This is an optimization exercise on Yosys and OpenROAD, whose aim is small area and a short achievable clock period, not a production implementation.
The RTL was checked by simulation tests, not by an equivalence proof against the original design.
Not every run is shown, and edits may drop behaviour that the tests do not exercise.
With no activity given, the tool overestimates toggling in this design, so its power and IR-drop figures are unreliable.

==> flow/design.v <==
module intt4point(
    input clk, rst,
    input [15:0] in0, in1, in2, in3,
    output [15:0] out0, out1, out2, out3
);
  wire [12:0] z0, z1, z2, z3;
  reg [13:0] ra;
  reg [13:0] rc;
  reg [13:0] rb;
  reg [13:0] rd;
  wire s1, c2;
  ha_m us1 (.a(in0[0]), .b(in2[0]), .s(s1), .co(c2));
  wire s3, c4;
  fa_m us3 (.a(in0[1]), .b(in2[1]), .c(c2), .s(s3), .co(c4));
  wire s5, c6;
  fa_m us5 (.a(in0[2]), .b(in2[2]), .c(c4), .s(s5), .co(c6));
  wire s7, c8;
  fa_m us7 (.a(in0[3]), .b(in2[3]), .c(c6), .s(s7), .co(c8));
  wire s9, c10;
  fa_m us9 (.a(in0[4]), .b(in2[4]), .c(c8), .s(s9), .co(c10));
  wire s11, c12;
  fa_m us11 (.a(in0[5]), .b(in2[5]), .c(c10), .s(s11), .co(c12));
  wire s13, c14;
  fa_m us13 (.a(in0[6]), .b(in2[6]), .c(c12), .s(s13), .co(c14));
  wire s15, c16;
  fa_m us15 (.a(in0[7]), .b(in2[7]), .c(c14), .s(s15), .co(c16));
  wire s17, c18;
  fa_m us17 (.a(in0[8]), .b(in2[8]), .c(c16), .s(s17), .co(c18));
  wire s19, c20;
  fa_m us19 (.a(in0[9]), .b(in2[9]), .c(c18), .s(s19), .co(c20));
  wire s21, c22;
  fa_m us21 (.a(in0[10]), .b(in2[10]), .c(c20), .s(s21), .co(c22));
  wire s23, c24;
  fa_m us23 (.a(in0[11]), .b(in2[11]), .c(c22), .s(s23), .co(c24));
  wire s25, c26;
  fa_m us25 (.a(in0[12]), .b(in2[12]), .c(c24), .s(s25), .co(c26));
  wire s27, c28;
  ha_m us27 (.a(in1[0]), .b(in3[0]), .s(s27), .co(c28));
  wire s29, c30;
  fa_m us29 (.a(in1[1]), .b(in3[1]), .c(c28), .s(s29), .co(c30));
  wire s31, c32;
  fa_m us31 (.a(in1[2]), .b(in3[2]), .c(c30), .s(s31), .co(c32));
  wire s33, c34;
  fa_m us33 (.a(in1[3]), .b(in3[3]), .c(c32), .s(s33), .co(c34));
  wire s35, c36;
  fa_m us35 (.a(in1[4]), .b(in3[4]), .c(c34), .s(s35), .co(c36));
  wire s37, c38;
  fa_m us37 (.a(in1[5]), .b(in3[5]), .c(c36), .s(s37), .co(c38));
  wire s39, c40;
  fa_m us39 (.a(in1[6]), .b(in3[6]), .c(c38), .s(s39), .co(c40));
  wire s41, c42;
  fa_m us41 (.a(in1[7]), .b(in3[7]), .c(c40), .s(s41), .co(c42));
  wire s43, c44;
  fa_m us43 (.a(in1[8]), .b(in3[8]), .c(c42), .s(s43), .co(c44));
  wire s45, c46;
  fa_m us45 (.a(in1[9]), .b(in3[9]), .c(c44), .s(s45), .co(c46));
  wire s47, c48;
  fa_m us47 (.a(in1[10]), .b(in3[10]), .c(c46), .s(s47), .co(c48));
  wire s49, c50;
  fa_m us49 (.a(in1[11]), .b(in3[11]), .c(c48), .s(s49), .co(c50));
  wire s51, c52;
  fa_m us51 (.a(in1[12]), .b(in3[12]), .c(c50), .s(s51), .co(c52));
  wire i53 = ~in2[1];
  wire s54, c55;
  ha_m us54 (.a(in0[1]), .b(i53), .s(s54), .co(c55));
  wire i56 = ~in2[2];
  wire s57, c58;
  ha_m us57 (.a(in0[2]), .b(i56), .s(s57), .co(c58));
  wire i59 = ~in2[3];
  wire s60, c61;
  ha_m us60 (.a(in0[3]), .b(i59), .s(s60), .co(c61));
  wire i62 = ~in2[4];
  wire s63, c64;
  ha_m us63 (.a(in0[4]), .b(i62), .s(s63), .co(c64));
  wire i65 = ~in2[5];
  wire s66, c67;
  ha_m us66 (.a(in0[5]), .b(i65), .s(s66), .co(c67));
  wire i68 = ~in2[6];
  wire s69, c70;
  ha_m us69 (.a(in0[6]), .b(i68), .s(s69), .co(c70));
  wire i71 = ~in2[7];
  wire s72, c73;
  ha_m us72 (.a(in0[7]), .b(i71), .s(s72), .co(c73));
  wire i74 = ~in2[8];
  wire s75, c76;
  ha_m us75 (.a(in0[8]), .b(i74), .s(s75), .co(c76));
  wire i77 = ~in2[9];
  wire s78, c79;
  ha_m us78 (.a(in0[9]), .b(i77), .s(s78), .co(c79));
  wire i80 = ~in2[10];
  wire s81, c82;
  ha_m us81 (.a(in0[10]), .b(i80), .s(s81), .co(c82));
  wire i83 = ~in2[11];
  wire s84, c85;
  ha_m us84 (.a(in0[11]), .b(i83), .s(s84), .co(c85));
  wire i86 = ~in2[12];
  wire s87, c88;
  ha_m us87 (.a(in0[12]), .b(i86), .s(s87), .co(c88));
  wire s89, c90;
  xn_m us89 (.a(in2[0]), .b(in0[0]), .y(s89));
  or_m uc90 (.a(in2[0]), .b(in0[0]), .y(c90));
  wire i91 = ~c90;
  wire s92, c93;
  fa_m us92 (.a(in0[0]), .b(s54), .c(i91), .s(s92), .co(c93));
  wire s94, c95;
  fa_m us94 (.a(c55), .b(s57), .c(c93), .s(s94), .co(c95));
  wire s96, c97;
  fa_m us96 (.a(c58), .b(s60), .c(c95), .s(s96), .co(c97));
  wire s98, c99;
  fa_m us98 (.a(c61), .b(s63), .c(c97), .s(s98), .co(c99));
  wire s100, c101;
  fa_m us100 (.a(c64), .b(s66), .c(c99), .s(s100), .co(c101));
  wire s102, c103;
  fa_m us102 (.a(c67), .b(s69), .c(c101), .s(s102), .co(c103));
  wire s104, c105;
  fa_m us104 (.a(c70), .b(s72), .c(c103), .s(s104), .co(c105));
  wire s106, c107;
  fa_m us106 (.a(c73), .b(s75), .c(c105), .s(s106), .co(c107));
  wire s108, c109;
  fa_m us108 (.a(c76), .b(s78), .c(c107), .s(s108), .co(c109));
  wire s110, c111;
  fa_m us110 (.a(c79), .b(s81), .c(c109), .s(s110), .co(c111));
  wire s112, c113;
  fa_m us112 (.a(c82), .b(s84), .c(c111), .s(s112), .co(c113));
  wire s114, c115;
  fa_m us114 (.a(c85), .b(s87), .c(c113), .s(s114), .co(c115));
  wire s116, c117;
  xn_m us116 (.a(c88), .b(c115), .y(s116));
  or_m uc117 (.a(c88), .b(c115), .y(c117));
  wire i118 = ~in3[1];
  wire s119, c120;
  ha_m us119 (.a(in1[1]), .b(i118), .s(s119), .co(c120));
  wire i121 = ~in3[2];
  wire s122, c123;
  ha_m us122 (.a(in1[2]), .b(i121), .s(s122), .co(c123));
  wire i124 = ~in3[3];
  wire s125, c126;
  ha_m us125 (.a(in1[3]), .b(i124), .s(s125), .co(c126));
  wire i127 = ~in3[4];
  wire s128, c129;
  ha_m us128 (.a(in1[4]), .b(i127), .s(s128), .co(c129));
  wire i130 = ~in3[5];
  wire s131, c132;
  ha_m us131 (.a(in1[5]), .b(i130), .s(s131), .co(c132));
  wire i133 = ~in3[6];
  wire s134, c135;
  ha_m us134 (.a(in1[6]), .b(i133), .s(s134), .co(c135));
  wire i136 = ~in3[7];
  wire s137, c138;
  ha_m us137 (.a(in1[7]), .b(i136), .s(s137), .co(c138));
  wire i139 = ~in3[8];
  wire s140, c141;
  ha_m us140 (.a(in1[8]), .b(i139), .s(s140), .co(c141));
  wire i142 = ~in3[9];
  wire s143, c144;
  ha_m us143 (.a(in1[9]), .b(i142), .s(s143), .co(c144));
  wire i145 = ~in3[10];
  wire s146, c147;
  ha_m us146 (.a(in1[10]), .b(i145), .s(s146), .co(c147));
  wire i148 = ~in3[11];
  wire s149, c150;
  ha_m us149 (.a(in1[11]), .b(i148), .s(s149), .co(c150));
  wire i151 = ~in3[12];
  wire s152, c153;
  ha_m us152 (.a(in1[12]), .b(i151), .s(s152), .co(c153));
  wire s154, c155;
  xn_m us154 (.a(in3[0]), .b(in1[0]), .y(s154));
  or_m uc155 (.a(in3[0]), .b(in1[0]), .y(c155));
  wire i156 = ~c155;
  wire s157, c158;
  fa_m us157 (.a(in1[0]), .b(s119), .c(i156), .s(s157), .co(c158));
  wire s159, c160;
  fa_m us159 (.a(c120), .b(s122), .c(c158), .s(s159), .co(c160));
  wire s161, c162;
  fa_m us161 (.a(c123), .b(s125), .c(c160), .s(s161), .co(c162));
  wire s163, c164;
  fa_m us163 (.a(c126), .b(s128), .c(c162), .s(s163), .co(c164));
  wire s165, c166;
  fa_m us165 (.a(c129), .b(s131), .c(c164), .s(s165), .co(c166));
  wire s167, c168;
  fa_m us167 (.a(c132), .b(s134), .c(c166), .s(s167), .co(c168));
  wire s169, c170;
  fa_m us169 (.a(c135), .b(s137), .c(c168), .s(s169), .co(c170));
  wire s171, c172;
  fa_m us171 (.a(c138), .b(s140), .c(c170), .s(s171), .co(c172));
  wire s173, c174;
  fa_m us173 (.a(c141), .b(s143), .c(c172), .s(s173), .co(c174));
  wire s175, c176;
  fa_m us175 (.a(c144), .b(s146), .c(c174), .s(s175), .co(c176));
  wire s177, c178;
  fa_m us177 (.a(c147), .b(s149), .c(c176), .s(s177), .co(c178));
  wire s179, c180;
  fa_m us179 (.a(c150), .b(s152), .c(c178), .s(s179), .co(c180));
  wire s181, c182;
  xn_m us181 (.a(c153), .b(c180), .y(s181));
  or_m uc182 (.a(c153), .b(c180), .y(c182));
  wire [13:0] ra_d = {c26, s25, s23, s21, s19, s17, s15, s13, s11, s9, s7, s5, s3, s1};
  wire [13:0] rc_d = {c52, s51, s49, s47, s45, s43, s41, s39, s37, s35, s33, s31, s29, s27};
  wire i183 = ~s89;
  wire [13:0] rb_d = {s116, s114, s112, s110, s108, s106, s104, s102, s100, s98, s96, s94, s92, i183};
  wire i184 = ~s154;
  wire [13:0] rd_d = {s181, s179, s177, s175, s173, s171, s169, s167, s165, s163, s161, s159, s157, i184};
  wire s185, c186;
  ha_m us185 (.a(ra[0]), .b(rc[0]), .s(s185), .co(c186));
  wire s187, c188;
  fa_m us187 (.a(ra[1]), .b(rc[1]), .c(c186), .s(s187), .co(c188));
  wire s189, c190;
  fa_m us189 (.a(ra[2]), .b(rc[2]), .c(c188), .s(s189), .co(c190));
  wire s191, c192;
  fa_m us191 (.a(ra[3]), .b(rc[3]), .c(c190), .s(s191), .co(c192));
  wire s193, c194;
  fa_m us193 (.a(ra[4]), .b(rc[4]), .c(c192), .s(s193), .co(c194));
  wire s195, c196;
  fa_m us195 (.a(ra[5]), .b(rc[5]), .c(c194), .s(s195), .co(c196));
  wire s197, c198;
  fa_m us197 (.a(ra[6]), .b(rc[6]), .c(c196), .s(s197), .co(c198));
  wire s199, c200;
  fa_m us199 (.a(ra[7]), .b(rc[7]), .c(c198), .s(s199), .co(c200));
  wire s201, c202;
  fa_m us201 (.a(ra[8]), .b(rc[8]), .c(c200), .s(s201), .co(c202));
  wire s203, c204;
  fa_m us203 (.a(ra[9]), .b(rc[9]), .c(c202), .s(s203), .co(c204));
  wire s205, c206;
  fa_m us205 (.a(ra[10]), .b(rc[10]), .c(c204), .s(s205), .co(c206));
  wire s207, c208;
  fa_m us207 (.a(ra[11]), .b(rc[11]), .c(c206), .s(s207), .co(c208));
  wire s209, c210;
  fa_m us209 (.a(ra[12]), .b(rc[12]), .c(c208), .s(s209), .co(c210));
  wire s211, c212;
  fa_m us211 (.a(ra[13]), .b(rc[13]), .c(c210), .s(s211), .co(c212));
  wire s213, c214;
  xn_m us213 (.a(s185), .b(s187), .y(s213));
  or_m uc214 (.a(s185), .b(s187), .y(c214));
  wire s215, c216;
  ha_m us215 (.a(s185), .b(s203), .s(s215), .co(c216));
  wire s217, c218;
  fa_m us217 (.a(s187), .b(s205), .c(c216), .s(s217), .co(c218));
  wire s219, c220;
  ha_m us219 (.a(s207), .b(c218), .s(s219), .co(c220));
  wire s221, c222;
  ha_m us221 (.a(s209), .b(c220), .s(s221), .co(c222));
  wire s223, c224;
  fa_m us223 (.a(s211), .b(s185), .c(c222), .s(s223), .co(c224));
  wire i225 = ~s213;
  wire s226, c227;
  fa_m us226 (.a(c212), .b(i225), .c(c224), .s(s226), .co(c227));
  wire i228 = ~c214;
  wire s229, c230;
  xn_m us229 (.a(i228), .b(c227), .y(s229));
  or_m uc230 (.a(i228), .b(c227), .y(c230));
  wire [12:0] w231 = {s226, s223, s221, s219, s217, s215, s201, s199, s197, s195, s193, s191, s189};
  assign z0 = s229 ? w231 + 13'd7681 : w231;
  wire i232 = ~rc[1];
  wire s233, c234;
  ha_m us233 (.a(ra[1]), .b(i232), .s(s233), .co(c234));
  wire i235 = ~rc[2];
  wire s236, c237;
  ha_m us236 (.a(ra[2]), .b(i235), .s(s236), .co(c237));
  wire i238 = ~rc[3];
  wire s239, c240;
  ha_m us239 (.a(ra[3]), .b(i238), .s(s239), .co(c240));
  wire i241 = ~rc[4];
  wire s242, c243;
  ha_m us242 (.a(ra[4]), .b(i241), .s(s242), .co(c243));
  wire i244 = ~rc[5];
  wire s245, c246;
  ha_m us245 (.a(ra[5]), .b(i244), .s(s245), .co(c246));
  wire i247 = ~rc[6];
  wire s248, c249;
  ha_m us248 (.a(ra[6]), .b(i247), .s(s248), .co(c249));
  wire i250 = ~rc[7];
  wire s251, c252;
  xn_m us251 (.a(ra[7]), .b(i250), .y(s251));
  or_m uc252 (.a(ra[7]), .b(i250), .y(c252));
  wire i253 = ~ra[0];
  wire s254, c255;
  fa_m us254 (.a(i253), .b(rc[0]), .c(c249), .s(s254), .co(c255));
  wire i256 = ~ra[8];
  wire s257, c258;
  fa_m us257 (.a(i256), .b(rc[8]), .c(ra[1]), .s(s257), .co(c258));
  wire i259 = ~s257;
  wire s260, c261;
  fa_m us260 (.a(rc[1]), .b(c252), .c(i259), .s(s260), .co(c261));
  wire i262 = ~ra[9];
  wire s263, c264;
  fa_m us263 (.a(i262), .b(rc[9]), .c(ra[2]), .s(s263), .co(c264));
  wire s265, c266;
  fa_m us265 (.a(i235), .b(c258), .c(s263), .s(s265), .co(c266));
  wire i267 = ~ra[10];
  wire s268, c269;
  fa_m us268 (.a(i267), .b(rc[10]), .c(ra[3]), .s(s268), .co(c269));
  wire s270, c271;
  fa_m us270 (.a(i238), .b(c264), .c(s268), .s(s270), .co(c271));
  wire i272 = ~ra[11];
  wire s273, c274;
  fa_m us273 (.a(i272), .b(rc[11]), .c(ra[4]), .s(s273), .co(c274));
  wire s275, c276;
  fa_m us275 (.a(i241), .b(c269), .c(s273), .s(s275), .co(c276));
  wire i277 = ~ra[12];
  wire s278, c279;
  fa_m us278 (.a(i277), .b(rc[12]), .c(ra[5]), .s(s278), .co(c279));
  wire s280, c281;
  fa_m us280 (.a(i244), .b(c274), .c(s278), .s(s280), .co(c281));
  wire i282 = ~ra[13];
  wire s283, c284;
  fa_m us283 (.a(i282), .b(rc[13]), .c(ra[6]), .s(s283), .co(c284));
  wire s285, c286;
  fa_m us285 (.a(i247), .b(c279), .c(s283), .s(s285), .co(c286));
  wire i287 = ~ra[7];
  wire s288, c289;
  xn_m us288 (.a(i287), .b(rc[7]), .y(s288));
  or_m uc289 (.a(i287), .b(rc[7]), .y(c289));
  wire i290 = ~c284;
  wire s291, c292;
  ha_m us291 (.a(i290), .b(s288), .s(s291), .co(c292));
  wire s293, c294;
  xn_m us293 (.a(i256), .b(rc[8]), .y(s293));
  or_m uc294 (.a(i256), .b(rc[8]), .y(c294));
  wire s295, c296;
  ha_m us295 (.a(c289), .b(s293), .s(s295), .co(c296));
  wire s297, c298;
  xn_m us297 (.a(i262), .b(rc[9]), .y(s297));
  or_m uc298 (.a(i262), .b(rc[9]), .y(c298));
  wire s299, c300;
  ha_m us299 (.a(c294), .b(s297), .s(s299), .co(c300));
  wire s301, c302;
  xn_m us301 (.a(i267), .b(rc[10]), .y(s301));
  or_m uc302 (.a(i267), .b(rc[10]), .y(c302));
  wire s303, c304;
  ha_m us303 (.a(c298), .b(s301), .s(s303), .co(c304));
  wire s305, c306;
  xn_m us305 (.a(i272), .b(rc[11]), .y(s305));
  or_m uc306 (.a(i272), .b(rc[11]), .y(c306));
  wire s307, c308;
  ha_m us307 (.a(c302), .b(s305), .s(s307), .co(c308));
  wire s309, c310;
  xn_m us309 (.a(i277), .b(rc[12]), .y(s309));
  or_m uc310 (.a(i277), .b(rc[12]), .y(c310));
  wire s311, c312;
  ha_m us311 (.a(c306), .b(s309), .s(s311), .co(c312));
  wire s313, c314;
  xn_m us313 (.a(i282), .b(rc[13]), .y(s313));
  or_m uc314 (.a(i282), .b(rc[13]), .y(c314));
  wire s315, c316;
  ha_m us315 (.a(c310), .b(s313), .s(s315), .co(c316));
  wire s317, c318;
  xn_m us317 (.a(rc[0]), .b(ra[0]), .y(s317));
  or_m uc318 (.a(rc[0]), .b(ra[0]), .y(c318));
  wire i319 = ~c318;
  wire s320, c321;
  fa_m us320 (.a(ra[0]), .b(s233), .c(i319), .s(s320), .co(c321));
  wire s322, c323;
  fa_m us322 (.a(c234), .b(s236), .c(c321), .s(s322), .co(c323));
  wire s324, c325;
  fa_m us324 (.a(c237), .b(s239), .c(c323), .s(s324), .co(c325));
  wire s326, c327;
  fa_m us326 (.a(c240), .b(s242), .c(c325), .s(s326), .co(c327));
  wire s328, c329;
  fa_m us328 (.a(c243), .b(s245), .c(c327), .s(s328), .co(c329));
  wire s330, c331;
  fa_m us330 (.a(c246), .b(s248), .c(c329), .s(s330), .co(c331));
  wire s332, c333;
  fa_m us332 (.a(s251), .b(s254), .c(c331), .s(s332), .co(c333));
  wire s334, c335;
  fa_m us334 (.a(c255), .b(s260), .c(c333), .s(s334), .co(c335));
  wire i336 = ~c261;
  wire s337, c338;
  fa_m us337 (.a(s317), .b(i336), .c(s265), .s(s337), .co(c338));
  wire i339 = ~s320;
  wire s340, c341;
  fa_m us340 (.a(i339), .b(c266), .c(s270), .s(s340), .co(c341));
  wire i342 = ~s322;
  wire s343, c344;
  fa_m us343 (.a(c271), .b(s275), .c(i342), .s(s343), .co(c344));
  wire s345, c346;
  fa_m us345 (.a(c276), .b(s280), .c(c344), .s(s345), .co(c346));
  wire i347 = ~c281;
  wire s348, c349;
  xn_m us348 (.a(s317), .b(i347), .y(s348));
  or_m uc349 (.a(s317), .b(i347), .y(c349));
  wire i350 = ~s348;
  wire s351, c352;
  fa_m us351 (.a(s285), .b(i350), .c(c346), .s(s351), .co(c352));
  wire i353 = ~s291;
  wire s354, c355;
  fa_m us354 (.a(s320), .b(i353), .c(c286), .s(s354), .co(c355));
  wire i356 = ~c349;
  wire s357, c358;
  fa_m us357 (.a(i356), .b(s354), .c(c352), .s(s357), .co(c358));
  wire s359, c360;
  fa_m us359 (.a(c292), .b(s295), .c(i342), .s(s359), .co(c360));
  wire i361 = ~s359;
  wire s362, c363;
  fa_m us362 (.a(c355), .b(i361), .c(c358), .s(s362), .co(c363));
  wire s364, c365;
  fa_m us364 (.a(c296), .b(s299), .c(c360), .s(s364), .co(c365));
  wire i366 = ~s364;
  wire s367, c368;
  fa_m us367 (.a(s324), .b(i366), .c(c363), .s(s367), .co(c368));
  wire s369, c370;
  fa_m us369 (.a(c300), .b(s303), .c(c365), .s(s369), .co(c370));
  wire i371 = ~s369;
  wire s372, c373;
  fa_m us372 (.a(s326), .b(i371), .c(c368), .s(s372), .co(c373));
  wire s374, c375;
  fa_m us374 (.a(c304), .b(s307), .c(c370), .s(s374), .co(c375));
  wire i376 = ~s328;
  wire s377, c378;
  ha_m us377 (.a(i376), .b(s374), .s(s377), .co(c378));
  wire s379, c380;
  fa_m us379 (.a(c308), .b(s311), .c(c375), .s(s379), .co(c380));
  wire i381 = ~s330;
  wire s382, c383;
  ha_m us382 (.a(i381), .b(c378), .s(s382), .co(c383));
  wire s384, c385;
  fa_m us384 (.a(c312), .b(s315), .c(c380), .s(s384), .co(c385));
  wire i386 = ~s332;
  wire s387, c388;
  ha_m us387 (.a(i386), .b(c383), .s(s387), .co(c388));
  wire s389, c390;
  fa_m us389 (.a(c314), .b(c316), .c(c385), .s(s389), .co(c390));
  wire i391 = ~s334;
  wire s392, c393;
  ha_m us392 (.a(i391), .b(c388), .s(s392), .co(c393));
  wire i394 = ~s337;
  wire s395, c396;
  ha_m us395 (.a(c335), .b(i394), .s(s395), .co(c396));
  wire i397 = ~c396;
  wire s398, c399;
  fa_m us398 (.a(c338), .b(s340), .c(i397), .s(s398), .co(c399));
  wire s400, c401;
  fa_m us400 (.a(c341), .b(s343), .c(c399), .s(s400), .co(c401));
  wire i402 = ~s324;
  wire s403, c404;
  fa_m us403 (.a(i402), .b(s345), .c(c401), .s(s403), .co(c404));
  wire i405 = ~s326;
  wire s406, c407;
  fa_m us406 (.a(i405), .b(s351), .c(c404), .s(s406), .co(c407));
  wire s408, c409;
  fa_m us408 (.a(i376), .b(s357), .c(c407), .s(s408), .co(c409));
  wire s410, c411;
  fa_m us410 (.a(i381), .b(s362), .c(c409), .s(s410), .co(c411));
  wire s412, c413;
  fa_m us412 (.a(i386), .b(s367), .c(c411), .s(s412), .co(c413));
  wire s414, c415;
  fa_m us414 (.a(i391), .b(s372), .c(c413), .s(s414), .co(c415));
  wire i416 = ~c373;
  wire s417, c418;
  fa_m us417 (.a(s377), .b(s395), .c(i416), .s(s417), .co(c418));
  wire i419 = ~s398;
  wire s420, c421;
  fa_m us420 (.a(s379), .b(s382), .c(i419), .s(s420), .co(c421));
  wire s422, c423;
  fa_m us422 (.a(s384), .b(s387), .c(c421), .s(s422), .co(c423));
  wire s424, c425;
  fa_m us424 (.a(s392), .b(s389), .c(c423), .s(s424), .co(c425));
  wire i426 = ~s395;
  wire s427, c428;
  xn_m us427 (.a(i426), .b(c393), .y(s427));
  or_m uc428 (.a(i426), .b(c393), .y(c428));
  wire s429, c430;
  fa_m us429 (.a(c390), .b(s427), .c(c425), .s(s429), .co(c430));
  wire s431, c432;
  xn_m us431 (.a(s398), .b(c428), .y(s431));
  or_m uc432 (.a(s398), .b(c428), .y(c432));
  wire i433 = ~s408;
  wire s434, c435;
  ha_m us434 (.a(s431), .b(i433), .s(s434), .co(c435));
  wire s436, c437;
  xn_m us436 (.a(s400), .b(c432), .y(s436));
  or_m uc437 (.a(s400), .b(c432), .y(c437));
  wire s438, c439;
  ha_m us438 (.a(s436), .b(c435), .s(s438), .co(c439));
  wire s440, c441;
  xn_m us440 (.a(s403), .b(c437), .y(s440));
  or_m uc441 (.a(s403), .b(c437), .y(c441));
  wire s442, c443;
  ha_m us442 (.a(s440), .b(c439), .s(s442), .co(c443));
  wire s444, c445;
  xn_m us444 (.a(s406), .b(c441), .y(s444));
  or_m uc445 (.a(s406), .b(c441), .y(c445));
  wire s446, c447;
  ha_m us446 (.a(s444), .b(c443), .s(s446), .co(c447));
  wire s448, c449;
  xn_m us448 (.a(s408), .b(c445), .y(s448));
  or_m uc449 (.a(s408), .b(c445), .y(c449));
  wire i450 = ~c415;
  wire s451, c452;
  ha_m us451 (.a(i450), .b(s417), .s(s451), .co(c452));
  wire s453, c454;
  xn_m us453 (.a(c418), .b(s420), .y(s453));
  or_m uc454 (.a(c418), .b(s420), .y(c454));
  wire i455 = ~s400;
  wire s456, c457;
  ha_m us456 (.a(i455), .b(s422), .s(s456), .co(c457));
  wire i458 = ~s403;
  wire s459, c460;
  ha_m us459 (.a(i458), .b(c457), .s(s459), .co(c460));
  wire i461 = ~s406;
  wire s462, c463;
  ha_m us462 (.a(i461), .b(c460), .s(s462), .co(c463));
  wire s464, c465;
  ha_m us464 (.a(c463), .b(c430), .s(s464), .co(c465));
  wire i466 = ~s410;
  wire s467, c468;
  ha_m us467 (.a(c465), .b(i466), .s(s467), .co(c468));
  wire s469, c470;
  ha_m us469 (.a(c468), .b(s442), .s(s469), .co(c470));
  wire s471, c472;
  ha_m us471 (.a(s446), .b(c470), .s(s471), .co(c472));
  wire s473, c474;
  fa_m us473 (.a(s448), .b(c447), .c(c472), .s(s473), .co(c474));
  wire s475, c476;
  xn_m us475 (.a(i466), .b(c449), .y(s475));
  or_m uc476 (.a(i466), .b(c449), .y(c476));
  wire i477 = ~s412;
  wire s478, c479;
  xn_m us478 (.a(s410), .b(i477), .y(s478));
  or_m uc479 (.a(s410), .b(i477), .y(c479));
  wire i480 = ~s414;
  wire s481, c482;
  xn_m us481 (.a(s412), .b(i480), .y(s481));
  or_m uc482 (.a(s412), .b(i480), .y(c482));
  wire i483 = ~s451;
  wire s484, c485;
  ha_m us484 (.a(s414), .b(i483), .s(s484), .co(c485));
  wire s486, c487;
  ha_m us486 (.a(c452), .b(s453), .s(s486), .co(c487));
  wire s488, c489;
  fa_m us488 (.a(c454), .b(s456), .c(c487), .s(s488), .co(c489));
  wire s490, c491;
  fa_m us490 (.a(s424), .b(s459), .c(c489), .s(s490), .co(c491));
  wire s492, c493;
  fa_m us492 (.a(s429), .b(s462), .c(c491), .s(s492), .co(c493));
  wire s494, c495;
  fa_m us494 (.a(s434), .b(s464), .c(c493), .s(s494), .co(c495));
  wire s496, c497;
  fa_m us496 (.a(s438), .b(s467), .c(c495), .s(s496), .co(c497));
  wire s498, c499;
  fa_m us498 (.a(i477), .b(s469), .c(c497), .s(s498), .co(c499));
  wire s500, c501;
  fa_m us500 (.a(i480), .b(s471), .c(c499), .s(s500), .co(c501));
  wire s502, c503;
  fa_m us502 (.a(s451), .b(s473), .c(c501), .s(s502), .co(c503));
  wire s504, c505;
  fa_m us504 (.a(c474), .b(s475), .c(c503), .s(s504), .co(c505));
  wire s506, c507;
  fa_m us506 (.a(c476), .b(s478), .c(c505), .s(s506), .co(c507));
  wire s508, c509;
  fa_m us508 (.a(c479), .b(s481), .c(c507), .s(s508), .co(c509));
  wire s510, c511;
  fa_m us510 (.a(c482), .b(s484), .c(c509), .s(s510), .co(c511));
  wire s512, c513;
  xn_m us512 (.a(c485), .b(c511), .y(s512));
  or_m uc513 (.a(c485), .b(c511), .y(c513));
  wire [13:0] w514 = {s512, s510, s508, s506, s504, s502, s500, s498, s496, s494, s492, s490, s488, s486};
  wire i515 = ~s512;
  wire n516 = i515 & (w514[12:0] >= 13'd7681);
  wire n517 = s512 | n516;
  wire [12:0] w518 = {s510, s508, s506, s504, s502, s500, s498, s496, s494, s492, s490, s488, s486};
  assign z2 = s512 ? w518 + 13'd7681 : (n516 ? w518 + 13'd511 : w518);
  wire i519 = ~rb[1];
  wire s520, c521;
  ha_m us520 (.a(i519), .b(rd[3]), .s(s520), .co(c521));
  wire i522 = ~rb[2];
  wire s523, c524;
  ha_m us523 (.a(i522), .b(rd[4]), .s(s523), .co(c524));
  wire i525 = ~rb[3];
  wire s526, c527;
  ha_m us526 (.a(i525), .b(rd[5]), .s(s526), .co(c527));
  wire s528, c529;
  ha_m us528 (.a(rb[4]), .b(rb[0]), .s(s528), .co(c529));
  wire s530, c531;
  ha_m us530 (.a(rd[6]), .b(c527), .s(s530), .co(c531));
  wire i532 = ~rd[7];
  wire s533, c534;
  fa_m us533 (.a(rb[5]), .b(rb[1]), .c(i532), .s(s533), .co(c534));
  wire s535, c536;
  xn_m us535 (.a(c529), .b(s533), .y(s535));
  or_m uc536 (.a(c529), .b(s533), .y(c536));
  wire s537, c538;
  ha_m us537 (.a(rb[6]), .b(rb[2]), .s(s537), .co(c538));
  wire s539, c540;
  fa_m us539 (.a(rb[0]), .b(c534), .c(s537), .s(s539), .co(c540));
  wire i541 = ~c536;
  wire s542, c543;
  ha_m us542 (.a(rd[8]), .b(i541), .s(s542), .co(c543));
  wire s544, c545;
  fa_m us544 (.a(rb[7]), .b(rb[3]), .c(rb[1]), .s(s544), .co(c545));
  wire i546 = ~rd[9];
  wire s547, c548;
  fa_m us547 (.a(i546), .b(c538), .c(s544), .s(s547), .co(c548));
  wire s549, c550;
  xn_m us549 (.a(c540), .b(s547), .y(s549));
  or_m uc550 (.a(c540), .b(s547), .y(c550));
  wire s551, c552;
  fa_m us551 (.a(rb[8]), .b(rb[4]), .c(rb[2]), .s(s551), .co(c552));
  wire i553 = ~rd[10];
  wire s554, c555;
  fa_m us554 (.a(i553), .b(c545), .c(s551), .s(s554), .co(c555));
  wire s556, c557;
  xn_m us556 (.a(c548), .b(s554), .y(s556));
  or_m uc557 (.a(c548), .b(s554), .y(c557));
  wire s558, c559;
  ha_m us558 (.a(rb[9]), .b(rb[5]), .s(s558), .co(c559));
  wire i560 = ~rd[11];
  wire s561, c562;
  fa_m us561 (.a(rb[3]), .b(i560), .c(rd[0]), .s(s561), .co(c562));
  wire s563, c564;
  fa_m us563 (.a(c552), .b(s558), .c(s561), .s(s563), .co(c564));
  wire s565, c566;
  xn_m us565 (.a(c555), .b(s563), .y(s565));
  or_m uc566 (.a(c555), .b(s563), .y(c566));
  wire s567, c568;
  fa_m us567 (.a(rb[10]), .b(rb[6]), .c(rb[4]), .s(s567), .co(c568));
  wire i569 = ~rb[0];
  wire s570, c571;
  xn_m us570 (.a(i569), .b(rd[12]), .y(s570));
  or_m uc571 (.a(i569), .b(rd[12]), .y(c571));
  wire s572, c573;
  fa_m us572 (.a(rd[1]), .b(c559), .c(c562), .s(s572), .co(c573));
  wire s574, c575;
  fa_m us574 (.a(s567), .b(c564), .c(s572), .s(s574), .co(c575));
  wire i576 = ~c566;
  wire s577, c578;
  ha_m us577 (.a(s570), .b(i576), .s(s577), .co(c578));
  wire s579, c580;
  fa_m us579 (.a(rb[11]), .b(rb[7]), .c(rb[5]), .s(s579), .co(c580));
  wire s581, c582;
  ha_m us581 (.a(rb[1]), .b(rd[13]), .s(s581), .co(c582));
  wire s583, c584;
  fa_m us583 (.a(rd[2]), .b(c568), .c(s579), .s(s583), .co(c584));
  wire s585, c586;
  fa_m us585 (.a(s581), .b(c573), .c(s583), .s(s585), .co(c586));
  wire i587 = ~c571;
  wire s588, c589;
  fa_m us588 (.a(i587), .b(c575), .c(s585), .s(s588), .co(c589));
  wire s590, c591;
  ha_m us590 (.a(rb[12]), .b(rb[8]), .s(s590), .co(c591));
  wire s592, c593;
  fa_m us592 (.a(rb[6]), .b(rb[2]), .c(rd[3]), .s(s592), .co(c593));
  wire s594, c595;
  fa_m us594 (.a(c580), .b(c582), .c(s590), .s(s594), .co(c595));
  wire s596, c597;
  fa_m us596 (.a(s592), .b(c584), .c(s594), .s(s596), .co(c597));
  wire s598, c599;
  xn_m us598 (.a(c586), .b(s596), .y(s598));
  or_m uc599 (.a(c586), .b(s596), .y(c599));
  wire s600, c601;
  fa_m us600 (.a(rb[9]), .b(rb[7]), .c(rb[3]), .s(s600), .co(c601));
  wire s602, c603;
  fa_m us602 (.a(rd[4]), .b(c591), .c(c593), .s(s602), .co(c603));
  wire s604, c605;
  fa_m us604 (.a(s600), .b(c595), .c(s602), .s(s604), .co(c605));
  wire i606 = ~rb[13];
  wire s607, c608;
  fa_m us607 (.a(i606), .b(c597), .c(s604), .s(s607), .co(c608));
  wire s609, c610;
  ha_m us609 (.a(rb[10]), .b(rb[8]), .s(s609), .co(c610));
  wire s611, c612;
  fa_m us611 (.a(rb[4]), .b(rd[5]), .c(c601), .s(s611), .co(c612));
  wire s613, c614;
  fa_m us613 (.a(s609), .b(c603), .c(s611), .s(s613), .co(c614));
  wire s615, c616;
  xn_m us615 (.a(c605), .b(s613), .y(s615));
  or_m uc616 (.a(c605), .b(s613), .y(c616));
  wire s617, c618;
  ha_m us617 (.a(rb[11]), .b(rb[9]), .s(s617), .co(c618));
  wire s619, c620;
  fa_m us619 (.a(rb[5]), .b(rd[6]), .c(c610), .s(s619), .co(c620));
  wire s621, c622;
  fa_m us621 (.a(s617), .b(c612), .c(s619), .s(s621), .co(c622));
  wire s623, c624;
  xn_m us623 (.a(c614), .b(s621), .y(s623));
  or_m uc624 (.a(c614), .b(s621), .y(c624));
  wire s625, c626;
  ha_m us625 (.a(rb[12]), .b(rb[10]), .s(s625), .co(c626));
  wire s627, c628;
  fa_m us627 (.a(rb[6]), .b(rd[7]), .c(c618), .s(s627), .co(c628));
  wire s629, c630;
  fa_m us629 (.a(s625), .b(c620), .c(s627), .s(s629), .co(c630));
  wire s631, c632;
  xn_m us631 (.a(c622), .b(s629), .y(s631));
  or_m uc632 (.a(c622), .b(s629), .y(c632));
  wire s633, c634;
  fa_m us633 (.a(rb[11]), .b(rb[7]), .c(rd[8]), .s(s633), .co(c634));
  wire s635, c636;
  fa_m us635 (.a(i606), .b(c626), .c(s633), .s(s635), .co(c636));
  wire s637, c638;
  fa_m us637 (.a(c628), .b(s635), .c(c630), .s(s637), .co(c638));
  wire s639, c640;
  ha_m us639 (.a(rb[12]), .b(rb[8]), .s(s639), .co(c640));
  wire s641, c642;
  fa_m us641 (.a(rd[9]), .b(c634), .c(s639), .s(s641), .co(c642));
  wire s643, c644;
  xn_m us643 (.a(c636), .b(s641), .y(s643));
  or_m uc644 (.a(c636), .b(s641), .y(c644));
  wire s645, c646;
  fa_m us645 (.a(i606), .b(rb[9]), .c(rd[10]), .s(s645), .co(c646));
  wire s647, c648;
  fa_m us647 (.a(c640), .b(s645), .c(c642), .s(s647), .co(c648));
  wire s649, c650;
  ha_m us649 (.a(rb[10]), .b(rd[11]), .s(s649), .co(c650));
  wire s651, c652;
  xn_m us651 (.a(c646), .b(s649), .y(s651));
  or_m uc652 (.a(c646), .b(s649), .y(c652));
  wire s653, c654;
  ha_m us653 (.a(rb[11]), .b(rd[12]), .s(s653), .co(c654));
  wire s655, c656;
  xn_m us655 (.a(c650), .b(s653), .y(s655));
  or_m uc656 (.a(c650), .b(s653), .y(c656));
  wire i657 = ~rd[13];
  wire s658, c659;
  fa_m us658 (.a(rb[12]), .b(i657), .c(c654), .s(s658), .co(c659));
  wire s660, c661;
  ha_m us660 (.a(rd[2]), .b(rb[0]), .s(s660), .co(c661));
  wire s662, c663;
  fa_m us662 (.a(i569), .b(s520), .c(c661), .s(s662), .co(c663));
  wire s664, c665;
  fa_m us664 (.a(c521), .b(s523), .c(c663), .s(s664), .co(c665));
  wire s666, c667;
  fa_m us666 (.a(c524), .b(s526), .c(c665), .s(s666), .co(c667));
  wire i668 = ~s528;
  wire s669, c670;
  fa_m us669 (.a(i668), .b(s530), .c(c667), .s(s669), .co(c670));
  wire i671 = ~s535;
  wire s672, c673;
  fa_m us672 (.a(c531), .b(i671), .c(c670), .s(s672), .co(c673));
  wire i674 = ~s539;
  wire s675, c676;
  fa_m us675 (.a(i674), .b(s542), .c(c673), .s(s675), .co(c676));
  wire i677 = ~s549;
  wire s678, c679;
  fa_m us678 (.a(rd[0]), .b(c543), .c(i677), .s(s678), .co(c679));
  wire i680 = ~rd[1];
  wire s681, c682;
  fa_m us681 (.a(i680), .b(c550), .c(s556), .s(s681), .co(c682));
  wire i683 = ~s660;
  wire s684, c685;
  fa_m us684 (.a(i683), .b(c557), .c(s565), .s(s684), .co(c685));
  wire i686 = ~s574;
  wire s687, c688;
  fa_m us687 (.a(s662), .b(i686), .c(s577), .s(s687), .co(c688));
  wire i689 = ~rd[0];
  wire s690, c691;
  xn_m us690 (.a(i689), .b(s664), .y(s690));
  or_m uc691 (.a(i689), .b(s664), .y(c691));
  wire s692, c693;
  fa_m us692 (.a(c578), .b(s690), .c(c688), .s(s692), .co(c693));
  wire s694, c695;
  fa_m us694 (.a(i680), .b(c691), .c(s666), .s(s694), .co(c695));
  wire i696 = ~s694;
  wire s697, c698;
  fa_m us697 (.a(s598), .b(c589), .c(i696), .s(s697), .co(c698));
  wire s699, c700;
  fa_m us699 (.a(s660), .b(c599), .c(s607), .s(s699), .co(c700));
  wire i701 = ~s699;
  wire s702, c703;
  fa_m us702 (.a(s669), .b(c695), .c(i701), .s(s702), .co(c703));
  wire s704, c705;
  fa_m us704 (.a(s662), .b(s615), .c(c608), .s(s704), .co(c705));
  wire i706 = ~s672;
  wire s707, c708;
  fa_m us707 (.a(c700), .b(s704), .c(i706), .s(s707), .co(c708));
  wire s709, c710;
  fa_m us709 (.a(s664), .b(c616), .c(s623), .s(s709), .co(c710));
  wire s711, c712;
  fa_m us711 (.a(s709), .b(c705), .c(c708), .s(s711), .co(c712));
  wire s713, c714;
  fa_m us713 (.a(s666), .b(c624), .c(s631), .s(s713), .co(c714));
  wire s715, c716;
  xn_m us715 (.a(c710), .b(s713), .y(s715));
  or_m uc716 (.a(c710), .b(s713), .y(c716));
  wire s717, c718;
  fa_m us717 (.a(c632), .b(s637), .c(s669), .s(s717), .co(c718));
  wire s719, c720;
  xn_m us719 (.a(c714), .b(c716), .y(s719));
  or_m uc720 (.a(c714), .b(c716), .y(c720));
  wire s721, c722;
  fa_m us721 (.a(s643), .b(c638), .c(s672), .s(s721), .co(c722));
  wire s723, c724;
  xn_m us723 (.a(c718), .b(c720), .y(s723));
  or_m uc724 (.a(c718), .b(c720), .y(c724));
  wire s725, c726;
  fa_m us725 (.a(c644), .b(s647), .c(s675), .s(s725), .co(c726));
  wire s727, c728;
  xn_m us727 (.a(c722), .b(c724), .y(s727));
  or_m uc728 (.a(c722), .b(c724), .y(c728));
  wire s729, c730;
  ha_m us729 (.a(s651), .b(c648), .s(s729), .co(c730));
  wire s731, c732;
  xn_m us731 (.a(s729), .b(c728), .y(s731));
  or_m uc732 (.a(s729), .b(c728), .y(c732));
  wire s733, c734;
  ha_m us733 (.a(c652), .b(s655), .s(s733), .co(c734));
  wire s735, c736;
  xn_m us735 (.a(s733), .b(c730), .y(s735));
  or_m uc736 (.a(s733), .b(c730), .y(c736));
  wire s737, c738;
  ha_m us737 (.a(c656), .b(s658), .s(s737), .co(c738));
  wire s739, c740;
  xn_m us739 (.a(c734), .b(s737), .y(s739));
  or_m uc740 (.a(c734), .b(s737), .y(c740));
  wire i741 = ~c659;
  wire s742, c743;
  xn_m us742 (.a(rb[13]), .b(i741), .y(s742));
  or_m uc743 (.a(rb[13]), .b(i741), .y(c743));
  wire i744 = ~c738;
  wire s745, c746;
  ha_m us745 (.a(i744), .b(s742), .s(s745), .co(c746));
  wire s747, c748;
  ha_m us747 (.a(c676), .b(s678), .s(s747), .co(c748));
  wire i749 = ~s681;
  wire s750, c751;
  fa_m us750 (.a(c679), .b(i749), .c(c748), .s(s750), .co(c751));
  wire i752 = ~c751;
  wire s753, c754;
  fa_m us753 (.a(c682), .b(s684), .c(i752), .s(s753), .co(c754));
  wire i755 = ~s687;
  wire s756, c757;
  fa_m us756 (.a(c685), .b(i755), .c(c754), .s(s756), .co(c757));
  wire i758 = ~s588;
  wire s759, c760;
  xn_m us759 (.a(i758), .b(s692), .y(s759));
  or_m uc760 (.a(i758), .b(s692), .y(c760));
  wire i761 = ~s697;
  wire s762, c763;
  ha_m us762 (.a(c693), .b(i761), .s(s762), .co(c763));
  wire i764 = ~c698;
  wire s765, c766;
  ha_m us765 (.a(i764), .b(s702), .s(s765), .co(c766));
  wire i767 = ~s707;
  wire s768, c769;
  ha_m us768 (.a(c703), .b(i767), .s(s768), .co(c769));
  wire s770, c771;
  ha_m us770 (.a(s675), .b(c769), .s(s770), .co(c771));
  wire i772 = ~s747;
  wire s773, c774;
  fa_m us773 (.a(s715), .b(i772), .c(c712), .s(s773), .co(c774));
  wire i775 = ~s750;
  wire s776, c777;
  fa_m us776 (.a(s717), .b(s719), .c(i775), .s(s776), .co(c777));
  wire s778, c779;
  fa_m us778 (.a(s721), .b(s723), .c(s753), .s(s778), .co(c779));
  wire s780, c781;
  fa_m us780 (.a(s727), .b(s725), .c(s756), .s(s780), .co(c781));
  wire s782, c783;
  fa_m us782 (.a(s747), .b(c726), .c(s731), .s(s782), .co(c783));
  wire s784, c785;
  fa_m us784 (.a(s735), .b(c732), .c(s750), .s(s784), .co(c785));
  wire s786, c787;
  fa_m us786 (.a(s739), .b(c736), .c(c785), .s(s786), .co(c787));
  wire i788 = ~c740;
  wire s789, c790;
  fa_m us789 (.a(i788), .b(s745), .c(s756), .s(s789), .co(c790));
  wire s791, c792;
  ha_m us791 (.a(c743), .b(c746), .s(s791), .co(c792));
  wire i793 = ~c757;
  wire s794, c795;
  ha_m us794 (.a(i793), .b(s759), .s(s794), .co(c795));
  wire s796, c797;
  fa_m us796 (.a(c760), .b(s762), .c(c795), .s(s796), .co(c797));
  wire s798, c799;
  fa_m us798 (.a(c763), .b(s765), .c(c797), .s(s798), .co(c799));
  wire s800, c801;
  fa_m us800 (.a(c766), .b(s768), .c(c799), .s(s800), .co(c801));
  wire i802 = ~s711;
  wire s803, c804;
  fa_m us803 (.a(i802), .b(s770), .c(c801), .s(s803), .co(c804));
  wire i805 = ~s773;
  wire s806, c807;
  fa_m us806 (.a(c771), .b(i805), .c(c804), .s(s806), .co(c807));
  wire i808 = ~c807;
  wire s809, c810;
  fa_m us809 (.a(c774), .b(s776), .c(i808), .s(s809), .co(c810));
  wire s811, c812;
  fa_m us811 (.a(c777), .b(s778), .c(c810), .s(s811), .co(c812));
  wire s813, c814;
  fa_m us813 (.a(c779), .b(s780), .c(c812), .s(s813), .co(c814));
  wire s815, c816;
  fa_m us815 (.a(c781), .b(s782), .c(c814), .s(s815), .co(c816));
  wire s817, c818;
  fa_m us817 (.a(c783), .b(s784), .c(c816), .s(s817), .co(c818));
  wire i819 = ~s753;
  wire s820, c821;
  fa_m us820 (.a(i819), .b(s786), .c(c818), .s(s820), .co(c821));
  wire i822 = ~s789;
  wire s823, c824;
  fa_m us823 (.a(c787), .b(i822), .c(c821), .s(s823), .co(c824));
  wire i825 = ~c824;
  wire s826, c827;
  fa_m us826 (.a(c790), .b(s791), .c(i825), .s(s826), .co(c827));
  wire s828, c829;
  xn_m us828 (.a(c792), .b(c827), .y(s828));
  or_m uc829 (.a(c792), .b(c827), .y(c829));
  wire [14:0] w830 = {s828, s826, ~s823, ~s820, ~s817, ~s815, ~s813, ~s811, ~s809, s806, s803, s800, s798, s796, s794};
  wire i831 = ~s828;
  wire n832 = i831 & (w830[13:0] >= 14'd7681);
  wire n833 = s828 | n832;
  wire i834 = ~s809;
  wire i835 = ~s811;
  wire i836 = ~s813;
  wire i837 = ~s815;
  wire i838 = ~s817;
  wire i839 = ~s820;
  wire i840 = ~s823;
  wire [12:0] w841 = {i840, i839, i838, i837, i836, i835, i834, s806, s803, s800, s798, s796, s794};
  assign z1 = s828 ? w841 + 13'd7681 : (n832 ? w841 + 13'd511 : w841);
  wire s842, c843;
  ha_m us842 (.a(rb[3]), .b(i680), .s(s842), .co(c843));
  wire i844 = ~rd[2];
  wire s845, c846;
  ha_m us845 (.a(rb[4]), .b(i844), .s(s845), .co(c846));
  wire i847 = ~rd[3];
  wire s848, c849;
  ha_m us848 (.a(rb[5]), .b(i847), .s(s848), .co(c849));
  wire i850 = ~rd[4];
  wire s851, c852;
  xn_m us851 (.a(rb[6]), .b(i850), .y(s851));
  or_m uc852 (.a(rb[6]), .b(i850), .y(c852));
  wire s853, c854;
  ha_m us853 (.a(i689), .b(c849), .s(s853), .co(c854));
  wire i855 = ~rb[7];
  wire s856, c857;
  fa_m us856 (.a(i855), .b(rd[5]), .c(rd[1]), .s(s856), .co(c857));
  wire i858 = ~s856;
  wire s859, c860;
  ha_m us859 (.a(c852), .b(i858), .s(s859), .co(c860));
  wire i861 = ~rd[6];
  wire s862, c863;
  xn_m us862 (.a(rb[8]), .b(i861), .y(s862));
  or_m uc863 (.a(rb[8]), .b(i861), .y(c863));
  wire s864, c865;
  fa_m us864 (.a(rd[2]), .b(rd[0]), .c(c857), .s(s864), .co(c865));
  wire s866, c867;
  ha_m us866 (.a(s862), .b(c860), .s(s866), .co(c867));
  wire s868, c869;
  fa_m us868 (.a(rd[7]), .b(rd[3]), .c(rd[1]), .s(s868), .co(c869));
  wire i870 = ~s868;
  wire s871, c872;
  fa_m us871 (.a(rb[9]), .b(c863), .c(i870), .s(s871), .co(c872));
  wire i873 = ~c865;
  wire s874, c875;
  ha_m us874 (.a(i873), .b(s871), .s(s874), .co(c875));
  wire s876, c877;
  fa_m us876 (.a(rd[8]), .b(rd[4]), .c(rd[2]), .s(s876), .co(c877));
  wire i878 = ~rb[10];
  wire s879, c880;
  fa_m us879 (.a(i878), .b(c869), .c(s876), .s(s879), .co(c880));
  wire i881 = ~s879;
  wire s882, c883;
  ha_m us882 (.a(c872), .b(i881), .s(s882), .co(c883));
  wire s884, c885;
  xn_m us884 (.a(rb[11]), .b(i569), .y(s884));
  or_m uc885 (.a(rb[11]), .b(i569), .y(c885));
  wire s886, c887;
  fa_m us886 (.a(rd[9]), .b(rd[5]), .c(rd[3]), .s(s886), .co(c887));
  wire i888 = ~s884;
  wire s889, c890;
  fa_m us889 (.a(c877), .b(i888), .c(s886), .s(s889), .co(c890));
  wire s891, c892;
  xn_m us891 (.a(c880), .b(s889), .y(s891));
  or_m uc892 (.a(c880), .b(s889), .y(c892));
  wire s893, c894;
  fa_m us893 (.a(rb[1]), .b(rd[10]), .c(rd[6]), .s(s893), .co(c894));
  wire s895, c896;
  xn_m us895 (.a(rb[12]), .b(i850), .y(s895));
  or_m uc896 (.a(rb[12]), .b(i850), .y(c896));
  wire s897, c898;
  fa_m us897 (.a(rd[0]), .b(c887), .c(s893), .s(s897), .co(c898));
  wire i899 = ~c890;
  wire s900, c901;
  fa_m us900 (.a(c885), .b(s895), .c(i899), .s(s900), .co(c901));
  wire s902, c903;
  xn_m us902 (.a(s897), .b(c892), .y(s902));
  or_m uc903 (.a(s897), .b(c892), .y(c903));
  wire s904, c905;
  fa_m us904 (.a(rb[13]), .b(rb[2]), .c(rd[11]), .s(s904), .co(c905));
  wire s906, c907;
  ha_m us906 (.a(rd[7]), .b(rd[5]), .s(s906), .co(c907));
  wire s908, c909;
  fa_m us908 (.a(rd[1]), .b(c894), .c(s904), .s(s908), .co(c909));
  wire s910, c911;
  fa_m us910 (.a(s906), .b(c898), .c(s908), .s(s910), .co(c911));
  wire i912 = ~s910;
  wire s913, c914;
  fa_m us913 (.a(c896), .b(c901), .c(i912), .s(s913), .co(c914));
  wire s915, c916;
  ha_m us915 (.a(rb[3]), .b(rd[12]), .s(s915), .co(c916));
  wire s917, c918;
  fa_m us917 (.a(rd[8]), .b(rd[6]), .c(rd[2]), .s(s917), .co(c918));
  wire s919, c920;
  fa_m us919 (.a(c905), .b(c907), .c(s915), .s(s919), .co(c920));
  wire s921, c922;
  fa_m us921 (.a(s917), .b(c909), .c(s919), .s(s921), .co(c922));
  wire s923, c924;
  xn_m us923 (.a(c911), .b(s921), .y(s923));
  or_m uc924 (.a(c911), .b(s921), .y(c924));
  wire s925, c926;
  fa_m us925 (.a(rb[4]), .b(rd[9]), .c(rd[7]), .s(s925), .co(c926));
  wire s927, c928;
  fa_m us927 (.a(rd[3]), .b(c916), .c(c918), .s(s927), .co(c928));
  wire s929, c930;
  fa_m us929 (.a(s925), .b(c920), .c(s927), .s(s929), .co(c930));
  wire s931, c932;
  fa_m us931 (.a(i657), .b(c922), .c(s929), .s(s931), .co(c932));
  wire s933, c934;
  ha_m us933 (.a(rb[5]), .b(rd[10]), .s(s933), .co(c934));
  wire s935, c936;
  fa_m us935 (.a(rd[8]), .b(rd[4]), .c(c926), .s(s935), .co(c936));
  wire s937, c938;
  fa_m us937 (.a(s933), .b(c928), .c(s935), .s(s937), .co(c938));
  wire s939, c940;
  xn_m us939 (.a(c930), .b(s937), .y(s939));
  or_m uc940 (.a(c930), .b(s937), .y(c940));
  wire s941, c942;
  ha_m us941 (.a(rb[6]), .b(rd[11]), .s(s941), .co(c942));
  wire s943, c944;
  fa_m us943 (.a(rd[9]), .b(rd[5]), .c(c934), .s(s943), .co(c944));
  wire s945, c946;
  fa_m us945 (.a(s941), .b(c936), .c(s943), .s(s945), .co(c946));
  wire s947, c948;
  xn_m us947 (.a(c938), .b(s945), .y(s947));
  or_m uc948 (.a(c938), .b(s945), .y(c948));
  wire s949, c950;
  ha_m us949 (.a(rb[7]), .b(rd[12]), .s(s949), .co(c950));
  wire s951, c952;
  fa_m us951 (.a(rd[10]), .b(rd[6]), .c(c942), .s(s951), .co(c952));
  wire s953, c954;
  fa_m us953 (.a(s949), .b(c944), .c(s951), .s(s953), .co(c954));
  wire s955, c956;
  xn_m us955 (.a(c946), .b(s953), .y(s955));
  or_m uc956 (.a(c946), .b(s953), .y(c956));
  wire s957, c958;
  fa_m us957 (.a(rb[8]), .b(rd[11]), .c(rd[7]), .s(s957), .co(c958));
  wire s959, c960;
  fa_m us959 (.a(i657), .b(c950), .c(s957), .s(s959), .co(c960));
  wire s961, c962;
  fa_m us961 (.a(c952), .b(s959), .c(c954), .s(s961), .co(c962));
  wire s963, c964;
  ha_m us963 (.a(rb[9]), .b(rd[12]), .s(s963), .co(c964));
  wire s965, c966;
  fa_m us965 (.a(rd[8]), .b(c958), .c(s963), .s(s965), .co(c966));
  wire s967, c968;
  xn_m us967 (.a(c960), .b(s965), .y(s967));
  or_m uc968 (.a(c960), .b(s965), .y(c968));
  wire s969, c970;
  fa_m us969 (.a(rb[10]), .b(i657), .c(rd[9]), .s(s969), .co(c970));
  wire s971, c972;
  fa_m us971 (.a(c964), .b(s969), .c(c966), .s(s971), .co(c972));
  wire s973, c974;
  ha_m us973 (.a(rb[11]), .b(rd[10]), .s(s973), .co(c974));
  wire s975, c976;
  xn_m us975 (.a(c970), .b(s973), .y(s975));
  or_m uc976 (.a(c970), .b(s973), .y(c976));
  wire s977, c978;
  ha_m us977 (.a(rb[12]), .b(rd[11]), .s(s977), .co(c978));
  wire s979, c980;
  xn_m us979 (.a(c974), .b(s977), .y(s979));
  or_m uc980 (.a(c974), .b(s977), .y(c980));
  wire s981, c982;
  fa_m us981 (.a(i606), .b(rd[12]), .c(c978), .s(s981), .co(c982));
  wire s983, c984;
  xn_m us983 (.a(rd[0]), .b(rb[2]), .y(s983));
  or_m uc984 (.a(rd[0]), .b(rb[2]), .y(c984));
  wire i985 = ~c984;
  wire s986, c987;
  fa_m us986 (.a(rb[2]), .b(s842), .c(i985), .s(s986), .co(c987));
  wire s988, c989;
  fa_m us988 (.a(c843), .b(s845), .c(c987), .s(s988), .co(c989));
  wire s990, c991;
  fa_m us990 (.a(c846), .b(s848), .c(c989), .s(s990), .co(c991));
  wire s992, c993;
  fa_m us992 (.a(s851), .b(s853), .c(c991), .s(s992), .co(c993));
  wire s994, c995;
  fa_m us994 (.a(c854), .b(s859), .c(c993), .s(s994), .co(c995));
  wire i996 = ~s864;
  wire s997, c998;
  fa_m us997 (.a(i996), .b(s866), .c(c995), .s(s997), .co(c998));
  wire s999, c1000;
  fa_m us999 (.a(rb[0]), .b(c867), .c(s874), .s(s999), .co(c1000));
  wire s1001, c1002;
  fa_m us1001 (.a(rb[1]), .b(c875), .c(s882), .s(s1001), .co(c1002));
  wire i1003 = ~c883;
  wire s1004, c1005;
  fa_m us1004 (.a(s983), .b(i1003), .c(s891), .s(s1004), .co(c1005));
  wire i1006 = ~s902;
  wire s1007, c1008;
  fa_m us1007 (.a(s986), .b(s900), .c(i1006), .s(s1007), .co(c1008));
  wire s1009, c1010;
  xn_m us1009 (.a(i569), .b(s988), .y(s1009));
  or_m uc1010 (.a(i569), .b(s988), .y(c1010));
  wire s1011, c1012;
  fa_m us1011 (.a(s1009), .b(s913), .c(c1008), .s(s1011), .co(c1012));
  wire s1013, c1014;
  fa_m us1013 (.a(i519), .b(c1010), .c(s990), .s(s1013), .co(c1014));
  wire i1015 = ~s923;
  wire s1016, c1017;
  fa_m us1016 (.a(i1015), .b(c914), .c(s1013), .s(s1016), .co(c1017));
  wire i1018 = ~s983;
  wire s1019, c1020;
  fa_m us1019 (.a(i1018), .b(c924), .c(s931), .s(s1019), .co(c1020));
  wire i1021 = ~s1019;
  wire s1022, c1023;
  fa_m us1022 (.a(s992), .b(c1014), .c(i1021), .s(s1022), .co(c1023));
  wire s1024, c1025;
  fa_m us1024 (.a(s986), .b(s939), .c(c932), .s(s1024), .co(c1025));
  wire i1026 = ~s994;
  wire s1027, c1028;
  fa_m us1027 (.a(c1020), .b(s1024), .c(i1026), .s(s1027), .co(c1028));
  wire s1029, c1030;
  fa_m us1029 (.a(s988), .b(c940), .c(s947), .s(s1029), .co(c1030));
  wire s1031, c1032;
  fa_m us1031 (.a(s1029), .b(c1025), .c(c1028), .s(s1031), .co(c1032));
  wire s1033, c1034;
  fa_m us1033 (.a(s990), .b(c948), .c(s955), .s(s1033), .co(c1034));
  wire s1035, c1036;
  xn_m us1035 (.a(c1030), .b(s1033), .y(s1035));
  or_m uc1036 (.a(c1030), .b(s1033), .y(c1036));
  wire s1037, c1038;
  fa_m us1037 (.a(c956), .b(s961), .c(s992), .s(s1037), .co(c1038));
  wire s1039, c1040;
  xn_m us1039 (.a(c1034), .b(c1036), .y(s1039));
  or_m uc1040 (.a(c1034), .b(c1036), .y(c1040));
  wire s1041, c1042;
  fa_m us1041 (.a(s967), .b(c962), .c(s994), .s(s1041), .co(c1042));
  wire s1043, c1044;
  xn_m us1043 (.a(c1038), .b(c1040), .y(s1043));
  or_m uc1044 (.a(c1038), .b(c1040), .y(c1044));
  wire s1045, c1046;
  fa_m us1045 (.a(c968), .b(s971), .c(s997), .s(s1045), .co(c1046));
  wire s1047, c1048;
  xn_m us1047 (.a(c1042), .b(c1044), .y(s1047));
  or_m uc1048 (.a(c1042), .b(c1044), .y(c1048));
  wire s1049, c1050;
  ha_m us1049 (.a(s975), .b(c972), .s(s1049), .co(c1050));
  wire s1051, c1052;
  xn_m us1051 (.a(s1049), .b(c1048), .y(s1051));
  or_m uc1052 (.a(s1049), .b(c1048), .y(c1052));
  wire s1053, c1054;
  ha_m us1053 (.a(c976), .b(s979), .s(s1053), .co(c1054));
  wire s1055, c1056;
  xn_m us1055 (.a(s1053), .b(c1050), .y(s1055));
  or_m uc1056 (.a(s1053), .b(c1050), .y(c1056));
  wire s1057, c1058;
  ha_m us1057 (.a(c980), .b(s981), .s(s1057), .co(c1058));
  wire s1059, c1060;
  xn_m us1059 (.a(c1054), .b(s1057), .y(s1059));
  or_m uc1060 (.a(c1054), .b(s1057), .y(c1060));
  wire i1061 = ~c982;
  wire s1062, c1063;
  xn_m us1062 (.a(rd[13]), .b(i1061), .y(s1062));
  or_m uc1063 (.a(rd[13]), .b(i1061), .y(c1063));
  wire i1064 = ~c1058;
  wire s1065, c1066;
  ha_m us1065 (.a(i1064), .b(s1062), .s(s1065), .co(c1066));
  wire s1067, c1068;
  ha_m us1067 (.a(c998), .b(s999), .s(s1067), .co(c1068));
  wire s1069, c1070;
  fa_m us1069 (.a(c1000), .b(s1001), .c(c1068), .s(s1069), .co(c1070));
  wire i1071 = ~s1004;
  wire s1072, c1073;
  fa_m us1072 (.a(c1002), .b(i1071), .c(c1070), .s(s1072), .co(c1073));
  wire i1074 = ~c1005;
  wire s1075, c1076;
  fa_m us1075 (.a(i1074), .b(s1007), .c(c1073), .s(s1075), .co(c1076));
  wire i1077 = ~c903;
  wire s1078, c1079;
  xn_m us1078 (.a(i1077), .b(s1011), .y(s1078));
  or_m uc1079 (.a(i1077), .b(s1011), .y(c1079));
  wire s1080, c1081;
  ha_m us1080 (.a(c1012), .b(s1016), .s(s1080), .co(c1081));
  wire s1082, c1083;
  ha_m us1082 (.a(c1017), .b(s1022), .s(s1082), .co(c1083));
  wire i1084 = ~s1027;
  wire s1085, c1086;
  ha_m us1085 (.a(c1023), .b(i1084), .s(s1085), .co(c1086));
  wire s1087, c1088;
  ha_m us1087 (.a(s997), .b(c1086), .s(s1087), .co(c1088));
  wire i1089 = ~s1067;
  wire s1090, c1091;
  fa_m us1090 (.a(s1035), .b(i1089), .c(c1032), .s(s1090), .co(c1091));
  wire i1092 = ~s1069;
  wire s1093, c1094;
  fa_m us1093 (.a(s1037), .b(s1039), .c(i1092), .s(s1093), .co(c1094));
  wire s1095, c1096;
  fa_m us1095 (.a(s1041), .b(s1043), .c(c1094), .s(s1095), .co(c1096));
  wire s1097, c1098;
  fa_m us1097 (.a(s1047), .b(s1045), .c(c1096), .s(s1097), .co(c1098));
  wire s1099, c1100;
  fa_m us1099 (.a(s1067), .b(c1046), .c(s1051), .s(s1099), .co(c1100));
  wire s1101, c1102;
  fa_m us1101 (.a(s1055), .b(c1052), .c(s1069), .s(s1101), .co(c1102));
  wire s1103, c1104;
  fa_m us1103 (.a(s1059), .b(c1056), .c(s1072), .s(s1103), .co(c1104));
  wire s1105, c1106;
  fa_m us1105 (.a(c1060), .b(s1075), .c(c1104), .s(s1105), .co(c1106));
  wire s1107, c1108;
  ha_m us1107 (.a(c1063), .b(c1066), .s(s1107), .co(c1108));
  wire s1109, c1110;
  ha_m us1109 (.a(c1076), .b(s1078), .s(s1109), .co(c1110));
  wire s1111, c1112;
  fa_m us1111 (.a(c1079), .b(s1080), .c(c1110), .s(s1111), .co(c1112));
  wire s1113, c1114;
  fa_m us1113 (.a(c1081), .b(s1082), .c(c1112), .s(s1113), .co(c1114));
  wire s1115, c1116;
  fa_m us1115 (.a(c1083), .b(s1085), .c(c1114), .s(s1115), .co(c1116));
  wire i1117 = ~s1031;
  wire s1118, c1119;
  fa_m us1118 (.a(i1117), .b(s1087), .c(c1116), .s(s1118), .co(c1119));
  wire i1120 = ~s1090;
  wire s1121, c1122;
  fa_m us1121 (.a(c1088), .b(i1120), .c(c1119), .s(s1121), .co(c1122));
  wire i1123 = ~c1122;
  wire s1124, c1125;
  fa_m us1124 (.a(c1091), .b(s1093), .c(i1123), .s(s1124), .co(c1125));
  wire i1126 = ~s1072;
  wire s1127, c1128;
  fa_m us1127 (.a(i1126), .b(s1095), .c(c1125), .s(s1127), .co(c1128));
  wire i1129 = ~s1075;
  wire s1130, c1131;
  fa_m us1130 (.a(i1129), .b(s1097), .c(c1128), .s(s1130), .co(c1131));
  wire s1132, c1133;
  fa_m us1132 (.a(c1098), .b(s1099), .c(c1131), .s(s1132), .co(c1133));
  wire s1134, c1135;
  fa_m us1134 (.a(c1100), .b(s1101), .c(c1133), .s(s1134), .co(c1135));
  wire s1136, c1137;
  fa_m us1136 (.a(c1102), .b(s1103), .c(c1135), .s(s1136), .co(c1137));
  wire i1138 = ~s1065;
  wire s1139, c1140;
  fa_m us1139 (.a(i1138), .b(s1105), .c(c1137), .s(s1139), .co(c1140));
  wire i1141 = ~s1107;
  wire s1142, c1143;
  fa_m us1142 (.a(c1106), .b(i1141), .c(c1140), .s(s1142), .co(c1143));
  wire i1144 = ~c1143;
  wire s1145, c1146;
  xn_m us1145 (.a(c1108), .b(i1144), .y(s1145));
  or_m uc1146 (.a(c1108), .b(i1144), .y(c1146));
  wire [14:0] w1147 = {s1145, ~s1142, ~s1139, ~s1136, ~s1134, ~s1132, ~s1130, ~s1127, ~s1124, s1121, s1118, s1115, s1113, s1111, s1109};
  wire i1148 = ~s1145;
  wire n1149 = i1148 & (w1147[13:0] >= 14'd7681);
  wire n1150 = s1145 | n1149;
  wire i1151 = ~s1124;
  wire i1152 = ~s1127;
  wire i1153 = ~s1130;
  wire i1154 = ~s1132;
  wire i1155 = ~s1134;
  wire i1156 = ~s1136;
  wire i1157 = ~s1139;
  wire [12:0] w1158 = {i1157, i1156, i1155, i1154, i1153, i1152, i1151, s1121, s1118, s1115, s1113, s1111, s1109};
  assign z3 = s1145 ? w1158 + 13'd7681 : (n1149 ? w1158 + 13'd511 : w1158);
  always @(posedge clk) begin
    if (rst) begin
      ra <= 14'd0;
      rc <= 14'd0;
      rb <= 14'd0;
      rd <= 14'd0;
    end else begin
      ra <= ra_d;
      rc <= rc_d;
      rb <= rb_d;
      rd <= rd_d;
    end
  end
  assign out0 = {3'b000, z0};
  assign out1 = {3'b000, z1};
  assign out2 = {3'b000, z2};
  assign out3 = {3'b000, z3};
endmodule
module fa_m(input a, b, c, output s, co);
  assign s = a ^ b ^ c;
  assign co = (a & b) | (a & c) | (b & c);
endmodule
module ha_m(input a, b, output s, co);
  assign s = a ^ b;
  assign co = a & b;
endmodule
module xn_m(input a, b, output y);
  assign y = ~(a ^ b);
endmodule
module or_m(input a, b, output y);
  assign y = a | b;
endmodule
==> flow/run.sh <==
#!/bin/bash
# synth_recipe.tcl (not shown) runs the flow's synth.tcl, then flattens the netlist and writes it again
# the make line also repeats each setting of config.mk as NAME=value (left out here)
make -C /OpenROAD-flow-scripts/flow DESIGN_CONFIG=/design/flow/config.mk WORK_HOME=/design/flow/orfs CLKGATE_MAP_FILE= SYNTH_SCRIPT=/design/flow/synth_recipe.tcl finish
==> flow/config.mk <==
export PLATFORM = sky130hd
export DESIGN_NAME = intt4point
export DESIGN_NICKNAME = intt4point
export VERILOG_FILES = /design/flow/design.v
export SDC_FILE = /design/flow/constraint.sdc
export NUM_CORES = 4
export LEC_CHECK = 0
export CAP_MARGIN = 20
export CORE_MARGIN = 2
export CORE_UTILIZATION = 40
export SLEW_MARGIN = 20
export SYNTH_HIERARCHICAL = 1
export SYNTH_MINIMUM_KEEP_SIZE = 0
==> flow/constraint.sdc <==
create_clock -name core_clock -period 110.0 [get_ports {clk}]
set_input_delay 22.0000 -clock core_clock [delete_from_list [all_inputs] [get_ports {clk}]]
set_output_delay 22.0000 -clock core_clock [all_outputs]
set_load 0.01 [all_outputs]
Run 1, static IR drop:
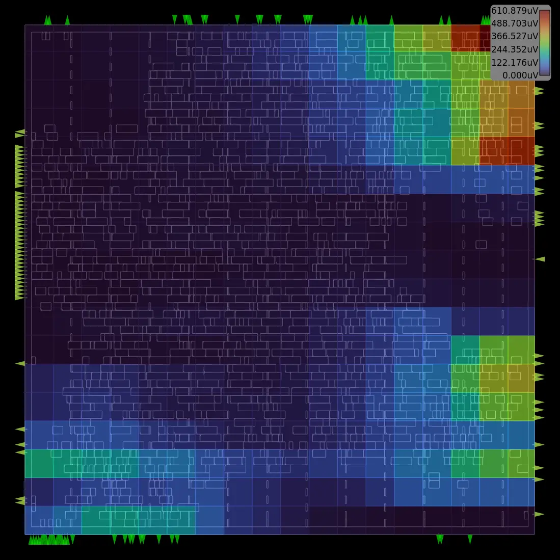

Run 1, track usage over the die:
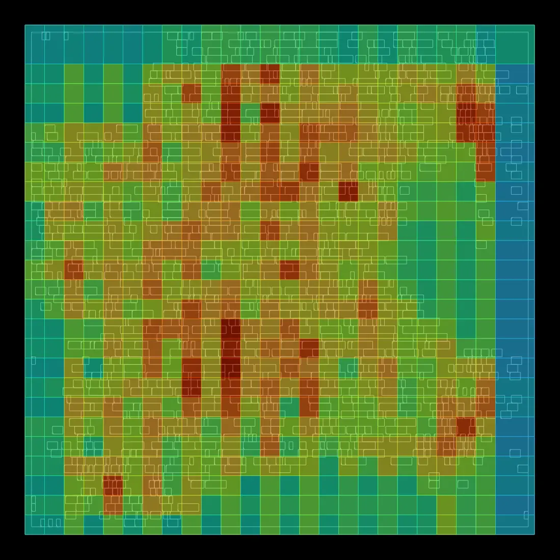
Overall Global Routing Usage: 17.8%
met3 Usage GRT: 1.91%
fin util: 45.7%
met2 Use GR: 28.8%

==> results by group, run 1 <==
Detailed routing
  – Total routed wirelength: 27000 microns
  – DRC errors left: 0
  – DR WL met2: 12400 microns
  – DR iter-0 viols: 371
  – Metal3 WL: 1180 microns
  – Top Layer Used: met4
  – Met1 WL: 13100 microns
  – Via density: 4.78

Clock tree
  – Maximum clock insertion buffer count: 2
  – Post-CTS setup buffers: 0
  – TritonCTS Buffers: 5
  – Clk sink count: 56
  – Register clock-pin slew on the reported worst setup and hold paths: 0.07 ns
  – CTS tree: done
  – Cts repair resizes: 0

Run
  – MaxCap Viol Count: 0

GRT
  – Wire length of the first global-routing pass: 44200 microns
  – Total gr overflow: 0
  – Largest net degree at the start of global routing: 57

Placement
  – Cell Area, Placed: 13700 sq um
  – Setup WS pre-CTS: 75.02 ns
  – Port Buffer Count: 105
  – Post-DP HPWL: 24700 microns
  – Placed Cells: 1588

Final layout
  – Register Area: 1120 sq um
  – Commonest non-fill, non-tap cell in the layout: fa_1
  – Clk tree area frac: 1.23%
  – Post-Layout Cell Count: 1596
  – Area of the multi-input gates: 10400 sq um
  – ANT cells: 0
  – Seq area share: 8.06%
  – Bufs w/o clock: 105
  – Fill count: 2868
  – Biggest Area Class: multi-input gates
  – Layout Nets: 1685
  – Non-clock buffer share of cell area: 7.52%
  – Sequential cell count: 56
  – Fraction of area in multi-input gates: 75.1%

Yosys
  – Post-Synth XOR/XNOR Area: 8.55%
  – Post-Synthesis Cell Area: 12300 sq um
  – Primary FF master, synth: dfxtp_1
  – Post-synthesis sequential area ratio: 9.12%
  – Avg Inst Size Synth: 11.2 sq um
  – Commonest cells post-synth: fa_1, inv_1, ha_1, xnor2_1, or2_1
  – Synthesis-stage register bit count: 56
  – Post-Syn Instances: 1100
  – Largest family of logic cells by synthesized area: adder cells
  – Synth top area cells: fa_1, ha_1, dfxtp_1
  – Ys Warns: 7
  – Multiplexer area fraction after synthesis: 0.346%
  – Synth Area in Compound Gates: 3.20%
  – Post-synth EDFFs: 0
  – Count leader, synth: fa_1
  – Post-synthesis adder-cell area fraction: 60.6%

Floorplan
  – Die Y: 179 microns
  – Core Area: 30400 sq um
  – Initial core utilization: 40.4%
  – FP Rows: 64

Timing
  – Setup violations, final: 0
  – Final setup TNS: 0 ns
  – RSZ-0062 raised after global routing: false

Critical path
  – Required time of the critical path: 88.00 ns
  – Delay of the slowest critical-path stage: 0.75 ns
  – Crit. path cell count: 41
  – Critical path capture point: out2[5]
  – CP max stage cell: xnor2_1
  – CP startpoint: rc[1]
  – CP max FO: 10

Min path
  – Hold endpoint: ra[0]
  – HP Class: input pin to register

Status
  – Status: no timing/DRC/antenna violations
Run 1, drive-strength map:
Bar = 50 microns.
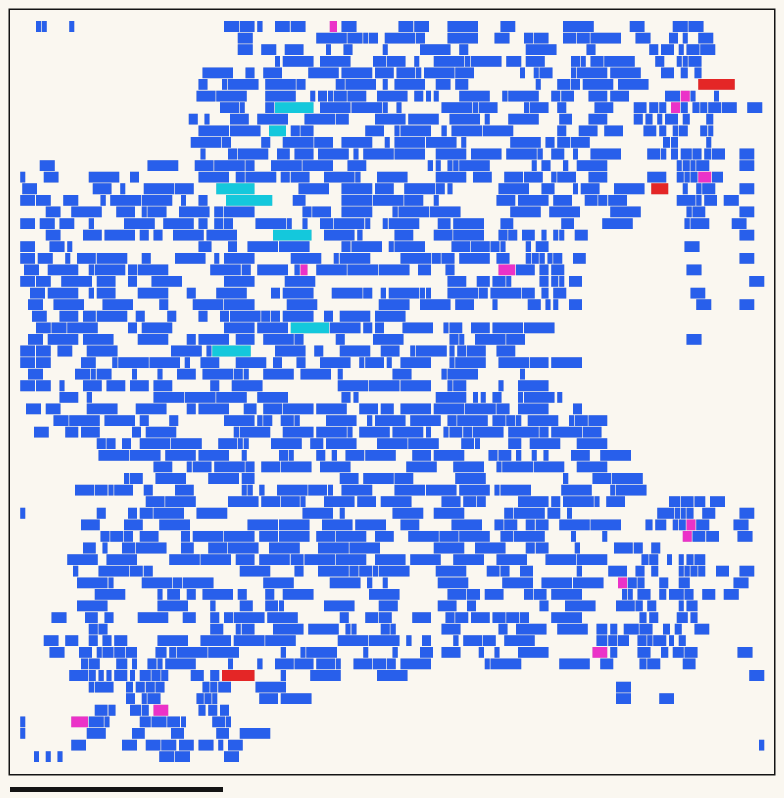
- red: x3 and x4 (cells 3)
- magenta: x2 (cells 12)
- blue: x1 and smaller (cells 1178)
- cyan: x6 and larger (cells 7)

==> run 2: a larger rewrite; changed files in full <==
==> flow/design.v <==
module intt4point(
    input clk, rst,
    input [15:0] in0, in1, in2, in3,
    output [15:0] out0, out1, out2, out3
);
  wire [12:0] z0, z1, z2, z3;
  reg [14:0] rs0;
  reg [14:0] rs2;
  reg [13:0] rb;
  reg [13:0] rd;
  wire s1, c2;
  ha_m us1 (.a(in0[0]), .b(in2[0]), .s(s1), .co(c2));
  wire s3, c4;
  fa_m us3 (.a(in0[1]), .b(in2[1]), .c(c2), .s(s3), .co(c4));
  wire s5, c6;
  fa_m us5 (.a(in0[2]), .b(in2[2]), .c(c4), .s(s5), .co(c6));
  wire s7, c8;
  fa_m us7 (.a(in0[3]), .b(in2[3]), .c(c6), .s(s7), .co(c8));
  wire s9, c10;
  fa_m us9 (.a(in0[4]), .b(in2[4]), .c(c8), .s(s9), .co(c10));
  wire s11, c12;
  fa_m us11 (.a(in0[5]), .b(in2[5]), .c(c10), .s(s11), .co(c12));
  wire s13, c14;
  fa_m us13 (.a(in0[6]), .b(in2[6]), .c(c12), .s(s13), .co(c14));
  wire s15, c16;
  fa_m us15 (.a(in0[7]), .b(in2[7]), .c(c14), .s(s15), .co(c16));
  wire s17, c18;
  fa_m us17 (.a(in0[8]), .b(in2[8]), .c(c16), .s(s17), .co(c18));
  wire s19, c20;
  fa_m us19 (.a(in0[9]), .b(in2[9]), .c(c18), .s(s19), .co(c20));
  wire s21, c22;
  fa_m us21 (.a(in0[10]), .b(in2[10]), .c(c20), .s(s21), .co(c22));
  wire s23, c24;
  fa_m us23 (.a(in0[11]), .b(in2[11]), .c(c22), .s(s23), .co(c24));
  wire s25, c26;
  fa_m us25 (.a(in0[12]), .b(in2[12]), .c(c24), .s(s25), .co(c26));
  wire s27, c28;
  ha_m us27 (.a(in1[0]), .b(in3[0]), .s(s27), .co(c28));
  wire s29, c30;
  fa_m us29 (.a(in1[1]), .b(in3[1]), .c(c28), .s(s29), .co(c30));
  wire s31, c32;
  fa_m us31 (.a(in1[2]), .b(in3[2]), .c(c30), .s(s31), .co(c32));
  wire s33, c34;
  fa_m us33 (.a(in1[3]), .b(in3[3]), .c(c32), .s(s33), .co(c34));
  wire s35, c36;
  fa_m us35 (.a(in1[4]), .b(in3[4]), .c(c34), .s(s35), .co(c36));
  wire s37, c38;
  fa_m us37 (.a(in1[5]), .b(in3[5]), .c(c36), .s(s37), .co(c38));
  wire s39, c40;
  fa_m us39 (.a(in1[6]), .b(in3[6]), .c(c38), .s(s39), .co(c40));
  wire s41, c42;
  fa_m us41 (.a(in1[7]), .b(in3[7]), .c(c40), .s(s41), .co(c42));
  wire s43, c44;
  fa_m us43 (.a(in1[8]), .b(in3[8]), .c(c42), .s(s43), .co(c44));
  wire s45, c46;
  fa_m us45 (.a(in1[9]), .b(in3[9]), .c(c44), .s(s45), .co(c46));
  wire s47, c48;
  fa_m us47 (.a(in1[10]), .b(in3[10]), .c(c46), .s(s47), .co(c48));
  wire s49, c50;
  fa_m us49 (.a(in1[11]), .b(in3[11]), .c(c48), .s(s49), .co(c50));
  wire s51, c52;
  fa_m us51 (.a(in1[12]), .b(in3[12]), .c(c50), .s(s51), .co(c52));
  wire i53 = ~in2[1];
  wire s54, c55;
  ha_m us54 (.a(in0[1]), .b(i53), .s(s54), .co(c55));
  wire i56 = ~in2[2];
  wire s57, c58;
  ha_m us57 (.a(in0[2]), .b(i56), .s(s57), .co(c58));
  wire i59 = ~in2[3];
  wire s60, c61;
  ha_m us60 (.a(in0[3]), .b(i59), .s(s60), .co(c61));
  wire i62 = ~in2[4];
  wire s63, c64;
  ha_m us63 (.a(in0[4]), .b(i62), .s(s63), .co(c64));
  wire i65 = ~in2[5];
  wire s66, c67;
  ha_m us66 (.a(in0[5]), .b(i65), .s(s66), .co(c67));
  wire i68 = ~in2[6];
  wire s69, c70;
  ha_m us69 (.a(in0[6]), .b(i68), .s(s69), .co(c70));
  wire i71 = ~in2[7];
  wire s72, c73;
  ha_m us72 (.a(in0[7]), .b(i71), .s(s72), .co(c73));
  wire i74 = ~in2[8];
  wire s75, c76;
  ha_m us75 (.a(in0[8]), .b(i74), .s(s75), .co(c76));
  wire i77 = ~in2[9];
  wire s78, c79;
  ha_m us78 (.a(in0[9]), .b(i77), .s(s78), .co(c79));
  wire i80 = ~in2[10];
  wire s81, c82;
  ha_m us81 (.a(in0[10]), .b(i80), .s(s81), .co(c82));
  wire i83 = ~in2[11];
  wire s84, c85;
  ha_m us84 (.a(in0[11]), .b(i83), .s(s84), .co(c85));
  wire i86 = ~in2[12];
  wire s87, c88;
  ha_m us87 (.a(in0[12]), .b(i86), .s(s87), .co(c88));
  wire s89, c90;
  xn_m us89 (.a(in2[0]), .b(in0[0]), .y(s89));
  or_m uc90 (.a(in2[0]), .b(in0[0]), .y(c90));
  wire i91 = ~c90;
  wire s92, c93;
  fa_m us92 (.a(in0[0]), .b(s54), .c(i91), .s(s92), .co(c93));
  wire s94, c95;
  fa_m us94 (.a(c55), .b(s57), .c(c93), .s(s94), .co(c95));
  wire s96, c97;
  fa_m us96 (.a(c58), .b(s60), .c(c95), .s(s96), .co(c97));
  wire s98, c99;
  fa_m us98 (.a(c61), .b(s63), .c(c97), .s(s98), .co(c99));
  wire s100, c101;
  fa_m us100 (.a(c64), .b(s66), .c(c99), .s(s100), .co(c101));
  wire s102, c103;
  fa_m us102 (.a(c67), .b(s69), .c(c101), .s(s102), .co(c103));
  wire s104, c105;
  fa_m us104 (.a(c70), .b(s72), .c(c103), .s(s104), .co(c105));
  wire s106, c107;
  fa_m us106 (.a(c73), .b(s75), .c(c105), .s(s106), .co(c107));
  wire s108, c109;
  fa_m us108 (.a(c76), .b(s78), .c(c107), .s(s108), .co(c109));
  wire s110, c111;
  fa_m us110 (.a(c79), .b(s81), .c(c109), .s(s110), .co(c111));
  wire s112, c113;
  fa_m us112 (.a(c82), .b(s84), .c(c111), .s(s112), .co(c113));
  wire s114, c115;
  fa_m us114 (.a(c85), .b(s87), .c(c113), .s(s114), .co(c115));
  wire s116, c117;
  xn_m us116 (.a(c88), .b(c115), .y(s116));
  or_m uc117 (.a(c88), .b(c115), .y(c117));
  wire i118 = ~in3[1];
  wire s119, c120;
  ha_m us119 (.a(in1[1]), .b(i118), .s(s119), .co(c120));
  wire i121 = ~in3[2];
  wire s122, c123;
  ha_m us122 (.a(in1[2]), .b(i121), .s(s122), .co(c123));
  wire i124 = ~in3[3];
  wire s125, c126;
  ha_m us125 (.a(in1[3]), .b(i124), .s(s125), .co(c126));
  wire i127 = ~in3[4];
  wire s128, c129;
  ha_m us128 (.a(in1[4]), .b(i127), .s(s128), .co(c129));
  wire i130 = ~in3[5];
  wire s131, c132;
  ha_m us131 (.a(in1[5]), .b(i130), .s(s131), .co(c132));
  wire i133 = ~in3[6];
  wire s134, c135;
  ha_m us134 (.a(in1[6]), .b(i133), .s(s134), .co(c135));
  wire i136 = ~in3[7];
  wire s137, c138;
  ha_m us137 (.a(in1[7]), .b(i136), .s(s137), .co(c138));
  wire i139 = ~in3[8];
  wire s140, c141;
  ha_m us140 (.a(in1[8]), .b(i139), .s(s140), .co(c141));
  wire i142 = ~in3[9];
  wire s143, c144;
  ha_m us143 (.a(in1[9]), .b(i142), .s(s143), .co(c144));
  wire i145 = ~in3[10];
  wire s146, c147;
  ha_m us146 (.a(in1[10]), .b(i145), .s(s146), .co(c147));
  wire i148 = ~in3[11];
  wire s149, c150;
  ha_m us149 (.a(in1[11]), .b(i148), .s(s149), .co(c150));
  wire i151 = ~in3[12];
  wire s152, c153;
  ha_m us152 (.a(in1[12]), .b(i151), .s(s152), .co(c153));
  wire s154, c155;
  xn_m us154 (.a(in3[0]), .b(in1[0]), .y(s154));
  or_m uc155 (.a(in3[0]), .b(in1[0]), .y(c155));
  wire i156 = ~c155;
  wire s157, c158;
  fa_m us157 (.a(in1[0]), .b(s119), .c(i156), .s(s157), .co(c158));
  wire s159, c160;
  fa_m us159 (.a(c120), .b(s122), .c(c158), .s(s159), .co(c160));
  wire s161, c162;
  fa_m us161 (.a(c123), .b(s125), .c(c160), .s(s161), .co(c162));
  wire s163, c164;
  fa_m us163 (.a(c126), .b(s128), .c(c162), .s(s163), .co(c164));
  wire s165, c166;
  fa_m us165 (.a(c129), .b(s131), .c(c164), .s(s165), .co(c166));
  wire s167, c168;
  fa_m us167 (.a(c132), .b(s134), .c(c166), .s(s167), .co(c168));
  wire s169, c170;
  fa_m us169 (.a(c135), .b(s137), .c(c168), .s(s169), .co(c170));
  wire s171, c172;
  fa_m us171 (.a(c138), .b(s140), .c(c170), .s(s171), .co(c172));
  wire s173, c174;
  fa_m us173 (.a(c141), .b(s143), .c(c172), .s(s173), .co(c174));
  wire s175, c176;
  fa_m us175 (.a(c144), .b(s146), .c(c174), .s(s175), .co(c176));
  wire s177, c178;
  fa_m us177 (.a(c147), .b(s149), .c(c176), .s(s177), .co(c178));
  wire s179, c180;
  fa_m us179 (.a(c150), .b(s152), .c(c178), .s(s179), .co(c180));
  wire s181, c182;
  xn_m us181 (.a(c153), .b(c180), .y(s181));
  or_m uc182 (.a(c153), .b(c180), .y(c182));
  wire s183, c184;
  ha_m us183 (.a(s1), .b(s27), .s(s183), .co(c184));
  wire s185, c186;
  fa_m us185 (.a(s3), .b(s29), .c(c184), .s(s185), .co(c186));
  wire s187, c188;
  fa_m us187 (.a(s5), .b(s31), .c(c186), .s(s187), .co(c188));
  wire s189, c190;
  fa_m us189 (.a(s7), .b(s33), .c(c188), .s(s189), .co(c190));
  wire s191, c192;
  fa_m us191 (.a(s9), .b(s35), .c(c190), .s(s191), .co(c192));
  wire s193, c194;
  fa_m us193 (.a(s11), .b(s37), .c(c192), .s(s193), .co(c194));
  wire s195, c196;
  fa_m us195 (.a(s13), .b(s39), .c(c194), .s(s195), .co(c196));
  wire s197, c198;
  fa_m us197 (.a(s15), .b(s41), .c(c196), .s(s197), .co(c198));
  wire s199, c200;
  fa_m us199 (.a(s17), .b(s43), .c(c198), .s(s199), .co(c200));
  wire s201, c202;
  fa_m us201 (.a(s19), .b(s45), .c(c200), .s(s201), .co(c202));
  wire s203, c204;
  fa_m us203 (.a(s21), .b(s47), .c(c202), .s(s203), .co(c204));
  wire s205, c206;
  fa_m us205 (.a(s23), .b(s49), .c(c204), .s(s205), .co(c206));
  wire s207, c208;
  fa_m us207 (.a(s25), .b(s51), .c(c206), .s(s207), .co(c208));
  wire s209, c210;
  fa_m us209 (.a(c26), .b(c52), .c(c208), .s(s209), .co(c210));
  wire s211, c212;
  ha_m us211 (.a(s1), .b(s3), .s(s211), .co(c212));
  wire s213, c214;
  ha_m us213 (.a(c212), .b(s5), .s(s213), .co(c214));
  wire s215, c216;
  ha_m us215 (.a(c214), .b(s7), .s(s215), .co(c216));
  wire s217, c218;
  ha_m us217 (.a(c216), .b(s9), .s(s217), .co(c218));
  wire s219, c220;
  ha_m us219 (.a(c218), .b(s11), .s(s219), .co(c220));
  wire s221, c222;
  ha_m us221 (.a(c220), .b(s13), .s(s221), .co(c222));
  wire s223, c224;
  ha_m us223 (.a(c222), .b(s15), .s(s223), .co(c224));
  wire s225, c226;
  ha_m us225 (.a(c224), .b(s17), .s(s225), .co(c226));
  wire s227, c228;
  ha_m us227 (.a(c226), .b(s19), .s(s227), .co(c228));
  wire s229, c230;
  ha_m us229 (.a(c228), .b(s21), .s(s229), .co(c230));
  wire s231, c232;
  ha_m us231 (.a(c230), .b(s23), .s(s231), .co(c232));
  wire s233, c234;
  ha_m us233 (.a(c232), .b(s25), .s(s233), .co(c234));
  wire i235 = ~c52;
  wire s236, c237;
  ha_m us236 (.a(c26), .b(i235), .s(s236), .co(c237));
  wire s238, c239;
  xn_m us238 (.a(s27), .b(s1), .y(s238));
  or_m uc239 (.a(s27), .b(s1), .y(c239));
  wire i240 = ~s211;
  wire s241, c242;
  fa_m us241 (.a(s29), .b(i240), .c(c239), .s(s241), .co(c242));
  wire i243 = ~s213;
  wire s244, c245;
  fa_m us244 (.a(s31), .b(i243), .c(c242), .s(s244), .co(c245));
  wire i246 = ~s215;
  wire s247, c248;
  fa_m us247 (.a(s33), .b(i246), .c(c245), .s(s247), .co(c248));
  wire i249 = ~s217;
  wire s250, c251;
  fa_m us250 (.a(s35), .b(i249), .c(c248), .s(s250), .co(c251));
  wire i252 = ~s219;
  wire s253, c254;
  fa_m us253 (.a(s37), .b(i252), .c(c251), .s(s253), .co(c254));
  wire i255 = ~s221;
  wire s256, c257;
  fa_m us256 (.a(s39), .b(i255), .c(c254), .s(s256), .co(c257));
  wire i258 = ~s223;
  wire s259, c260;
  fa_m us259 (.a(s41), .b(i258), .c(c257), .s(s259), .co(c260));
  wire i261 = ~s225;
  wire s262, c263;
  fa_m us262 (.a(s43), .b(i261), .c(c260), .s(s262), .co(c263));
  wire i264 = ~s227;
  wire s265, c266;
  fa_m us265 (.a(s45), .b(i264), .c(c263), .s(s265), .co(c266));
  wire i267 = ~s229;
  wire s268, c269;
  fa_m us268 (.a(s47), .b(i267), .c(c266), .s(s268), .co(c269));
  wire i270 = ~s231;
  wire s271, c272;
  fa_m us271 (.a(s49), .b(i270), .c(c269), .s(s271), .co(c272));
  wire i273 = ~s233;
  wire s274, c275;
  fa_m us274 (.a(s51), .b(i273), .c(c272), .s(s274), .co(c275));
  wire i276 = ~c275;
  wire s277, c278;
  fa_m us277 (.a(c234), .b(s236), .c(i276), .s(s277), .co(c278));
  wire s279, c280;
  xn_m us279 (.a(c237), .b(c278), .y(s279));
  or_m uc280 (.a(c237), .b(c278), .y(c280));
  wire [14:0] rs0_d = {c210, s209, s207, s205, s203, s201, s199, s197, s195, s193, s191, s189, s187, s185, s183};
  wire i281 = ~s238;
  wire i282 = ~s241;
  wire i283 = ~s244;
  wire i284 = ~s247;
  wire i285 = ~s250;
  wire i286 = ~s253;
  wire i287 = ~s256;
  wire i288 = ~s259;
  wire i289 = ~s262;
  wire i290 = ~s265;
  wire i291 = ~s268;
  wire i292 = ~s271;
  wire i293 = ~s274;
  wire [14:0] rs2_d = {s279, s277, i293, i292, i291, i290, i289, i288, i287, i286, i285, i284, i283, i282, i281};
  wire i294 = ~s89;
  wire [13:0] rb_d = {s116, s114, s112, s110, s108, s106, s104, s102, s100, s98, s96, s94, s92, i294};
  wire i295 = ~s154;
  wire [13:0] rd_d = {s181, s179, s177, s175, s173, s171, s169, s167, s165, s163, s161, s159, s157, i295};
  wire i296 = ~rs0[1];
  wire s297, c298;
  ha_m us297 (.a(i296), .b(rs0[14]), .s(s297), .co(c298));
  wire s299, c300;
  ha_m us299 (.a(rs0[0]), .b(rs0[9]), .s(s299), .co(c300));
  wire s301, c302;
  fa_m us301 (.a(rs0[1]), .b(rs0[10]), .c(c300), .s(s301), .co(c302));
  wire s303, c304;
  ha_m us303 (.a(rs0[11]), .b(c302), .s(s303), .co(c304));
  wire s305, c306;
  ha_m us305 (.a(rs0[12]), .b(c304), .s(s305), .co(c306));
  wire s307, c308;
  fa_m us307 (.a(rs0[13]), .b(rs0[0]), .c(c306), .s(s307), .co(c308));
  wire i309 = ~rs0[0];
  wire s310, c311;
  fa_m us310 (.a(i309), .b(s297), .c(c308), .s(s310), .co(c311));
  wire s312, c313;
  xn_m us312 (.a(c298), .b(c311), .y(s312));
  or_m uc313 (.a(c298), .b(c311), .y(c313));
  wire [12:0] w314 = {s310, s307, s305, s303, s301, s299, rs0[8], rs0[7], rs0[6], rs0[5], rs0[4], rs0[3], rs0[2]};
  assign z0 = s312 ? w314 + 13'd7681 : w314;
  wire s315, c316;
  ha_m us315 (.a(rs2[1]), .b(rs2[14]), .s(s315), .co(c316));
  wire i317 = ~rs2[7];
  wire s318, c319;
  ha_m us318 (.a(i317), .b(rs2[5]), .s(s318), .co(c319));
  wire s320, c321;
  ha_m us320 (.a(rs2[2]), .b(rs2[8]), .s(s320), .co(c321));
  wire i322 = ~c316;
  wire s323, c324;
  fa_m us323 (.a(rs2[6]), .b(c319), .c(i322), .s(s323), .co(c324));
  wire s325, c326;
  fa_m us325 (.a(rs2[3]), .b(rs2[9]), .c(rs2[0]), .s(s325), .co(c326));
  wire s327, c328;
  fa_m us327 (.a(i317), .b(c321), .c(s325), .s(s327), .co(c328));
  wire s329, c330;
  fa_m us329 (.a(rs2[4]), .b(rs2[10]), .c(rs2[1]), .s(s329), .co(c330));
  wire i331 = ~rs2[8];
  wire s332, c333;
  fa_m us332 (.a(i331), .b(c326), .c(s329), .s(s332), .co(c333));
  wire s334, c335;
  fa_m us334 (.a(rs2[2]), .b(rs2[5]), .c(rs2[11]), .s(s334), .co(c335));
  wire i336 = ~c330;
  wire s337, c338;
  fa_m us337 (.a(rs2[0]), .b(rs2[9]), .c(i336), .s(s337), .co(c338));
  wire s339, c340;
  xn_m us339 (.a(s334), .b(c333), .y(s339));
  or_m uc340 (.a(s334), .b(c333), .y(c340));
  wire s341, c342;
  fa_m us341 (.a(rs2[3]), .b(rs2[6]), .c(rs2[12]), .s(s341), .co(c342));
  wire i343 = ~c335;
  wire s344, c345;
  fa_m us344 (.a(rs2[1]), .b(rs2[10]), .c(i343), .s(s344), .co(c345));
  wire i346 = ~s341;
  wire s347, c348;
  fa_m us347 (.a(i346), .b(c338), .c(s344), .s(s347), .co(c348));
  wire s349, c350;
  fa_m us349 (.a(rs2[2]), .b(rs2[11]), .c(rs2[0]), .s(s349), .co(c350));
  wire s351, c352;
  fa_m us351 (.a(rs2[4]), .b(rs2[7]), .c(rs2[13]), .s(s351), .co(c352));
  wire i353 = ~s349;
  wire s354, c355;
  fa_m us354 (.a(c342), .b(i353), .c(s351), .s(s354), .co(c355));
  wire i356 = ~s354;
  wire s357, c358;
  ha_m us357 (.a(c345), .b(i356), .s(s357), .co(c358));
  wire s359, c360;
  fa_m us359 (.a(rs2[3]), .b(rs2[12]), .c(rs2[1]), .s(s359), .co(c360));
  wire s361, c362;
  ha_m us361 (.a(rs2[5]), .b(rs2[8]), .s(s361), .co(c362));
  wire s363, c364;
  fa_m us363 (.a(rs2[14]), .b(c350), .c(s359), .s(s363), .co(c364));
  wire s365, c366;
  fa_m us365 (.a(c352), .b(s361), .c(c355), .s(s365), .co(c366));
  wire s367, c368;
  ha_m us367 (.a(s363), .b(c358), .s(s367), .co(c368));
  wire s369, c370;
  fa_m us369 (.a(rs2[0]), .b(rs2[9]), .c(rs2[0]), .s(s369), .co(c370));
  wire s371, c372;
  xn_m us371 (.a(rs2[2]), .b(rs2[4]), .y(s371));
  or_m uc372 (.a(rs2[2]), .b(rs2[4]), .y(c372));
  wire s373, c374;
  fa_m us373 (.a(rs2[13]), .b(c360), .c(s371), .s(s373), .co(c374));
  wire s375, c376;
  fa_m us375 (.a(rs2[6]), .b(c362), .c(s369), .s(s375), .co(c376));
  wire i377 = ~s375;
  wire s378, c379;
  fa_m us378 (.a(c364), .b(s373), .c(i377), .s(s378), .co(c379));
  wire i380 = ~c366;
  wire s381, c382;
  ha_m us381 (.a(i380), .b(s378), .s(s381), .co(c382));
  wire i383 = ~rs2[3];
  wire s384, c385;
  fa_m us384 (.a(rs2[1]), .b(rs2[10]), .c(i383), .s(s384), .co(c385));
  wire i386 = ~c372;
  wire s387, c388;
  fa_m us387 (.a(c370), .b(i386), .c(s384), .s(s387), .co(c388));
  wire i389 = ~c374;
  wire s390, c391;
  fa_m us390 (.a(i389), .b(c376), .c(s387), .s(s390), .co(c391));
  wire i392 = ~s390;
  wire s393, c394;
  ha_m us393 (.a(c379), .b(i392), .s(s393), .co(c394));
  wire i395 = ~rs2[4];
  wire s396, c397;
  fa_m us396 (.a(rs2[2]), .b(rs2[11]), .c(i395), .s(s396), .co(c397));
  wire s398, c399;
  fa_m us398 (.a(c385), .b(s396), .c(c388), .s(s398), .co(c399));
  wire s400, c401;
  xn_m us400 (.a(c391), .b(s398), .y(s400));
  or_m uc401 (.a(c391), .b(s398), .y(c401));
  wire i402 = ~rs2[5];
  wire s403, c404;
  fa_m us403 (.a(rs2[3]), .b(rs2[12]), .c(i402), .s(s403), .co(c404));
  wire s405, c406;
  fa_m us405 (.a(c397), .b(s403), .c(c399), .s(s405), .co(c406));
  wire i407 = ~rs2[0];
  wire s408, c409;
  fa_m us408 (.a(i407), .b(rs2[4]), .c(rs2[13]), .s(s408), .co(c409));
  wire i410 = ~rs2[6];
  wire s411, c412;
  fa_m us411 (.a(i410), .b(c404), .c(s408), .s(s411), .co(c412));
  wire i413 = ~s365;
  wire s414, c415;
  ha_m us414 (.a(c348), .b(i413), .s(s414), .co(c415));
  wire s416, c417;
  ha_m us416 (.a(c368), .b(c415), .s(s416), .co(c417));
  wire s418, c419;
  fa_m us418 (.a(s318), .b(c382), .c(s393), .s(s418), .co(c419));
  wire i420 = ~s315;
  wire s421, c422;
  ha_m us421 (.a(i420), .b(c417), .s(s421), .co(c422));
  wire i423 = ~s320;
  wire s424, c425;
  fa_m us424 (.a(i423), .b(s323), .c(c394), .s(s424), .co(c425));
  wire s426, c427;
  fa_m us426 (.a(c422), .b(c419), .c(s424), .s(s426), .co(c427));
  wire i428 = ~c324;
  wire s429, c430;
  fa_m us429 (.a(i428), .b(s327), .c(c401), .s(s429), .co(c430));
  wire i431 = ~c425;
  wire s432, c433;
  fa_m us432 (.a(s405), .b(i431), .c(s429), .s(s432), .co(c433));
  wire s434, c435;
  fa_m us434 (.a(c328), .b(s332), .c(s411), .s(s434), .co(c435));
  wire s436, c437;
  fa_m us436 (.a(s434), .b(c406), .c(c430), .s(s436), .co(c437));
  wire s438, c439;
  fa_m us438 (.a(s318), .b(c409), .c(i420), .s(s438), .co(c439));
  wire i440 = ~s337;
  wire s441, c442;
  fa_m us441 (.a(i440), .b(c412), .c(s438), .s(s441), .co(c442));
  wire s443, c444;
  fa_m us443 (.a(s339), .b(c435), .c(s441), .s(s443), .co(c444));
  wire i445 = ~s323;
  wire s446, c447;
  xn_m us446 (.a(s320), .b(i445), .y(s446));
  or_m uc447 (.a(s320), .b(i445), .y(c447));
  wire i448 = ~s446;
  wire s449, c450;
  fa_m us449 (.a(c439), .b(c442), .c(i448), .s(s449), .co(c450));
  wire s451, c452;
  fa_m us451 (.a(i428), .b(s327), .c(c447), .s(s451), .co(c452));
  wire s453, c454;
  xn_m us453 (.a(c328), .b(s332), .y(s453));
  or_m uc454 (.a(c328), .b(s332), .y(c454));
  wire s455, c456;
  xn_m us455 (.a(i440), .b(s339), .y(s455));
  or_m uc456 (.a(i440), .b(s339), .y(c456));
  wire i457 = ~c340;
  wire s458, c459;
  ha_m us458 (.a(i457), .b(s347), .s(s458), .co(c459));
  wire i460 = ~c348;
  wire s461, c462;
  fa_m us461 (.a(s357), .b(i460), .c(c459), .s(s461), .co(c462));
  wire s463, c464;
  fa_m us463 (.a(s367), .b(s414), .c(c462), .s(s463), .co(c464));
  wire s465, c466;
  fa_m us465 (.a(s381), .b(s416), .c(c464), .s(s465), .co(c466));
  wire s467, c468;
  fa_m us467 (.a(s418), .b(s421), .c(c466), .s(s467), .co(c468));
  wire i469 = ~s400;
  wire s470, c471;
  fa_m us470 (.a(i469), .b(s426), .c(c468), .s(s470), .co(c471));
  wire i472 = ~s432;
  wire s473, c474;
  fa_m us473 (.a(c427), .b(i472), .c(c471), .s(s473), .co(c474));
  wire i475 = ~c474;
  wire s476, c477;
  fa_m us476 (.a(c433), .b(s436), .c(i475), .s(s476), .co(c477));
  wire s478, c479;
  fa_m us478 (.a(c437), .b(s443), .c(c477), .s(s478), .co(c479));
  wire s480, c481;
  fa_m us480 (.a(c444), .b(s449), .c(c479), .s(s480), .co(c481));
  wire i482 = ~s451;
  wire s483, c484;
  fa_m us483 (.a(c450), .b(i482), .c(c481), .s(s483), .co(c484));
  wire i485 = ~c484;
  wire s486, c487;
  fa_m us486 (.a(c452), .b(s453), .c(i485), .s(s486), .co(c487));
  wire s488, c489;
  fa_m us488 (.a(c454), .b(s455), .c(c487), .s(s488), .co(c489));
  wire s490, c491;
  xn_m us490 (.a(c456), .b(c489), .y(s490));
  or_m uc491 (.a(c456), .b(c489), .y(c491));
  wire [14:0] w492 = {~c491, s490, s488, s486, ~s483, ~s480, ~s478, ~s476, s473, s470, s467, s465, s463, s461, s458};
  wire n493 = c491 & (w492[13:0] >= 14'd7681);
  wire n494 = ~c491 | n493;
  wire i495 = ~s476;
  wire i496 = ~s478;
  wire i497 = ~s480;
  wire i498 = ~s483;
  wire [12:0] w499 = {s488, s486, i498, i497, i496, i495, s473, s470, s467, s465, s463, s461, s458};
  wire i500 = ~c491;
  assign z2 = i500 ? w499 + 13'd7681 : (n493 ? w499 + 13'd511 : w499);
  wire s501, c502;
  ha_m us501 (.a(rb[4]), .b(rb[0]), .s(s501), .co(c502));
  wire i503 = ~rd[7];
  wire s504, c505;
  fa_m us504 (.a(rb[5]), .b(rb[1]), .c(i503), .s(s504), .co(c505));
  wire s506, c507;
  ha_m us506 (.a(rb[6]), .b(rb[2]), .s(s506), .co(c507));
  wire s508, c509;
  fa_m us508 (.a(rb[0]), .b(c505), .c(s506), .s(s508), .co(c509));
  wire s510, c511;
  fa_m us510 (.a(rb[7]), .b(rb[3]), .c(rb[1]), .s(s510), .co(c511));
  wire i512 = ~c507;
  wire s513, c514;
  fa_m us513 (.a(rd[9]), .b(rd[0]), .c(i512), .s(s513), .co(c514));
  wire s515, c516;
  xn_m us515 (.a(s510), .b(c509), .y(s515));
  or_m uc516 (.a(s510), .b(c509), .y(c516));
  wire s517, c518;
  fa_m us517 (.a(rb[8]), .b(rb[4]), .c(rb[2]), .s(s517), .co(c518));
  wire i519 = ~c511;
  wire s520, c521;
  fa_m us520 (.a(rd[10]), .b(rd[1]), .c(i519), .s(s520), .co(c521));
  wire i522 = ~s517;
  wire s523, c524;
  fa_m us523 (.a(i522), .b(c514), .c(s520), .s(s523), .co(c524));
  wire s525, c526;
  fa_m us525 (.a(rb[0]), .b(rb[9]), .c(rb[5]), .s(s525), .co(c526));
  wire i527 = ~rb[3];
  wire s528, c529;
  fa_m us528 (.a(rd[2]), .b(i527), .c(rd[11]), .s(s528), .co(c529));
  wire s530, c531;
  fa_m us530 (.a(rd[0]), .b(c518), .c(s525), .s(s530), .co(c531));
  wire i532 = ~s530;
  wire s533, c534;
  fa_m us533 (.a(s528), .b(c521), .c(i532), .s(s533), .co(c534));
  wire s535, c536;
  fa_m us535 (.a(rb[1]), .b(rb[10]), .c(rb[6]), .s(s535), .co(c536));
  wire s537, c538;
  fa_m us537 (.a(rb[4]), .b(rb[0]), .c(rd[1]), .s(s537), .co(c538));
  wire s539, c540;
  fa_m us539 (.a(rd[3]), .b(rd[12]), .c(c529), .s(s539), .co(c540));
  wire s541, c542;
  fa_m us541 (.a(c526), .b(s535), .c(s537), .s(s541), .co(c542));
  wire i543 = ~s539;
  wire s544, c545;
  fa_m us544 (.a(c531), .b(i543), .c(s541), .s(s544), .co(c545));
  wire s546, c547;
  fa_m us546 (.a(rb[2]), .b(rb[11]), .c(rb[7]), .s(s546), .co(c547));
  wire s548, c549;
  fa_m us548 (.a(rb[5]), .b(rb[1]), .c(rd[13]), .s(s548), .co(c549));
  wire i550 = ~rd[2];
  wire s551, c552;
  xn_m us551 (.a(rd[4]), .b(i550), .y(s551));
  or_m uc552 (.a(rd[4]), .b(i550), .y(c552));
  wire s553, c554;
  fa_m us553 (.a(rd[0]), .b(c536), .c(c538), .s(s553), .co(c554));
  wire i555 = ~s551;
  wire s556, c557;
  fa_m us556 (.a(s546), .b(s548), .c(i555), .s(s556), .co(c557));
  wire s558, c559;
  fa_m us558 (.a(c542), .b(s553), .c(s556), .s(s558), .co(c559));
  wire i560 = ~c545;
  wire s561, c562;
  ha_m us561 (.a(c540), .b(i560), .s(s561), .co(c562));
  wire s563, c564;
  fa_m us563 (.a(rb[12]), .b(rb[8]), .c(rb[6]), .s(s563), .co(c564));
  wire s565, c566;
  fa_m us565 (.a(rb[2]), .b(rd[3]), .c(rd[1]), .s(s565), .co(c566));
  wire s567, c568;
  fa_m us567 (.a(c547), .b(c549), .c(s563), .s(s567), .co(c568));
  wire s569, c570;
  fa_m us569 (.a(s565), .b(c554), .c(c557), .s(s569), .co(c570));
  wire s571, c572;
  fa_m us571 (.a(s567), .b(c559), .c(s569), .s(s571), .co(c572));
  wire s573, c574;
  ha_m us573 (.a(c552), .b(c562), .s(s573), .co(c574));
  wire s575, c576;
  fa_m us575 (.a(rd[2]), .b(rb[9]), .c(rb[7]), .s(s575), .co(c576));
  wire s577, c578;
  xn_m us577 (.a(rb[0]), .b(rb[13]), .y(s577));
  or_m uc578 (.a(rb[0]), .b(rb[13]), .y(c578));
  wire s579, c580;
  fa_m us579 (.a(rb[3]), .b(rd[4]), .c(c564), .s(s579), .co(c580));
  wire i581 = ~s577;
  wire s582, c583;
  fa_m us582 (.a(c566), .b(s575), .c(i581), .s(s582), .co(c583));
  wire s584, c585;
  fa_m us584 (.a(c568), .b(s579), .c(s582), .s(s584), .co(c585));
  wire s586, c587;
  fa_m us586 (.a(c570), .b(s584), .c(c572), .s(s586), .co(c587));
  wire s588, c589;
  fa_m us588 (.a(rd[3]), .b(rb[10]), .c(rb[8]), .s(s588), .co(c589));
  wire i590 = ~rb[4];
  wire s591, c592;
  xn_m us591 (.a(rb[1]), .b(i590), .y(s591));
  or_m uc592 (.a(rb[1]), .b(i590), .y(c592));
  wire s593, c594;
  fa_m us593 (.a(rd[5]), .b(c576), .c(s588), .s(s593), .co(c594));
  wire s595, c596;
  fa_m us595 (.a(c580), .b(c583), .c(s593), .s(s595), .co(c596));
  wire i597 = ~c585;
  wire s598, c599;
  fa_m us598 (.a(c578), .b(s591), .c(i597), .s(s598), .co(c599));
  wire i600 = ~s595;
  wire s601, c602;
  ha_m us601 (.a(i600), .b(s598), .s(s601), .co(c602));
  wire s603, c604;
  fa_m us603 (.a(rd[4]), .b(rb[11]), .c(rb[9]), .s(s603), .co(c604));
  wire i605 = ~rb[5];
  wire s606, c607;
  xn_m us606 (.a(rb[2]), .b(i605), .y(s606));
  or_m uc607 (.a(rb[2]), .b(i605), .y(c607));
  wire s608, c609;
  fa_m us608 (.a(rd[6]), .b(c589), .c(s603), .s(s608), .co(c609));
  wire i610 = ~c594;
  wire s611, c612;
  fa_m us611 (.a(c592), .b(s606), .c(i610), .s(s611), .co(c612));
  wire i613 = ~s611;
  wire s614, c615;
  fa_m us614 (.a(s608), .b(c596), .c(i613), .s(s614), .co(c615));
  wire i616 = ~s614;
  wire s617, c618;
  ha_m us617 (.a(c599), .b(i616), .s(s617), .co(c618));
  wire s619, c620;
  ha_m us619 (.a(rb[12]), .b(rb[10]), .s(s619), .co(c620));
  wire s621, c622;
  fa_m us621 (.a(rb[6]), .b(rd[7]), .c(c604), .s(s621), .co(c622));
  wire s623, c624;
  fa_m us623 (.a(s619), .b(c609), .c(s621), .s(s623), .co(c624));
  wire i625 = ~s623;
  wire s626, c627;
  fa_m us626 (.a(c607), .b(c612), .c(i625), .s(s626), .co(c627));
  wire i628 = ~c615;
  wire s629, c630;
  ha_m us629 (.a(i628), .b(s626), .s(s629), .co(c630));
  wire i631 = ~rb[11];
  wire s632, c633;
  xn_m us632 (.a(rb[13]), .b(i631), .y(s632));
  or_m uc633 (.a(rb[13]), .b(i631), .y(c633));
  wire s634, c635;
  fa_m us634 (.a(rb[7]), .b(rd[8]), .c(c620), .s(s634), .co(c635));
  wire i636 = ~s632;
  wire s637, c638;
  fa_m us637 (.a(i636), .b(c622), .c(s634), .s(s637), .co(c638));
  wire i639 = ~c627;
  wire s640, c641;
  fa_m us640 (.a(c624), .b(s637), .c(i639), .s(s640), .co(c641));
  wire s642, c643;
  fa_m us642 (.a(rb[12]), .b(rb[8]), .c(rd[9]), .s(s642), .co(c643));
  wire i644 = ~c633;
  wire s645, c646;
  fa_m us645 (.a(i644), .b(s642), .c(c635), .s(s645), .co(c646));
  wire s647, c648;
  xn_m us647 (.a(c638), .b(s645), .y(s647));
  or_m uc648 (.a(c638), .b(s645), .y(c648));
  wire i649 = ~rb[13];
  wire s650, c651;
  fa_m us650 (.a(i649), .b(rb[9]), .c(rd[10]), .s(s650), .co(c651));
  wire s652, c653;
  fa_m us652 (.a(c643), .b(s650), .c(c646), .s(s652), .co(c653));
  wire s654, c655;
  ha_m us654 (.a(rb[10]), .b(rd[11]), .s(s654), .co(c655));
  wire s656, c657;
  xn_m us656 (.a(c651), .b(s654), .y(s656));
  or_m uc657 (.a(c651), .b(s654), .y(c657));
  wire s658, c659;
  ha_m us658 (.a(rb[11]), .b(rd[12]), .s(s658), .co(c659));
  wire s660, c661;
  xn_m us660 (.a(c655), .b(s658), .y(s660));
  or_m uc661 (.a(c655), .b(s658), .y(c661));
  wire i662 = ~rd[13];
  wire s663, c664;
  fa_m us663 (.a(rb[12]), .b(i662), .c(c659), .s(s663), .co(c664));
  wire s665, c666;
  ha_m us665 (.a(i527), .b(rd[5]), .s(s665), .co(c666));
  wire i667 = ~s501;
  wire s668, c669;
  fa_m us668 (.a(rd[6]), .b(i667), .c(c666), .s(s668), .co(c669));
  wire i670 = ~c669;
  wire s671, c672;
  fa_m us671 (.a(c502), .b(s504), .c(i670), .s(s671), .co(c672));
  wire i673 = ~rd[8];
  wire s674, c675;
  fa_m us674 (.a(i673), .b(s508), .c(c672), .s(s674), .co(c675));
  wire i676 = ~s513;
  wire s677, c678;
  fa_m us677 (.a(i676), .b(s515), .c(c675), .s(s677), .co(c678));
  wire i679 = ~s523;
  wire s680, c681;
  fa_m us680 (.a(c516), .b(i679), .c(c678), .s(s680), .co(c681));
  wire i682 = ~c681;
  wire s683, c684;
  fa_m us683 (.a(c524), .b(s533), .c(i682), .s(s683), .co(c684));
  wire i685 = ~s544;
  wire s686, c687;
  fa_m us686 (.a(c534), .b(i685), .c(c684), .s(s686), .co(c687));
  wire i688 = ~s558;
  wire s689, c690;
  xn_m us689 (.a(i688), .b(s561), .y(s689));
  or_m uc690 (.a(i688), .b(s561), .y(c690));
  wire i691 = ~s571;
  wire s692, c693;
  fa_m us692 (.a(s665), .b(i691), .c(s573), .s(s692), .co(c693));
  wire s694, c695;
  fa_m us694 (.a(s668), .b(c574), .c(c693), .s(s694), .co(c695));
  wire i696 = ~s601;
  wire s697, c698;
  fa_m us697 (.a(s671), .b(i696), .c(c587), .s(s697), .co(c698));
  wire i699 = ~s674;
  wire s700, c701;
  fa_m us700 (.a(i699), .b(c602), .c(s617), .s(s700), .co(c701));
  wire i702 = ~s665;
  wire s703, c704;
  xn_m us703 (.a(i702), .b(c618), .y(s703));
  or_m uc704 (.a(i702), .b(c618), .y(c704));
  wire s705, c706;
  fa_m us705 (.a(s629), .b(c701), .c(s703), .s(s705), .co(c706));
  wire i707 = ~c630;
  wire s708, c709;
  fa_m us708 (.a(s668), .b(i707), .c(s640), .s(s708), .co(c709));
  wire i710 = ~c704;
  wire s711, c712;
  fa_m us711 (.a(i710), .b(s680), .c(s708), .s(s711), .co(c712));
  wire i713 = ~s671;
  wire s714, c715;
  fa_m us714 (.a(i713), .b(s647), .c(c641), .s(s714), .co(c715));
  wire s716, c717;
  fa_m us716 (.a(c709), .b(s714), .c(c712), .s(s716), .co(c717));
  wire s718, c719;
  fa_m us718 (.a(c648), .b(s652), .c(i699), .s(s718), .co(c719));
  wire s720, c721;
  fa_m us720 (.a(s718), .b(c715), .c(c717), .s(s720), .co(c721));
  wire s722, c723;
  ha_m us722 (.a(s656), .b(c653), .s(s722), .co(c723));
  wire i724 = ~s677;
  wire s725, c726;
  fa_m us725 (.a(s722), .b(i724), .c(c719), .s(s725), .co(c726));
  wire s727, c728;
  ha_m us727 (.a(c657), .b(s660), .s(s727), .co(c728));
  wire s729, c730;
  fa_m us729 (.a(s727), .b(c723), .c(c726), .s(s729), .co(c730));
  wire s731, c732;
  ha_m us731 (.a(c661), .b(s663), .s(s731), .co(c732));
  wire s733, c734;
  fa_m us733 (.a(c728), .b(s731), .c(s683), .s(s733), .co(c734));
  wire i735 = ~c664;
  wire s736, c737;
  xn_m us736 (.a(rb[13]), .b(i735), .y(s736));
  or_m uc737 (.a(rb[13]), .b(i735), .y(c737));
  wire s738, c739;
  fa_m us738 (.a(c732), .b(s686), .c(c734), .s(s738), .co(c739));
  wire s740, c741;
  ha_m us740 (.a(c687), .b(s689), .s(s740), .co(c741));
  wire s742, c743;
  fa_m us742 (.a(c690), .b(s692), .c(c741), .s(s742), .co(c743));
  wire i744 = ~s586;
  wire s745, c746;
  fa_m us745 (.a(i744), .b(s694), .c(c743), .s(s745), .co(c746));
  wire i747 = ~s697;
  wire s748, c749;
  fa_m us748 (.a(c695), .b(i747), .c(c746), .s(s748), .co(c749));
  wire i750 = ~c698;
  wire s751, c752;
  fa_m us751 (.a(i750), .b(s700), .c(c749), .s(s751), .co(c752));
  wire s753, c754;
  fa_m us753 (.a(i724), .b(s705), .c(c752), .s(s753), .co(c754));
  wire i755 = ~s711;
  wire s756, c757;
  fa_m us756 (.a(c706), .b(i755), .c(c754), .s(s756), .co(c757));
  wire i758 = ~s716;
  wire s759, c760;
  fa_m us759 (.a(s683), .b(i758), .c(c757), .s(s759), .co(c760));
  wire i761 = ~s720;
  wire s762, c763;
  fa_m us762 (.a(s686), .b(i761), .c(c760), .s(s762), .co(c763));
  wire i764 = ~c763;
  wire s765, c766;
  fa_m us765 (.a(c721), .b(s725), .c(i764), .s(s765), .co(c766));
  wire i767 = ~s680;
  wire s768, c769;
  fa_m us768 (.a(i767), .b(s729), .c(c766), .s(s768), .co(c769));
  wire s770, c771;
  fa_m us770 (.a(c730), .b(s733), .c(c769), .s(s770), .co(c771));
  wire i772 = ~s736;
  wire s773, c774;
  fa_m us773 (.a(i772), .b(s738), .c(c771), .s(s773), .co(c774));
  wire i775 = ~c737;
  wire s776, c777;
  fa_m us776 (.a(i775), .b(c739), .c(c774), .s(s776), .co(c777));
  wire [14:0] w778 = {c777, ~s776, ~s773, ~s770, ~s768, ~s765, s762, s759, s756, s753, s751, s748, s745, s742, s740};
  wire i779 = ~c777;
  wire n780 = i779 & (w778[13:0] >= 14'd7681);
  wire n781 = c777 | n780;
  wire i782 = ~s765;
  wire i783 = ~s768;
  wire i784 = ~s770;
  wire i785 = ~s773;
  wire [12:0] w786 = {i785, i784, i783, i782, s762, s759, s756, s753, s751, s748, s745, s742, s740};
  assign z1 = c777 ? w786 + 13'd7681 : (n780 ? w786 + 13'd511 : w786);
  wire i787 = ~rd[4];
  wire s788, c789;
  xn_m us788 (.a(rb[6]), .b(i787), .y(s788));
  or_m uc789 (.a(rb[6]), .b(i787), .y(c789));
  wire i790 = ~rb[7];
  wire s791, c792;
  fa_m us791 (.a(i790), .b(rd[5]), .c(rd[1]), .s(s791), .co(c792));
  wire i793 = ~rd[6];
  wire s794, c795;
  xn_m us794 (.a(rb[8]), .b(i793), .y(s794));
  or_m uc795 (.a(rb[8]), .b(i793), .y(c795));
  wire s796, c797;
  fa_m us796 (.a(rd[2]), .b(rd[0]), .c(c792), .s(s796), .co(c797));
  wire s798, c799;
  fa_m us798 (.a(rd[7]), .b(rd[3]), .c(rd[1]), .s(s798), .co(c799));
  wire s800, c801;
  fa_m us800 (.a(rb[0]), .b(rb[9]), .c(c795), .s(s800), .co(c801));
  wire s802, c803;
  xn_m us802 (.a(s798), .b(c797), .y(s802));
  or_m uc803 (.a(s798), .b(c797), .y(c803));
  wire s804, c805;
  fa_m us804 (.a(rd[8]), .b(rd[4]), .c(rd[2]), .s(s804), .co(c805));
  wire i806 = ~c799;
  wire s807, c808;
  fa_m us807 (.a(rb[1]), .b(rb[10]), .c(i806), .s(s807), .co(c808));
  wire i809 = ~s804;
  wire s810, c811;
  fa_m us810 (.a(i809), .b(c801), .c(s807), .s(s810), .co(c811));
  wire s812, c813;
  fa_m us812 (.a(rd[0]), .b(rb[0]), .c(rd[9]), .s(s812), .co(c813));
  wire i814 = ~rd[5];
  wire s815, c816;
  fa_m us815 (.a(rb[2]), .b(rb[11]), .c(i814), .s(s815), .co(c816));
  wire s817, c818;
  fa_m us817 (.a(rd[3]), .b(c805), .c(s812), .s(s817), .co(c818));
  wire i819 = ~s817;
  wire s820, c821;
  fa_m us820 (.a(s815), .b(c808), .c(i819), .s(s820), .co(c821));
  wire s822, c823;
  fa_m us822 (.a(rd[1]), .b(rb[1]), .c(rd[10]), .s(s822), .co(c823));
  wire s824, c825;
  fa_m us824 (.a(rd[6]), .b(rd[4]), .c(rd[0]), .s(s824), .co(c825));
  wire s826, c827;
  fa_m us826 (.a(rb[3]), .b(rb[12]), .c(c816), .s(s826), .co(c827));
  wire s828, c829;
  fa_m us828 (.a(c813), .b(s822), .c(s824), .s(s828), .co(c829));
  wire i830 = ~s826;
  wire s831, c832;
  fa_m us831 (.a(c818), .b(i830), .c(s828), .s(s831), .co(c832));
  wire s833, c834;
  fa_m us833 (.a(rb[0]), .b(rb[13]), .c(rb[2]), .s(s833), .co(c834));
  wire s835, c836;
  fa_m us835 (.a(rd[11]), .b(rd[7]), .c(rd[5]), .s(s835), .co(c836));
  wire i837 = ~rd[1];
  wire s838, c839;
  xn_m us838 (.a(i837), .b(rb[4]), .y(s838));
  or_m uc839 (.a(i837), .b(rb[4]), .y(c839));
  wire s840, c841;
  fa_m us840 (.a(rd[2]), .b(c823), .c(c825), .s(s840), .co(c841));
  wire i842 = ~s838;
  wire s843, c844;
  fa_m us843 (.a(s833), .b(s835), .c(i842), .s(s843), .co(c844));
  wire s845, c846;
  fa_m us845 (.a(c829), .b(s840), .c(s843), .s(s845), .co(c846));
  wire i847 = ~c832;
  wire s848, c849;
  ha_m us848 (.a(c827), .b(i847), .s(s848), .co(c849));
  wire s850, c851;
  fa_m us850 (.a(rb[1]), .b(rb[3]), .c(rd[12]), .s(s850), .co(c851));
  wire s852, c853;
  fa_m us852 (.a(rd[8]), .b(rd[6]), .c(rd[2]), .s(s852), .co(c853));
  wire s854, c855;
  fa_m us854 (.a(c834), .b(c836), .c(s850), .s(s854), .co(c855));
  wire s856, c857;
  fa_m us856 (.a(s852), .b(c841), .c(c844), .s(s856), .co(c857));
  wire s858, c859;
  fa_m us858 (.a(s854), .b(c846), .c(s856), .s(s858), .co(c859));
  wire s860, c861;
  ha_m us860 (.a(c839), .b(c849), .s(s860), .co(c861));
  wire s862, c863;
  fa_m us862 (.a(rb[2]), .b(rb[4]), .c(rd[9]), .s(s862), .co(c863));
  wire s864, c865;
  xn_m us864 (.a(rd[0]), .b(rd[13]), .y(s864));
  or_m uc865 (.a(rd[0]), .b(rd[13]), .y(c865));
  wire s866, c867;
  fa_m us866 (.a(rd[7]), .b(rd[3]), .c(c851), .s(s866), .co(c867));
  wire i868 = ~s864;
  wire s869, c870;
  fa_m us869 (.a(c853), .b(s862), .c(i868), .s(s869), .co(c870));
  wire s871, c872;
  fa_m us871 (.a(c855), .b(s866), .c(s869), .s(s871), .co(c872));
  wire s873, c874;
  fa_m us873 (.a(c857), .b(s871), .c(c859), .s(s873), .co(c874));
  wire s875, c876;
  fa_m us875 (.a(rb[3]), .b(rb[5]), .c(rd[10]), .s(s875), .co(c876));
  wire s877, c878;
  xn_m us877 (.a(rd[1]), .b(i673), .y(s877));
  or_m uc878 (.a(rd[1]), .b(i673), .y(c878));
  wire s879, c880;
  fa_m us879 (.a(rd[4]), .b(c863), .c(s875), .s(s879), .co(c880));
  wire s881, c882;
  fa_m us881 (.a(c867), .b(c870), .c(s879), .s(s881), .co(c882));
  wire i883 = ~c872;
  wire s884, c885;
  fa_m us884 (.a(c865), .b(s877), .c(i883), .s(s884), .co(c885));
  wire i886 = ~s881;
  wire s887, c888;
  ha_m us887 (.a(i886), .b(s884), .s(s887), .co(c888));
  wire s889, c890;
  fa_m us889 (.a(rb[4]), .b(rb[6]), .c(rd[11]), .s(s889), .co(c890));
  wire i891 = ~rd[9];
  wire s892, c893;
  xn_m us892 (.a(rd[2]), .b(i891), .y(s892));
  or_m uc893 (.a(rd[2]), .b(i891), .y(c893));
  wire s894, c895;
  fa_m us894 (.a(rd[5]), .b(c876), .c(s889), .s(s894), .co(c895));
  wire i896 = ~c880;
  wire s897, c898;
  fa_m us897 (.a(c878), .b(s892), .c(i896), .s(s897), .co(c898));
  wire i899 = ~s897;
  wire s900, c901;
  fa_m us900 (.a(s894), .b(c882), .c(i899), .s(s900), .co(c901));
  wire i902 = ~s900;
  wire s903, c904;
  ha_m us903 (.a(c885), .b(i902), .s(s903), .co(c904));
  wire s905, c906;
  ha_m us905 (.a(rb[7]), .b(rd[12]), .s(s905), .co(c906));
  wire s907, c908;
  fa_m us907 (.a(rd[10]), .b(rd[6]), .c(c890), .s(s907), .co(c908));
  wire s909, c910;
  fa_m us909 (.a(s905), .b(c895), .c(s907), .s(s909), .co(c910));
  wire i911 = ~s909;
  wire s912, c913;
  fa_m us912 (.a(c893), .b(c898), .c(i911), .s(s912), .co(c913));
  wire i914 = ~c901;
  wire s915, c916;
  ha_m us915 (.a(i914), .b(s912), .s(s915), .co(c916));
  wire i917 = ~rb[8];
  wire s918, c919;
  xn_m us918 (.a(i917), .b(rd[13]), .y(s918));
  or_m uc919 (.a(i917), .b(rd[13]), .y(c919));
  wire s920, c921;
  fa_m us920 (.a(rd[11]), .b(rd[7]), .c(c906), .s(s920), .co(c921));
  wire i922 = ~s918;
  wire s923, c924;
  fa_m us923 (.a(i922), .b(c908), .c(s920), .s(s923), .co(c924));
  wire i925 = ~c913;
  wire s926, c927;
  fa_m us926 (.a(c910), .b(s923), .c(i925), .s(s926), .co(c927));
  wire s928, c929;
  fa_m us928 (.a(rb[9]), .b(rd[12]), .c(rd[8]), .s(s928), .co(c929));
  wire i930 = ~c919;
  wire s931, c932;
  fa_m us931 (.a(i930), .b(s928), .c(c921), .s(s931), .co(c932));
  wire s933, c934;
  xn_m us933 (.a(c924), .b(s931), .y(s933));
  or_m uc934 (.a(c924), .b(s931), .y(c934));
  wire s935, c936;
  fa_m us935 (.a(rb[10]), .b(i662), .c(rd[9]), .s(s935), .co(c936));
  wire s937, c938;
  fa_m us937 (.a(c929), .b(s935), .c(c932), .s(s937), .co(c938));
  wire s939, c940;
  ha_m us939 (.a(rb[11]), .b(rd[10]), .s(s939), .co(c940));
  wire s941, c942;
  xn_m us941 (.a(c936), .b(s939), .y(s941));
  or_m uc942 (.a(c936), .b(s939), .y(c942));
  wire s943, c944;
  ha_m us943 (.a(rb[12]), .b(rd[11]), .s(s943), .co(c944));
  wire s945, c946;
  xn_m us945 (.a(c940), .b(s943), .y(s945));
  or_m uc946 (.a(c940), .b(s943), .y(c946));
  wire s947, c948;
  fa_m us947 (.a(i649), .b(rd[12]), .c(c944), .s(s947), .co(c948));
  wire i949 = ~rd[3];
  wire s950, c951;
  ha_m us950 (.a(rb[5]), .b(i949), .s(s950), .co(c951));
  wire i952 = ~rd[0];
  wire s953, c954;
  fa_m us953 (.a(i952), .b(s788), .c(c951), .s(s953), .co(c954));
  wire i955 = ~s791;
  wire s956, c957;
  fa_m us956 (.a(c789), .b(i955), .c(c954), .s(s956), .co(c957));
  wire i958 = ~s796;
  wire s959, c960;
  fa_m us959 (.a(s794), .b(i958), .c(c957), .s(s959), .co(c960));
  wire i961 = ~s802;
  wire s962, c963;
  fa_m us962 (.a(s800), .b(i961), .c(c960), .s(s962), .co(c963));
  wire i964 = ~c803;
  wire s965, c966;
  fa_m us965 (.a(i964), .b(s810), .c(c963), .s(s965), .co(c966));
  wire s967, c968;
  fa_m us967 (.a(c811), .b(s820), .c(c966), .s(s967), .co(c968));
  wire i969 = ~s831;
  wire s970, c971;
  fa_m us970 (.a(c821), .b(i969), .c(c968), .s(s970), .co(c971));
  wire i972 = ~s845;
  wire s973, c974;
  xn_m us973 (.a(i972), .b(s848), .y(s973));
  or_m uc974 (.a(i972), .b(s848), .y(c974));
  wire i975 = ~s858;
  wire s976, c977;
  fa_m us976 (.a(s950), .b(i975), .c(s860), .s(s976), .co(c977));
  wire s978, c979;
  fa_m us978 (.a(s953), .b(c861), .c(c977), .s(s978), .co(c979));
  wire i980 = ~c874;
  wire s981, c982;
  fa_m us981 (.a(s956), .b(s887), .c(i980), .s(s981), .co(c982));
  wire s983, c984;
  fa_m us983 (.a(s959), .b(c888), .c(s903), .s(s983), .co(c984));
  wire i985 = ~s950;
  wire s986, c987;
  xn_m us986 (.a(i985), .b(c904), .y(s986));
  or_m uc987 (.a(i985), .b(c904), .y(c987));
  wire s988, c989;
  fa_m us988 (.a(s915), .b(s962), .c(c984), .s(s988), .co(c989));
  wire i990 = ~c916;
  wire s991, c992;
  fa_m us991 (.a(s953), .b(i990), .c(s926), .s(s991), .co(c992));
  wire i993 = ~s991;
  wire s994, c995;
  fa_m us994 (.a(c987), .b(s965), .c(i993), .s(s994), .co(c995));
  wire s996, c997;
  fa_m us996 (.a(s956), .b(s933), .c(c927), .s(s996), .co(c997));
  wire i998 = ~s967;
  wire s999, c1000;
  fa_m us999 (.a(c992), .b(s996), .c(i998), .s(s999), .co(c1000));
  wire s1001, c1002;
  fa_m us1001 (.a(c934), .b(s937), .c(s959), .s(s1001), .co(c1002));
  wire s1003, c1004;
  fa_m us1003 (.a(s1001), .b(c997), .c(c1000), .s(s1003), .co(c1004));
  wire s1005, c1006;
  ha_m us1005 (.a(s941), .b(c938), .s(s1005), .co(c1006));
  wire s1007, c1008;
  fa_m us1007 (.a(s1005), .b(s962), .c(c1002), .s(s1007), .co(c1008));
  wire s1009, c1010;
  ha_m us1009 (.a(c942), .b(s945), .s(s1009), .co(c1010));
  wire s1011, c1012;
  fa_m us1011 (.a(s1009), .b(c1006), .c(s965), .s(s1011), .co(c1012));
  wire s1013, c1014;
  ha_m us1013 (.a(c946), .b(s947), .s(s1013), .co(c1014));
  wire s1015, c1016;
  fa_m us1015 (.a(c1010), .b(s1013), .c(s967), .s(s1015), .co(c1016));
  wire i1017 = ~c948;
  wire s1018, c1019;
  xn_m us1018 (.a(rd[13]), .b(i1017), .y(s1018));
  or_m uc1019 (.a(rd[13]), .b(i1017), .y(c1019));
  wire s1020, c1021;
  fa_m us1020 (.a(c1014), .b(s970), .c(c1016), .s(s1020), .co(c1021));
  wire s1022, c1023;
  ha_m us1022 (.a(c971), .b(s973), .s(s1022), .co(c1023));
  wire s1024, c1025;
  fa_m us1024 (.a(c974), .b(s976), .c(c1023), .s(s1024), .co(c1025));
  wire i1026 = ~s873;
  wire s1027, c1028;
  fa_m us1027 (.a(i1026), .b(s978), .c(c1025), .s(s1027), .co(c1028));
  wire s1029, c1030;
  fa_m us1029 (.a(c979), .b(s981), .c(c1028), .s(s1029), .co(c1030));
  wire s1031, c1032;
  fa_m us1031 (.a(c982), .b(s983), .c(c1030), .s(s1031), .co(c1032));
  wire s1033, c1034;
  fa_m us1033 (.a(s986), .b(s988), .c(c1032), .s(s1033), .co(c1034));
  wire s1035, c1036;
  fa_m us1035 (.a(c989), .b(s994), .c(c1034), .s(s1035), .co(c1036));
  wire i1037 = ~s999;
  wire s1038, c1039;
  fa_m us1038 (.a(c995), .b(i1037), .c(c1036), .s(s1038), .co(c1039));
  wire i1040 = ~s1003;
  wire s1041, c1042;
  fa_m us1041 (.a(s970), .b(i1040), .c(c1039), .s(s1041), .co(c1042));
  wire i1043 = ~c1042;
  wire s1044, c1045;
  fa_m us1044 (.a(c1004), .b(s1007), .c(i1043), .s(s1044), .co(c1045));
  wire s1046, c1047;
  fa_m us1046 (.a(c1008), .b(s1011), .c(c1045), .s(s1046), .co(c1047));
  wire s1048, c1049;
  fa_m us1048 (.a(c1012), .b(s1015), .c(c1047), .s(s1048), .co(c1049));
  wire i1050 = ~s1018;
  wire s1051, c1052;
  fa_m us1051 (.a(i1050), .b(s1020), .c(c1049), .s(s1051), .co(c1052));
  wire i1053 = ~c1019;
  wire s1054, c1055;
  fa_m us1054 (.a(i1053), .b(c1021), .c(c1052), .s(s1054), .co(c1055));
  wire [14:0] w1056 = {c1055, ~s1054, ~s1051, ~s1048, ~s1046, ~s1044, s1041, s1038, s1035, s1033, s1031, s1029, s1027, s1024, s1022};
  wire i1057 = ~c1055;
  wire n1058 = i1057 & (w1056[13:0] >= 14'd7681);
  wire n1059 = c1055 | n1058;
  wire i1060 = ~s1044;
  wire i1061 = ~s1046;
  wire i1062 = ~s1048;
  wire i1063 = ~s1051;
  wire [12:0] w1064 = {i1063, i1062, i1061, i1060, s1041, s1038, s1035, s1033, s1031, s1029, s1027, s1024, s1022};
  assign z3 = c1055 ? w1064 + 13'd7681 : (n1058 ? w1064 + 13'd511 : w1064);
  always @(posedge clk) begin
    if (rst) begin
      rs0 <= 15'd0;
      rs2 <= 15'd0;
      rb <= 14'd0;
      rd <= 14'd0;
    end else begin
      rs0 <= rs0_d;
      rs2 <= rs2_d;
      rb <= rb_d;
      rd <= rd_d;
    end
  end
  assign out0 = {3'b000, z0};
  assign out1 = {3'b000, z1};
  assign out2 = {3'b000, z2};
  assign out3 = {3'b000, z3};
endmodule
module fa_m(input a, b, c, output s, co);
  assign s = a ^ b ^ c;
  assign co = (a & b) | (a & c) | (b & c);
endmodule
module ha_m(input a, b, output s, co);
  assign s = a ^ b;
  assign co = a & b;
endmodule
module xn_m(input a, b, output y);
  assign y = ~(a ^ b);
endmodule
module or_m(input a, b, output y);
  assign y = a | b;
endmodule
==> run 2 against run 1 <==
  * Still clean on timing, DRC and antenna
  * Global-route usage is 0.19 points lower
  * Count of clock-buffer cells in the layout grew 4
  * Maximum frequency up 9.1%
  * Critical path type unchanged
  * Highest routed layer unchanged
==> results by group, run 2 <==
Final layout
  – Seq area share: 8.66% (+0.60 points)
  – Layout Nets: 1591 (-5.6%)
  – Finished Cell Area: 13400 sq um
  – Biggest Area Class: multi-input gates
  – Fin util: 46.7% (+1.0 points)
  – Non-clock buffer share of cell area: 7.80% (+0.28 points)
  – Register Area: 1160 sq um (+3.6%)
  – Commonest non-fill, non-tap cell in the layout: fa_1
  – Ratio of cells with drive above 1 in the final layout: 3.17%
  – Bufs w/o clock: 105 (unchanged)
  – ANT cells: 0 (unchanged)
  – Count of multi-input gates: 773
  – Fill count: 2700 (-5.9%)
  – Post-Layout Cell Count: 1520 (-4.8%)
  – Commonest non-fill, non-tap cells in the layout: fa_1, inv_1, clkdlybuf4s50_1, ha_1, xnor2_1
  – Area of the multi-input gates: 9680 sq um (-7.3%)
  – Clk tree area frac: 2.61% (+1.4 points)
  – Sequential cell count: 58 (+3.6%)
  – Fraction of area in multi-input gates: 72.2% (-2.9 points)
  – Final-layout clock buffer total: 9
  – Biggest regs: rs0: 15 flops, rs2: 15 flops
  – Area growth, synth to finish: 14.9%
  – Invs w/o clock: 184

Floorplan
  – Core Area: 28700 sq um (-5.7%)
  – Initial core utilization: 40.7% (+0.26 points)
  – DIE AREA: 30600 sq um
  – Io pins: 130
  – Tapcells: 384
  – FP Rows: 62 (-3.1%)
  – Die W: 175 microns
  – Die Y: 175 microns (-2.5%)

Critical path
  – CP Class: register to output pin
  – Arr. time, crit path: 10.41 ns
  – CP max FO: 7 (-3)
  – Critical path capture point: out3[11]
  – Top delay family on crit path: adder cells
  – Delay of the slowest critical-path stage: 0.71 ns (-0.04 ns)
  – CP max stage cell: dfxtp_1
  – Required time of the critical path: 88.00 ns (about the same)
  – CP startpoint: rd[3]
  – Bufs and invs on worst path: 3
  – Most common cell on crit path: fa_1
  – CP Launch Type: register
  – CP endpoint kind: output pin
  – Crit. path cell count: 29 (-29%)

GRT
  – Largest net degree at the start of global routing: 59 (+3.5%)
  – Number of global-route vias before repair: 8216
  – Global routing's busiest layer: met2
  – Total gr overflow: 0 (unchanged)
  – M1 GR Usage: 22.3%
  – Wire length of the first global-routing pass: 41700 microns (-5.6%)
  – Initial antenna violation count: 0
  – Met3 Usage GRT: 3.07% (+1.2 points)
  – Met2 Use GR: 32.2% (+3.4 points)

Min path
  – Hold endpoint: rs2[11]
  – Hold_sp: rst
  – HP Class: input pin to register
  – Worst Hold Depth: 2

Yosys
  – Post-synthesis cell type count: 59
  – Commonest cells post-synth: fa_1, inv_1, ha_1, xnor2_1, dfxtp_1
  – Post-Synthesis Cell Area: 11700 sq um (-5.1%)
  – Post-synth EDFFs: 0 (unchanged)
  – Top cell type's share of synthesized area: 51.5%
  – Post-synthesis adder-cell area fraction: 61.5% (+0.95 points)
  – Primary FF master, synth: dfxtp_1
  – Post-synthesis simple-gate area fraction: 10.5%
  – Async SR Flop Fraction: 0%
  – Multiplexer area fraction after synthesis: 0.461% (+0.11 points)
  – Largest family of logic cells by synthesized area: adder cells
  – Synth Area in Compound Gates: 3.44% (+0.25 points)
  – Leading area contributor after synthesis: fa_1
  – Post-synthesis sequential area ratio: 9.95% (+0.83 points)
  – Count leader, synth: fa_1
  – Ys Warns: 7 (unchanged)
  – Synthesis-stage register bit count: 58 (+3.6%)
  – Post-Synth XOR/XNOR Area: 6.60% (-1.9 points)
  – Synth top area cells: fa_1, ha_1, dfxtp_1
  – Avg Inst Size Synth: 11.3 sq um (+0.71%)
  – Post-Syn Instances: 1037 (-5.7%)

Timing
  – RSZ-0062 raised after global routing: false
  – Relative slew slack: 31.9%
  – Slew Limit Fails: 0
  – Setup ws final: 77.59 ns
  – Final Hold Vio Count: 0
  – Hold Worst Slack: 22.31 ns
  – F_max: 30.9 MHz
  – Min Clock Period, post-route: 32.41 ns
  – Setup violations, final: 0 (unchanged)
  – Final setup TNS: 0 ns (unchanged)
  – Fin crit share: 29.5%
  – Measured slew at the worst slew-check pin: 1.02 ns

Clock tree
  – Post-CTS setup buffers: 0 (unchanged)
  – TritonCTS Buffers: 9 (+4)
  – Maximum clock insertion buffer count: 2 (unchanged)
  – Cts repair resizes: 0 (unchanged)
  – Register clock-pin slew on the reported worst setup and hold paths: 0.06 ns (about the same)
  – Clk sink count: 58 (+3.6%)
  – CTS tree: done
  – Hold-fix buffers at CTS: 0
  – CTS Root Cell: clkbuf_16
  – H-tree levels: 3

Detailed routing
  – Via Count: 7344
  – DRC errors left: 0 (unchanged)
  – Top Layer Used: met4
  – Initial DRT Pass Iterations: 5
  – Total routed wirelength: 25200 microns (-6.6%)
  – Antenna Nets Post-Route: 0
  – DR iter-0 viols: 293 (-21%)
  – Met1 WL: 10200 microns (-22%)
  – Via density: 4.83 (+1.0%)
  – Metal3 WL: 1220 microns (+2.7%)
  – DR WL met2: 13600 microns (+9.7%)

Placement
  – Cell Area, Placed: 13100 sq um (-4.9%)
  – Port Buffer Count: 105 (unchanged)
  – Gpl congestion: 0.837
  – Post-DP HPWL: 22700 microns (-8.2%)
  – Placed Cells: 1504 (-5.3%)
  – Setup WS pre-CTS: 77.88 ns (+2.86 ns)

Run
  – MaxCap Viol Count: 0 (unchanged)

Status
  – Status: no timing/DRC/antenna violations
Run 2, track usage over the die:
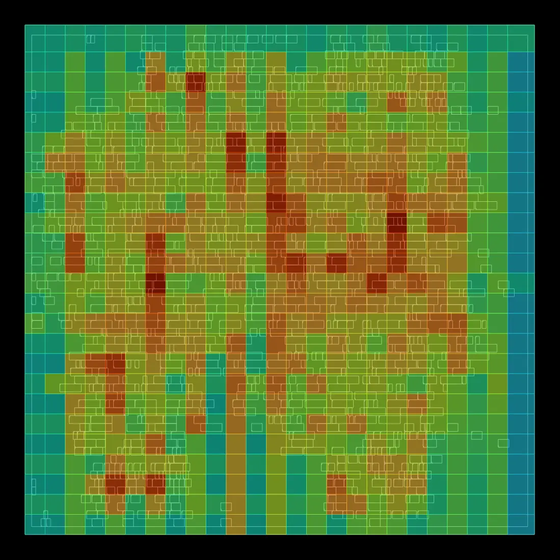
Overall Global Routing Usage: 17.6%
WL per Instance: 16.6 microns

Run 2, clock distribution:
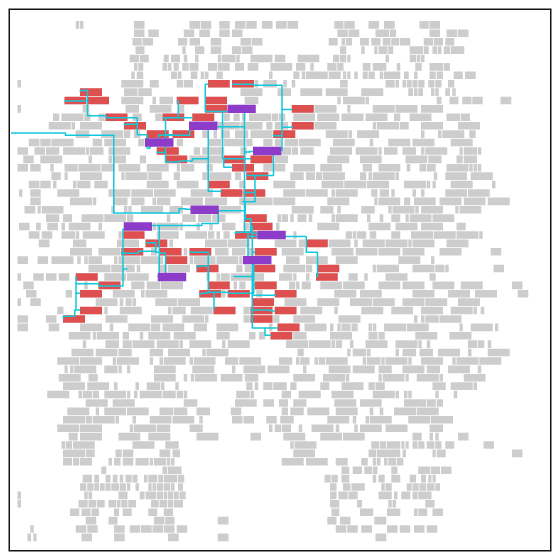
- cyan: clock wires (length 794 microns)
- purple: clock-net drivers (count 9)
- red: flip-flops (count 58)
- routed clock nets: 10

Run 2, static IR drop:
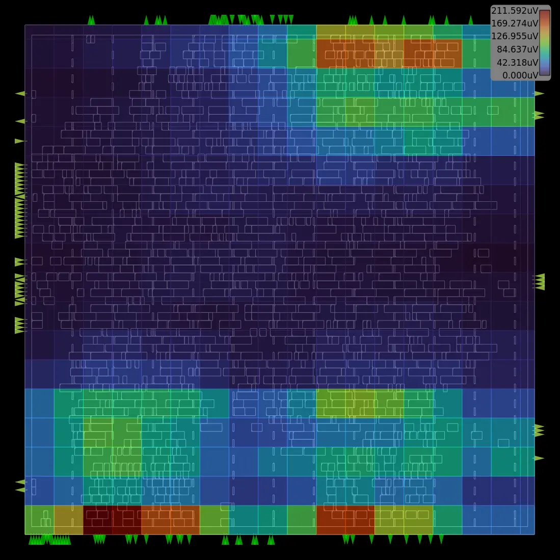

--- run 3 (changed files replaced; the others as in run 2) ---
==> flow/design.v <==
module intt4point(
    input clk, rst,
    input [15:0] in0, in1, in2, in3,
    output [15:0] out0, out1, out2, out3
);
  wire [12:0] z0, z1, z2, z3;
  reg [14:0] rs0;
  reg [14:0] rs2;
  reg [13:0] rb;
  reg [13:0] rd;
  wire s1, c2;
  ha_m us1 (.a(in0[0]), .b(in2[0]), .s(s1), .co(c2));
  wire s3, c4;
  fa_m us3 (.a(in0[1]), .b(in2[1]), .c(c2), .s(s3), .co(c4));
  wire s5, c6;
  fa_m us5 (.a(in0[2]), .b(in2[2]), .c(c4), .s(s5), .co(c6));
  wire s7, c8;
  fa_m us7 (.a(in0[3]), .b(in2[3]), .c(c6), .s(s7), .co(c8));
  wire s9, c10;
  fa_m us9 (.a(in0[4]), .b(in2[4]), .c(c8), .s(s9), .co(c10));
  wire s11, c12;
  fa_m us11 (.a(in0[5]), .b(in2[5]), .c(c10), .s(s11), .co(c12));
  wire s13, c14;
  fa_m us13 (.a(in0[6]), .b(in2[6]), .c(c12), .s(s13), .co(c14));
  wire s15, c16;
  fa_m us15 (.a(in0[7]), .b(in2[7]), .c(c14), .s(s15), .co(c16));
  wire s17, c18;
  fa_m us17 (.a(in0[8]), .b(in2[8]), .c(c16), .s(s17), .co(c18));
  wire s19, c20;
  fa_m us19 (.a(in0[9]), .b(in2[9]), .c(c18), .s(s19), .co(c20));
  wire s21, c22;
  fa_m us21 (.a(in0[10]), .b(in2[10]), .c(c20), .s(s21), .co(c22));
  wire s23, c24;
  fa_m us23 (.a(in0[11]), .b(in2[11]), .c(c22), .s(s23), .co(c24));
  wire s25, c26;
  fa_m us25 (.a(in0[12]), .b(in2[12]), .c(c24), .s(s25), .co(c26));
  wire s27, c28;
  ha_m us27 (.a(in1[0]), .b(in3[0]), .s(s27), .co(c28));
  wire s29, c30;
  fa_m us29 (.a(in1[1]), .b(in3[1]), .c(c28), .s(s29), .co(c30));
  wire s31, c32;
  fa_m us31 (.a(in1[2]), .b(in3[2]), .c(c30), .s(s31), .co(c32));
  wire s33, c34;
  fa_m us33 (.a(in1[3]), .b(in3[3]), .c(c32), .s(s33), .co(c34));
  wire s35, c36;
  fa_m us35 (.a(in1[4]), .b(in3[4]), .c(c34), .s(s35), .co(c36));
  wire s37, c38;
  fa_m us37 (.a(in1[5]), .b(in3[5]), .c(c36), .s(s37), .co(c38));
  wire s39, c40;
  fa_m us39 (.a(in1[6]), .b(in3[6]), .c(c38), .s(s39), .co(c40));
  wire s41, c42;
  fa_m us41 (.a(in1[7]), .b(in3[7]), .c(c40), .s(s41), .co(c42));
  wire s43, c44;
  fa_m us43 (.a(in1[8]), .b(in3[8]), .c(c42), .s(s43), .co(c44));
  wire s45, c46;
  fa_m us45 (.a(in1[9]), .b(in3[9]), .c(c44), .s(s45), .co(c46));
  wire s47, c48;
  fa_m us47 (.a(in1[10]), .b(in3[10]), .c(c46), .s(s47), .co(c48));
  wire s49, c50;
  fa_m us49 (.a(in1[11]), .b(in3[11]), .c(c48), .s(s49), .co(c50));
  wire s51, c52;
  fa_m us51 (.a(in1[12]), .b(in3[12]), .c(c50), .s(s51), .co(c52));
  wire i53 = ~in2[1];
  wire s54, c55;
  ha_m us54 (.a(in0[1]), .b(i53), .s(s54), .co(c55));
  wire i56 = ~in2[2];
  wire s57, c58;
  ha_m us57 (.a(in0[2]), .b(i56), .s(s57), .co(c58));
  wire i59 = ~in2[3];
  wire s60, c61;
  ha_m us60 (.a(in0[3]), .b(i59), .s(s60), .co(c61));
  wire i62 = ~in2[4];
  wire s63, c64;
  ha_m us63 (.a(in0[4]), .b(i62), .s(s63), .co(c64));
  wire i65 = ~in2[5];
  wire s66, c67;
  ha_m us66 (.a(in0[5]), .b(i65), .s(s66), .co(c67));
  wire i68 = ~in2[6];
  wire s69, c70;
  ha_m us69 (.a(in0[6]), .b(i68), .s(s69), .co(c70));
  wire i71 = ~in2[7];
  wire s72, c73;
  ha_m us72 (.a(in0[7]), .b(i71), .s(s72), .co(c73));
  wire i74 = ~in2[8];
  wire s75, c76;
  ha_m us75 (.a(in0[8]), .b(i74), .s(s75), .co(c76));
  wire i77 = ~in2[9];
  wire s78, c79;
  ha_m us78 (.a(in0[9]), .b(i77), .s(s78), .co(c79));
  wire i80 = ~in2[10];
  wire s81, c82;
  ha_m us81 (.a(in0[10]), .b(i80), .s(s81), .co(c82));
  wire i83 = ~in2[11];
  wire s84, c85;
  ha_m us84 (.a(in0[11]), .b(i83), .s(s84), .co(c85));
  wire i86 = ~in2[12];
  wire s87, c88;
  ha_m us87 (.a(in0[12]), .b(i86), .s(s87), .co(c88));
  wire s89, c90;
  xn_m us89 (.a(in2[0]), .b(in0[0]), .y(s89));
  or_m uc90 (.a(in2[0]), .b(in0[0]), .y(c90));
  wire i91 = ~c90;
  wire s92, c93;
  fa_m us92 (.a(in0[0]), .b(s54), .c(i91), .s(s92), .co(c93));
  wire s94, c95;
  fa_m us94 (.a(c55), .b(s57), .c(c93), .s(s94), .co(c95));
  wire s96, c97;
  fa_m us96 (.a(c58), .b(s60), .c(c95), .s(s96), .co(c97));
  wire s98, c99;
  fa_m us98 (.a(c61), .b(s63), .c(c97), .s(s98), .co(c99));
  wire s100, c101;
  fa_m us100 (.a(c64), .b(s66), .c(c99), .s(s100), .co(c101));
  wire s102, c103;
  fa_m us102 (.a(c67), .b(s69), .c(c101), .s(s102), .co(c103));
  wire s104, c105;
  fa_m us104 (.a(c70), .b(s72), .c(c103), .s(s104), .co(c105));
  wire s106, c107;
  fa_m us106 (.a(c73), .b(s75), .c(c105), .s(s106), .co(c107));
  wire s108, c109;
  fa_m us108 (.a(c76), .b(s78), .c(c107), .s(s108), .co(c109));
  wire s110, c111;
  fa_m us110 (.a(c79), .b(s81), .c(c109), .s(s110), .co(c111));
  wire s112, c113;
  fa_m us112 (.a(c82), .b(s84), .c(c111), .s(s112), .co(c113));
  wire s114, c115;
  fa_m us114 (.a(c85), .b(s87), .c(c113), .s(s114), .co(c115));
  wire s116, c117;
  xn_m us116 (.a(c88), .b(c115), .y(s116));
  or_m uc117 (.a(c88), .b(c115), .y(c117));
  wire i118 = ~in3[1];
  wire s119, c120;
  ha_m us119 (.a(in1[1]), .b(i118), .s(s119), .co(c120));
  wire i121 = ~in3[2];
  wire s122, c123;
  ha_m us122 (.a(in1[2]), .b(i121), .s(s122), .co(c123));
  wire i124 = ~in3[3];
  wire s125, c126;
  ha_m us125 (.a(in1[3]), .b(i124), .s(s125), .co(c126));
  wire i127 = ~in3[4];
  wire s128, c129;
  ha_m us128 (.a(in1[4]), .b(i127), .s(s128), .co(c129));
  wire i130 = ~in3[5];
  wire s131, c132;
  ha_m us131 (.a(in1[5]), .b(i130), .s(s131), .co(c132));
  wire i133 = ~in3[6];
  wire s134, c135;
  ha_m us134 (.a(in1[6]), .b(i133), .s(s134), .co(c135));
  wire i136 = ~in3[7];
  wire s137, c138;
  ha_m us137 (.a(in1[7]), .b(i136), .s(s137), .co(c138));
  wire i139 = ~in3[8];
  wire s140, c141;
  ha_m us140 (.a(in1[8]), .b(i139), .s(s140), .co(c141));
  wire i142 = ~in3[9];
  wire s143, c144;
  ha_m us143 (.a(in1[9]), .b(i142), .s(s143), .co(c144));
  wire i145 = ~in3[10];
  wire s146, c147;
  ha_m us146 (.a(in1[10]), .b(i145), .s(s146), .co(c147));
  wire i148 = ~in3[11];
  wire s149, c150;
  ha_m us149 (.a(in1[11]), .b(i148), .s(s149), .co(c150));
  wire i151 = ~in3[12];
  wire s152, c153;
  ha_m us152 (.a(in1[12]), .b(i151), .s(s152), .co(c153));
  wire s154, c155;
  xn_m us154 (.a(in3[0]), .b(in1[0]), .y(s154));
  or_m uc155 (.a(in3[0]), .b(in1[0]), .y(c155));
  wire i156 = ~c155;
  wire s157, c158;
  fa_m us157 (.a(in1[0]), .b(s119), .c(i156), .s(s157), .co(c158));
  wire s159, c160;
  fa_m us159 (.a(c120), .b(s122), .c(c158), .s(s159), .co(c160));
  wire s161, c162;
  fa_m us161 (.a(c123), .b(s125), .c(c160), .s(s161), .co(c162));
  wire s163, c164;
  fa_m us163 (.a(c126), .b(s128), .c(c162), .s(s163), .co(c164));
  wire s165, c166;
  fa_m us165 (.a(c129), .b(s131), .c(c164), .s(s165), .co(c166));
  wire s167, c168;
  fa_m us167 (.a(c132), .b(s134), .c(c166), .s(s167), .co(c168));
  wire s169, c170;
  fa_m us169 (.a(c135), .b(s137), .c(c168), .s(s169), .co(c170));
  wire s171, c172;
  fa_m us171 (.a(c138), .b(s140), .c(c170), .s(s171), .co(c172));
  wire s173, c174;
  fa_m us173 (.a(c141), .b(s143), .c(c172), .s(s173), .co(c174));
  wire s175, c176;
  fa_m us175 (.a(c144), .b(s146), .c(c174), .s(s175), .co(c176));
  wire s177, c178;
  fa_m us177 (.a(c147), .b(s149), .c(c176), .s(s177), .co(c178));
  wire s179, c180;
  fa_m us179 (.a(c150), .b(s152), .c(c178), .s(s179), .co(c180));
  wire s181, c182;
  xn_m us181 (.a(c153), .b(c180), .y(s181));
  or_m uc182 (.a(c153), .b(c180), .y(c182));
  wire s183, c184;
  ha_m us183 (.a(s1), .b(s27), .s(s183), .co(c184));
  wire s185, c186;
  fa_m us185 (.a(s3), .b(s29), .c(c184), .s(s185), .co(c186));
  wire s187, c188;
  fa_m us187 (.a(s5), .b(s31), .c(c186), .s(s187), .co(c188));
  wire s189, c190;
  fa_m us189 (.a(s7), .b(s33), .c(c188), .s(s189), .co(c190));
  wire s191, c192;
  fa_m us191 (.a(s9), .b(s35), .c(c190), .s(s191), .co(c192));
  wire s193, c194;
  fa_m us193 (.a(s11), .b(s37), .c(c192), .s(s193), .co(c194));
  wire s195, c196;
  fa_m us195 (.a(s13), .b(s39), .c(c194), .s(s195), .co(c196));
  wire s197, c198;
  fa_m us197 (.a(s15), .b(s41), .c(c196), .s(s197), .co(c198));
  wire s199, c200;
  fa_m us199 (.a(s17), .b(s43), .c(c198), .s(s199), .co(c200));
  wire s201, c202;
  fa_m us201 (.a(s19), .b(s45), .c(c200), .s(s201), .co(c202));
  wire s203, c204;
  fa_m us203 (.a(s21), .b(s47), .c(c202), .s(s203), .co(c204));
  wire s205, c206;
  fa_m us205 (.a(s23), .b(s49), .c(c204), .s(s205), .co(c206));
  wire s207, c208;
  fa_m us207 (.a(s25), .b(s51), .c(c206), .s(s207), .co(c208));
  wire s209, c210;
  fa_m us209 (.a(c26), .b(c52), .c(c208), .s(s209), .co(c210));
  wire s211, c212;
  ha_m us211 (.a(s1), .b(s3), .s(s211), .co(c212));
  wire s213, c214;
  ha_m us213 (.a(c212), .b(s5), .s(s213), .co(c214));
  wire s215, c216;
  ha_m us215 (.a(c214), .b(s7), .s(s215), .co(c216));
  wire s217, c218;
  ha_m us217 (.a(c216), .b(s9), .s(s217), .co(c218));
  wire s219, c220;
  ha_m us219 (.a(c218), .b(s11), .s(s219), .co(c220));
  wire s221, c222;
  ha_m us221 (.a(c220), .b(s13), .s(s221), .co(c222));
  wire s223, c224;
  ha_m us223 (.a(c222), .b(s15), .s(s223), .co(c224));
  wire s225, c226;
  ha_m us225 (.a(c224), .b(s17), .s(s225), .co(c226));
  wire s227, c228;
  ha_m us227 (.a(c226), .b(s19), .s(s227), .co(c228));
  wire s229, c230;
  ha_m us229 (.a(c228), .b(s21), .s(s229), .co(c230));
  wire s231, c232;
  ha_m us231 (.a(c230), .b(s23), .s(s231), .co(c232));
  wire s233, c234;
  ha_m us233 (.a(c232), .b(s25), .s(s233), .co(c234));
  wire i235 = ~c52;
  wire s236, c237;
  ha_m us236 (.a(c26), .b(i235), .s(s236), .co(c237));
  wire s238, c239;
  xn_m us238 (.a(s27), .b(s1), .y(s238));
  or_m uc239 (.a(s27), .b(s1), .y(c239));
  wire i240 = ~s211;
  wire s241, c242;
  fa_m us241 (.a(s29), .b(i240), .c(c239), .s(s241), .co(c242));
  wire i243 = ~s213;
  wire s244, c245;
  fa_m us244 (.a(s31), .b(i243), .c(c242), .s(s244), .co(c245));
  wire i246 = ~s215;
  wire s247, c248;
  fa_m us247 (.a(s33), .b(i246), .c(c245), .s(s247), .co(c248));
  wire i249 = ~s217;
  wire s250, c251;
  fa_m us250 (.a(s35), .b(i249), .c(c248), .s(s250), .co(c251));
  wire i252 = ~s219;
  wire s253, c254;
  fa_m us253 (.a(s37), .b(i252), .c(c251), .s(s253), .co(c254));
  wire i255 = ~s221;
  wire s256, c257;
  fa_m us256 (.a(s39), .b(i255), .c(c254), .s(s256), .co(c257));
  wire i258 = ~s223;
  wire s259, c260;
  fa_m us259 (.a(s41), .b(i258), .c(c257), .s(s259), .co(c260));
  wire i261 = ~s225;
  wire s262, c263;
  fa_m us262 (.a(s43), .b(i261), .c(c260), .s(s262), .co(c263));
  wire i264 = ~s227;
  wire s265, c266;
  fa_m us265 (.a(s45), .b(i264), .c(c263), .s(s265), .co(c266));
  wire i267 = ~s229;
  wire s268, c269;
  fa_m us268 (.a(s47), .b(i267), .c(c266), .s(s268), .co(c269));
  wire i270 = ~s231;
  wire s271, c272;
  fa_m us271 (.a(s49), .b(i270), .c(c269), .s(s271), .co(c272));
  wire i273 = ~s233;
  wire s274, c275;
  fa_m us274 (.a(s51), .b(i273), .c(c272), .s(s274), .co(c275));
  wire i276 = ~c275;
  wire s277, c278;
  fa_m us277 (.a(c234), .b(s236), .c(i276), .s(s277), .co(c278));
  wire s279, c280;
  xn_m us279 (.a(c237), .b(c278), .y(s279));
  or_m uc280 (.a(c237), .b(c278), .y(c280));
  wire [14:0] rs0_d = {c210, s209, s207, s205, s203, s201, s199, s197, s195, s193, s191, s189, s187, s185, s183};
  wire i281 = ~s238;
  wire i282 = ~s241;
  wire i283 = ~s244;
  wire i284 = ~s247;
  wire i285 = ~s250;
  wire i286 = ~s253;
  wire i287 = ~s256;
  wire i288 = ~s259;
  wire i289 = ~s262;
  wire i290 = ~s265;
  wire i291 = ~s268;
  wire i292 = ~s271;
  wire i293 = ~s274;
  wire [14:0] rs2_d = {s279, s277, i293, i292, i291, i290, i289, i288, i287, i286, i285, i284, i283, i282, i281};
  wire i294 = ~s89;
  wire [13:0] rb_d = {s116, s114, s112, s110, s108, s106, s104, s102, s100, s98, s96, s94, s92, i294};
  wire i295 = ~s154;
  wire [13:0] rd_d = {s181, s179, s177, s175, s173, s171, s169, s167, s165, s163, s161, s159, s157, i295};
  wire i296 = ~rs0[1];
  wire s297, c298;
  ha_m us297 (.a(i296), .b(rs0[14]), .s(s297), .co(c298));
  wire s299, c300;
  ha_m us299 (.a(rs0[0]), .b(rs0[9]), .s(s299), .co(c300));
  wire s301, c302;
  fa_m us301 (.a(rs0[1]), .b(rs0[10]), .c(c300), .s(s301), .co(c302));
  wire s303, c304;
  ha_m us303 (.a(rs0[11]), .b(c302), .s(s303), .co(c304));
  wire s305, c306;
  ha_m us305 (.a(rs0[12]), .b(c304), .s(s305), .co(c306));
  wire s307, c308;
  fa_m us307 (.a(rs0[13]), .b(rs0[0]), .c(c306), .s(s307), .co(c308));
  wire i309 = ~rs0[0];
  wire s310, c311;
  fa_m us310 (.a(i309), .b(s297), .c(c308), .s(s310), .co(c311));
  wire s312, c313;
  xn_m us312 (.a(c298), .b(c311), .y(s312));
  or_m uc313 (.a(c298), .b(c311), .y(c313));
  wire [12:0] w314 = {s310, s307, s305, s303, s301, s299, rs0[8], rs0[7], rs0[6], rs0[5], rs0[4], rs0[3], rs0[2]};
  assign z0 = s312 ? w314 + 13'd7681 : w314;
  wire s315, c316;
  ha_m us315 (.a(rs2[1]), .b(rs2[14]), .s(s315), .co(c316));
  wire i317 = ~rs2[7];
  wire s318, c319;
  ha_m us318 (.a(i317), .b(rs2[5]), .s(s318), .co(c319));
  wire s320, c321;
  ha_m us320 (.a(rs2[2]), .b(rs2[8]), .s(s320), .co(c321));
  wire i322 = ~c316;
  wire s323, c324;
  fa_m us323 (.a(rs2[6]), .b(c319), .c(i322), .s(s323), .co(c324));
  wire s325, c326;
  fa_m us325 (.a(rs2[3]), .b(rs2[9]), .c(rs2[0]), .s(s325), .co(c326));
  wire s327, c328;
  fa_m us327 (.a(i317), .b(c321), .c(s325), .s(s327), .co(c328));
  wire s329, c330;
  fa_m us329 (.a(rs2[4]), .b(rs2[10]), .c(rs2[1]), .s(s329), .co(c330));
  wire i331 = ~rs2[8];
  wire s332, c333;
  fa_m us332 (.a(i331), .b(c326), .c(s329), .s(s332), .co(c333));
  wire s334, c335;
  fa_m us334 (.a(rs2[2]), .b(rs2[5]), .c(rs2[11]), .s(s334), .co(c335));
  wire i336 = ~c330;
  wire s337, c338;
  fa_m us337 (.a(rs2[0]), .b(rs2[9]), .c(i336), .s(s337), .co(c338));
  wire s339, c340;
  xn_m us339 (.a(s334), .b(c333), .y(s339));
  or_m uc340 (.a(s334), .b(c333), .y(c340));
  wire s341, c342;
  fa_m us341 (.a(rs2[3]), .b(rs2[6]), .c(rs2[12]), .s(s341), .co(c342));
  wire i343 = ~c335;
  wire s344, c345;
  fa_m us344 (.a(rs2[1]), .b(rs2[10]), .c(i343), .s(s344), .co(c345));
  wire i346 = ~s341;
  wire s347, c348;
  fa_m us347 (.a(i346), .b(c338), .c(s344), .s(s347), .co(c348));
  wire s349, c350;
  fa_m us349 (.a(rs2[2]), .b(rs2[11]), .c(rs2[0]), .s(s349), .co(c350));
  wire s351, c352;
  fa_m us351 (.a(rs2[4]), .b(rs2[7]), .c(rs2[13]), .s(s351), .co(c352));
  wire i353 = ~s349;
  wire s354, c355;
  fa_m us354 (.a(c342), .b(i353), .c(s351), .s(s354), .co(c355));
  wire i356 = ~s354;
  wire s357, c358;
  ha_m us357 (.a(c345), .b(i356), .s(s357), .co(c358));
  wire s359, c360;
  fa_m us359 (.a(rs2[3]), .b(rs2[12]), .c(rs2[1]), .s(s359), .co(c360));
  wire s361, c362;
  ha_m us361 (.a(rs2[5]), .b(rs2[8]), .s(s361), .co(c362));
  wire s363, c364;
  fa_m us363 (.a(rs2[14]), .b(c350), .c(s359), .s(s363), .co(c364));
  wire s365, c366;
  fa_m us365 (.a(c352), .b(s361), .c(c355), .s(s365), .co(c366));
  wire s367, c368;
  ha_m us367 (.a(s363), .b(c358), .s(s367), .co(c368));
  wire s369, c370;
  fa_m us369 (.a(rs2[0]), .b(rs2[9]), .c(rs2[0]), .s(s369), .co(c370));
  wire s371, c372;
  xn_m us371 (.a(rs2[2]), .b(rs2[4]), .y(s371));
  or_m uc372 (.a(rs2[2]), .b(rs2[4]), .y(c372));
  wire s373, c374;
  fa_m us373 (.a(rs2[13]), .b(c360), .c(s371), .s(s373), .co(c374));
  wire s375, c376;
  fa_m us375 (.a(rs2[6]), .b(c362), .c(s369), .s(s375), .co(c376));
  wire i377 = ~s375;
  wire s378, c379;
  fa_m us378 (.a(c364), .b(s373), .c(i377), .s(s378), .co(c379));
  wire i380 = ~c366;
  wire s381, c382;
  ha_m us381 (.a(i380), .b(s378), .s(s381), .co(c382));
  wire i383 = ~rs2[3];
  wire s384, c385;
  fa_m us384 (.a(rs2[1]), .b(rs2[10]), .c(i383), .s(s384), .co(c385));
  wire i386 = ~c372;
  wire s387, c388;
  fa_m us387 (.a(c370), .b(i386), .c(s384), .s(s387), .co(c388));
  wire i389 = ~c374;
  wire s390, c391;
  fa_m us390 (.a(i389), .b(c376), .c(s387), .s(s390), .co(c391));
  wire i392 = ~s390;
  wire s393, c394;
  ha_m us393 (.a(c379), .b(i392), .s(s393), .co(c394));
  wire i395 = ~rs2[4];
  wire s396, c397;
  fa_m us396 (.a(rs2[2]), .b(rs2[11]), .c(i395), .s(s396), .co(c397));
  wire s398, c399;
  fa_m us398 (.a(c385), .b(s396), .c(c388), .s(s398), .co(c399));
  wire s400, c401;
  xn_m us400 (.a(c391), .b(s398), .y(s400));
  or_m uc401 (.a(c391), .b(s398), .y(c401));
  wire i402 = ~rs2[5];
  wire s403, c404;
  fa_m us403 (.a(rs2[3]), .b(rs2[12]), .c(i402), .s(s403), .co(c404));
  wire s405, c406;
  fa_m us405 (.a(c397), .b(s403), .c(c399), .s(s405), .co(c406));
  wire i407 = ~rs2[0];
  wire s408, c409;
  fa_m us408 (.a(i407), .b(rs2[4]), .c(rs2[13]), .s(s408), .co(c409));
  wire i410 = ~rs2[6];
  wire s411, c412;
  fa_m us411 (.a(i410), .b(c404), .c(s408), .s(s411), .co(c412));
  wire i413 = ~s365;
  wire s414, c415;
  ha_m us414 (.a(c348), .b(i413), .s(s414), .co(c415));
  wire s416, c417;
  ha_m us416 (.a(c368), .b(c415), .s(s416), .co(c417));
  wire s418, c419;
  fa_m us418 (.a(s318), .b(c382), .c(s393), .s(s418), .co(c419));
  wire i420 = ~s315;
  wire s421, c422;
  ha_m us421 (.a(i420), .b(c417), .s(s421), .co(c422));
  wire i423 = ~s320;
  wire s424, c425;
  fa_m us424 (.a(i423), .b(s323), .c(c394), .s(s424), .co(c425));
  wire s426, c427;
  fa_m us426 (.a(c422), .b(c419), .c(s424), .s(s426), .co(c427));
  wire i428 = ~c324;
  wire s429, c430;
  fa_m us429 (.a(i428), .b(s327), .c(c401), .s(s429), .co(c430));
  wire i431 = ~c425;
  wire s432, c433;
  fa_m us432 (.a(s405), .b(i431), .c(s429), .s(s432), .co(c433));
  wire s434, c435;
  fa_m us434 (.a(c328), .b(s332), .c(s411), .s(s434), .co(c435));
  wire s436, c437;
  fa_m us436 (.a(s434), .b(c406), .c(c430), .s(s436), .co(c437));
  wire s438, c439;
  fa_m us438 (.a(s318), .b(c409), .c(i420), .s(s438), .co(c439));
  wire i440 = ~s337;
  wire s441, c442;
  fa_m us441 (.a(i440), .b(c412), .c(s438), .s(s441), .co(c442));
  wire s443, c444;
  fa_m us443 (.a(s339), .b(c435), .c(s441), .s(s443), .co(c444));
  wire i445 = ~s323;
  wire s446, c447;
  xn_m us446 (.a(s320), .b(i445), .y(s446));
  or_m uc447 (.a(s320), .b(i445), .y(c447));
  wire i448 = ~s446;
  wire s449, c450;
  fa_m us449 (.a(c439), .b(c442), .c(i448), .s(s449), .co(c450));
  wire s451, c452;
  fa_m us451 (.a(i428), .b(s327), .c(c447), .s(s451), .co(c452));
  wire s453, c454;
  xn_m us453 (.a(c328), .b(s332), .y(s453));
  or_m uc454 (.a(c328), .b(s332), .y(c454));
  wire s455, c456;
  xn_m us455 (.a(i440), .b(s339), .y(s455));
  or_m uc456 (.a(i440), .b(s339), .y(c456));
  wire i457 = ~c340;
  wire s458, c459;
  ha_m us458 (.a(i457), .b(s347), .s(s458), .co(c459));
  wire i460 = ~c348;
  wire s461, c462;
  fa_m us461 (.a(s357), .b(i460), .c(c459), .s(s461), .co(c462));
  wire s463, c464;
  fa_m us463 (.a(s367), .b(s414), .c(c462), .s(s463), .co(c464));
  wire s465, c466;
  fa_m us465 (.a(s381), .b(s416), .c(c464), .s(s465), .co(c466));
  wire s467, c468;
  fa_m us467 (.a(s418), .b(s421), .c(c466), .s(s467), .co(c468));
  wire i469 = ~s400;
  wire s470, c471;
  fa_m us470 (.a(i469), .b(s426), .c(c468), .s(s470), .co(c471));
  wire i472 = ~s432;
  wire s473, c474;
  fa_m us473 (.a(c427), .b(i472), .c(c471), .s(s473), .co(c474));
  wire i475 = ~c474;
  wire s476, c477;
  fa_m us476 (.a(c433), .b(s436), .c(i475), .s(s476), .co(c477));
  wire s478, c479;
  fa_m us478 (.a(c437), .b(s443), .c(c477), .s(s478), .co(c479));
  wire s480, c481;
  fa_m us480 (.a(c444), .b(s449), .c(c479), .s(s480), .co(c481));
  wire i482 = ~s451;
  wire s483, c484;
  fa_m us483 (.a(c450), .b(i482), .c(c481), .s(s483), .co(c484));
  wire i485 = ~c484;
  wire s486, c487;
  fa_m us486 (.a(c452), .b(s453), .c(i485), .s(s486), .co(c487));
  wire s488, c489;
  fa_m us488 (.a(c454), .b(s455), .c(c487), .s(s488), .co(c489));
  wire s490, c491;
  xn_m us490 (.a(c456), .b(c489), .y(s490));
  or_m uc491 (.a(c456), .b(c489), .y(c491));
  wire [14:0] w492 = {~c491, s490, s488, s486, ~s483, ~s480, ~s478, ~s476, s473, s470, s467, s465, s463, s461, s458};
  wire n493 = c491 & (w492[13:0] >= 14'd7681);
  wire n494 = ~c491 | n493;
  wire i495 = ~s476;
  wire i496 = ~s478;
  wire i497 = ~s480;
  wire i498 = ~s483;
  wire [12:0] w499 = {s488, s486, i498, i497, i496, i495, s473, s470, s467, s465, s463, s461, s458};
  wire i500 = ~c491;
  assign z2 = i500 ? w499 + 13'd7681 : (n493 ? w499 + 13'd511 : w499);
  wire s501, c502;
  fa_m us501 (.a(rb[7]), .b(rb[3]), .c(rb[1]), .s(s501), .co(c502));
  wire s503, c504;
  ha_m us503 (.a(rd[9]), .b(rd[0]), .s(s503), .co(c504));
  wire s505, c506;
  fa_m us505 (.a(rb[8]), .b(rb[4]), .c(rb[2]), .s(s505), .co(c506));
  wire s507, c508;
  fa_m us507 (.a(rd[10]), .b(rd[1]), .c(c504), .s(s507), .co(c508));
  wire s509, c510;
  xn_m us509 (.a(c502), .b(s505), .y(s509));
  or_m uc510 (.a(c502), .b(s505), .y(c510));
  wire s511, c512;
  fa_m us511 (.a(rb[0]), .b(rb[9]), .c(rb[5]), .s(s511), .co(c512));
  wire i513 = ~rb[3];
  wire s514, c515;
  fa_m us514 (.a(rd[2]), .b(i513), .c(rd[11]), .s(s514), .co(c515));
  wire s516, c517;
  fa_m us516 (.a(rd[0]), .b(c506), .c(s511), .s(s516), .co(c517));
  wire i518 = ~c510;
  wire s519, c520;
  fa_m us519 (.a(s514), .b(c508), .c(i518), .s(s519), .co(c520));
  wire s521, c522;
  fa_m us521 (.a(rb[1]), .b(rb[10]), .c(rb[6]), .s(s521), .co(c522));
  wire s523, c524;
  fa_m us523 (.a(rb[4]), .b(rb[0]), .c(rd[1]), .s(s523), .co(c524));
  wire s525, c526;
  fa_m us525 (.a(rd[3]), .b(rd[12]), .c(c515), .s(s525), .co(c526));
  wire s527, c528;
  fa_m us527 (.a(c512), .b(s521), .c(s523), .s(s527), .co(c528));
  wire i529 = ~s525;
  wire s530, c531;
  fa_m us530 (.a(c517), .b(i529), .c(s527), .s(s530), .co(c531));
  wire s532, c533;
  fa_m us532 (.a(rb[2]), .b(rb[11]), .c(rb[7]), .s(s532), .co(c533));
  wire s534, c535;
  fa_m us534 (.a(rb[5]), .b(rb[1]), .c(rd[13]), .s(s534), .co(c535));
  wire i536 = ~rd[2];
  wire s537, c538;
  xn_m us537 (.a(rd[4]), .b(i536), .y(s537));
  or_m uc538 (.a(rd[4]), .b(i536), .y(c538));
  wire s539, c540;
  fa_m us539 (.a(rd[0]), .b(c522), .c(c524), .s(s539), .co(c540));
  wire i541 = ~s537;
  wire s542, c543;
  fa_m us542 (.a(s532), .b(s534), .c(i541), .s(s542), .co(c543));
  wire s544, c545;
  fa_m us544 (.a(c528), .b(s539), .c(s542), .s(s544), .co(c545));
  wire i546 = ~c531;
  wire s547, c548;
  ha_m us547 (.a(c526), .b(i546), .s(s547), .co(c548));
  wire s549, c550;
  fa_m us549 (.a(rb[3]), .b(rb[12]), .c(rb[8]), .s(s549), .co(c550));
  wire s551, c552;
  fa_m us551 (.a(rb[6]), .b(rb[2]), .c(rd[3]), .s(s551), .co(c552));
  wire s553, c554;
  fa_m us553 (.a(rd[1]), .b(c533), .c(c535), .s(s553), .co(c554));
  wire i555 = ~s549;
  wire s556, c557;
  fa_m us556 (.a(rd[5]), .b(c538), .c(i555), .s(s556), .co(c557));
  wire s558, c559;
  fa_m us558 (.a(s551), .b(c540), .c(c543), .s(s558), .co(c559));
  wire s560, c561;
  fa_m us560 (.a(s553), .b(c545), .c(s558), .s(s560), .co(c561));
  wire s562, c563;
  ha_m us562 (.a(s556), .b(c548), .s(s562), .co(c563));
  wire s564, c565;
  fa_m us564 (.a(rb[0]), .b(rd[6]), .c(rb[13]), .s(s564), .co(c565));
  wire s566, c567;
  fa_m us566 (.a(rd[2]), .b(rb[4]), .c(rb[0]), .s(s566), .co(c567));
  wire s568, c569;
  fa_m us568 (.a(rb[9]), .b(rb[7]), .c(rb[3]), .s(s568), .co(c569));
  wire s570, c571;
  fa_m us570 (.a(rd[4]), .b(c550), .c(c552), .s(s570), .co(c571));
  wire i572 = ~s564;
  wire s573, c574;
  fa_m us573 (.a(i572), .b(s566), .c(s568), .s(s573), .co(c574));
  wire s575, c576;
  fa_m us575 (.a(c554), .b(s570), .c(s573), .s(s575), .co(c576));
  wire i577 = ~c557;
  wire s578, c579;
  fa_m us578 (.a(i577), .b(c559), .c(s575), .s(s578), .co(c579));
  wire i580 = ~c561;
  wire s581, c582;
  ha_m us581 (.a(i580), .b(c563), .s(s581), .co(c582));
  wire s583, c584;
  fa_m us583 (.a(rd[3]), .b(rb[5]), .c(rb[1]), .s(s583), .co(c584));
  wire s585, c586;
  fa_m us585 (.a(rb[10]), .b(rb[8]), .c(rb[4]), .s(s585), .co(c586));
  wire i587 = ~rd[5];
  wire s588, c589;
  fa_m us588 (.a(rb[1]), .b(rd[7]), .c(i587), .s(s588), .co(c589));
  wire s590, c591;
  fa_m us590 (.a(c567), .b(c569), .c(s583), .s(s590), .co(c591));
  wire i592 = ~s585;
  wire s593, c594;
  fa_m us593 (.a(c565), .b(i592), .c(s588), .s(s593), .co(c594));
  wire s595, c596;
  fa_m us595 (.a(c571), .b(c574), .c(s590), .s(s595), .co(c596));
  wire i597 = ~s593;
  wire s598, c599;
  fa_m us598 (.a(i597), .b(c576), .c(s595), .s(s598), .co(c599));
  wire s600, c601;
  xn_m us600 (.a(c579), .b(s598), .y(s600));
  or_m uc601 (.a(c579), .b(s598), .y(c601));
  wire s602, c603;
  fa_m us602 (.a(rd[4]), .b(rb[6]), .c(rb[2]), .s(s602), .co(c603));
  wire s604, c605;
  fa_m us604 (.a(rb[0]), .b(rb[11]), .c(rb[9]), .s(s604), .co(c605));
  wire s606, c607;
  xn_m us606 (.a(rb[2]), .b(rd[8]), .y(s606));
  or_m uc607 (.a(rb[2]), .b(rd[8]), .y(c607));
  wire s608, c609;
  fa_m us608 (.a(rb[5]), .b(rd[6]), .c(c584), .s(s608), .co(c609));
  wire s610, c611;
  fa_m us610 (.a(c586), .b(s602), .c(s604), .s(s610), .co(c611));
  wire s612, c613;
  fa_m us612 (.a(c589), .b(s606), .c(c594), .s(s612), .co(c613));
  wire s614, c615;
  fa_m us614 (.a(c591), .b(s608), .c(s610), .s(s614), .co(c615));
  wire i616 = ~s612;
  wire s617, c618;
  fa_m us617 (.a(c596), .b(i616), .c(s614), .s(s617), .co(c618));
  wire s619, c620;
  xn_m us619 (.a(c599), .b(s617), .y(s619));
  or_m uc620 (.a(c599), .b(s617), .y(c620));
  wire s621, c622;
  fa_m us621 (.a(rd[5]), .b(rb[12]), .c(rb[10]), .s(s621), .co(c622));
  wire s623, c624;
  fa_m us623 (.a(i513), .b(rb[6]), .c(rd[7]), .s(s623), .co(c624));
  wire s625, c626;
  fa_m us625 (.a(c603), .b(c605), .c(s621), .s(s625), .co(c626));
  wire s627, c628;
  fa_m us627 (.a(s623), .b(c609), .c(c611), .s(s627), .co(c628));
  wire s629, c630;
  fa_m us629 (.a(s625), .b(c615), .c(s627), .s(s629), .co(c630));
  wire i631 = ~c618;
  wire s632, c633;
  fa_m us632 (.a(c607), .b(c613), .c(i631), .s(s632), .co(c633));
  wire s634, c635;
  xn_m us634 (.a(s629), .b(c620), .y(s634));
  or_m uc635 (.a(s629), .b(c620), .y(c635));
  wire s636, c637;
  fa_m us636 (.a(rb[4]), .b(rb[0]), .c(rb[13]), .s(s636), .co(c637));
  wire s638, c639;
  ha_m us638 (.a(rd[6]), .b(rb[11]), .s(s638), .co(c639));
  wire s640, c641;
  fa_m us640 (.a(rb[7]), .b(rd[8]), .c(c622), .s(s640), .co(c641));
  wire i642 = ~s636;
  wire s643, c644;
  fa_m us643 (.a(c624), .b(i642), .c(s638), .s(s643), .co(c644));
  wire s645, c646;
  fa_m us645 (.a(c626), .b(s640), .c(s643), .s(s645), .co(c646));
  wire s647, c648;
  fa_m us647 (.a(c628), .b(s645), .c(c630), .s(s647), .co(c648));
  wire i649 = ~s647;
  wire s650, c651;
  ha_m us650 (.a(c633), .b(i649), .s(s650), .co(c651));
  wire s652, c653;
  fa_m us652 (.a(rd[7]), .b(rb[12]), .c(rb[8]), .s(s652), .co(c653));
  wire s654, c655;
  xn_m us654 (.a(rb[5]), .b(rb[1]), .y(s654));
  or_m uc655 (.a(rb[5]), .b(rb[1]), .y(c655));
  wire s656, c657;
  fa_m us656 (.a(rd[9]), .b(c639), .c(s652), .s(s656), .co(c657));
  wire s658, c659;
  fa_m us658 (.a(c641), .b(c644), .c(s656), .s(s658), .co(c659));
  wire i660 = ~c646;
  wire s661, c662;
  fa_m us661 (.a(c637), .b(s654), .c(i660), .s(s661), .co(c662));
  wire i663 = ~s661;
  wire s664, c665;
  fa_m us664 (.a(s658), .b(i663), .c(c648), .s(s664), .co(c665));
  wire s666, c667;
  fa_m us666 (.a(rb[6]), .b(rb[2]), .c(rb[0]), .s(s666), .co(c667));
  wire s668, c669;
  fa_m us668 (.a(rd[8]), .b(rb[9]), .c(rd[10]), .s(s668), .co(c669));
  wire s670, c671;
  fa_m us670 (.a(rb[13]), .b(c655), .c(s666), .s(s670), .co(c671));
  wire s672, c673;
  fa_m us672 (.a(c653), .b(s668), .c(c657), .s(s672), .co(c673));
  wire i674 = ~s670;
  wire s675, c676;
  fa_m us675 (.a(i674), .b(c659), .c(s672), .s(s675), .co(c676));
  wire i677 = ~s675;
  wire s678, c679;
  ha_m us678 (.a(c662), .b(i677), .s(s678), .co(c679));
  wire s680, c681;
  ha_m us680 (.a(rb[10]), .b(rd[11]), .s(s680), .co(c681));
  wire i682 = ~c667;
  wire s683, c684;
  fa_m us683 (.a(i682), .b(c669), .c(s680), .s(s683), .co(c684));
  wire i685 = ~c671;
  wire s686, c687;
  fa_m us686 (.a(i685), .b(s683), .c(c673), .s(s686), .co(c687));
  wire s688, c689;
  xn_m us688 (.a(s686), .b(c676), .y(s688));
  or_m uc689 (.a(s686), .b(c676), .y(c689));
  wire s690, c691;
  ha_m us690 (.a(rb[11]), .b(rd[12]), .s(s690), .co(c691));
  wire s692, c693;
  fa_m us692 (.a(c681), .b(s690), .c(c684), .s(s692), .co(c693));
  wire s694, c695;
  xn_m us694 (.a(s692), .b(c687), .y(s694));
  or_m uc695 (.a(s692), .b(c687), .y(c695));
  wire i696 = ~rb[12];
  wire s697, c698;
  xn_m us697 (.a(i696), .b(rd[13]), .y(s697));
  or_m uc698 (.a(i696), .b(rd[13]), .y(c698));
  wire i699 = ~s697;
  wire s700, c701;
  fa_m us700 (.a(c691), .b(i699), .c(c693), .s(s700), .co(c701));
  wire s702, c703;
  xn_m us702 (.a(rb[13]), .b(c698), .y(s702));
  or_m uc703 (.a(rb[13]), .b(c698), .y(c703));
  wire i704 = ~s501;
  wire s705, c706;
  ha_m us705 (.a(i704), .b(s503), .s(s705), .co(c706));
  wire i707 = ~s509;
  wire s708, c709;
  fa_m us708 (.a(s507), .b(i707), .c(c706), .s(s708), .co(c709));
  wire i710 = ~s516;
  wire s711, c712;
  fa_m us711 (.a(i710), .b(s519), .c(c709), .s(s711), .co(c712));
  wire i713 = ~s530;
  wire s714, c715;
  fa_m us714 (.a(c520), .b(i713), .c(c712), .s(s714), .co(c715));
  wire i716 = ~s544;
  wire s717, c718;
  xn_m us717 (.a(i716), .b(s547), .y(s717));
  or_m uc718 (.a(i716), .b(s547), .y(c718));
  wire i719 = ~s560;
  wire s720, c721;
  ha_m us720 (.a(i719), .b(s562), .s(s720), .co(c721));
  wire i722 = ~s578;
  wire s723, c724;
  ha_m us723 (.a(i722), .b(s581), .s(s723), .co(c724));
  wire i725 = ~s600;
  wire s726, c727;
  ha_m us726 (.a(c582), .b(i725), .s(s726), .co(c727));
  wire s728, c729;
  xn_m us728 (.a(c601), .b(s619), .y(s728));
  or_m uc729 (.a(c601), .b(s619), .y(c729));
  wire i730 = ~s634;
  wire s731, c732;
  fa_m us731 (.a(s705), .b(s632), .c(i730), .s(s731), .co(c732));
  wire i733 = ~c635;
  wire s734, c735;
  fa_m us734 (.a(s708), .b(i733), .c(s650), .s(s734), .co(c735));
  wire i736 = ~s664;
  wire s737, c738;
  fa_m us737 (.a(s711), .b(c651), .c(i736), .s(s737), .co(c738));
  wire i739 = ~c665;
  wire s740, c741;
  fa_m us740 (.a(s714), .b(s678), .c(i739), .s(s740), .co(c741));
  wire i742 = ~c679;
  wire s743, c744;
  fa_m us743 (.a(s705), .b(i742), .c(s688), .s(s743), .co(c744));
  wire s745, c746;
  fa_m us745 (.a(s708), .b(s694), .c(c689), .s(s745), .co(c746));
  wire s747, c748;
  fa_m us747 (.a(s711), .b(s700), .c(c695), .s(s747), .co(c748));
  wire i749 = ~s702;
  wire s750, c751;
  fa_m us750 (.a(i749), .b(c701), .c(s714), .s(s750), .co(c751));
  wire s752, c753;
  ha_m us752 (.a(c715), .b(s717), .s(s752), .co(c753));
  wire s754, c755;
  fa_m us754 (.a(c718), .b(s720), .c(c753), .s(s754), .co(c755));
  wire s756, c757;
  fa_m us756 (.a(c721), .b(s723), .c(c755), .s(s756), .co(c757));
  wire s758, c759;
  fa_m us758 (.a(c724), .b(s726), .c(c757), .s(s758), .co(c759));
  wire i760 = ~s728;
  wire s761, c762;
  fa_m us761 (.a(c727), .b(i760), .c(c759), .s(s761), .co(c762));
  wire i763 = ~c729;
  wire s764, c765;
  fa_m us764 (.a(i763), .b(s731), .c(c762), .s(s764), .co(c765));
  wire s766, c767;
  fa_m us766 (.a(c732), .b(s734), .c(c765), .s(s766), .co(c767));
  wire s768, c769;
  fa_m us768 (.a(c735), .b(s737), .c(c767), .s(s768), .co(c769));
  wire s770, c771;
  fa_m us770 (.a(c738), .b(s740), .c(c769), .s(s770), .co(c771));
  wire i772 = ~s743;
  wire s773, c774;
  fa_m us773 (.a(c741), .b(i772), .c(c771), .s(s773), .co(c774));
  wire i775 = ~c774;
  wire s776, c777;
  fa_m us776 (.a(c744), .b(s745), .c(i775), .s(s776), .co(c777));
  wire s778, c779;
  fa_m us778 (.a(c746), .b(s747), .c(c777), .s(s778), .co(c779));
  wire s780, c781;
  fa_m us780 (.a(c748), .b(s750), .c(c779), .s(s780), .co(c781));
  wire i782 = ~c703;
  wire s783, c784;
  fa_m us783 (.a(i782), .b(c751), .c(c781), .s(s783), .co(c784));
  wire [14:0] w785 = {c784, ~s783, ~s780, ~s778, ~s776, s773, s770, s768, s766, s764, s761, s758, s756, s754, s752};
  wire i786 = ~c784;
  wire n787 = i786 & (w785[13:0] >= 14'd7681);
  wire n788 = c784 | n787;
  wire i789 = ~s776;
  wire i790 = ~s778;
  wire i791 = ~s780;
  wire [12:0] w792 = {i791, i790, i789, s773, s770, s768, s766, s764, s761, s758, s756, s754, s752};
  assign z1 = c784 ? w792 + 13'd7681 : (n787 ? w792 + 13'd511 : w792);
  wire s793, c794;
  fa_m us793 (.a(rd[7]), .b(rd[3]), .c(rd[1]), .s(s793), .co(c794));
  wire s795, c796;
  ha_m us795 (.a(rb[0]), .b(rb[9]), .s(s795), .co(c796));
  wire s797, c798;
  fa_m us797 (.a(rd[8]), .b(rd[4]), .c(rd[2]), .s(s797), .co(c798));
  wire s799, c800;
  fa_m us799 (.a(rb[1]), .b(rb[10]), .c(c796), .s(s799), .co(c800));
  wire s801, c802;
  xn_m us801 (.a(c794), .b(s797), .y(s801));
  or_m uc802 (.a(c794), .b(s797), .y(c802));
  wire s803, c804;
  fa_m us803 (.a(rd[0]), .b(rb[0]), .c(rd[9]), .s(s803), .co(c804));
  wire s805, c806;
  fa_m us805 (.a(rb[2]), .b(rb[11]), .c(i587), .s(s805), .co(c806));
  wire s807, c808;
  fa_m us807 (.a(rd[3]), .b(c798), .c(s803), .s(s807), .co(c808));
  wire i809 = ~c802;
  wire s810, c811;
  fa_m us810 (.a(s805), .b(c800), .c(i809), .s(s810), .co(c811));
  wire s812, c813;
  fa_m us812 (.a(rd[1]), .b(rb[1]), .c(rd[10]), .s(s812), .co(c813));
  wire s814, c815;
  fa_m us814 (.a(rd[6]), .b(rd[4]), .c(rd[0]), .s(s814), .co(c815));
  wire s816, c817;
  fa_m us816 (.a(rb[3]), .b(rb[12]), .c(c806), .s(s816), .co(c817));
  wire s818, c819;
  fa_m us818 (.a(c804), .b(s812), .c(s814), .s(s818), .co(c819));
  wire i820 = ~s816;
  wire s821, c822;
  fa_m us821 (.a(c808), .b(i820), .c(s818), .s(s821), .co(c822));
  wire s823, c824;
  fa_m us823 (.a(rb[0]), .b(rb[13]), .c(rb[2]), .s(s823), .co(c824));
  wire s825, c826;
  fa_m us825 (.a(rd[11]), .b(rd[7]), .c(rd[5]), .s(s825), .co(c826));
  wire i827 = ~rd[1];
  wire s828, c829;
  xn_m us828 (.a(i827), .b(rb[4]), .y(s828));
  or_m uc829 (.a(i827), .b(rb[4]), .y(c829));
  wire s830, c831;
  fa_m us830 (.a(rd[2]), .b(c813), .c(c815), .s(s830), .co(c831));
  wire i832 = ~s828;
  wire s833, c834;
  fa_m us833 (.a(s823), .b(s825), .c(i832), .s(s833), .co(c834));
  wire s835, c836;
  fa_m us835 (.a(c819), .b(s830), .c(s833), .s(s835), .co(c836));
  wire i837 = ~c822;
  wire s838, c839;
  ha_m us838 (.a(c817), .b(i837), .s(s838), .co(c839));
  wire s840, c841;
  fa_m us840 (.a(rb[1]), .b(rd[3]), .c(rb[3]), .s(s840), .co(c841));
  wire s842, c843;
  fa_m us842 (.a(rd[12]), .b(rd[8]), .c(rd[6]), .s(s842), .co(c843));
  wire s844, c845;
  fa_m us844 (.a(rd[2]), .b(c824), .c(c826), .s(s844), .co(c845));
  wire i846 = ~s840;
  wire s847, c848;
  fa_m us847 (.a(rb[5]), .b(c829), .c(i846), .s(s847), .co(c848));
  wire s849, c850;
  fa_m us849 (.a(s842), .b(c831), .c(c834), .s(s849), .co(c850));
  wire s851, c852;
  fa_m us851 (.a(s844), .b(c836), .c(s849), .s(s851), .co(c852));
  wire s853, c854;
  ha_m us853 (.a(s847), .b(c839), .s(s853), .co(c854));
  wire s855, c856;
  fa_m us855 (.a(rb[2]), .b(rd[4]), .c(rd[0]), .s(s855), .co(c856));
  wire s857, c858;
  fa_m us857 (.a(rd[0]), .b(rb[6]), .c(rd[13]), .s(s857), .co(c858));
  wire s859, c860;
  fa_m us859 (.a(rb[4]), .b(rd[9]), .c(rd[7]), .s(s859), .co(c860));
  wire s861, c862;
  fa_m us861 (.a(rd[3]), .b(c841), .c(c843), .s(s861), .co(c862));
  wire i863 = ~s857;
  wire s864, c865;
  fa_m us864 (.a(s855), .b(i863), .c(s859), .s(s864), .co(c865));
  wire s866, c867;
  fa_m us866 (.a(c845), .b(s861), .c(s864), .s(s866), .co(c867));
  wire i868 = ~c848;
  wire s869, c870;
  fa_m us869 (.a(i868), .b(c850), .c(s866), .s(s869), .co(c870));
  wire i871 = ~c852;
  wire s872, c873;
  ha_m us872 (.a(i871), .b(c854), .s(s872), .co(c873));
  wire s874, c875;
  fa_m us874 (.a(rb[3]), .b(rd[5]), .c(rd[1]), .s(s874), .co(c875));
  wire s876, c877;
  fa_m us876 (.a(rb[5]), .b(rd[10]), .c(rd[8]), .s(s876), .co(c877));
  wire i878 = ~rd[4];
  wire s879, c880;
  fa_m us879 (.a(rd[1]), .b(rb[7]), .c(i878), .s(s879), .co(c880));
  wire s881, c882;
  fa_m us881 (.a(c856), .b(c860), .c(s874), .s(s881), .co(c882));
  wire i883 = ~s876;
  wire s884, c885;
  fa_m us884 (.a(c858), .b(i883), .c(s879), .s(s884), .co(c885));
  wire s886, c887;
  fa_m us886 (.a(c862), .b(c865), .c(s881), .s(s886), .co(c887));
  wire i888 = ~s884;
  wire s889, c890;
  fa_m us889 (.a(i888), .b(c867), .c(s886), .s(s889), .co(c890));
  wire s891, c892;
  xn_m us891 (.a(c870), .b(s889), .y(s891));
  or_m uc892 (.a(c870), .b(s889), .y(c892));
  wire s893, c894;
  fa_m us893 (.a(rb[4]), .b(rd[6]), .c(rd[2]), .s(s893), .co(c894));
  wire s895, c896;
  fa_m us895 (.a(rd[0]), .b(rb[6]), .c(rd[11]), .s(s895), .co(c896));
  wire s897, c898;
  xn_m us897 (.a(rd[2]), .b(rb[8]), .y(s897));
  or_m uc898 (.a(rd[2]), .b(rb[8]), .y(c898));
  wire s899, c900;
  fa_m us899 (.a(rd[9]), .b(rd[5]), .c(c875), .s(s899), .co(c900));
  wire s901, c902;
  fa_m us901 (.a(c877), .b(s893), .c(s895), .s(s901), .co(c902));
  wire s903, c904;
  fa_m us903 (.a(c880), .b(s897), .c(c885), .s(s903), .co(c904));
  wire s905, c906;
  fa_m us905 (.a(c882), .b(s899), .c(s901), .s(s905), .co(c906));
  wire i907 = ~s903;
  wire s908, c909;
  fa_m us908 (.a(c887), .b(i907), .c(s905), .s(s908), .co(c909));
  wire s910, c911;
  xn_m us910 (.a(c890), .b(s908), .y(s910));
  or_m uc911 (.a(c890), .b(s908), .y(c911));
  wire s912, c913;
  fa_m us912 (.a(rb[5]), .b(rb[7]), .c(rd[12]), .s(s912), .co(c913));
  wire i914 = ~rd[3];
  wire s915, c916;
  fa_m us915 (.a(i914), .b(rd[10]), .c(rd[6]), .s(s915), .co(c916));
  wire s917, c918;
  fa_m us917 (.a(c894), .b(c896), .c(s912), .s(s917), .co(c918));
  wire s919, c920;
  fa_m us919 (.a(s915), .b(c900), .c(c902), .s(s919), .co(c920));
  wire s921, c922;
  fa_m us921 (.a(s917), .b(c906), .c(s919), .s(s921), .co(c922));
  wire i923 = ~c909;
  wire s924, c925;
  fa_m us924 (.a(c898), .b(c904), .c(i923), .s(s924), .co(c925));
  wire s926, c927;
  xn_m us926 (.a(s921), .b(c911), .y(s926));
  or_m uc927 (.a(s921), .b(c911), .y(c927));
  wire s928, c929;
  fa_m us928 (.a(rb[6]), .b(rb[8]), .c(rd[11]), .s(s928), .co(c929));
  wire s930, c931;
  xn_m us930 (.a(rd[4]), .b(rd[0]), .y(s930));
  or_m uc931 (.a(rd[4]), .b(rd[0]), .y(c931));
  wire s932, c933;
  fa_m us932 (.a(rd[7]), .b(c913), .c(c916), .s(s932), .co(c933));
  wire i934 = ~s928;
  wire s935, c936;
  fa_m us935 (.a(rd[13]), .b(i934), .c(s930), .s(s935), .co(c936));
  wire i937 = ~s935;
  wire s938, c939;
  fa_m us938 (.a(c918), .b(s932), .c(i937), .s(s938), .co(c939));
  wire s940, c941;
  fa_m us940 (.a(c920), .b(s938), .c(c922), .s(s940), .co(c941));
  wire i942 = ~s940;
  wire s943, c944;
  ha_m us943 (.a(c925), .b(i942), .s(s943), .co(c944));
  wire s945, c946;
  fa_m us945 (.a(rb[7]), .b(rb[9]), .c(rd[12]), .s(s945), .co(c946));
  wire s947, c948;
  xn_m us947 (.a(rd[5]), .b(rd[1]), .y(s947));
  or_m uc948 (.a(rd[5]), .b(rd[1]), .y(c948));
  wire s949, c950;
  fa_m us949 (.a(rd[8]), .b(c929), .c(s945), .s(s949), .co(c950));
  wire s951, c952;
  fa_m us951 (.a(c931), .b(s947), .c(c936), .s(s951), .co(c952));
  wire s953, c954;
  fa_m us953 (.a(c933), .b(s949), .c(c939), .s(s953), .co(c954));
  wire i955 = ~s951;
  wire s956, c957;
  fa_m us956 (.a(i955), .b(s953), .c(c941), .s(s956), .co(c957));
  wire s958, c959;
  fa_m us958 (.a(rd[6]), .b(rd[2]), .c(rd[0]), .s(s958), .co(c959));
  wire s960, c961;
  fa_m us960 (.a(rb[8]), .b(rb[10]), .c(rd[9]), .s(s960), .co(c961));
  wire s962, c963;
  fa_m us962 (.a(rd[13]), .b(c948), .c(s958), .s(s962), .co(c963));
  wire s964, c965;
  fa_m us964 (.a(c946), .b(s960), .c(c950), .s(s964), .co(c965));
  wire i966 = ~s964;
  wire s967, c968;
  fa_m us967 (.a(s962), .b(c952), .c(i966), .s(s967), .co(c968));
  wire i969 = ~c954;
  wire s970, c971;
  ha_m us970 (.a(i969), .b(s967), .s(s970), .co(c971));
  wire s972, c973;
  ha_m us972 (.a(rb[11]), .b(rd[10]), .s(s972), .co(c973));
  wire i974 = ~c959;
  wire s975, c976;
  fa_m us975 (.a(i974), .b(c961), .c(s972), .s(s975), .co(c976));
  wire i977 = ~c963;
  wire s978, c979;
  fa_m us978 (.a(i977), .b(s975), .c(c965), .s(s978), .co(c979));
  wire i980 = ~s978;
  wire s981, c982;
  ha_m us981 (.a(i980), .b(c968), .s(s981), .co(c982));
  wire s983, c984;
  ha_m us983 (.a(rb[12]), .b(rd[11]), .s(s983), .co(c984));
  wire s985, c986;
  fa_m us985 (.a(c973), .b(s983), .c(c976), .s(s985), .co(c986));
  wire s987, c988;
  xn_m us987 (.a(s985), .b(c979), .y(s987));
  or_m uc988 (.a(s985), .b(c979), .y(c988));
  wire i989 = ~rd[12];
  wire s990, c991;
  xn_m us990 (.a(rb[13]), .b(i989), .y(s990));
  or_m uc991 (.a(rb[13]), .b(i989), .y(c991));
  wire i992 = ~s990;
  wire s993, c994;
  fa_m us993 (.a(c984), .b(i992), .c(c986), .s(s993), .co(c994));
  wire s995, c996;
  xn_m us995 (.a(rd[13]), .b(c991), .y(s995));
  or_m uc996 (.a(rd[13]), .b(c991), .y(c996));
  wire i997 = ~s793;
  wire s998, c999;
  ha_m us998 (.a(i997), .b(s795), .s(s998), .co(c999));
  wire i1000 = ~s801;
  wire s1001, c1002;
  fa_m us1001 (.a(s799), .b(i1000), .c(c999), .s(s1001), .co(c1002));
  wire i1003 = ~s807;
  wire s1004, c1005;
  fa_m us1004 (.a(i1003), .b(s810), .c(c1002), .s(s1004), .co(c1005));
  wire i1006 = ~s821;
  wire s1007, c1008;
  fa_m us1007 (.a(c811), .b(i1006), .c(c1005), .s(s1007), .co(c1008));
  wire i1009 = ~s835;
  wire s1010, c1011;
  xn_m us1010 (.a(i1009), .b(s838), .y(s1010));
  or_m uc1011 (.a(i1009), .b(s838), .y(c1011));
  wire i1012 = ~s851;
  wire s1013, c1014;
  ha_m us1013 (.a(i1012), .b(s853), .s(s1013), .co(c1014));
  wire i1015 = ~s869;
  wire s1016, c1017;
  ha_m us1016 (.a(i1015), .b(s872), .s(s1016), .co(c1017));
  wire i1018 = ~s891;
  wire s1019, c1020;
  ha_m us1019 (.a(c873), .b(i1018), .s(s1019), .co(c1020));
  wire s1021, c1022;
  xn_m us1021 (.a(c892), .b(s910), .y(s1021));
  or_m uc1022 (.a(c892), .b(s910), .y(c1022));
  wire i1023 = ~s926;
  wire s1024, c1025;
  fa_m us1024 (.a(s998), .b(s924), .c(i1023), .s(s1024), .co(c1025));
  wire i1026 = ~c927;
  wire s1027, c1028;
  fa_m us1027 (.a(s1001), .b(i1026), .c(s943), .s(s1027), .co(c1028));
  wire i1029 = ~s956;
  wire s1030, c1031;
  fa_m us1030 (.a(s1004), .b(c944), .c(i1029), .s(s1030), .co(c1031));
  wire i1032 = ~c957;
  wire s1033, c1034;
  fa_m us1033 (.a(s1007), .b(s970), .c(i1032), .s(s1033), .co(c1034));
  wire i1035 = ~s998;
  wire s1036, c1037;
  fa_m us1036 (.a(i1035), .b(c971), .c(s981), .s(s1036), .co(c1037));
  wire i1038 = ~c982;
  wire s1039, c1040;
  fa_m us1039 (.a(s1001), .b(s987), .c(i1038), .s(s1039), .co(c1040));
  wire s1041, c1042;
  fa_m us1041 (.a(s1004), .b(s993), .c(c988), .s(s1041), .co(c1042));
  wire i1043 = ~s995;
  wire s1044, c1045;
  fa_m us1044 (.a(i1043), .b(c994), .c(s1007), .s(s1044), .co(c1045));
  wire s1046, c1047;
  ha_m us1046 (.a(c1008), .b(s1010), .s(s1046), .co(c1047));
  wire s1048, c1049;
  fa_m us1048 (.a(c1011), .b(s1013), .c(c1047), .s(s1048), .co(c1049));
  wire s1050, c1051;
  fa_m us1050 (.a(c1014), .b(s1016), .c(c1049), .s(s1050), .co(c1051));
  wire s1052, c1053;
  fa_m us1052 (.a(c1017), .b(s1019), .c(c1051), .s(s1052), .co(c1053));
  wire i1054 = ~s1021;
  wire s1055, c1056;
  fa_m us1055 (.a(c1020), .b(i1054), .c(c1053), .s(s1055), .co(c1056));
  wire i1057 = ~c1022;
  wire s1058, c1059;
  fa_m us1058 (.a(i1057), .b(s1024), .c(c1056), .s(s1058), .co(c1059));
  wire s1060, c1061;
  fa_m us1060 (.a(c1025), .b(s1027), .c(c1059), .s(s1060), .co(c1061));
  wire s1062, c1063;
  fa_m us1062 (.a(c1028), .b(s1030), .c(c1061), .s(s1062), .co(c1063));
  wire s1064, c1065;
  fa_m us1064 (.a(c1031), .b(s1033), .c(c1063), .s(s1064), .co(c1065));
  wire s1066, c1067;
  fa_m us1066 (.a(c1034), .b(s1036), .c(c1065), .s(s1066), .co(c1067));
  wire i1068 = ~s1039;
  wire s1069, c1070;
  fa_m us1069 (.a(c1037), .b(i1068), .c(c1067), .s(s1069), .co(c1070));
  wire i1071 = ~c1070;
  wire s1072, c1073;
  fa_m us1072 (.a(c1040), .b(s1041), .c(i1071), .s(s1072), .co(c1073));
  wire s1074, c1075;
  fa_m us1074 (.a(c1042), .b(s1044), .c(c1073), .s(s1074), .co(c1075));
  wire i1076 = ~c996;
  wire s1077, c1078;
  fa_m us1077 (.a(i1076), .b(c1045), .c(c1075), .s(s1077), .co(c1078));
  wire [14:0] w1079 = {c1078, ~s1077, ~s1074, ~s1072, s1069, s1066, s1064, s1062, s1060, s1058, s1055, s1052, s1050, s1048, s1046};
  wire i1080 = ~c1078;
  wire n1081 = i1080 & (w1079[13:0] >= 14'd7681);
  wire n1082 = c1078 | n1081;
  wire i1083 = ~s1072;
  wire i1084 = ~s1074;
  wire [12:0] w1085 = {i1084, i1083, s1069, s1066, s1064, s1062, s1060, s1058, s1055, s1052, s1050, s1048, s1046};
  assign z3 = c1078 ? w1085 + 13'd7681 : (n1081 ? w1085 + 13'd511 : w1085);
  always @(posedge clk) begin
    if (rst) begin
      rs0 <= 15'd0;
      rs2 <= 15'd0;
      rb <= 14'd0;
      rd <= 14'd0;
    end else begin
      rs0 <= rs0_d;
      rs2 <= rs2_d;
      rb <= rb_d;
      rd <= rd_d;
    end
  end
  assign out0 = {3'b000, z0};
  assign out1 = {3'b000, z1};
  assign out2 = {3'b000, z2};
  assign out3 = {3'b000, z3};
endmodule
module fa_m(input a, b, c, output s, co);
  assign s = a ^ b ^ c;
  assign co = (a & b) | (a & c) | (b & c);
endmodule
module ha_m(input a, b, output s, co);
  assign s = a ^ b;
  assign co = a & b;
endmodule
module xn_m(input a, b, output y);
  assign y = ~(a ^ b);
endmodule
module or_m(input a, b, output y);
  assign y = a | b;
endmodule
==> run 3 against run 2 <==
  * Via count increased by 0.65%
  * Synthesized cell count up 0.29%
  * First-iteration DRC count decreased by 0.34%
  * Count of clock-buffer cells in the layout is 1 higher
  * Synthesized area is 2.5% higher
  * Sequential share of layout area down 0.15 points
  * Critical path depth down 3
  * Worst setup slack gained 0.36 ns
  * Non-clock buffer count grew 1
  * Utilization down 0.53 points
  * Critical path type unchanged
  * Highest routed layer unchanged
==> results by group, run 3 <==
Status
  – Status: no timing/DRC/antenna violations

Final layout
  – Fill count: 2748 (+1.8%)
  – Non-clock buffer share of cell area: 7.72% (-0.084 points)
  – Final-layout clock buffer total: 10 (+1)
  – Count of multi-input gates: 784 (+1.4%)
  – Finished Cell Area: 13700 sq um (+1.8%)
  – ANT cells: 0 (unchanged)
  – Commonest non-fill, non-tap cells in the layout: fa_1, inv_1, clkdlybuf4s50_1, ha_1, xnor2_1
  – Commonest non-fill, non-tap cell in the layout: fa_1
  – Biggest Area Class: multi-input gates
  – Fin util: 46.2% (-0.53 points)
  – Area of the multi-input gates: 10000 sq um (+3.3%)
  – Clk tree area frac: 2.10% (-0.51 points)
  – Sequential cell count: 58 (unchanged)
  – Register Area: 1160 sq um (unchanged)
  – Biggest regs: rs0: 15 flops, rs2: 15 flops
  – Layout Nets: 1612 (+1.3%)
  – Ratio of cells with drive above 1 in the final layout: 2.72% (-0.45 points)
  – Bufs w/o clock: 106 (+0.95%)
  – Area growth, synth to finish: 14.1%
  – Invs w/o clock: 177 (-3.8%)
  – Seq area share: 8.50% (-0.15 points)
  – Post-Layout Cell Count: 1531 (+0.72%)
  – Fraction of area in multi-input gates: 73.2% (+1.0 points)

Timing
  – Setup ws final: 77.95 ns (+0.360 ns)
  – F_max: 31.2 MHz (+1.1%)
  – Final setup TNS: 0 ns (unchanged)
  – Min Clock Period, post-route: 32.05 ns (-0.360 ns)
  – Hold Worst Slack: 22.35 ns (+0.0368 ns)
  – RSZ-0062 raised after global routing: false
  – Relative slew slack: 31.0% (-0.85 points)
  – Measured slew at the worst slew-check pin: 1.03 ns (+0.0128 ns)
  – Slew Limit Fails: 0 (unchanged)
  – Setup violations, final: 0 (unchanged)
  – Fin crit share: 29.1% (-0.33 points)
  – Final Hold Vio Count: 0 (unchanged)

Clock tree
  – Maximum clock insertion buffer count: 2 (unchanged)
  – Clk sink count: 58 (unchanged)
  – CTS Root Cell: clkbuf_16
  – Cts repair resizes: 0 (unchanged)
  – Register clock-pin slew on the reported worst setup and hold paths: 0.05 ns (about the same)
  – H-tree levels: 3 (unchanged)
  – Post-CTS setup buffers: 0 (unchanged)
  – TritonCTS Buffers: 9 (unchanged)
  – Hold-fix buffers at CTS: 0 (unchanged)
  – CTS tree: done

Yosys
  – Synthesis-stage register bit count: 58 (unchanged)
  – Primary FF master, synth: dfxtp_1
  – Multiplexer area fraction after synthesis: 0.450% (-0.011 points)
  – Post-synthesis adder-cell area fraction: 62.7% (+1.2 points)
  – Post-synthesis sequential area ratio: 9.71% (-0.24 points)
  – Async SR Flop Fraction: 0% (unchanged)
  – Count leader, synth: fa_1
  – Leading area contributor after synthesis: fa_1
  – Top cell type's share of synthesized area: 52.9% (+1.4 points)
  – Ys Warns: 7 (unchanged)
  – Synth Area in Compound Gates: 3.11% (-0.33 points)
  – Post-Synth XOR/XNOR Area: 6.37% (-0.23 points)
  – Post-synthesis cell type count: 60 (+1.7%)
  – Post-Syn Instances: 1040 (+0.29%)
  – Largest family of logic cells by synthesized area: adder cells
  – Post-synth EDFFs: 0 (unchanged)
  – Commonest cells post-synth: fa_1, inv_1, ha_1, xnor2_1, dfxtp_1
  – Post-Synthesis Cell Area: 12000 sq um (+2.5%)
  – Post-synthesis simple-gate area fraction: 10.6% (+0.047 points)
  – Avg Inst Size Synth: 11.5 sq um (+2.2%)
  – Synth top area cells: fa_1, ha_1, dfxtp_1

Floorplan
  – Tapcells: 390 (+1.6%)
  – FP Rows: 63 (+1.6%)
  – Die Y: 177 microns (+1.2%)
  – Die W: 177 microns (+1.2%)
  – Io pins: 130 (unchanged)
  – Core Area: 29600 sq um (+3.0%)
  – Initial core utilization: 40.5% (-0.19 points)
  – DIE AREA: 31300 sq um (+2.4%)

Placement
  – Port Buffer Count: 105 (unchanged)
  – Gpl congestion: 0.819 (-2.2%)
  – Placed Cells: 1515 (+0.73%)
  – Post-DP HPWL: 22100 microns (-2.6%)
  – Setup WS pre-CTS: 78.26 ns (+0.373 ns)
  – Cell Area, Placed: 13400 sq um (+2.3%)

Critical path
  – Top delay family on crit path: adder cells
  – Arr. time, crit path: 10.05 ns (-0.36 ns)
  – Required time of the critical path: 88.00 ns (about the same)
  – CP Class: register to output pin
  – CP startpoint: rb[0]
  – Bufs and invs on worst path: 3 (unchanged)
  – Delay of the slowest critical-path stage: 0.88 ns (+0.17 ns)
  – CP max stage cell: dfxtp_1
  – Crit. path cell count: 26 (-10%)
  – Critical path capture point: out3[8]
  – CP max FO: 10 (+3)
  – CP Launch Type: register
  – CP endpoint kind: output pin
  – Most common cell on crit path: fa_1

Run
  – MaxCap Viol Count: 0 (unchanged)

GRT
  – Largest net degree at the start of global routing: 59 (unchanged)
  – Met2 Use GR: 30.5% (-1.7 points)
  – Met3 Usage GRT: 1.74% (-1.3 points)
  – Wire length of the first global-routing pass: 41900 microns (+0.48%)
  – M1 GR Usage: 23.4% (+1.1 points)
  – Initial antenna violation count: 0 (unchanged)
  – Number of global-route vias before repair: 8222 (+0.073%)
  – Total gr overflow: 0 (unchanged)
  – Global routing's busiest layer: met2
  – Overall Global Routing Usage: 17.3% (-0.32 points)

Detailed routing
  – DR WL met2: 13100 microns (-3.6%)
  – WL per Instance: 16.3 microns (-1.7%)
  – Via Count: 7392 (+0.65%)
  – Initial DRT Pass Iterations: 4 (-1)
  – Total routed wirelength: 25000 microns (-0.96%)
  – Via density: 4.83 (about the same)
  – Metal3 WL: 821 microns (-32%)
  – DRC errors left: 0 (unchanged)
  – Met1 WL: 10800 microns (+5.8%)
  – Top Layer Used: met4
  – Antenna Nets Post-Route: 0 (unchanged)
  – DR iter-0 viols: 292 (-0.34%)

Min path
  – Hold_sp: rst
  – Worst Hold Depth: 2 (unchanged)
  – Hold endpoint: rs2[8]
  – HP Class: input pin to register
Run 3, M2 wires:
Bar = 50 microns.
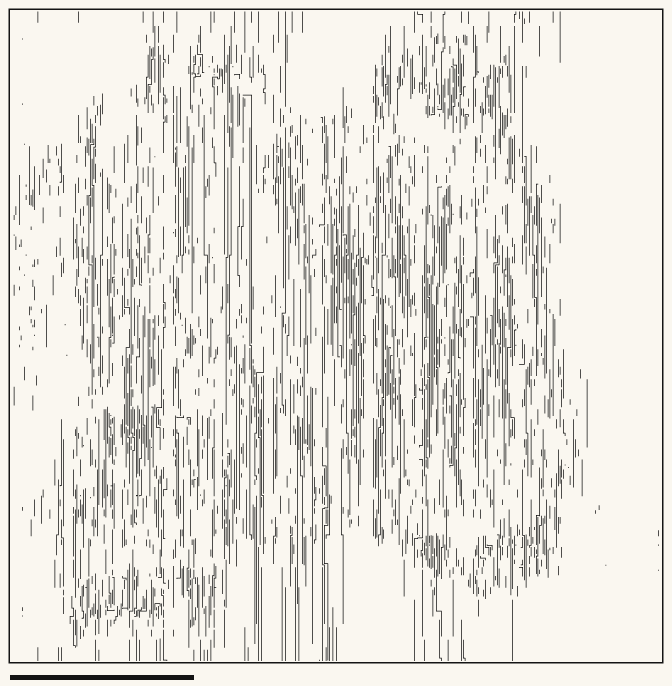
- wire length on this layer: 13100 microns
- nets with wire on the layer: 1366

Run 3, static IR drop:
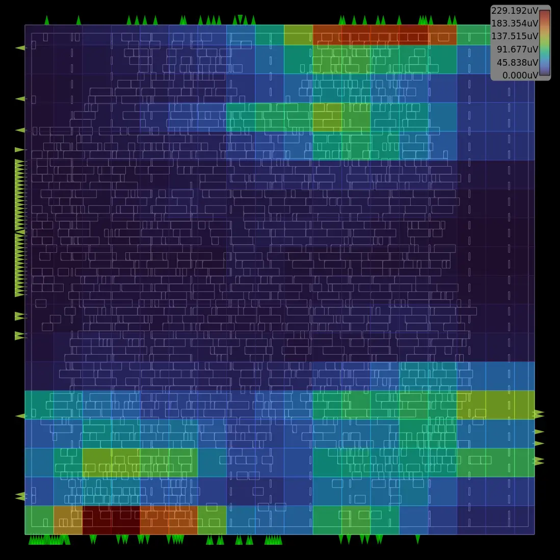

Run 3, drive-strength map:
Bar = 50 microns.
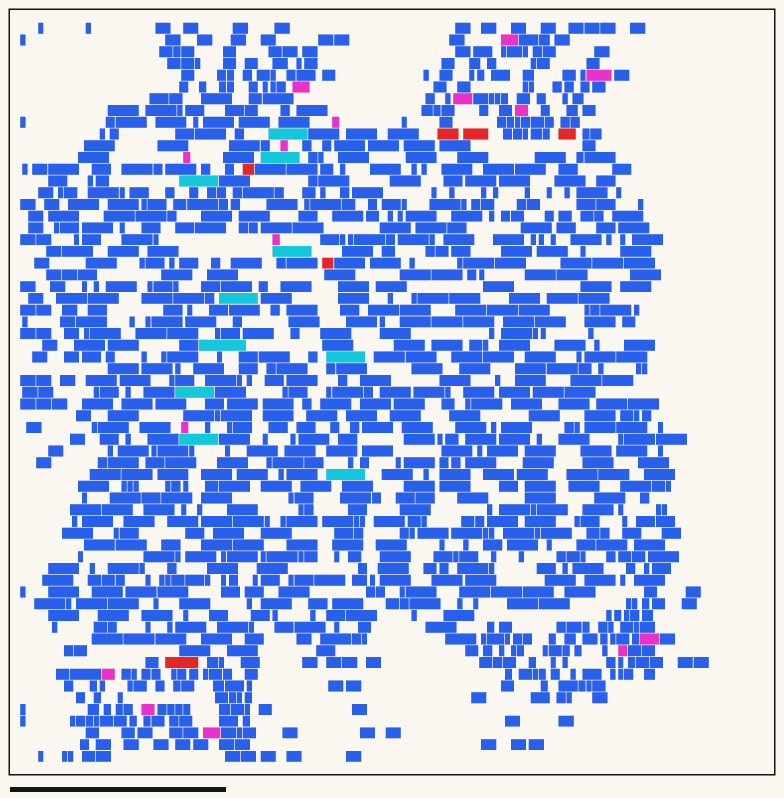
- magenta: x2 (cells 15)
- blue: x1 and smaller (cells 1110)
- cyan: x6 and larger (cells 10)
- red: x3 and x4 (cells 6)

## Run 4: large edit since run 3, in outline
flow/design.v: 1175 -> 1035 lines; modules unchanged: 4
  intt4point: edited, 1161 -> 1021 lines
--- a/flow/config.mk
+++ b/flow/config.mk
@@ -9,4 +9,5 @@
 export CORE_MARGIN = 2
 export CORE_UTILIZATION = 40
+export CTS_BUF_LIST = sky130_fd_sc_hd__clkbuf_4 sky130_fd_sc_hd__clkbuf_8
 export SLEW_MARGIN = 20
 export SYNTH_HIERARCHICAL = 1
==> run 4 against run 3 <==
  * Global-route usage increased by 0.69 points
  * Sequential share of layout area increased by 0.58 points
  * Synthesized cell count decreased by 6.1%
  * Final cell count decreased by 4.6%
  * Count of clock-buffer cells in the layout decreased by 1
  * Critical path depth increased by 3
  * Routed wire length decreased by 2.8%
  * Still clean on timing, DRC and antenna
  * Highest routed layer unchanged
==> results by group, run 4 <==
Timing
  – Setup violations, final: 0 (unchanged)
  – Relative slew slack: 54.2% (+23 points)
  – Measured slew at the worst slew-check pin: 0.686 ns (-0.349 ns)
  – Setup ws final: 77.15 ns (-0.799 ns)
  – Final Hold Vio Count: 0 (unchanged)
  – Fin crit share: 29.9% (+0.73 points)
  – Slew Limit Fails: 0 (unchanged)
  – Hold Worst Slack: 22.00 ns (-0.344 ns)
  – F_max: 30.4 MHz (-2.4%)
  – Final setup TNS: 0 ns (unchanged)
  – RSZ-0062 raised after global routing: false
  – Min Clock Period, post-route: 32.85 ns (+0.799 ns)

Yosys
  – Commonest cells post-synth: fa_1, inv_1, xnor2_1, nor2b_1, dfxtp_1
  – Async SR Flop Fraction: 0% (unchanged)
  – Post-synth EDFFs: 0 (unchanged)
  – Primary FF master, synth: dfxtp_1
  – Largest family of logic cells by synthesized area: adder cells
  – Synth top area cells: fa_1, dfxtp_1, ha_1
  – Avg Inst Size Synth: 11.4 sq um (-0.99%)
  – Post-synthesis sequential area ratio: 10.4% (+0.73 points)
  – Post-Synth XOR/XNOR Area: 6.93% (+0.56 points)
  – Top cell type's share of synthesized area: 54.0% (+1.1 points)
  – Post-synthesis simple-gate area fraction: 11.8% (+1.2 points)
  – Post-Synthesis Cell Area: 11100 sq um (-7.0%)
  – Leading area contributor after synthesis: fa_1
  – Multiplexer area fraction after synthesis: 0.427% (-0.022 points)
  – Synthesis-stage register bit count: 58 (unchanged)
  – Post-Syn Instances: 977 (-6.1%)
  – Synth Area in Compound Gates: 3.47% (+0.37 points)
  – Post-synthesis cell type count: 59 (-1.7%)
  – Post-synthesis adder-cell area fraction: 59.9% (-2.8 points)
  – Count leader, synth: fa_1
  – Ys Warns: 7 (unchanged)

Floorplan
  – Io pins: 130 (unchanged)
  – Die W: 171 microns (-3.5%)
  – FP Rows: 61 (-3.2%)
  – Core Area: 27600 sq um (-6.8%)
  – Die Y: 171 microns (-3.5%)
  – Initial core utilization: 40.4% (-0.085 points)
  – Tapcells: 378 (-3.1%)
  – DIE AREA: 29200 sq um (-6.8%)

Detailed routing
  – WL per Instance: 16.6 microns (+1.9%)
  – Metal3 WL: 1480 microns (+81%)
  – Top Layer Used: met4
  – DR WL met2: 10600 microns (-19%)
  – Via Count: 6883 (-6.9%)
  – Total routed wirelength: 24200 microns (-2.8%)
  – DR iter-0 viols: 299 (+2.4%)
  – Met1 WL: 11600 microns (+8.0%)
  – Antenna Nets Post-Route: 0 (unchanged)
  – Initial DRT Pass Iterations: 4 (unchanged)
  – Via density: 4.71 (-2.4%)
  – DRC errors left: 0 (unchanged)

GRT
  – Met3 Usage GRT: 3.52% (+1.8 points)
  – Met2 Use GR: 27.4% (-3.1 points)
  – Number of global-route vias before repair: 7519 (-8.6%)
  – M1 GR Usage: 26.8% (+3.4 points)
  – Largest net degree at the start of global routing: 59 (unchanged)
  – Overall Global Routing Usage: 18.0% (+0.69 points)
  – Wire length of the first global-routing pass: 39700 microns (-5.4%)
  – Initial antenna violation count: 0 (unchanged)
  – Total gr overflow: 0 (unchanged)
  – Global routing's busiest layer: met2

Placement
  – Cell Area, Placed: 12500 sq um (-6.2%)
  – Port Buffer Count: 105 (unchanged)
  – Post-DP HPWL: 21600 microns (-2.1%)
  – Gpl congestion: 0.876 (+7.0%)
  – Placed Cells: 1443 (-4.8%)
  – Setup WS pre-CTS: 77.51 ns (-0.749 ns)

Critical path
  – Top delay family on crit path: adder cells
  – CP max FO: 7 (-3)
  – CP endpoint kind: output pin
  – Bufs and invs on worst path: 3 (unchanged)
  – Crit. path cell count: 29 (+12%)
  – CP Class: register to output pin
  – Arr. time, crit path: 10.85 ns (+0.80 ns)
  – Most common cell on crit path: fa_1
  – Required time of the critical path: 88.00 ns (about the same)
  – CP startpoint: rd[4]
  – CP Launch Type: register
  – Delay of the slowest critical-path stage: 0.63 ns (-0.25 ns)
  – Critical path capture point: out3[7]
  – CP max stage cell: dfxtp_1

Status
  – Status: no timing/DRC/antenna violations

Final layout
  – Bufs w/o clock: 107 (+0.94%)
  – ANT cells: 0 (unchanged)
  – Ratio of cells with drive above 1 in the final layout: 2.96% (+0.24 points)
  – Fraction of area in multi-input gates: 72.2% (-1.0 points)
  – Post-Layout Cell Count: 1460 (-4.6%)
  – Sequential cell count: 58 (unchanged)
  – Invs w/o clock: 164 (-7.3%)
  – Count of multi-input gates: 737 (-6.0%)
  – Non-clock buffer share of cell area: 8.40% (+0.68 points)
  – Fin util: 46.4% (+0.19 points)
  – Area of the multi-input gates: 9230 sq um (-7.7%)
  – Finished Cell Area: 12800 sq um (-6.4%)
  – Final-layout clock buffer total: 9 (-1)
  – Layout Nets: 1496 (-7.2%)
  – Seq area share: 9.09% (+0.58 points)
  – Biggest Area Class: multi-input gates
  – Area growth, synth to finish: 14.8%
  – Fill count: 2538 (-7.6%)
  – Register Area: 1160 sq um (unchanged)
  – Commonest non-fill, non-tap cells in the layout: fa_1, inv_1, clkdlybuf4s50_1, xnor2_1, nor2b_1
  – Clk tree area frac: 1.76% (-0.34 points)
  – Biggest regs: rs0: 15 flops, rs2: 15 flops
  – Commonest non-fill, non-tap cell in the layout: fa_1

Run
  – MaxCap Viol Count: 0 (unchanged)

Clock tree
  – Post-CTS setup buffers: 0 (unchanged)
  – Clk sink count: 58 (unchanged)
  – H-tree levels: 3 (unchanged)
  – Cts repair resizes: 0 (unchanged)
  – TritonCTS Buffers: 9 (unchanged)
  – CTS Root Cell: clkbuf_8
  – CTS tree: done
  – Hold-fix buffers at CTS: 0 (unchanged)
  – Register clock-pin slew on the reported worst setup and hold paths: 0.08 ns (+0.03 ns)
  – Maximum clock insertion buffer count: 2 (unchanged)

Min path
  – Worst Hold Depth: 2 (unchanged)
  – Hold_sp: rst
  – HP Class: input pin to register
  – Hold endpoint: rd[13]
Run 4, drive-strength map:
Bar = 50 microns.
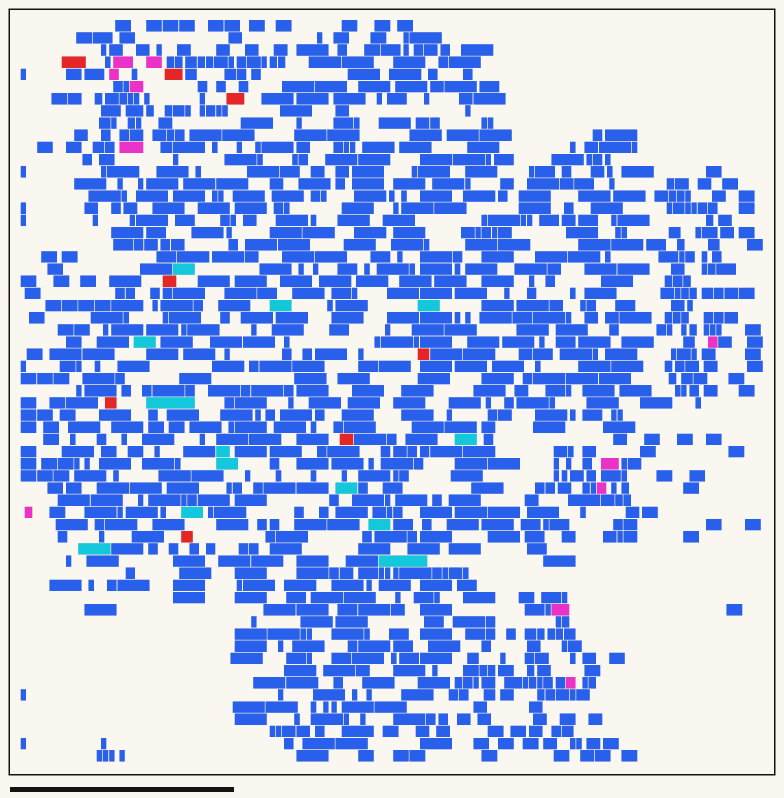
- magenta: x2 (cells 11)
- cyan: x6 and larger (cells 13)
- blue: x1 and smaller (cells 1050)
- red: x3 and x4 (cells 8)

Run 4, M2 wires:
Bar = 50 microns.
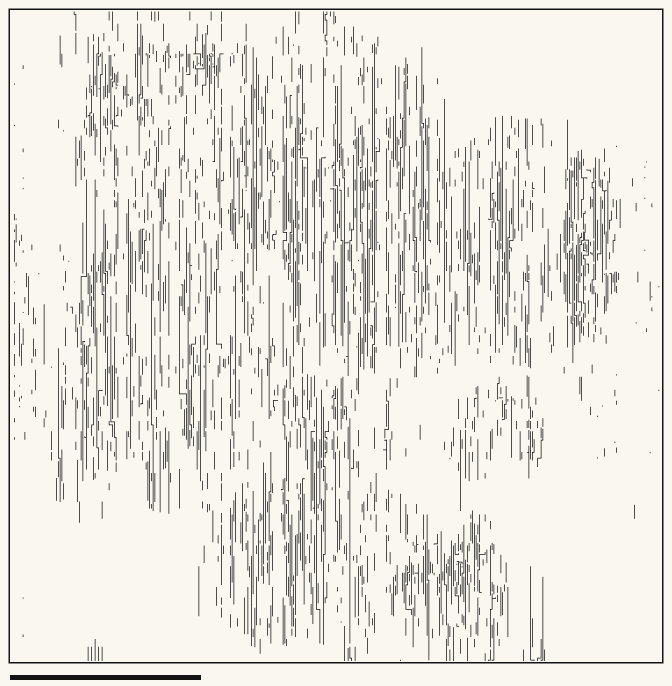
- wire length on this layer: 10600 microns
- share of all routed wire: 44%
- nets with wire on the layer: 1235

Run 4, static IR drop:
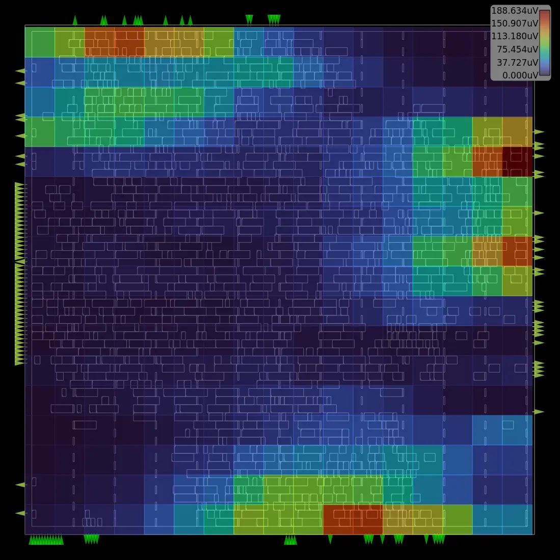

==> run 4 -> run 5 <==
--- a/flow/config.mk
+++ b/flow/config.mk
@@ -8,7 +8,6 @@
 export CAP_MARGIN = 20
 export CORE_MARGIN = 2
 export CORE_UTILIZATION = 40
-export CTS_BUF_LIST = sky130_fd_sc_hd__clkbuf_4 sky130_fd_sc_hd__clkbuf_8
 export SLEW_MARGIN = 20
 export SYNTH_HIERARCHICAL = 1
 export SYNTH_MINIMUM_KEEP_SIZE = 0
==> run 5 against run 4 <==
  * Die area stayed put
  * First-iteration DRC count increased by 12%
  * Count of clock-buffer cells in the layout unchanged
  * Sequential share of layout area decreased by 0.057 points
  * Synthesized area did not move
  * Via count barely moved
  * Worst setup slack gained 0.016 ns
  * Routed wire length barely moved
  * Final cell count about the same
==> results by group, run 5 <==
Clock tree
  – CTS tree: done
  – H-tree levels: 3 (unchanged)
  – Cts repair resizes: 0 (unchanged)
  – Post-CTS setup buffers: 0 (unchanged)
  – Register clock-pin slew on the reported worst setup and hold paths: 0.06 ns (-0.02 ns)

Yosys
  – Avg Inst Size Synth: 11.4 sq um (unchanged)
  – Commonest cells post-synth: fa_1, inv_1, xnor2_1, nor2b_1, dfxtp_1
  – Primary FF master, synth: dfxtp_1
  – Post-synthesis sequential area ratio: 10.4% (unchanged)
  – Count leader, synth: fa_1
  – Leading area contributor after synthesis: fa_1
  – Post-synthesis cell type count: 59 (unchanged)
  – Post-synthesis simple-gate area fraction: 11.8% (unchanged)
  – Post-Synth XOR/XNOR Area: 6.93% (unchanged)
  – Multiplexer area fraction after synthesis: 0.427% (unchanged)
  – Post-synthesis adder-cell area fraction: 59.9% (unchanged)

Critical path
  – CP endpoint kind: output pin
  – Arr. time, crit path: 10.83 ns (-0.02 ns)
  – CP Launch Type: register
  – CP Class: register to output pin
  – CP max stage cell: dfxtp_1
  – Delay of the slowest critical-path stage: 0.63 ns (about the same)
  – Required time of the critical path: 88.00 ns (about the same)

Final layout
  – Area growth, synth to finish: 15.6%
  – Ratio of cells with drive above 1 in the final layout: 2.87% (-0.090 points)
  – Invs w/o clock: 164 (unchanged)
  – Register Area: 1160 sq um (unchanged)
  – Sequential cell count: 58 (unchanged)
  – Post-Layout Cell Count: 1459 (-0.068%)
  – Non-clock buffer share of cell area: 8.19% (-0.21 points)
  – Finished Cell Area: 12900 sq um (+0.64%)
  – Commonest non-fill, non-tap cells in the layout: fa_1, inv_1, clkdlybuf4s50_1, xnor2_1, nor2b_1
  – Biggest Area Class: multi-input gates
  – Fraction of area in multi-input gates: 71.8% (-0.46 points)
  – Fin util: 46.7% (+0.30 points)
  – Count of multi-input gates: 737 (unchanged)
  – Layout Nets: 1495 (-0.067%)
  – Area of the multi-input gates: 9230 sq um (unchanged)

Min path
  – Hold_sp: rst

Floorplan
  – Initial core utilization: 40.4% (unchanged)
  – Io pins: 130 (unchanged)
  – Tapcells: 378 (unchanged)

GRT
  – Overall Global Routing Usage: 18.0% (about the same)
  – Met3 Usage GRT: 3.54% (+0.023 points)
  – Wire length of the first global-routing pass: 39500 microns (-0.33%)
  – M1 GR Usage: 26.5% (-0.23 points)
  – Global routing's busiest layer: met2
  – Largest net degree at the start of global routing: 59 (unchanged)

Timing
  – Fin crit share: 29.8% (about the same)
  – F_max: 30.5 MHz (about the same)
  – Measured slew at the worst slew-check pin: 1.06 ns (+0.372 ns)
  – Final Hold Vio Count: 0 (unchanged)
  – Relative slew slack: 29.5% (-25 points)
  – Setup violations, final: 0 (unchanged)

Placement
  – Cell Area, Placed: 12500 sq um (unchanged)
  – Setup WS pre-CTS: 77.51 ns (unchanged)
  – Port Buffer Count: 105 (unchanged)

Run
  – MaxCap Viol Count: 0 (unchanged)

Detailed routing
  – Top Layer Used: met4
  – DRC errors left: 0 (unchanged)
  – Initial DRT Pass Iterations: 5 (+1)
  – DR WL met2: 10800 microns (+1.4%)
  – Antenna Nets Post-Route: 0 (unchanged)
  – Metal3 WL: 1280 microns (-14%)
  – DR iter-0 viols: 336 (+12%)

Status
  – Status: no timing/DRC/antenna violations
Run 5, drive-strength map:
Bar = 50 microns.
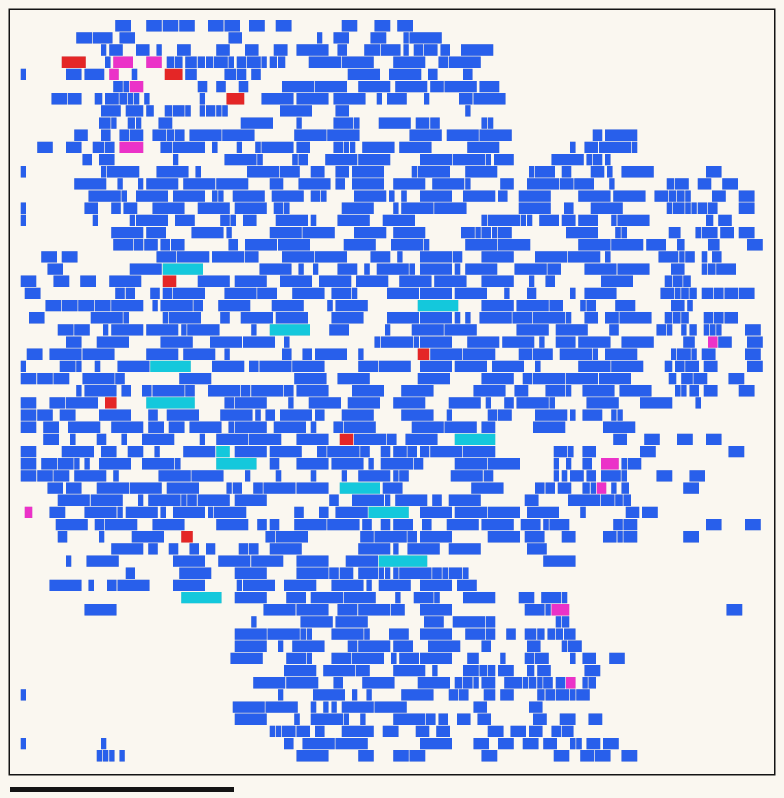
- red: x3 and x4 (cells 8)
- magenta: x2 (cells 11)
- blue: x1 and smaller (cells 1050)
- cyan: x6 and larger (cells 12)

Run 5, static IR drop:
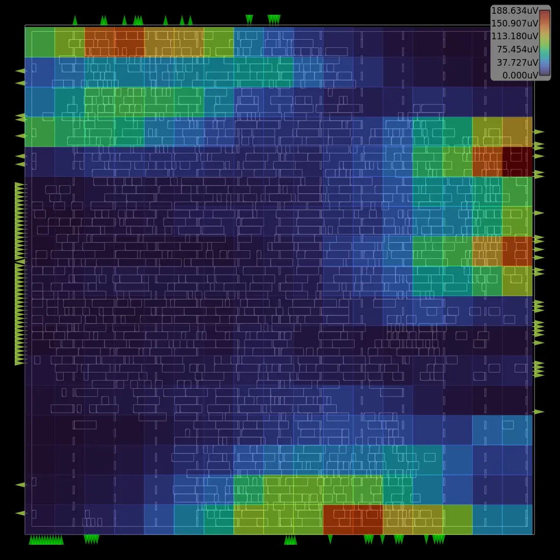

Run 5, M2 wires:
Bar = 50 microns.
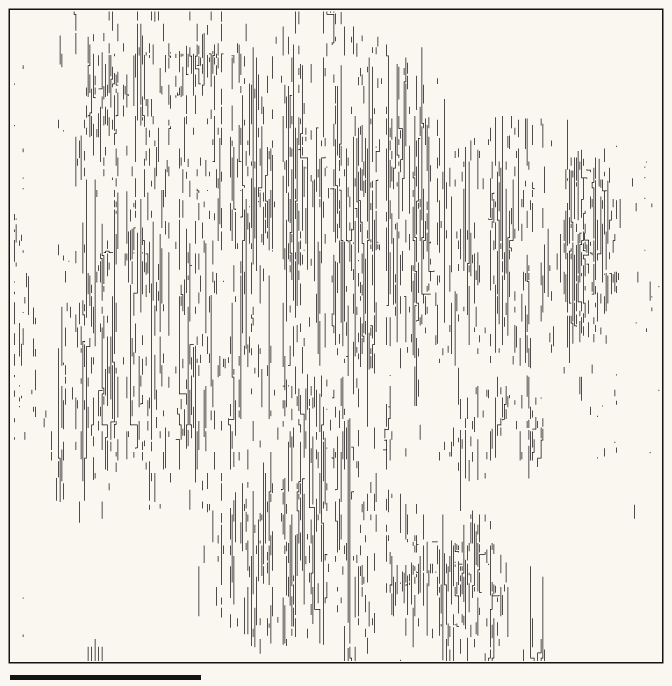
total routed wirelength: 24200 microns
met2 Use GR: 27.6%
Via Count: 6885

==> run 5 -> run 6 <==
==> flow/flow/run.sh (new file) <==
#!/bin/bash
set -e
export BUFFER_PORTS_ARGS="-buffer_cell sky130_fd_sc_hd__buf_1"
bash standard.sh > standard.log 2>&1
==> flow/standard.sh (new file) <==
#!/bin/bash
# synth_recipe.tcl (not shown) runs the flow's synth.tcl, then flattens the netlist and writes it again
# the make line also repeats each setting of config.mk as NAME=value (left out here)
make -C /OpenROAD-flow-scripts/flow DESIGN_CONFIG=/design/flow/config.mk WORK_HOME=/design/flow/orfs CLKGATE_MAP_FILE= SYNTH_SCRIPT=/design/flow/synth_recipe.tcl "${@:-finish}"
removed: flow/run.sh
==> run 6 against run 5 <==
  * Still clean
  * Routed wire length grew 1.3%
  * Largest cell class unchanged
  * Critical endpoint unchanged
  * Sequential share of layout area grew 0.47 points
==> results by group, run 6 <==
Floorplan
  – Io pins: 130 (unchanged)
  – Die Y: 171 microns
  – Initial core utilization: 40.4% (unchanged)
  – Tapcells: 378 (unchanged)
  – Die W: 171 microns
  – FP Rows: 61
  – Core Area: 27600 sq um

Yosys
  – Multiplexer area fraction after synthesis: 0.427% (unchanged)
  – Count leader, synth: fa_1
  – Post-synthesis cell type count: 59 (unchanged)
  – Post-synthesis simple-gate area fraction: 11.8% (unchanged)
  – Post-Synthesis Cell Area: 11100 sq um
  – Post-synth EDFFs: 0
  – Post-synthesis sequential area ratio: 10.4% (unchanged)
  – Leading area contributor after synthesis: fa_1
  – Avg Inst Size Synth: 11.4 sq um (unchanged)
  – Commonest cells post-synth: fa_1, inv_1, xnor2_1, nor2b_1, dfxtp_1
  – Async SR Flop Fraction: 0%
  – Post-Synth XOR/XNOR Area: 6.93% (unchanged)
  – Primary FF master, synth: dfxtp_1
  – Post-synthesis adder-cell area fraction: 59.9% (unchanged)

Min path
  – Hold endpoint: rb[0]
  – Hold_sp: in0[0]
  – Worst Hold Depth: 3
  – HP Class: input pin to register

Clock tree
  – H-tree levels: 3 (unchanged)
  – Cts repair resizes: 0 (unchanged)
  – Post-CTS setup buffers: 0 (unchanged)
  – Register clock-pin slew on the reported worst setup and hold paths: 0.06 ns (about the same)
  – CTS tree: done
  – CTS Root Cell: clkbuf_16

Final layout
  – Finished Cell Area: 12200 sq um (-5.0%)
  – Area growth, synth to finish: 9.82%
  – Register Area: 1160 sq um (unchanged)
  – Area of the multi-input gates: 9230 sq um (unchanged)
  – ANT cells: 2
  – Post-Layout Cell Count: 1462 (+0.21%)
  – Fill count: 2621
  – Biggest Area Class: multi-input gates
  – Final-layout clock buffer total: 9
  – Ratio of cells with drive above 1 in the final layout: 2.96% (+0.090 points)
  – Invs w/o clock: 164 (unchanged)
  – Commonest non-fill, non-tap cells in the layout: fa_1, inv_1, buf_1, xnor2_1, nor2b_1
  – Fraction of area in multi-input gates: 75.5% (+3.8 points)
  – Non-clock buffer share of cell area: 3.36% (-4.8 points)
  – Sequential cell count: 58 (unchanged)
  – Layout Nets: 1496 (+0.067%)
  – Count of multi-input gates: 737 (unchanged)

Detailed routing
  – Metal3 WL: 1370 microns (+6.6%)
  – Via Count: 6959 (+1.1%)
  – Top Layer Used: met4
  – DR iter-0 viols: 263 (-22%)
  – DRC errors left: 0 (unchanged)
  – Initial DRT Pass Iterations: 5 (unchanged)
  – DR WL met2: 10700 microns (-0.52%)
  – Antenna Nets Post-Route: 0 (unchanged)
  – Total routed wirelength: 24500 microns (+1.3%)
  – Via density: 4.76

Timing
  – Final setup TNS: 0 ns
  – Min Clock Period, post-route: 32.42 ns
  – Final Hold Vio Count: 0 (unchanged)
  – Setup violations, final: 0 (unchanged)
  – Fin crit share: 29.5% (-0.38 points)
  – Relative slew slack: 51.3% (+22 points)
  – F_max: 30.8 MHz (+1.3%)
  – Measured slew at the worst slew-check pin: 0.725 ns (-0.333 ns)
  – Hold Worst Slack: 22.02 ns

Status
  – Status: no timing/DRC/antenna violations

GRT
  – M1 GR Usage: 26.9% (+0.33 points)
  – Largest net degree at the start of global routing: 59 (unchanged)
  – Number of global-route vias before repair: 7458
  – Met2 Use GR: 27.4% (-0.25 points)
  – Wire length of the first global-routing pass: 39900 microns (+0.86%)
  – Met3 Usage GRT: 3.54% (unchanged)

Critical path
  – CP Launch Type: register
  – Delay of the slowest critical-path stage: 0.64 ns (about the same)
  – CP Class: register to output pin
  – Required time of the critical path: 88.00 ns (about the same)
  – Arr. time, crit path: 10.42 ns (-0.41 ns)
  – Top delay family on crit path: adder cells
  – CP max stage cell: dfxtp_1
  – CP endpoint kind: output pin

Placement
  – Cell Area, Placed: 11900 sq um (-5.1%)
  – Setup WS pre-CTS: 77.86 ns (+0.355 ns)
  – Post-DP HPWL: 21500 microns
  – Placed Cells: 1444
  – Gpl congestion: 0.888
  – Port Buffer Count: 105 (unchanged)

Run
  – MaxCap Viol Count: 0 (unchanged)
Run 6, clock distribution:
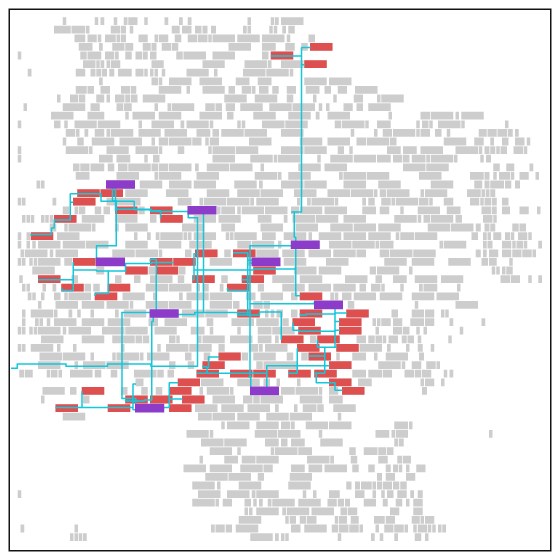
- red: flip-flops (count 58)
- cyan: clock wires (length 1010 microns)
- purple: clock-net drivers (count 9)
- routed clock nets: 10

Run 6, pin map:
Bar = 50 microns. Pins as bars across the die edge, other pins in grey.
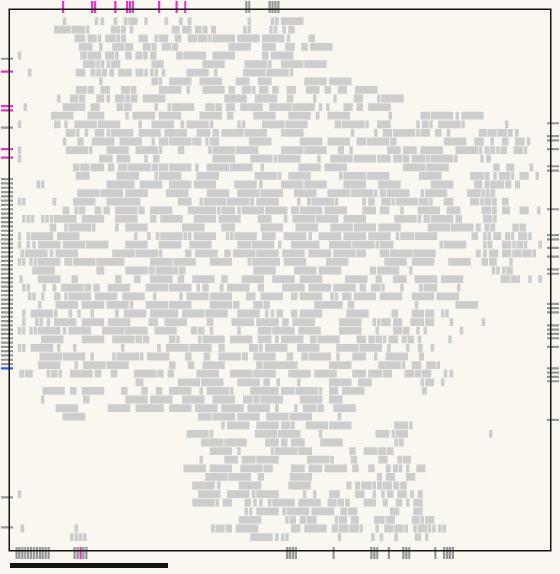
- blue: clk (pins 1; direction input; edge left)
- magenta: out1 (pins 16; direction output; edge 10 top, 5 left, 1 bottom)
- all pins by edge: 54 left, 34 bottom, 26 right, 16 top

Run 6, track usage over the die:
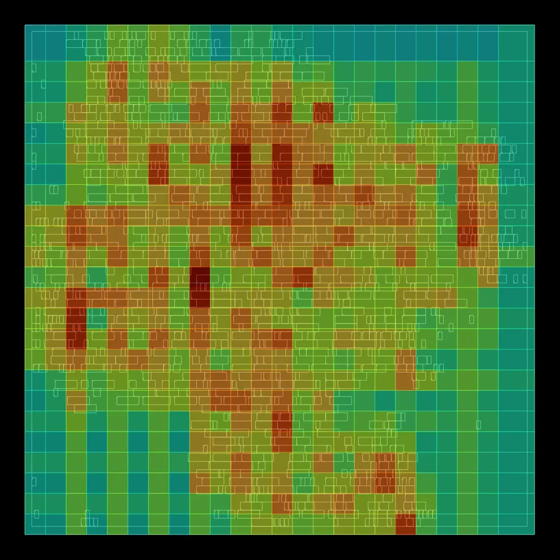
fin util: 44.4%
Overall Global Routing Usage: 18.1%
global routing's busiest layer: met2
WL per Instance: 16.8 microns

## Run 7: large edit since run 6, in outline
flow/design.v: 1035 -> 997 lines; modules unchanged: 4
  intt4point: edited, 1021 -> 983 lines
--- a/flow/config.mk
+++ b/flow/config.mk
@@ -8,5 +8,5 @@
 export CAP_MARGIN = 20
 export CORE_MARGIN = 2
-export CORE_UTILIZATION = 40
+export CORE_UTILIZATION = 60
 export SLEW_MARGIN = 20
 export SYNTH_HIERARCHICAL = 1
==> run 7 against run 6 <==
  * Still clean on timing, DRC and antenna
  * Final area fell by 5.7%
  * Synthesized area is 4.5% lower
  * Global-route usage rose by 7.8 points
  * Count of clock-buffer cells in the layout is 2 higher
==> results by group, run 7 <==
Final layout
  – Fin util: 66.7% (+22 points)
  – Invs w/o clock: 143 (-13%)
  – Final-layout clock buffer total: 11 (+2)
  – Layout Nets: 1418 (-5.2%)
  – Register Area: 1160 sq um (unchanged)
  – Ratio of cells with drive above 1 in the final layout: 2.71% (-0.25 points)
  – Fraction of area in multi-input gates: 76.6% (+1.0 points)
  – Area growth, synth to finish: 8.49%
  – ANT cells: 0 (-2)
  – Non-clock buffer share of cell area: 3.48% (+0.13 points)
  – Biggest Area Class: multi-input gates
  – Sequential cell count: 58 (unchanged)
  – Count of multi-input gates: 675 (-8.4%)
  – Seq area share: 10.1%
  – Finished Cell Area: 11500 sq um (-5.7%)
  – Bufs w/o clock: 106
  – Post-Layout Cell Count: 1223 (-16%)
  – Biggest regs: rs0: 15 flops, rs2: 15 flops
  – Clk tree area frac: 2.78%
  – Commonest non-fill, non-tap cells in the layout: fa_1, inv_1, buf_1, ha_1, xnor2_1
  – Fill count: 1350 (-48%)
  – Commonest non-fill, non-tap cell in the layout: fa_1
  – Area of the multi-input gates: 8830 sq um (-4.4%)

Critical path
  – Delay of the slowest critical-path stage: 0.70 ns (+0.06 ns)
  – CP startpoint: rd[4]
  – Critical path capture point: out3[7]
  – Top delay family on crit path: adder cells
  – CP max stage cell: dfxtp_1
  – CP max FO: 7
  – Arr. time, crit path: 10.21 ns (-0.21 ns)
  – Crit. path cell count: 30
  – Most common cell on crit path: fa_1
  – Bufs and invs on worst path: 3
  – CP Launch Type: register
  – Required time of the critical path: 88.00 ns (about the same)
  – CP Class: register to output pin
  – CP endpoint kind: output pin

Min path
  – Hold endpoint: rb[0]
  – Worst Hold Depth: 3 (unchanged)
  – Hold_sp: in2[0]
  – HP Class: input pin to register

Timing
  – Slew Limit Fails: 0
  – Fin crit share: 29.3% (-0.18 points)
  – Final Hold Vio Count: 0 (unchanged)
  – Setup violations, final: 0 (unchanged)
  – Final setup TNS: 0 ns (unchanged)
  – Hold Worst Slack: 21.99 ns (-0.0338 ns)
  – F_max: 31.0 MHz (+0.63%)
  – Min Clock Period, post-route: 32.21 ns (-0.203 ns)
  – Measured slew at the worst slew-check pin: 0.724 ns (-0.000624 ns)
  – RSZ-0062 raised after global routing: false
  – Setup ws final: 77.79 ns
  – Relative slew slack: 51.6% (+0.35 points)

Yosys
  – Avg Inst Size Synth: 11.9 sq um (+4.7%)
  – Top cell type's share of synthesized area: 55.6%
  – Largest family of logic cells by synthesized area: adder cells
  – Post-synthesis simple-gate area fraction: 9.82% (-2.0 points)
  – Post-Syn Instances: 891
  – Ys Warns: 7
  – Post-synthesis cell type count: 52 (-12%)
  – Synthesis-stage register bit count: 58
  – Count leader, synth: fa_1
  – Synth Area in Compound Gates: 3.07%
  – Primary FF master, synth: dfxtp_1
  – Commonest cells post-synth: fa_1, inv_1, ha_1, xnor2_1, dfxtp_1
  – Leading area contributor after synthesis: fa_1
  – Post-Synth XOR/XNOR Area: 6.35% (-0.58 points)
  – Post-synth EDFFs: 0 (unchanged)
  – Synth top area cells: fa_1, dfxtp_1, ha_1
  – Async SR Flop Fraction: 0% (unchanged)
  – Post-synthesis sequential area ratio: 10.9% (+0.49 points)
  – Post-Synthesis Cell Area: 10600 sq um (-4.5%)
  – Multiplexer area fraction after synthesis: 0.306% (-0.12 points)
  – Post-synthesis adder-cell area fraction: 63.1% (+3.2 points)

Detailed routing
  – Via Count: 6511 (-6.4%)
  – DR WL met2: 11400 microns (+5.9%)
  – DR iter-0 viols: 218 (-17%)
  – Antenna Nets Post-Route: 0 (unchanged)
  – Total routed wirelength: 21900 microns (-11%)
  – Met1 WL: 9500 microns
  – DRC errors left: 0 (unchanged)
  – Via density: 5.32 (+12%)
  – Initial DRT Pass Iterations: 4 (-1)
  – Top Layer Used: met4
  – Metal3 WL: 850 microns (-38%)

Placement
  – Port Buffer Count: 105 (unchanged)
  – Gpl congestion: 0.872 (-1.8%)
  – Placed Cells: 1207 (-16%)
  – Cell Area, Placed: 11200 sq um (-5.7%)
  – Setup WS pre-CTS: 78.21 ns (+0.342 ns)
  – Post-DP HPWL: 19700 microns (-8.3%)

Clock tree
  – Register clock-pin slew on the reported worst setup and hold paths: 0.05 ns (about the same)
  – Maximum clock insertion buffer count: 2
  – Post-CTS setup buffers: 0 (unchanged)
  – Hold-fix buffers at CTS: 0
  – H-tree levels: 3 (unchanged)
  – Clk sink count: 58
  – CTS Root Cell: clkbuf_16
  – Cts repair resizes: 0 (unchanged)
  – CTS tree: done
  – TritonCTS Buffers: 9

Floorplan
  – Core Area: 17300 sq um (-37%)
  – DIE AREA: 18800 sq um
  – Io pins: 130 (unchanged)
  – Die W: 137 microns (-20%)
  – Initial core utilization: 61.4% (+21 points)
  – FP Rows: 48 (-21%)
  – Tapcells: 225 (-40%)
  – Die Y: 137 microns (-20%)

GRT
  – Initial antenna violation count: 0
  – Met2 Use GR: 45.3% (+18 points)
  – Wire length of the first global-routing pass: 36600 microns (-8.3%)
  – Global routing's busiest layer: met2
  – Overall Global Routing Usage: 25.8% (+7.8 points)
  – Total gr overflow: 0
  – Largest net degree at the start of global routing: 53 (-10%)
  – Number of global-route vias before repair: 7383 (-1.0%)

Run
  – MaxCap Viol Count: 0 (unchanged)

Status
  – Status: no timing/DRC/antenna violations
Run 7, M2 wires:
Bar = 50 microns.
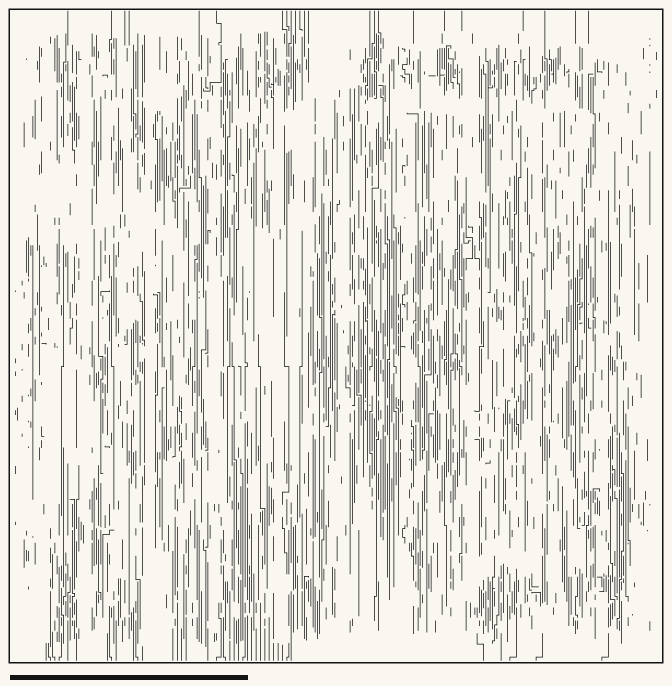
- wire length on this layer: 11400 microns
- nets with wire on the layer: 1244
- longest straight run: 53.4 microns
- main direction: vertical

Run 7, track usage over the die:
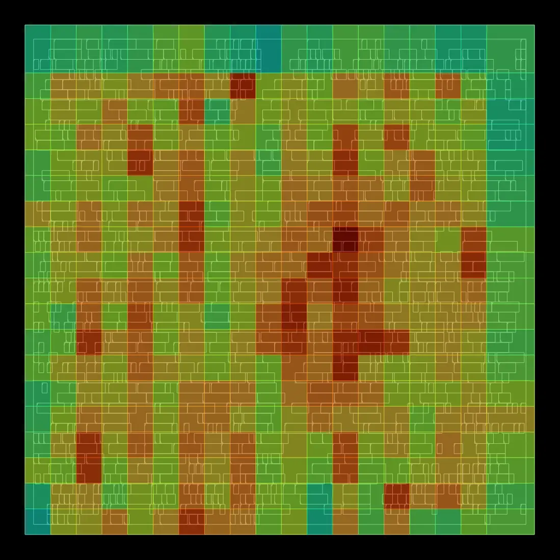
M1 GR Usage: 35.3%
met3 Usage GRT: 3.67%
WL per Instance: 17.9 microns

Run 7, clock distribution:
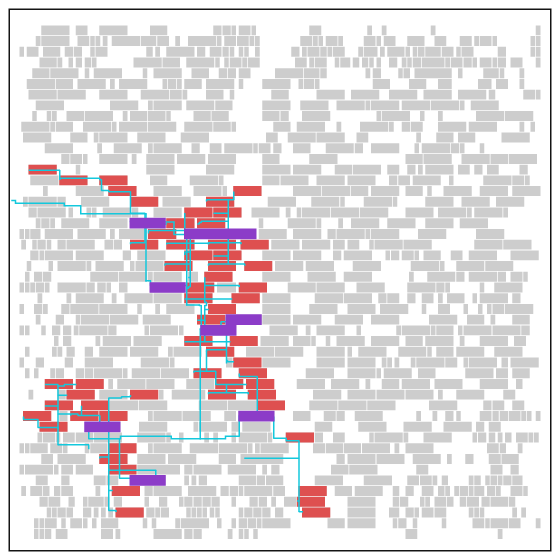

==> run 7 -> run 8 <==
--- a/flow/config.mk
+++ b/flow/config.mk
@@ -7,7 +7,7 @@
 export LEC_CHECK = 0
 export CAP_MARGIN = 20
 export CORE_MARGIN = 2
-export CORE_UTILIZATION = 60
+export CORE_UTILIZATION = 75
 export SLEW_MARGIN = 20
 export SYNTH_HIERARCHICAL = 1
 export SYNTH_MINIMUM_KEEP_SIZE = 0
==> run 8 against run 7 <==
  * Die area decreased by 19%
  * Final area shrank 0.51%
  * Utilization grew 16 points
  * Largest cell class unchanged
  * Global-route usage up 8.9 points
  * Still clean on timing, DRC and antenna
  * Synthesized area stayed put
  * Maximum frequency down 0.10%
  * First-iteration DRC count is 100% higher
  * Final cell count down 3.7%
==> results by group, run 8 <==
GRT
  – Total gr overflow: 0 (unchanged)
  – Largest net degree at the start of global routing: 53 (unchanged)
  – Initial antenna violation count: 0 (unchanged)
  – Wire length of the first global-routing pass: 38700 microns (+5.9%)
  – M1 GR Usage: 44.2% (+8.9 points)
  – Global routing's busiest layer: met2
  – Met3 Usage GRT: 5.07% (+1.4 points)
  – Number of global-route vias before repair: 7819 (+5.9%)

Min path
  – HP Class: input pin to register
  – Worst Hold Depth: 3 (unchanged)
  – Hold_sp: in2[0]

Yosys
  – Top cell type's share of synthesized area: 55.6% (unchanged)
  – Commonest cells post-synth: fa_1, inv_1, ha_1, xnor2_1, dfxtp_1
  – Async SR Flop Fraction: 0% (unchanged)
  – Synth top area cells: fa_1, dfxtp_1, ha_1
  – Primary FF master, synth: dfxtp_1
  – Multiplexer area fraction after synthesis: 0.306% (unchanged)
  – Synthesis-stage register bit count: 58 (unchanged)
  – Post-synthesis sequential area ratio: 10.9% (unchanged)
  – Post-synth EDFFs: 0 (unchanged)
  – Post-synthesis adder-cell area fraction: 63.1% (unchanged)
  – Count leader, synth: fa_1
  – Post-Syn Instances: 891 (unchanged)
  – Post-Synthesis Cell Area: 10600 sq um (unchanged)
  – Largest family of logic cells by synthesized area: adder cells
  – Ys Warns: 7 (unchanged)
  – Avg Inst Size Synth: 11.9 sq um (unchanged)
  – Post-synthesis simple-gate area fraction: 9.82% (unchanged)
  – Leading area contributor after synthesis: fa_1
  – Post-Synth XOR/XNOR Area: 6.35% (unchanged)
  – Synth Area in Compound Gates: 3.07% (unchanged)

Clock tree
  – CTS tree: done
  – Clk sink count: 58 (unchanged)
  – CTS Root Cell: clkbuf_16
  – Maximum clock insertion buffer count: 2 (unchanged)
  – TritonCTS Buffers: 9 (unchanged)
  – Register clock-pin slew on the reported worst setup and hold paths: 0.05 ns (about the same)
  – Post-CTS setup buffers: 0 (unchanged)
  – H-tree levels: 3 (unchanged)

Timing
  – Hold Worst Slack: 21.98 ns (-0.00450 ns)
  – Relative slew slack: 51.2% (-0.46 points)
  – Final setup TNS: 0 ns (unchanged)
  – Slew Limit Fails: 0 (unchanged)
  – F_max: 31.0 MHz (-0.10%)
  – Min Clock Period, post-route: 32.25 ns (+0.0335 ns)
  – RSZ-0062 raised after global routing: false
  – Final Hold Vio Count: 0 (unchanged)
  – Measured slew at the worst slew-check pin: 0.727 ns (+0.00273 ns)
  – Setup ws final: 77.75 ns (-0.0335 ns)

Placement
  – Post-DP HPWL: 20300 microns (+2.8%)
  – Cell Area, Placed: 11200 sq um (-0.50%)
  – Gpl congestion: 0.913 (+4.7%)
  – Setup WS pre-CTS: 78.17 ns (-0.0317 ns)
  – Port Buffer Count: 105 (unchanged)

Final layout
  – Register Area: 1160 sq um (unchanged)
  – Ratio of cells with drive above 1 in the final layout: 2.61% (-0.10 points)
  – Area growth, synth to finish: 7.93%
  – Fill count: 786 (-42%)
  – Biggest regs: rs0: 15 flops, rs2: 15 flops
  – Clk tree area frac: 2.77% (-0.0076 points)
  – Commonest non-fill, non-tap cell in the layout: fa_1
  – Non-clock buffer share of cell area: 3.50% (+0.018 points)
  – Sequential cell count: 58 (unchanged)
  – Bufs w/o clock: 106 (unchanged)
  – Layout Nets: 1418 (unchanged)
  – Invs w/o clock: 143 (unchanged)
  – Post-Layout Cell Count: 1178 (-3.7%)
  – Final-layout clock buffer total: 15 (+4)
  – ANT cells: 0 (unchanged)
  – Finished Cell Area: 11500 sq um (-0.51%)
  – Biggest Area Class: multi-input gates
  – Seq area share: 10.1% (+0.052 points)
  – Count of multi-input gates: 675 (unchanged)
  – Commonest non-fill, non-tap cells in the layout: fa_1, inv_1, buf_1, ha_1, xnor2_1
  – Fraction of area in multi-input gates: 77.0% (+0.39 points)
  – Area of the multi-input gates: 8830 sq um (unchanged)

Floorplan
  – Initial core utilization: 76.6% (+15 points)
  – FP Rows: 43 (-10%)
  – Core Area: 13900 sq um (-20%)
  – Io pins: 130 (unchanged)
  – Die Y: 123 microns (-10%)
  – Die W: 123 microns (-10%)
  – DIE AREA: 15100 sq um (-19%)
  – Tapcells: 180 (-20%)

Detailed routing
  – Antenna Nets Post-Route: 0 (unchanged)
  – Initial DRT Pass Iterations: 5 (+1)
  – DRC errors left: 0 (unchanged)
  – Metal3 WL: 1280 microns (+50%)
  – DR iter-0 viols: 435 (+100%)
  – Total routed wirelength: 23600 microns (+7.8%)
  – Top Layer Used: met4
  – Met1 WL: 8990 microns (-5.3%)
  – Via Count: 6914 (+6.2%)
  – Via density: 5.87 (+10%)
  – DR WL met2: 12400 microns (+9.2%)

Critical path
  – Critical path capture point: out3[5]
  – CP endpoint kind: output pin
  – CP Class: register to output pin
  – Crit. path cell count: 30 (unchanged)
  – CP max FO: 7 (unchanged)
  – CP Launch Type: register
  – Top delay family on crit path: adder cells
  – CP startpoint: rd[4]
  – Most common cell on crit path: fa_1
  – Arr. time, crit path: 10.25 ns (+0.04 ns)
  – Required time of the critical path: 88.00 ns (about the same)
  – Delay of the slowest critical-path stage: 0.61 ns (-0.09 ns)
  – CP max stage cell: dfxtp_1

Run
  – MaxCap Viol Count: 0 (unchanged)

Status
  – Status: no timing/DRC/antenna violations
Run 8, drive-strength map:
Bar = 20 microns.
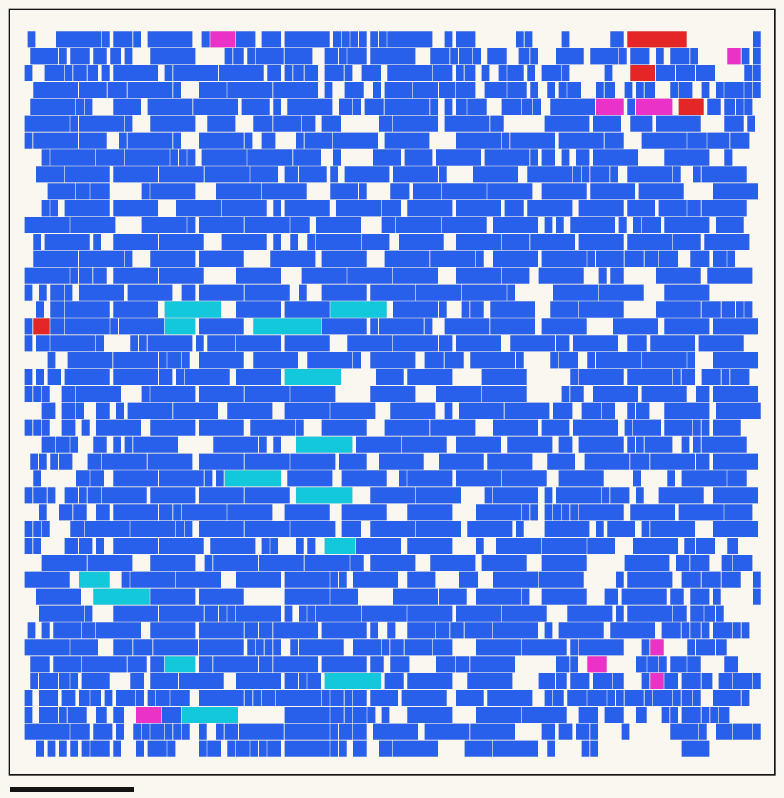
- cyan: x6 and larger (cells 14)
- red: x3 and x4 (cells 4)
- magenta: x2 (cells 8)
- blue: x1 and smaller (cells 972)

Run 8, M2 wires:
Bar = 20 microns.
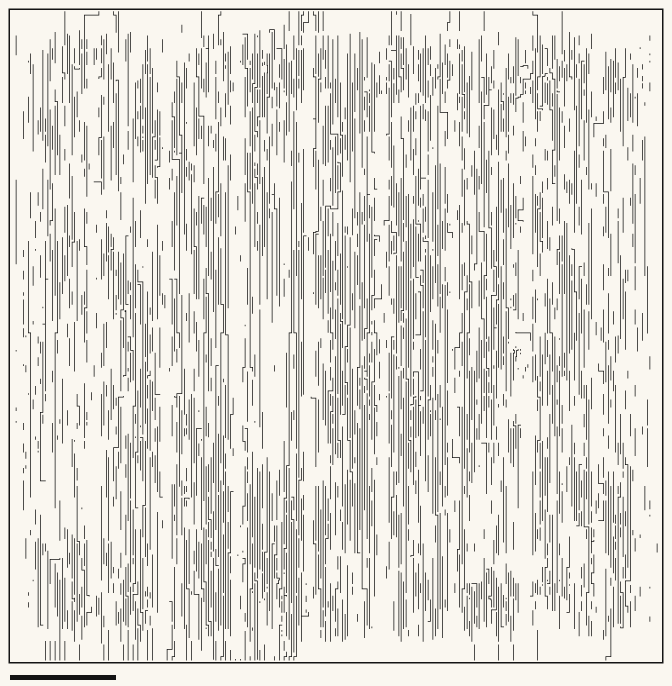
- longest straight run: 42.8 microns
- share of all routed wire: 53%
- wire length on this layer: 12400 microns
- nets with wire on the layer: 1277
- main direction: vertical

Run 8, track usage over the die:
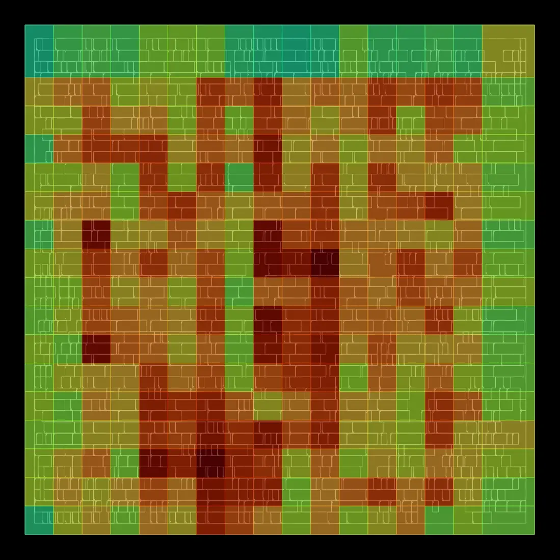
Overall Global Routing Usage: 34.8%
fin util: 82.6%
WL per Instance: 20.1 microns
met2 Use GR: 60.9%


==> gallery <==
Clock distribution.
shot_01.png
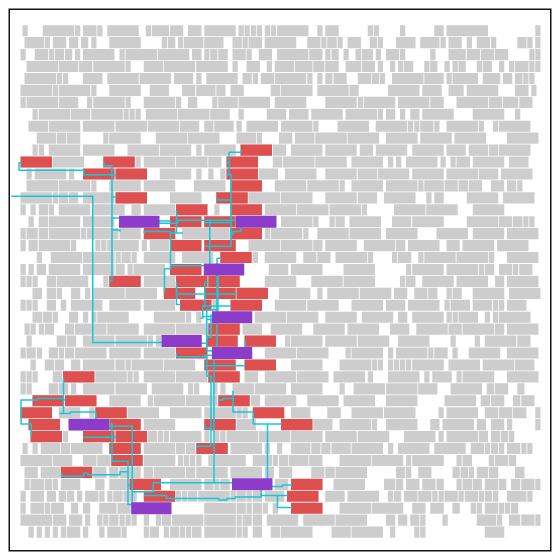
shot_02.png
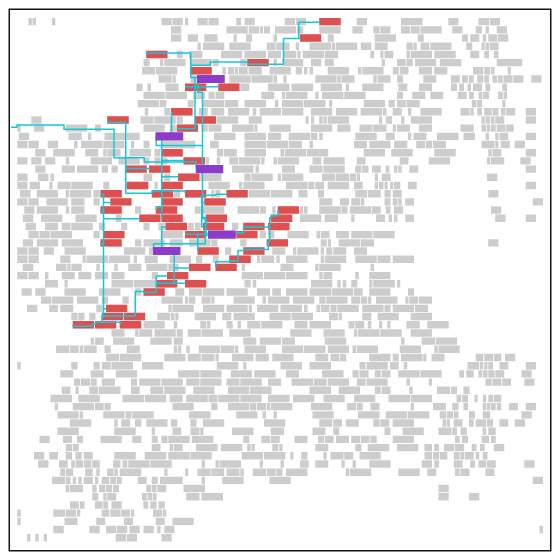
shot_03.png
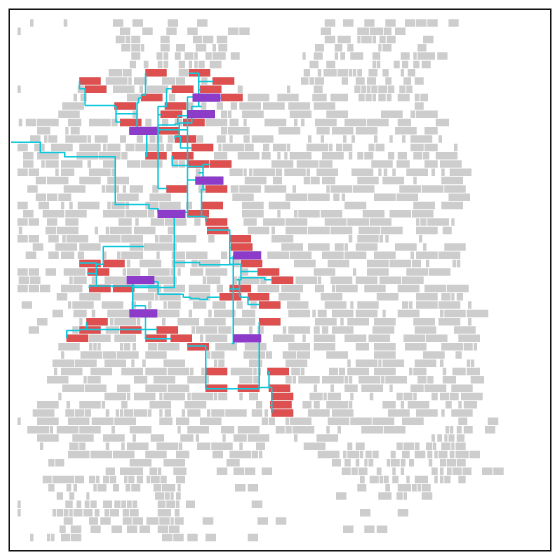
shot_04.png
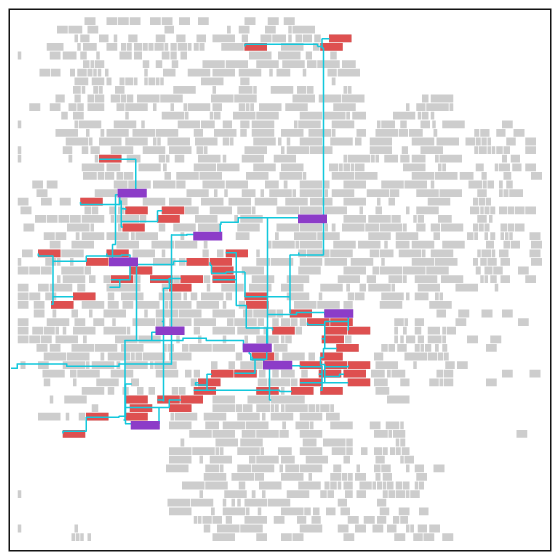
shot_04.png comes from run 5.
shot_01.png comes from run 8.
shot_03.png comes from run 3.
shot_02.png comes from run 1.


==> layout pictures side by side <==
Pin map.
image #1
Bar = 20 microns. Pins as bars across the die edge, other pins in grey.
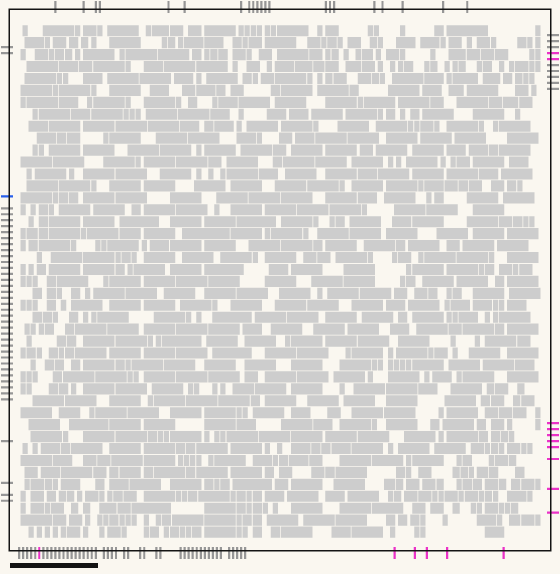
image #2
Bar = 50 microns. Pins as bars across the die edge, other pins in grey.
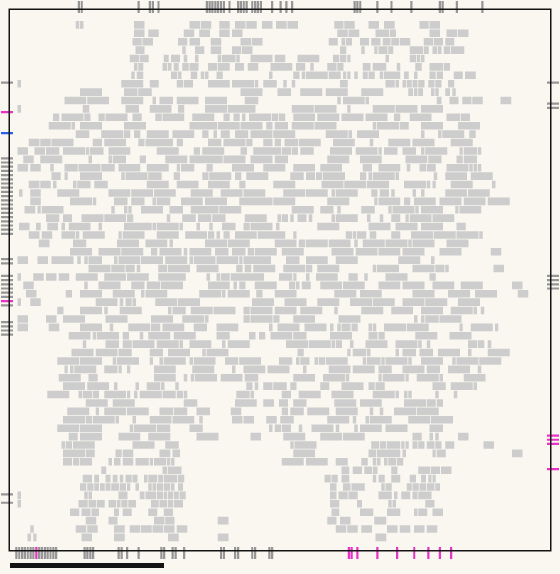
image #3
Bar = 50 microns. Pins as bars across the die edge, other pins in grey.
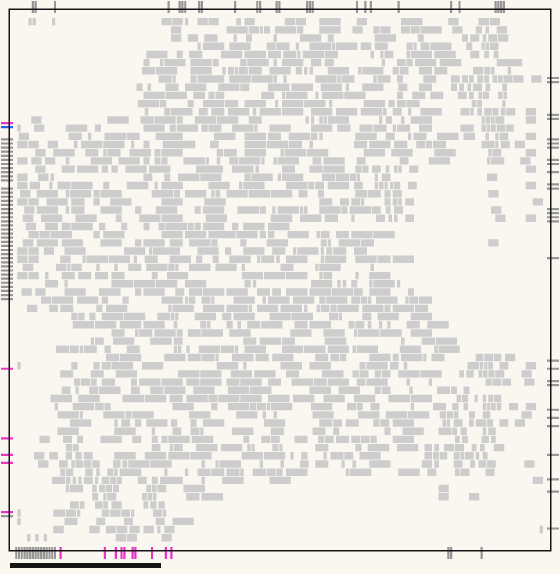
image #4
Bar = 50 microns. Pins as bars across the die edge, other pins in grey.
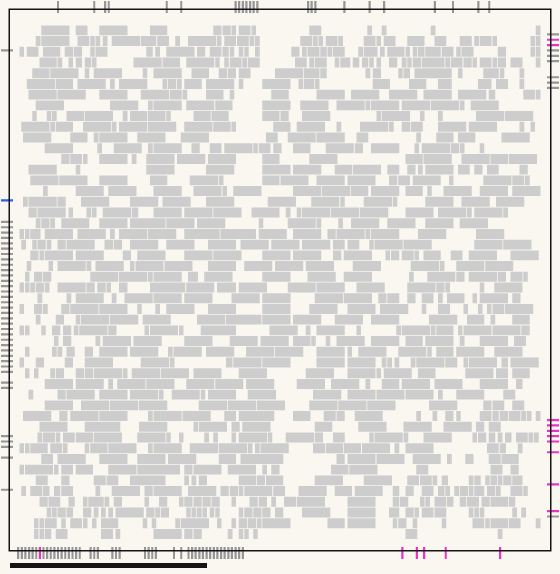
image #5
Bar = 50 microns. Pins as bars across the die edge, other pins in grey.
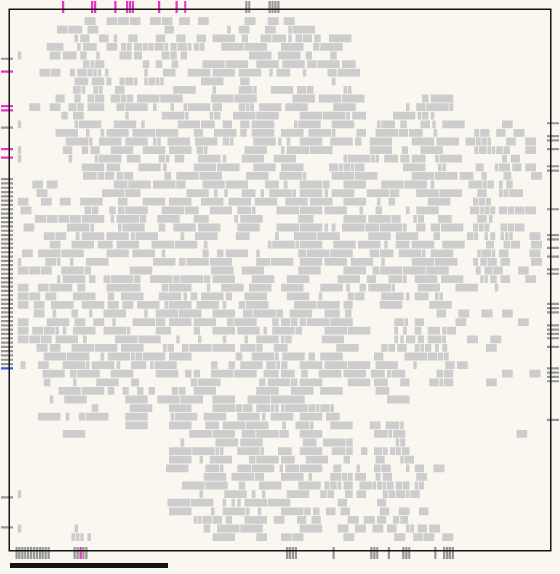
image #6
Bar = 50 microns. Pins as bars across the die edge, other pins in grey.
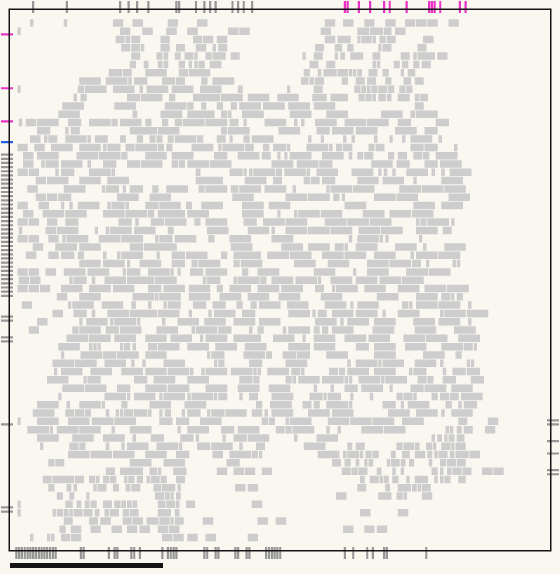
Of these, smallest die: image #1
| from | picture |
|---|---|
| run 7 | image #4 |
| run 3 | image #6 |
| run 4 | image #5 |
| run 8 | image #1 |
| run 2 | image #2 |
| run 1 | image #3 |

Key to image #4:
- magenta: out1 (pins 16; direction output; edge 10 right, 6 bottom)
- blue: clk (pins 1; direction input; edge left)

afterwards: timing with drivers on the ports:
No port has a modelled driver above. Below, the same layouts with a new extraction and two added sets of constraints.
Step 1, drivers: a clkbuf_16 drives clk and a buf_2 each remaining input, both assumed.
Step 2 moves the port delays by t, midway between the first and last clock arrival at a register: inputs arrive t later, outputs are due t later. That takes back most of the time a late clock gives input paths.
Slacks: ideal / step 1 / step 2; pairs: ideal / step 1.
| run | t, ns | setup slack, ns | worst setup path after step 2 | slew at the worst register clock pin (ns) |
|---|---|---|---|---|
| run 1 | 0.328 | 74.626 / 74.592 / 74.920 | register to output | 0.08 / 0.08 |
| run 2 | 0.357 | 77.588 / 77.552 / 77.909 | register to output | 0.06 / 0.06 |
| run 3 | 0.352 | 77.948 / 77.914 / 78.266 | register to output | 0.05 / 0.05 |
| run 4 | 0.396 | 77.149 / 77.112 / 77.508 | register to output | 0.09 / 0.09 |
| run 5 | 0.378 | 77.166 / 77.126 / 77.504 | register to output | 0.07 / 0.07 |
| run 6 | 0.384 | 77.583 / 77.541 / 77.925 | register to output | 0.06 / 0.06 |
| run 7 | 0.347 | 77.785 / 77.754 / 78.102 | register to output | 0.05 / 0.05 |
| run 8 | 0.355 | 77.752 / 77.717 / 78.072 | register to output | 0.05 / 0.05 |
After both steps every run listed still meets setup and hold.
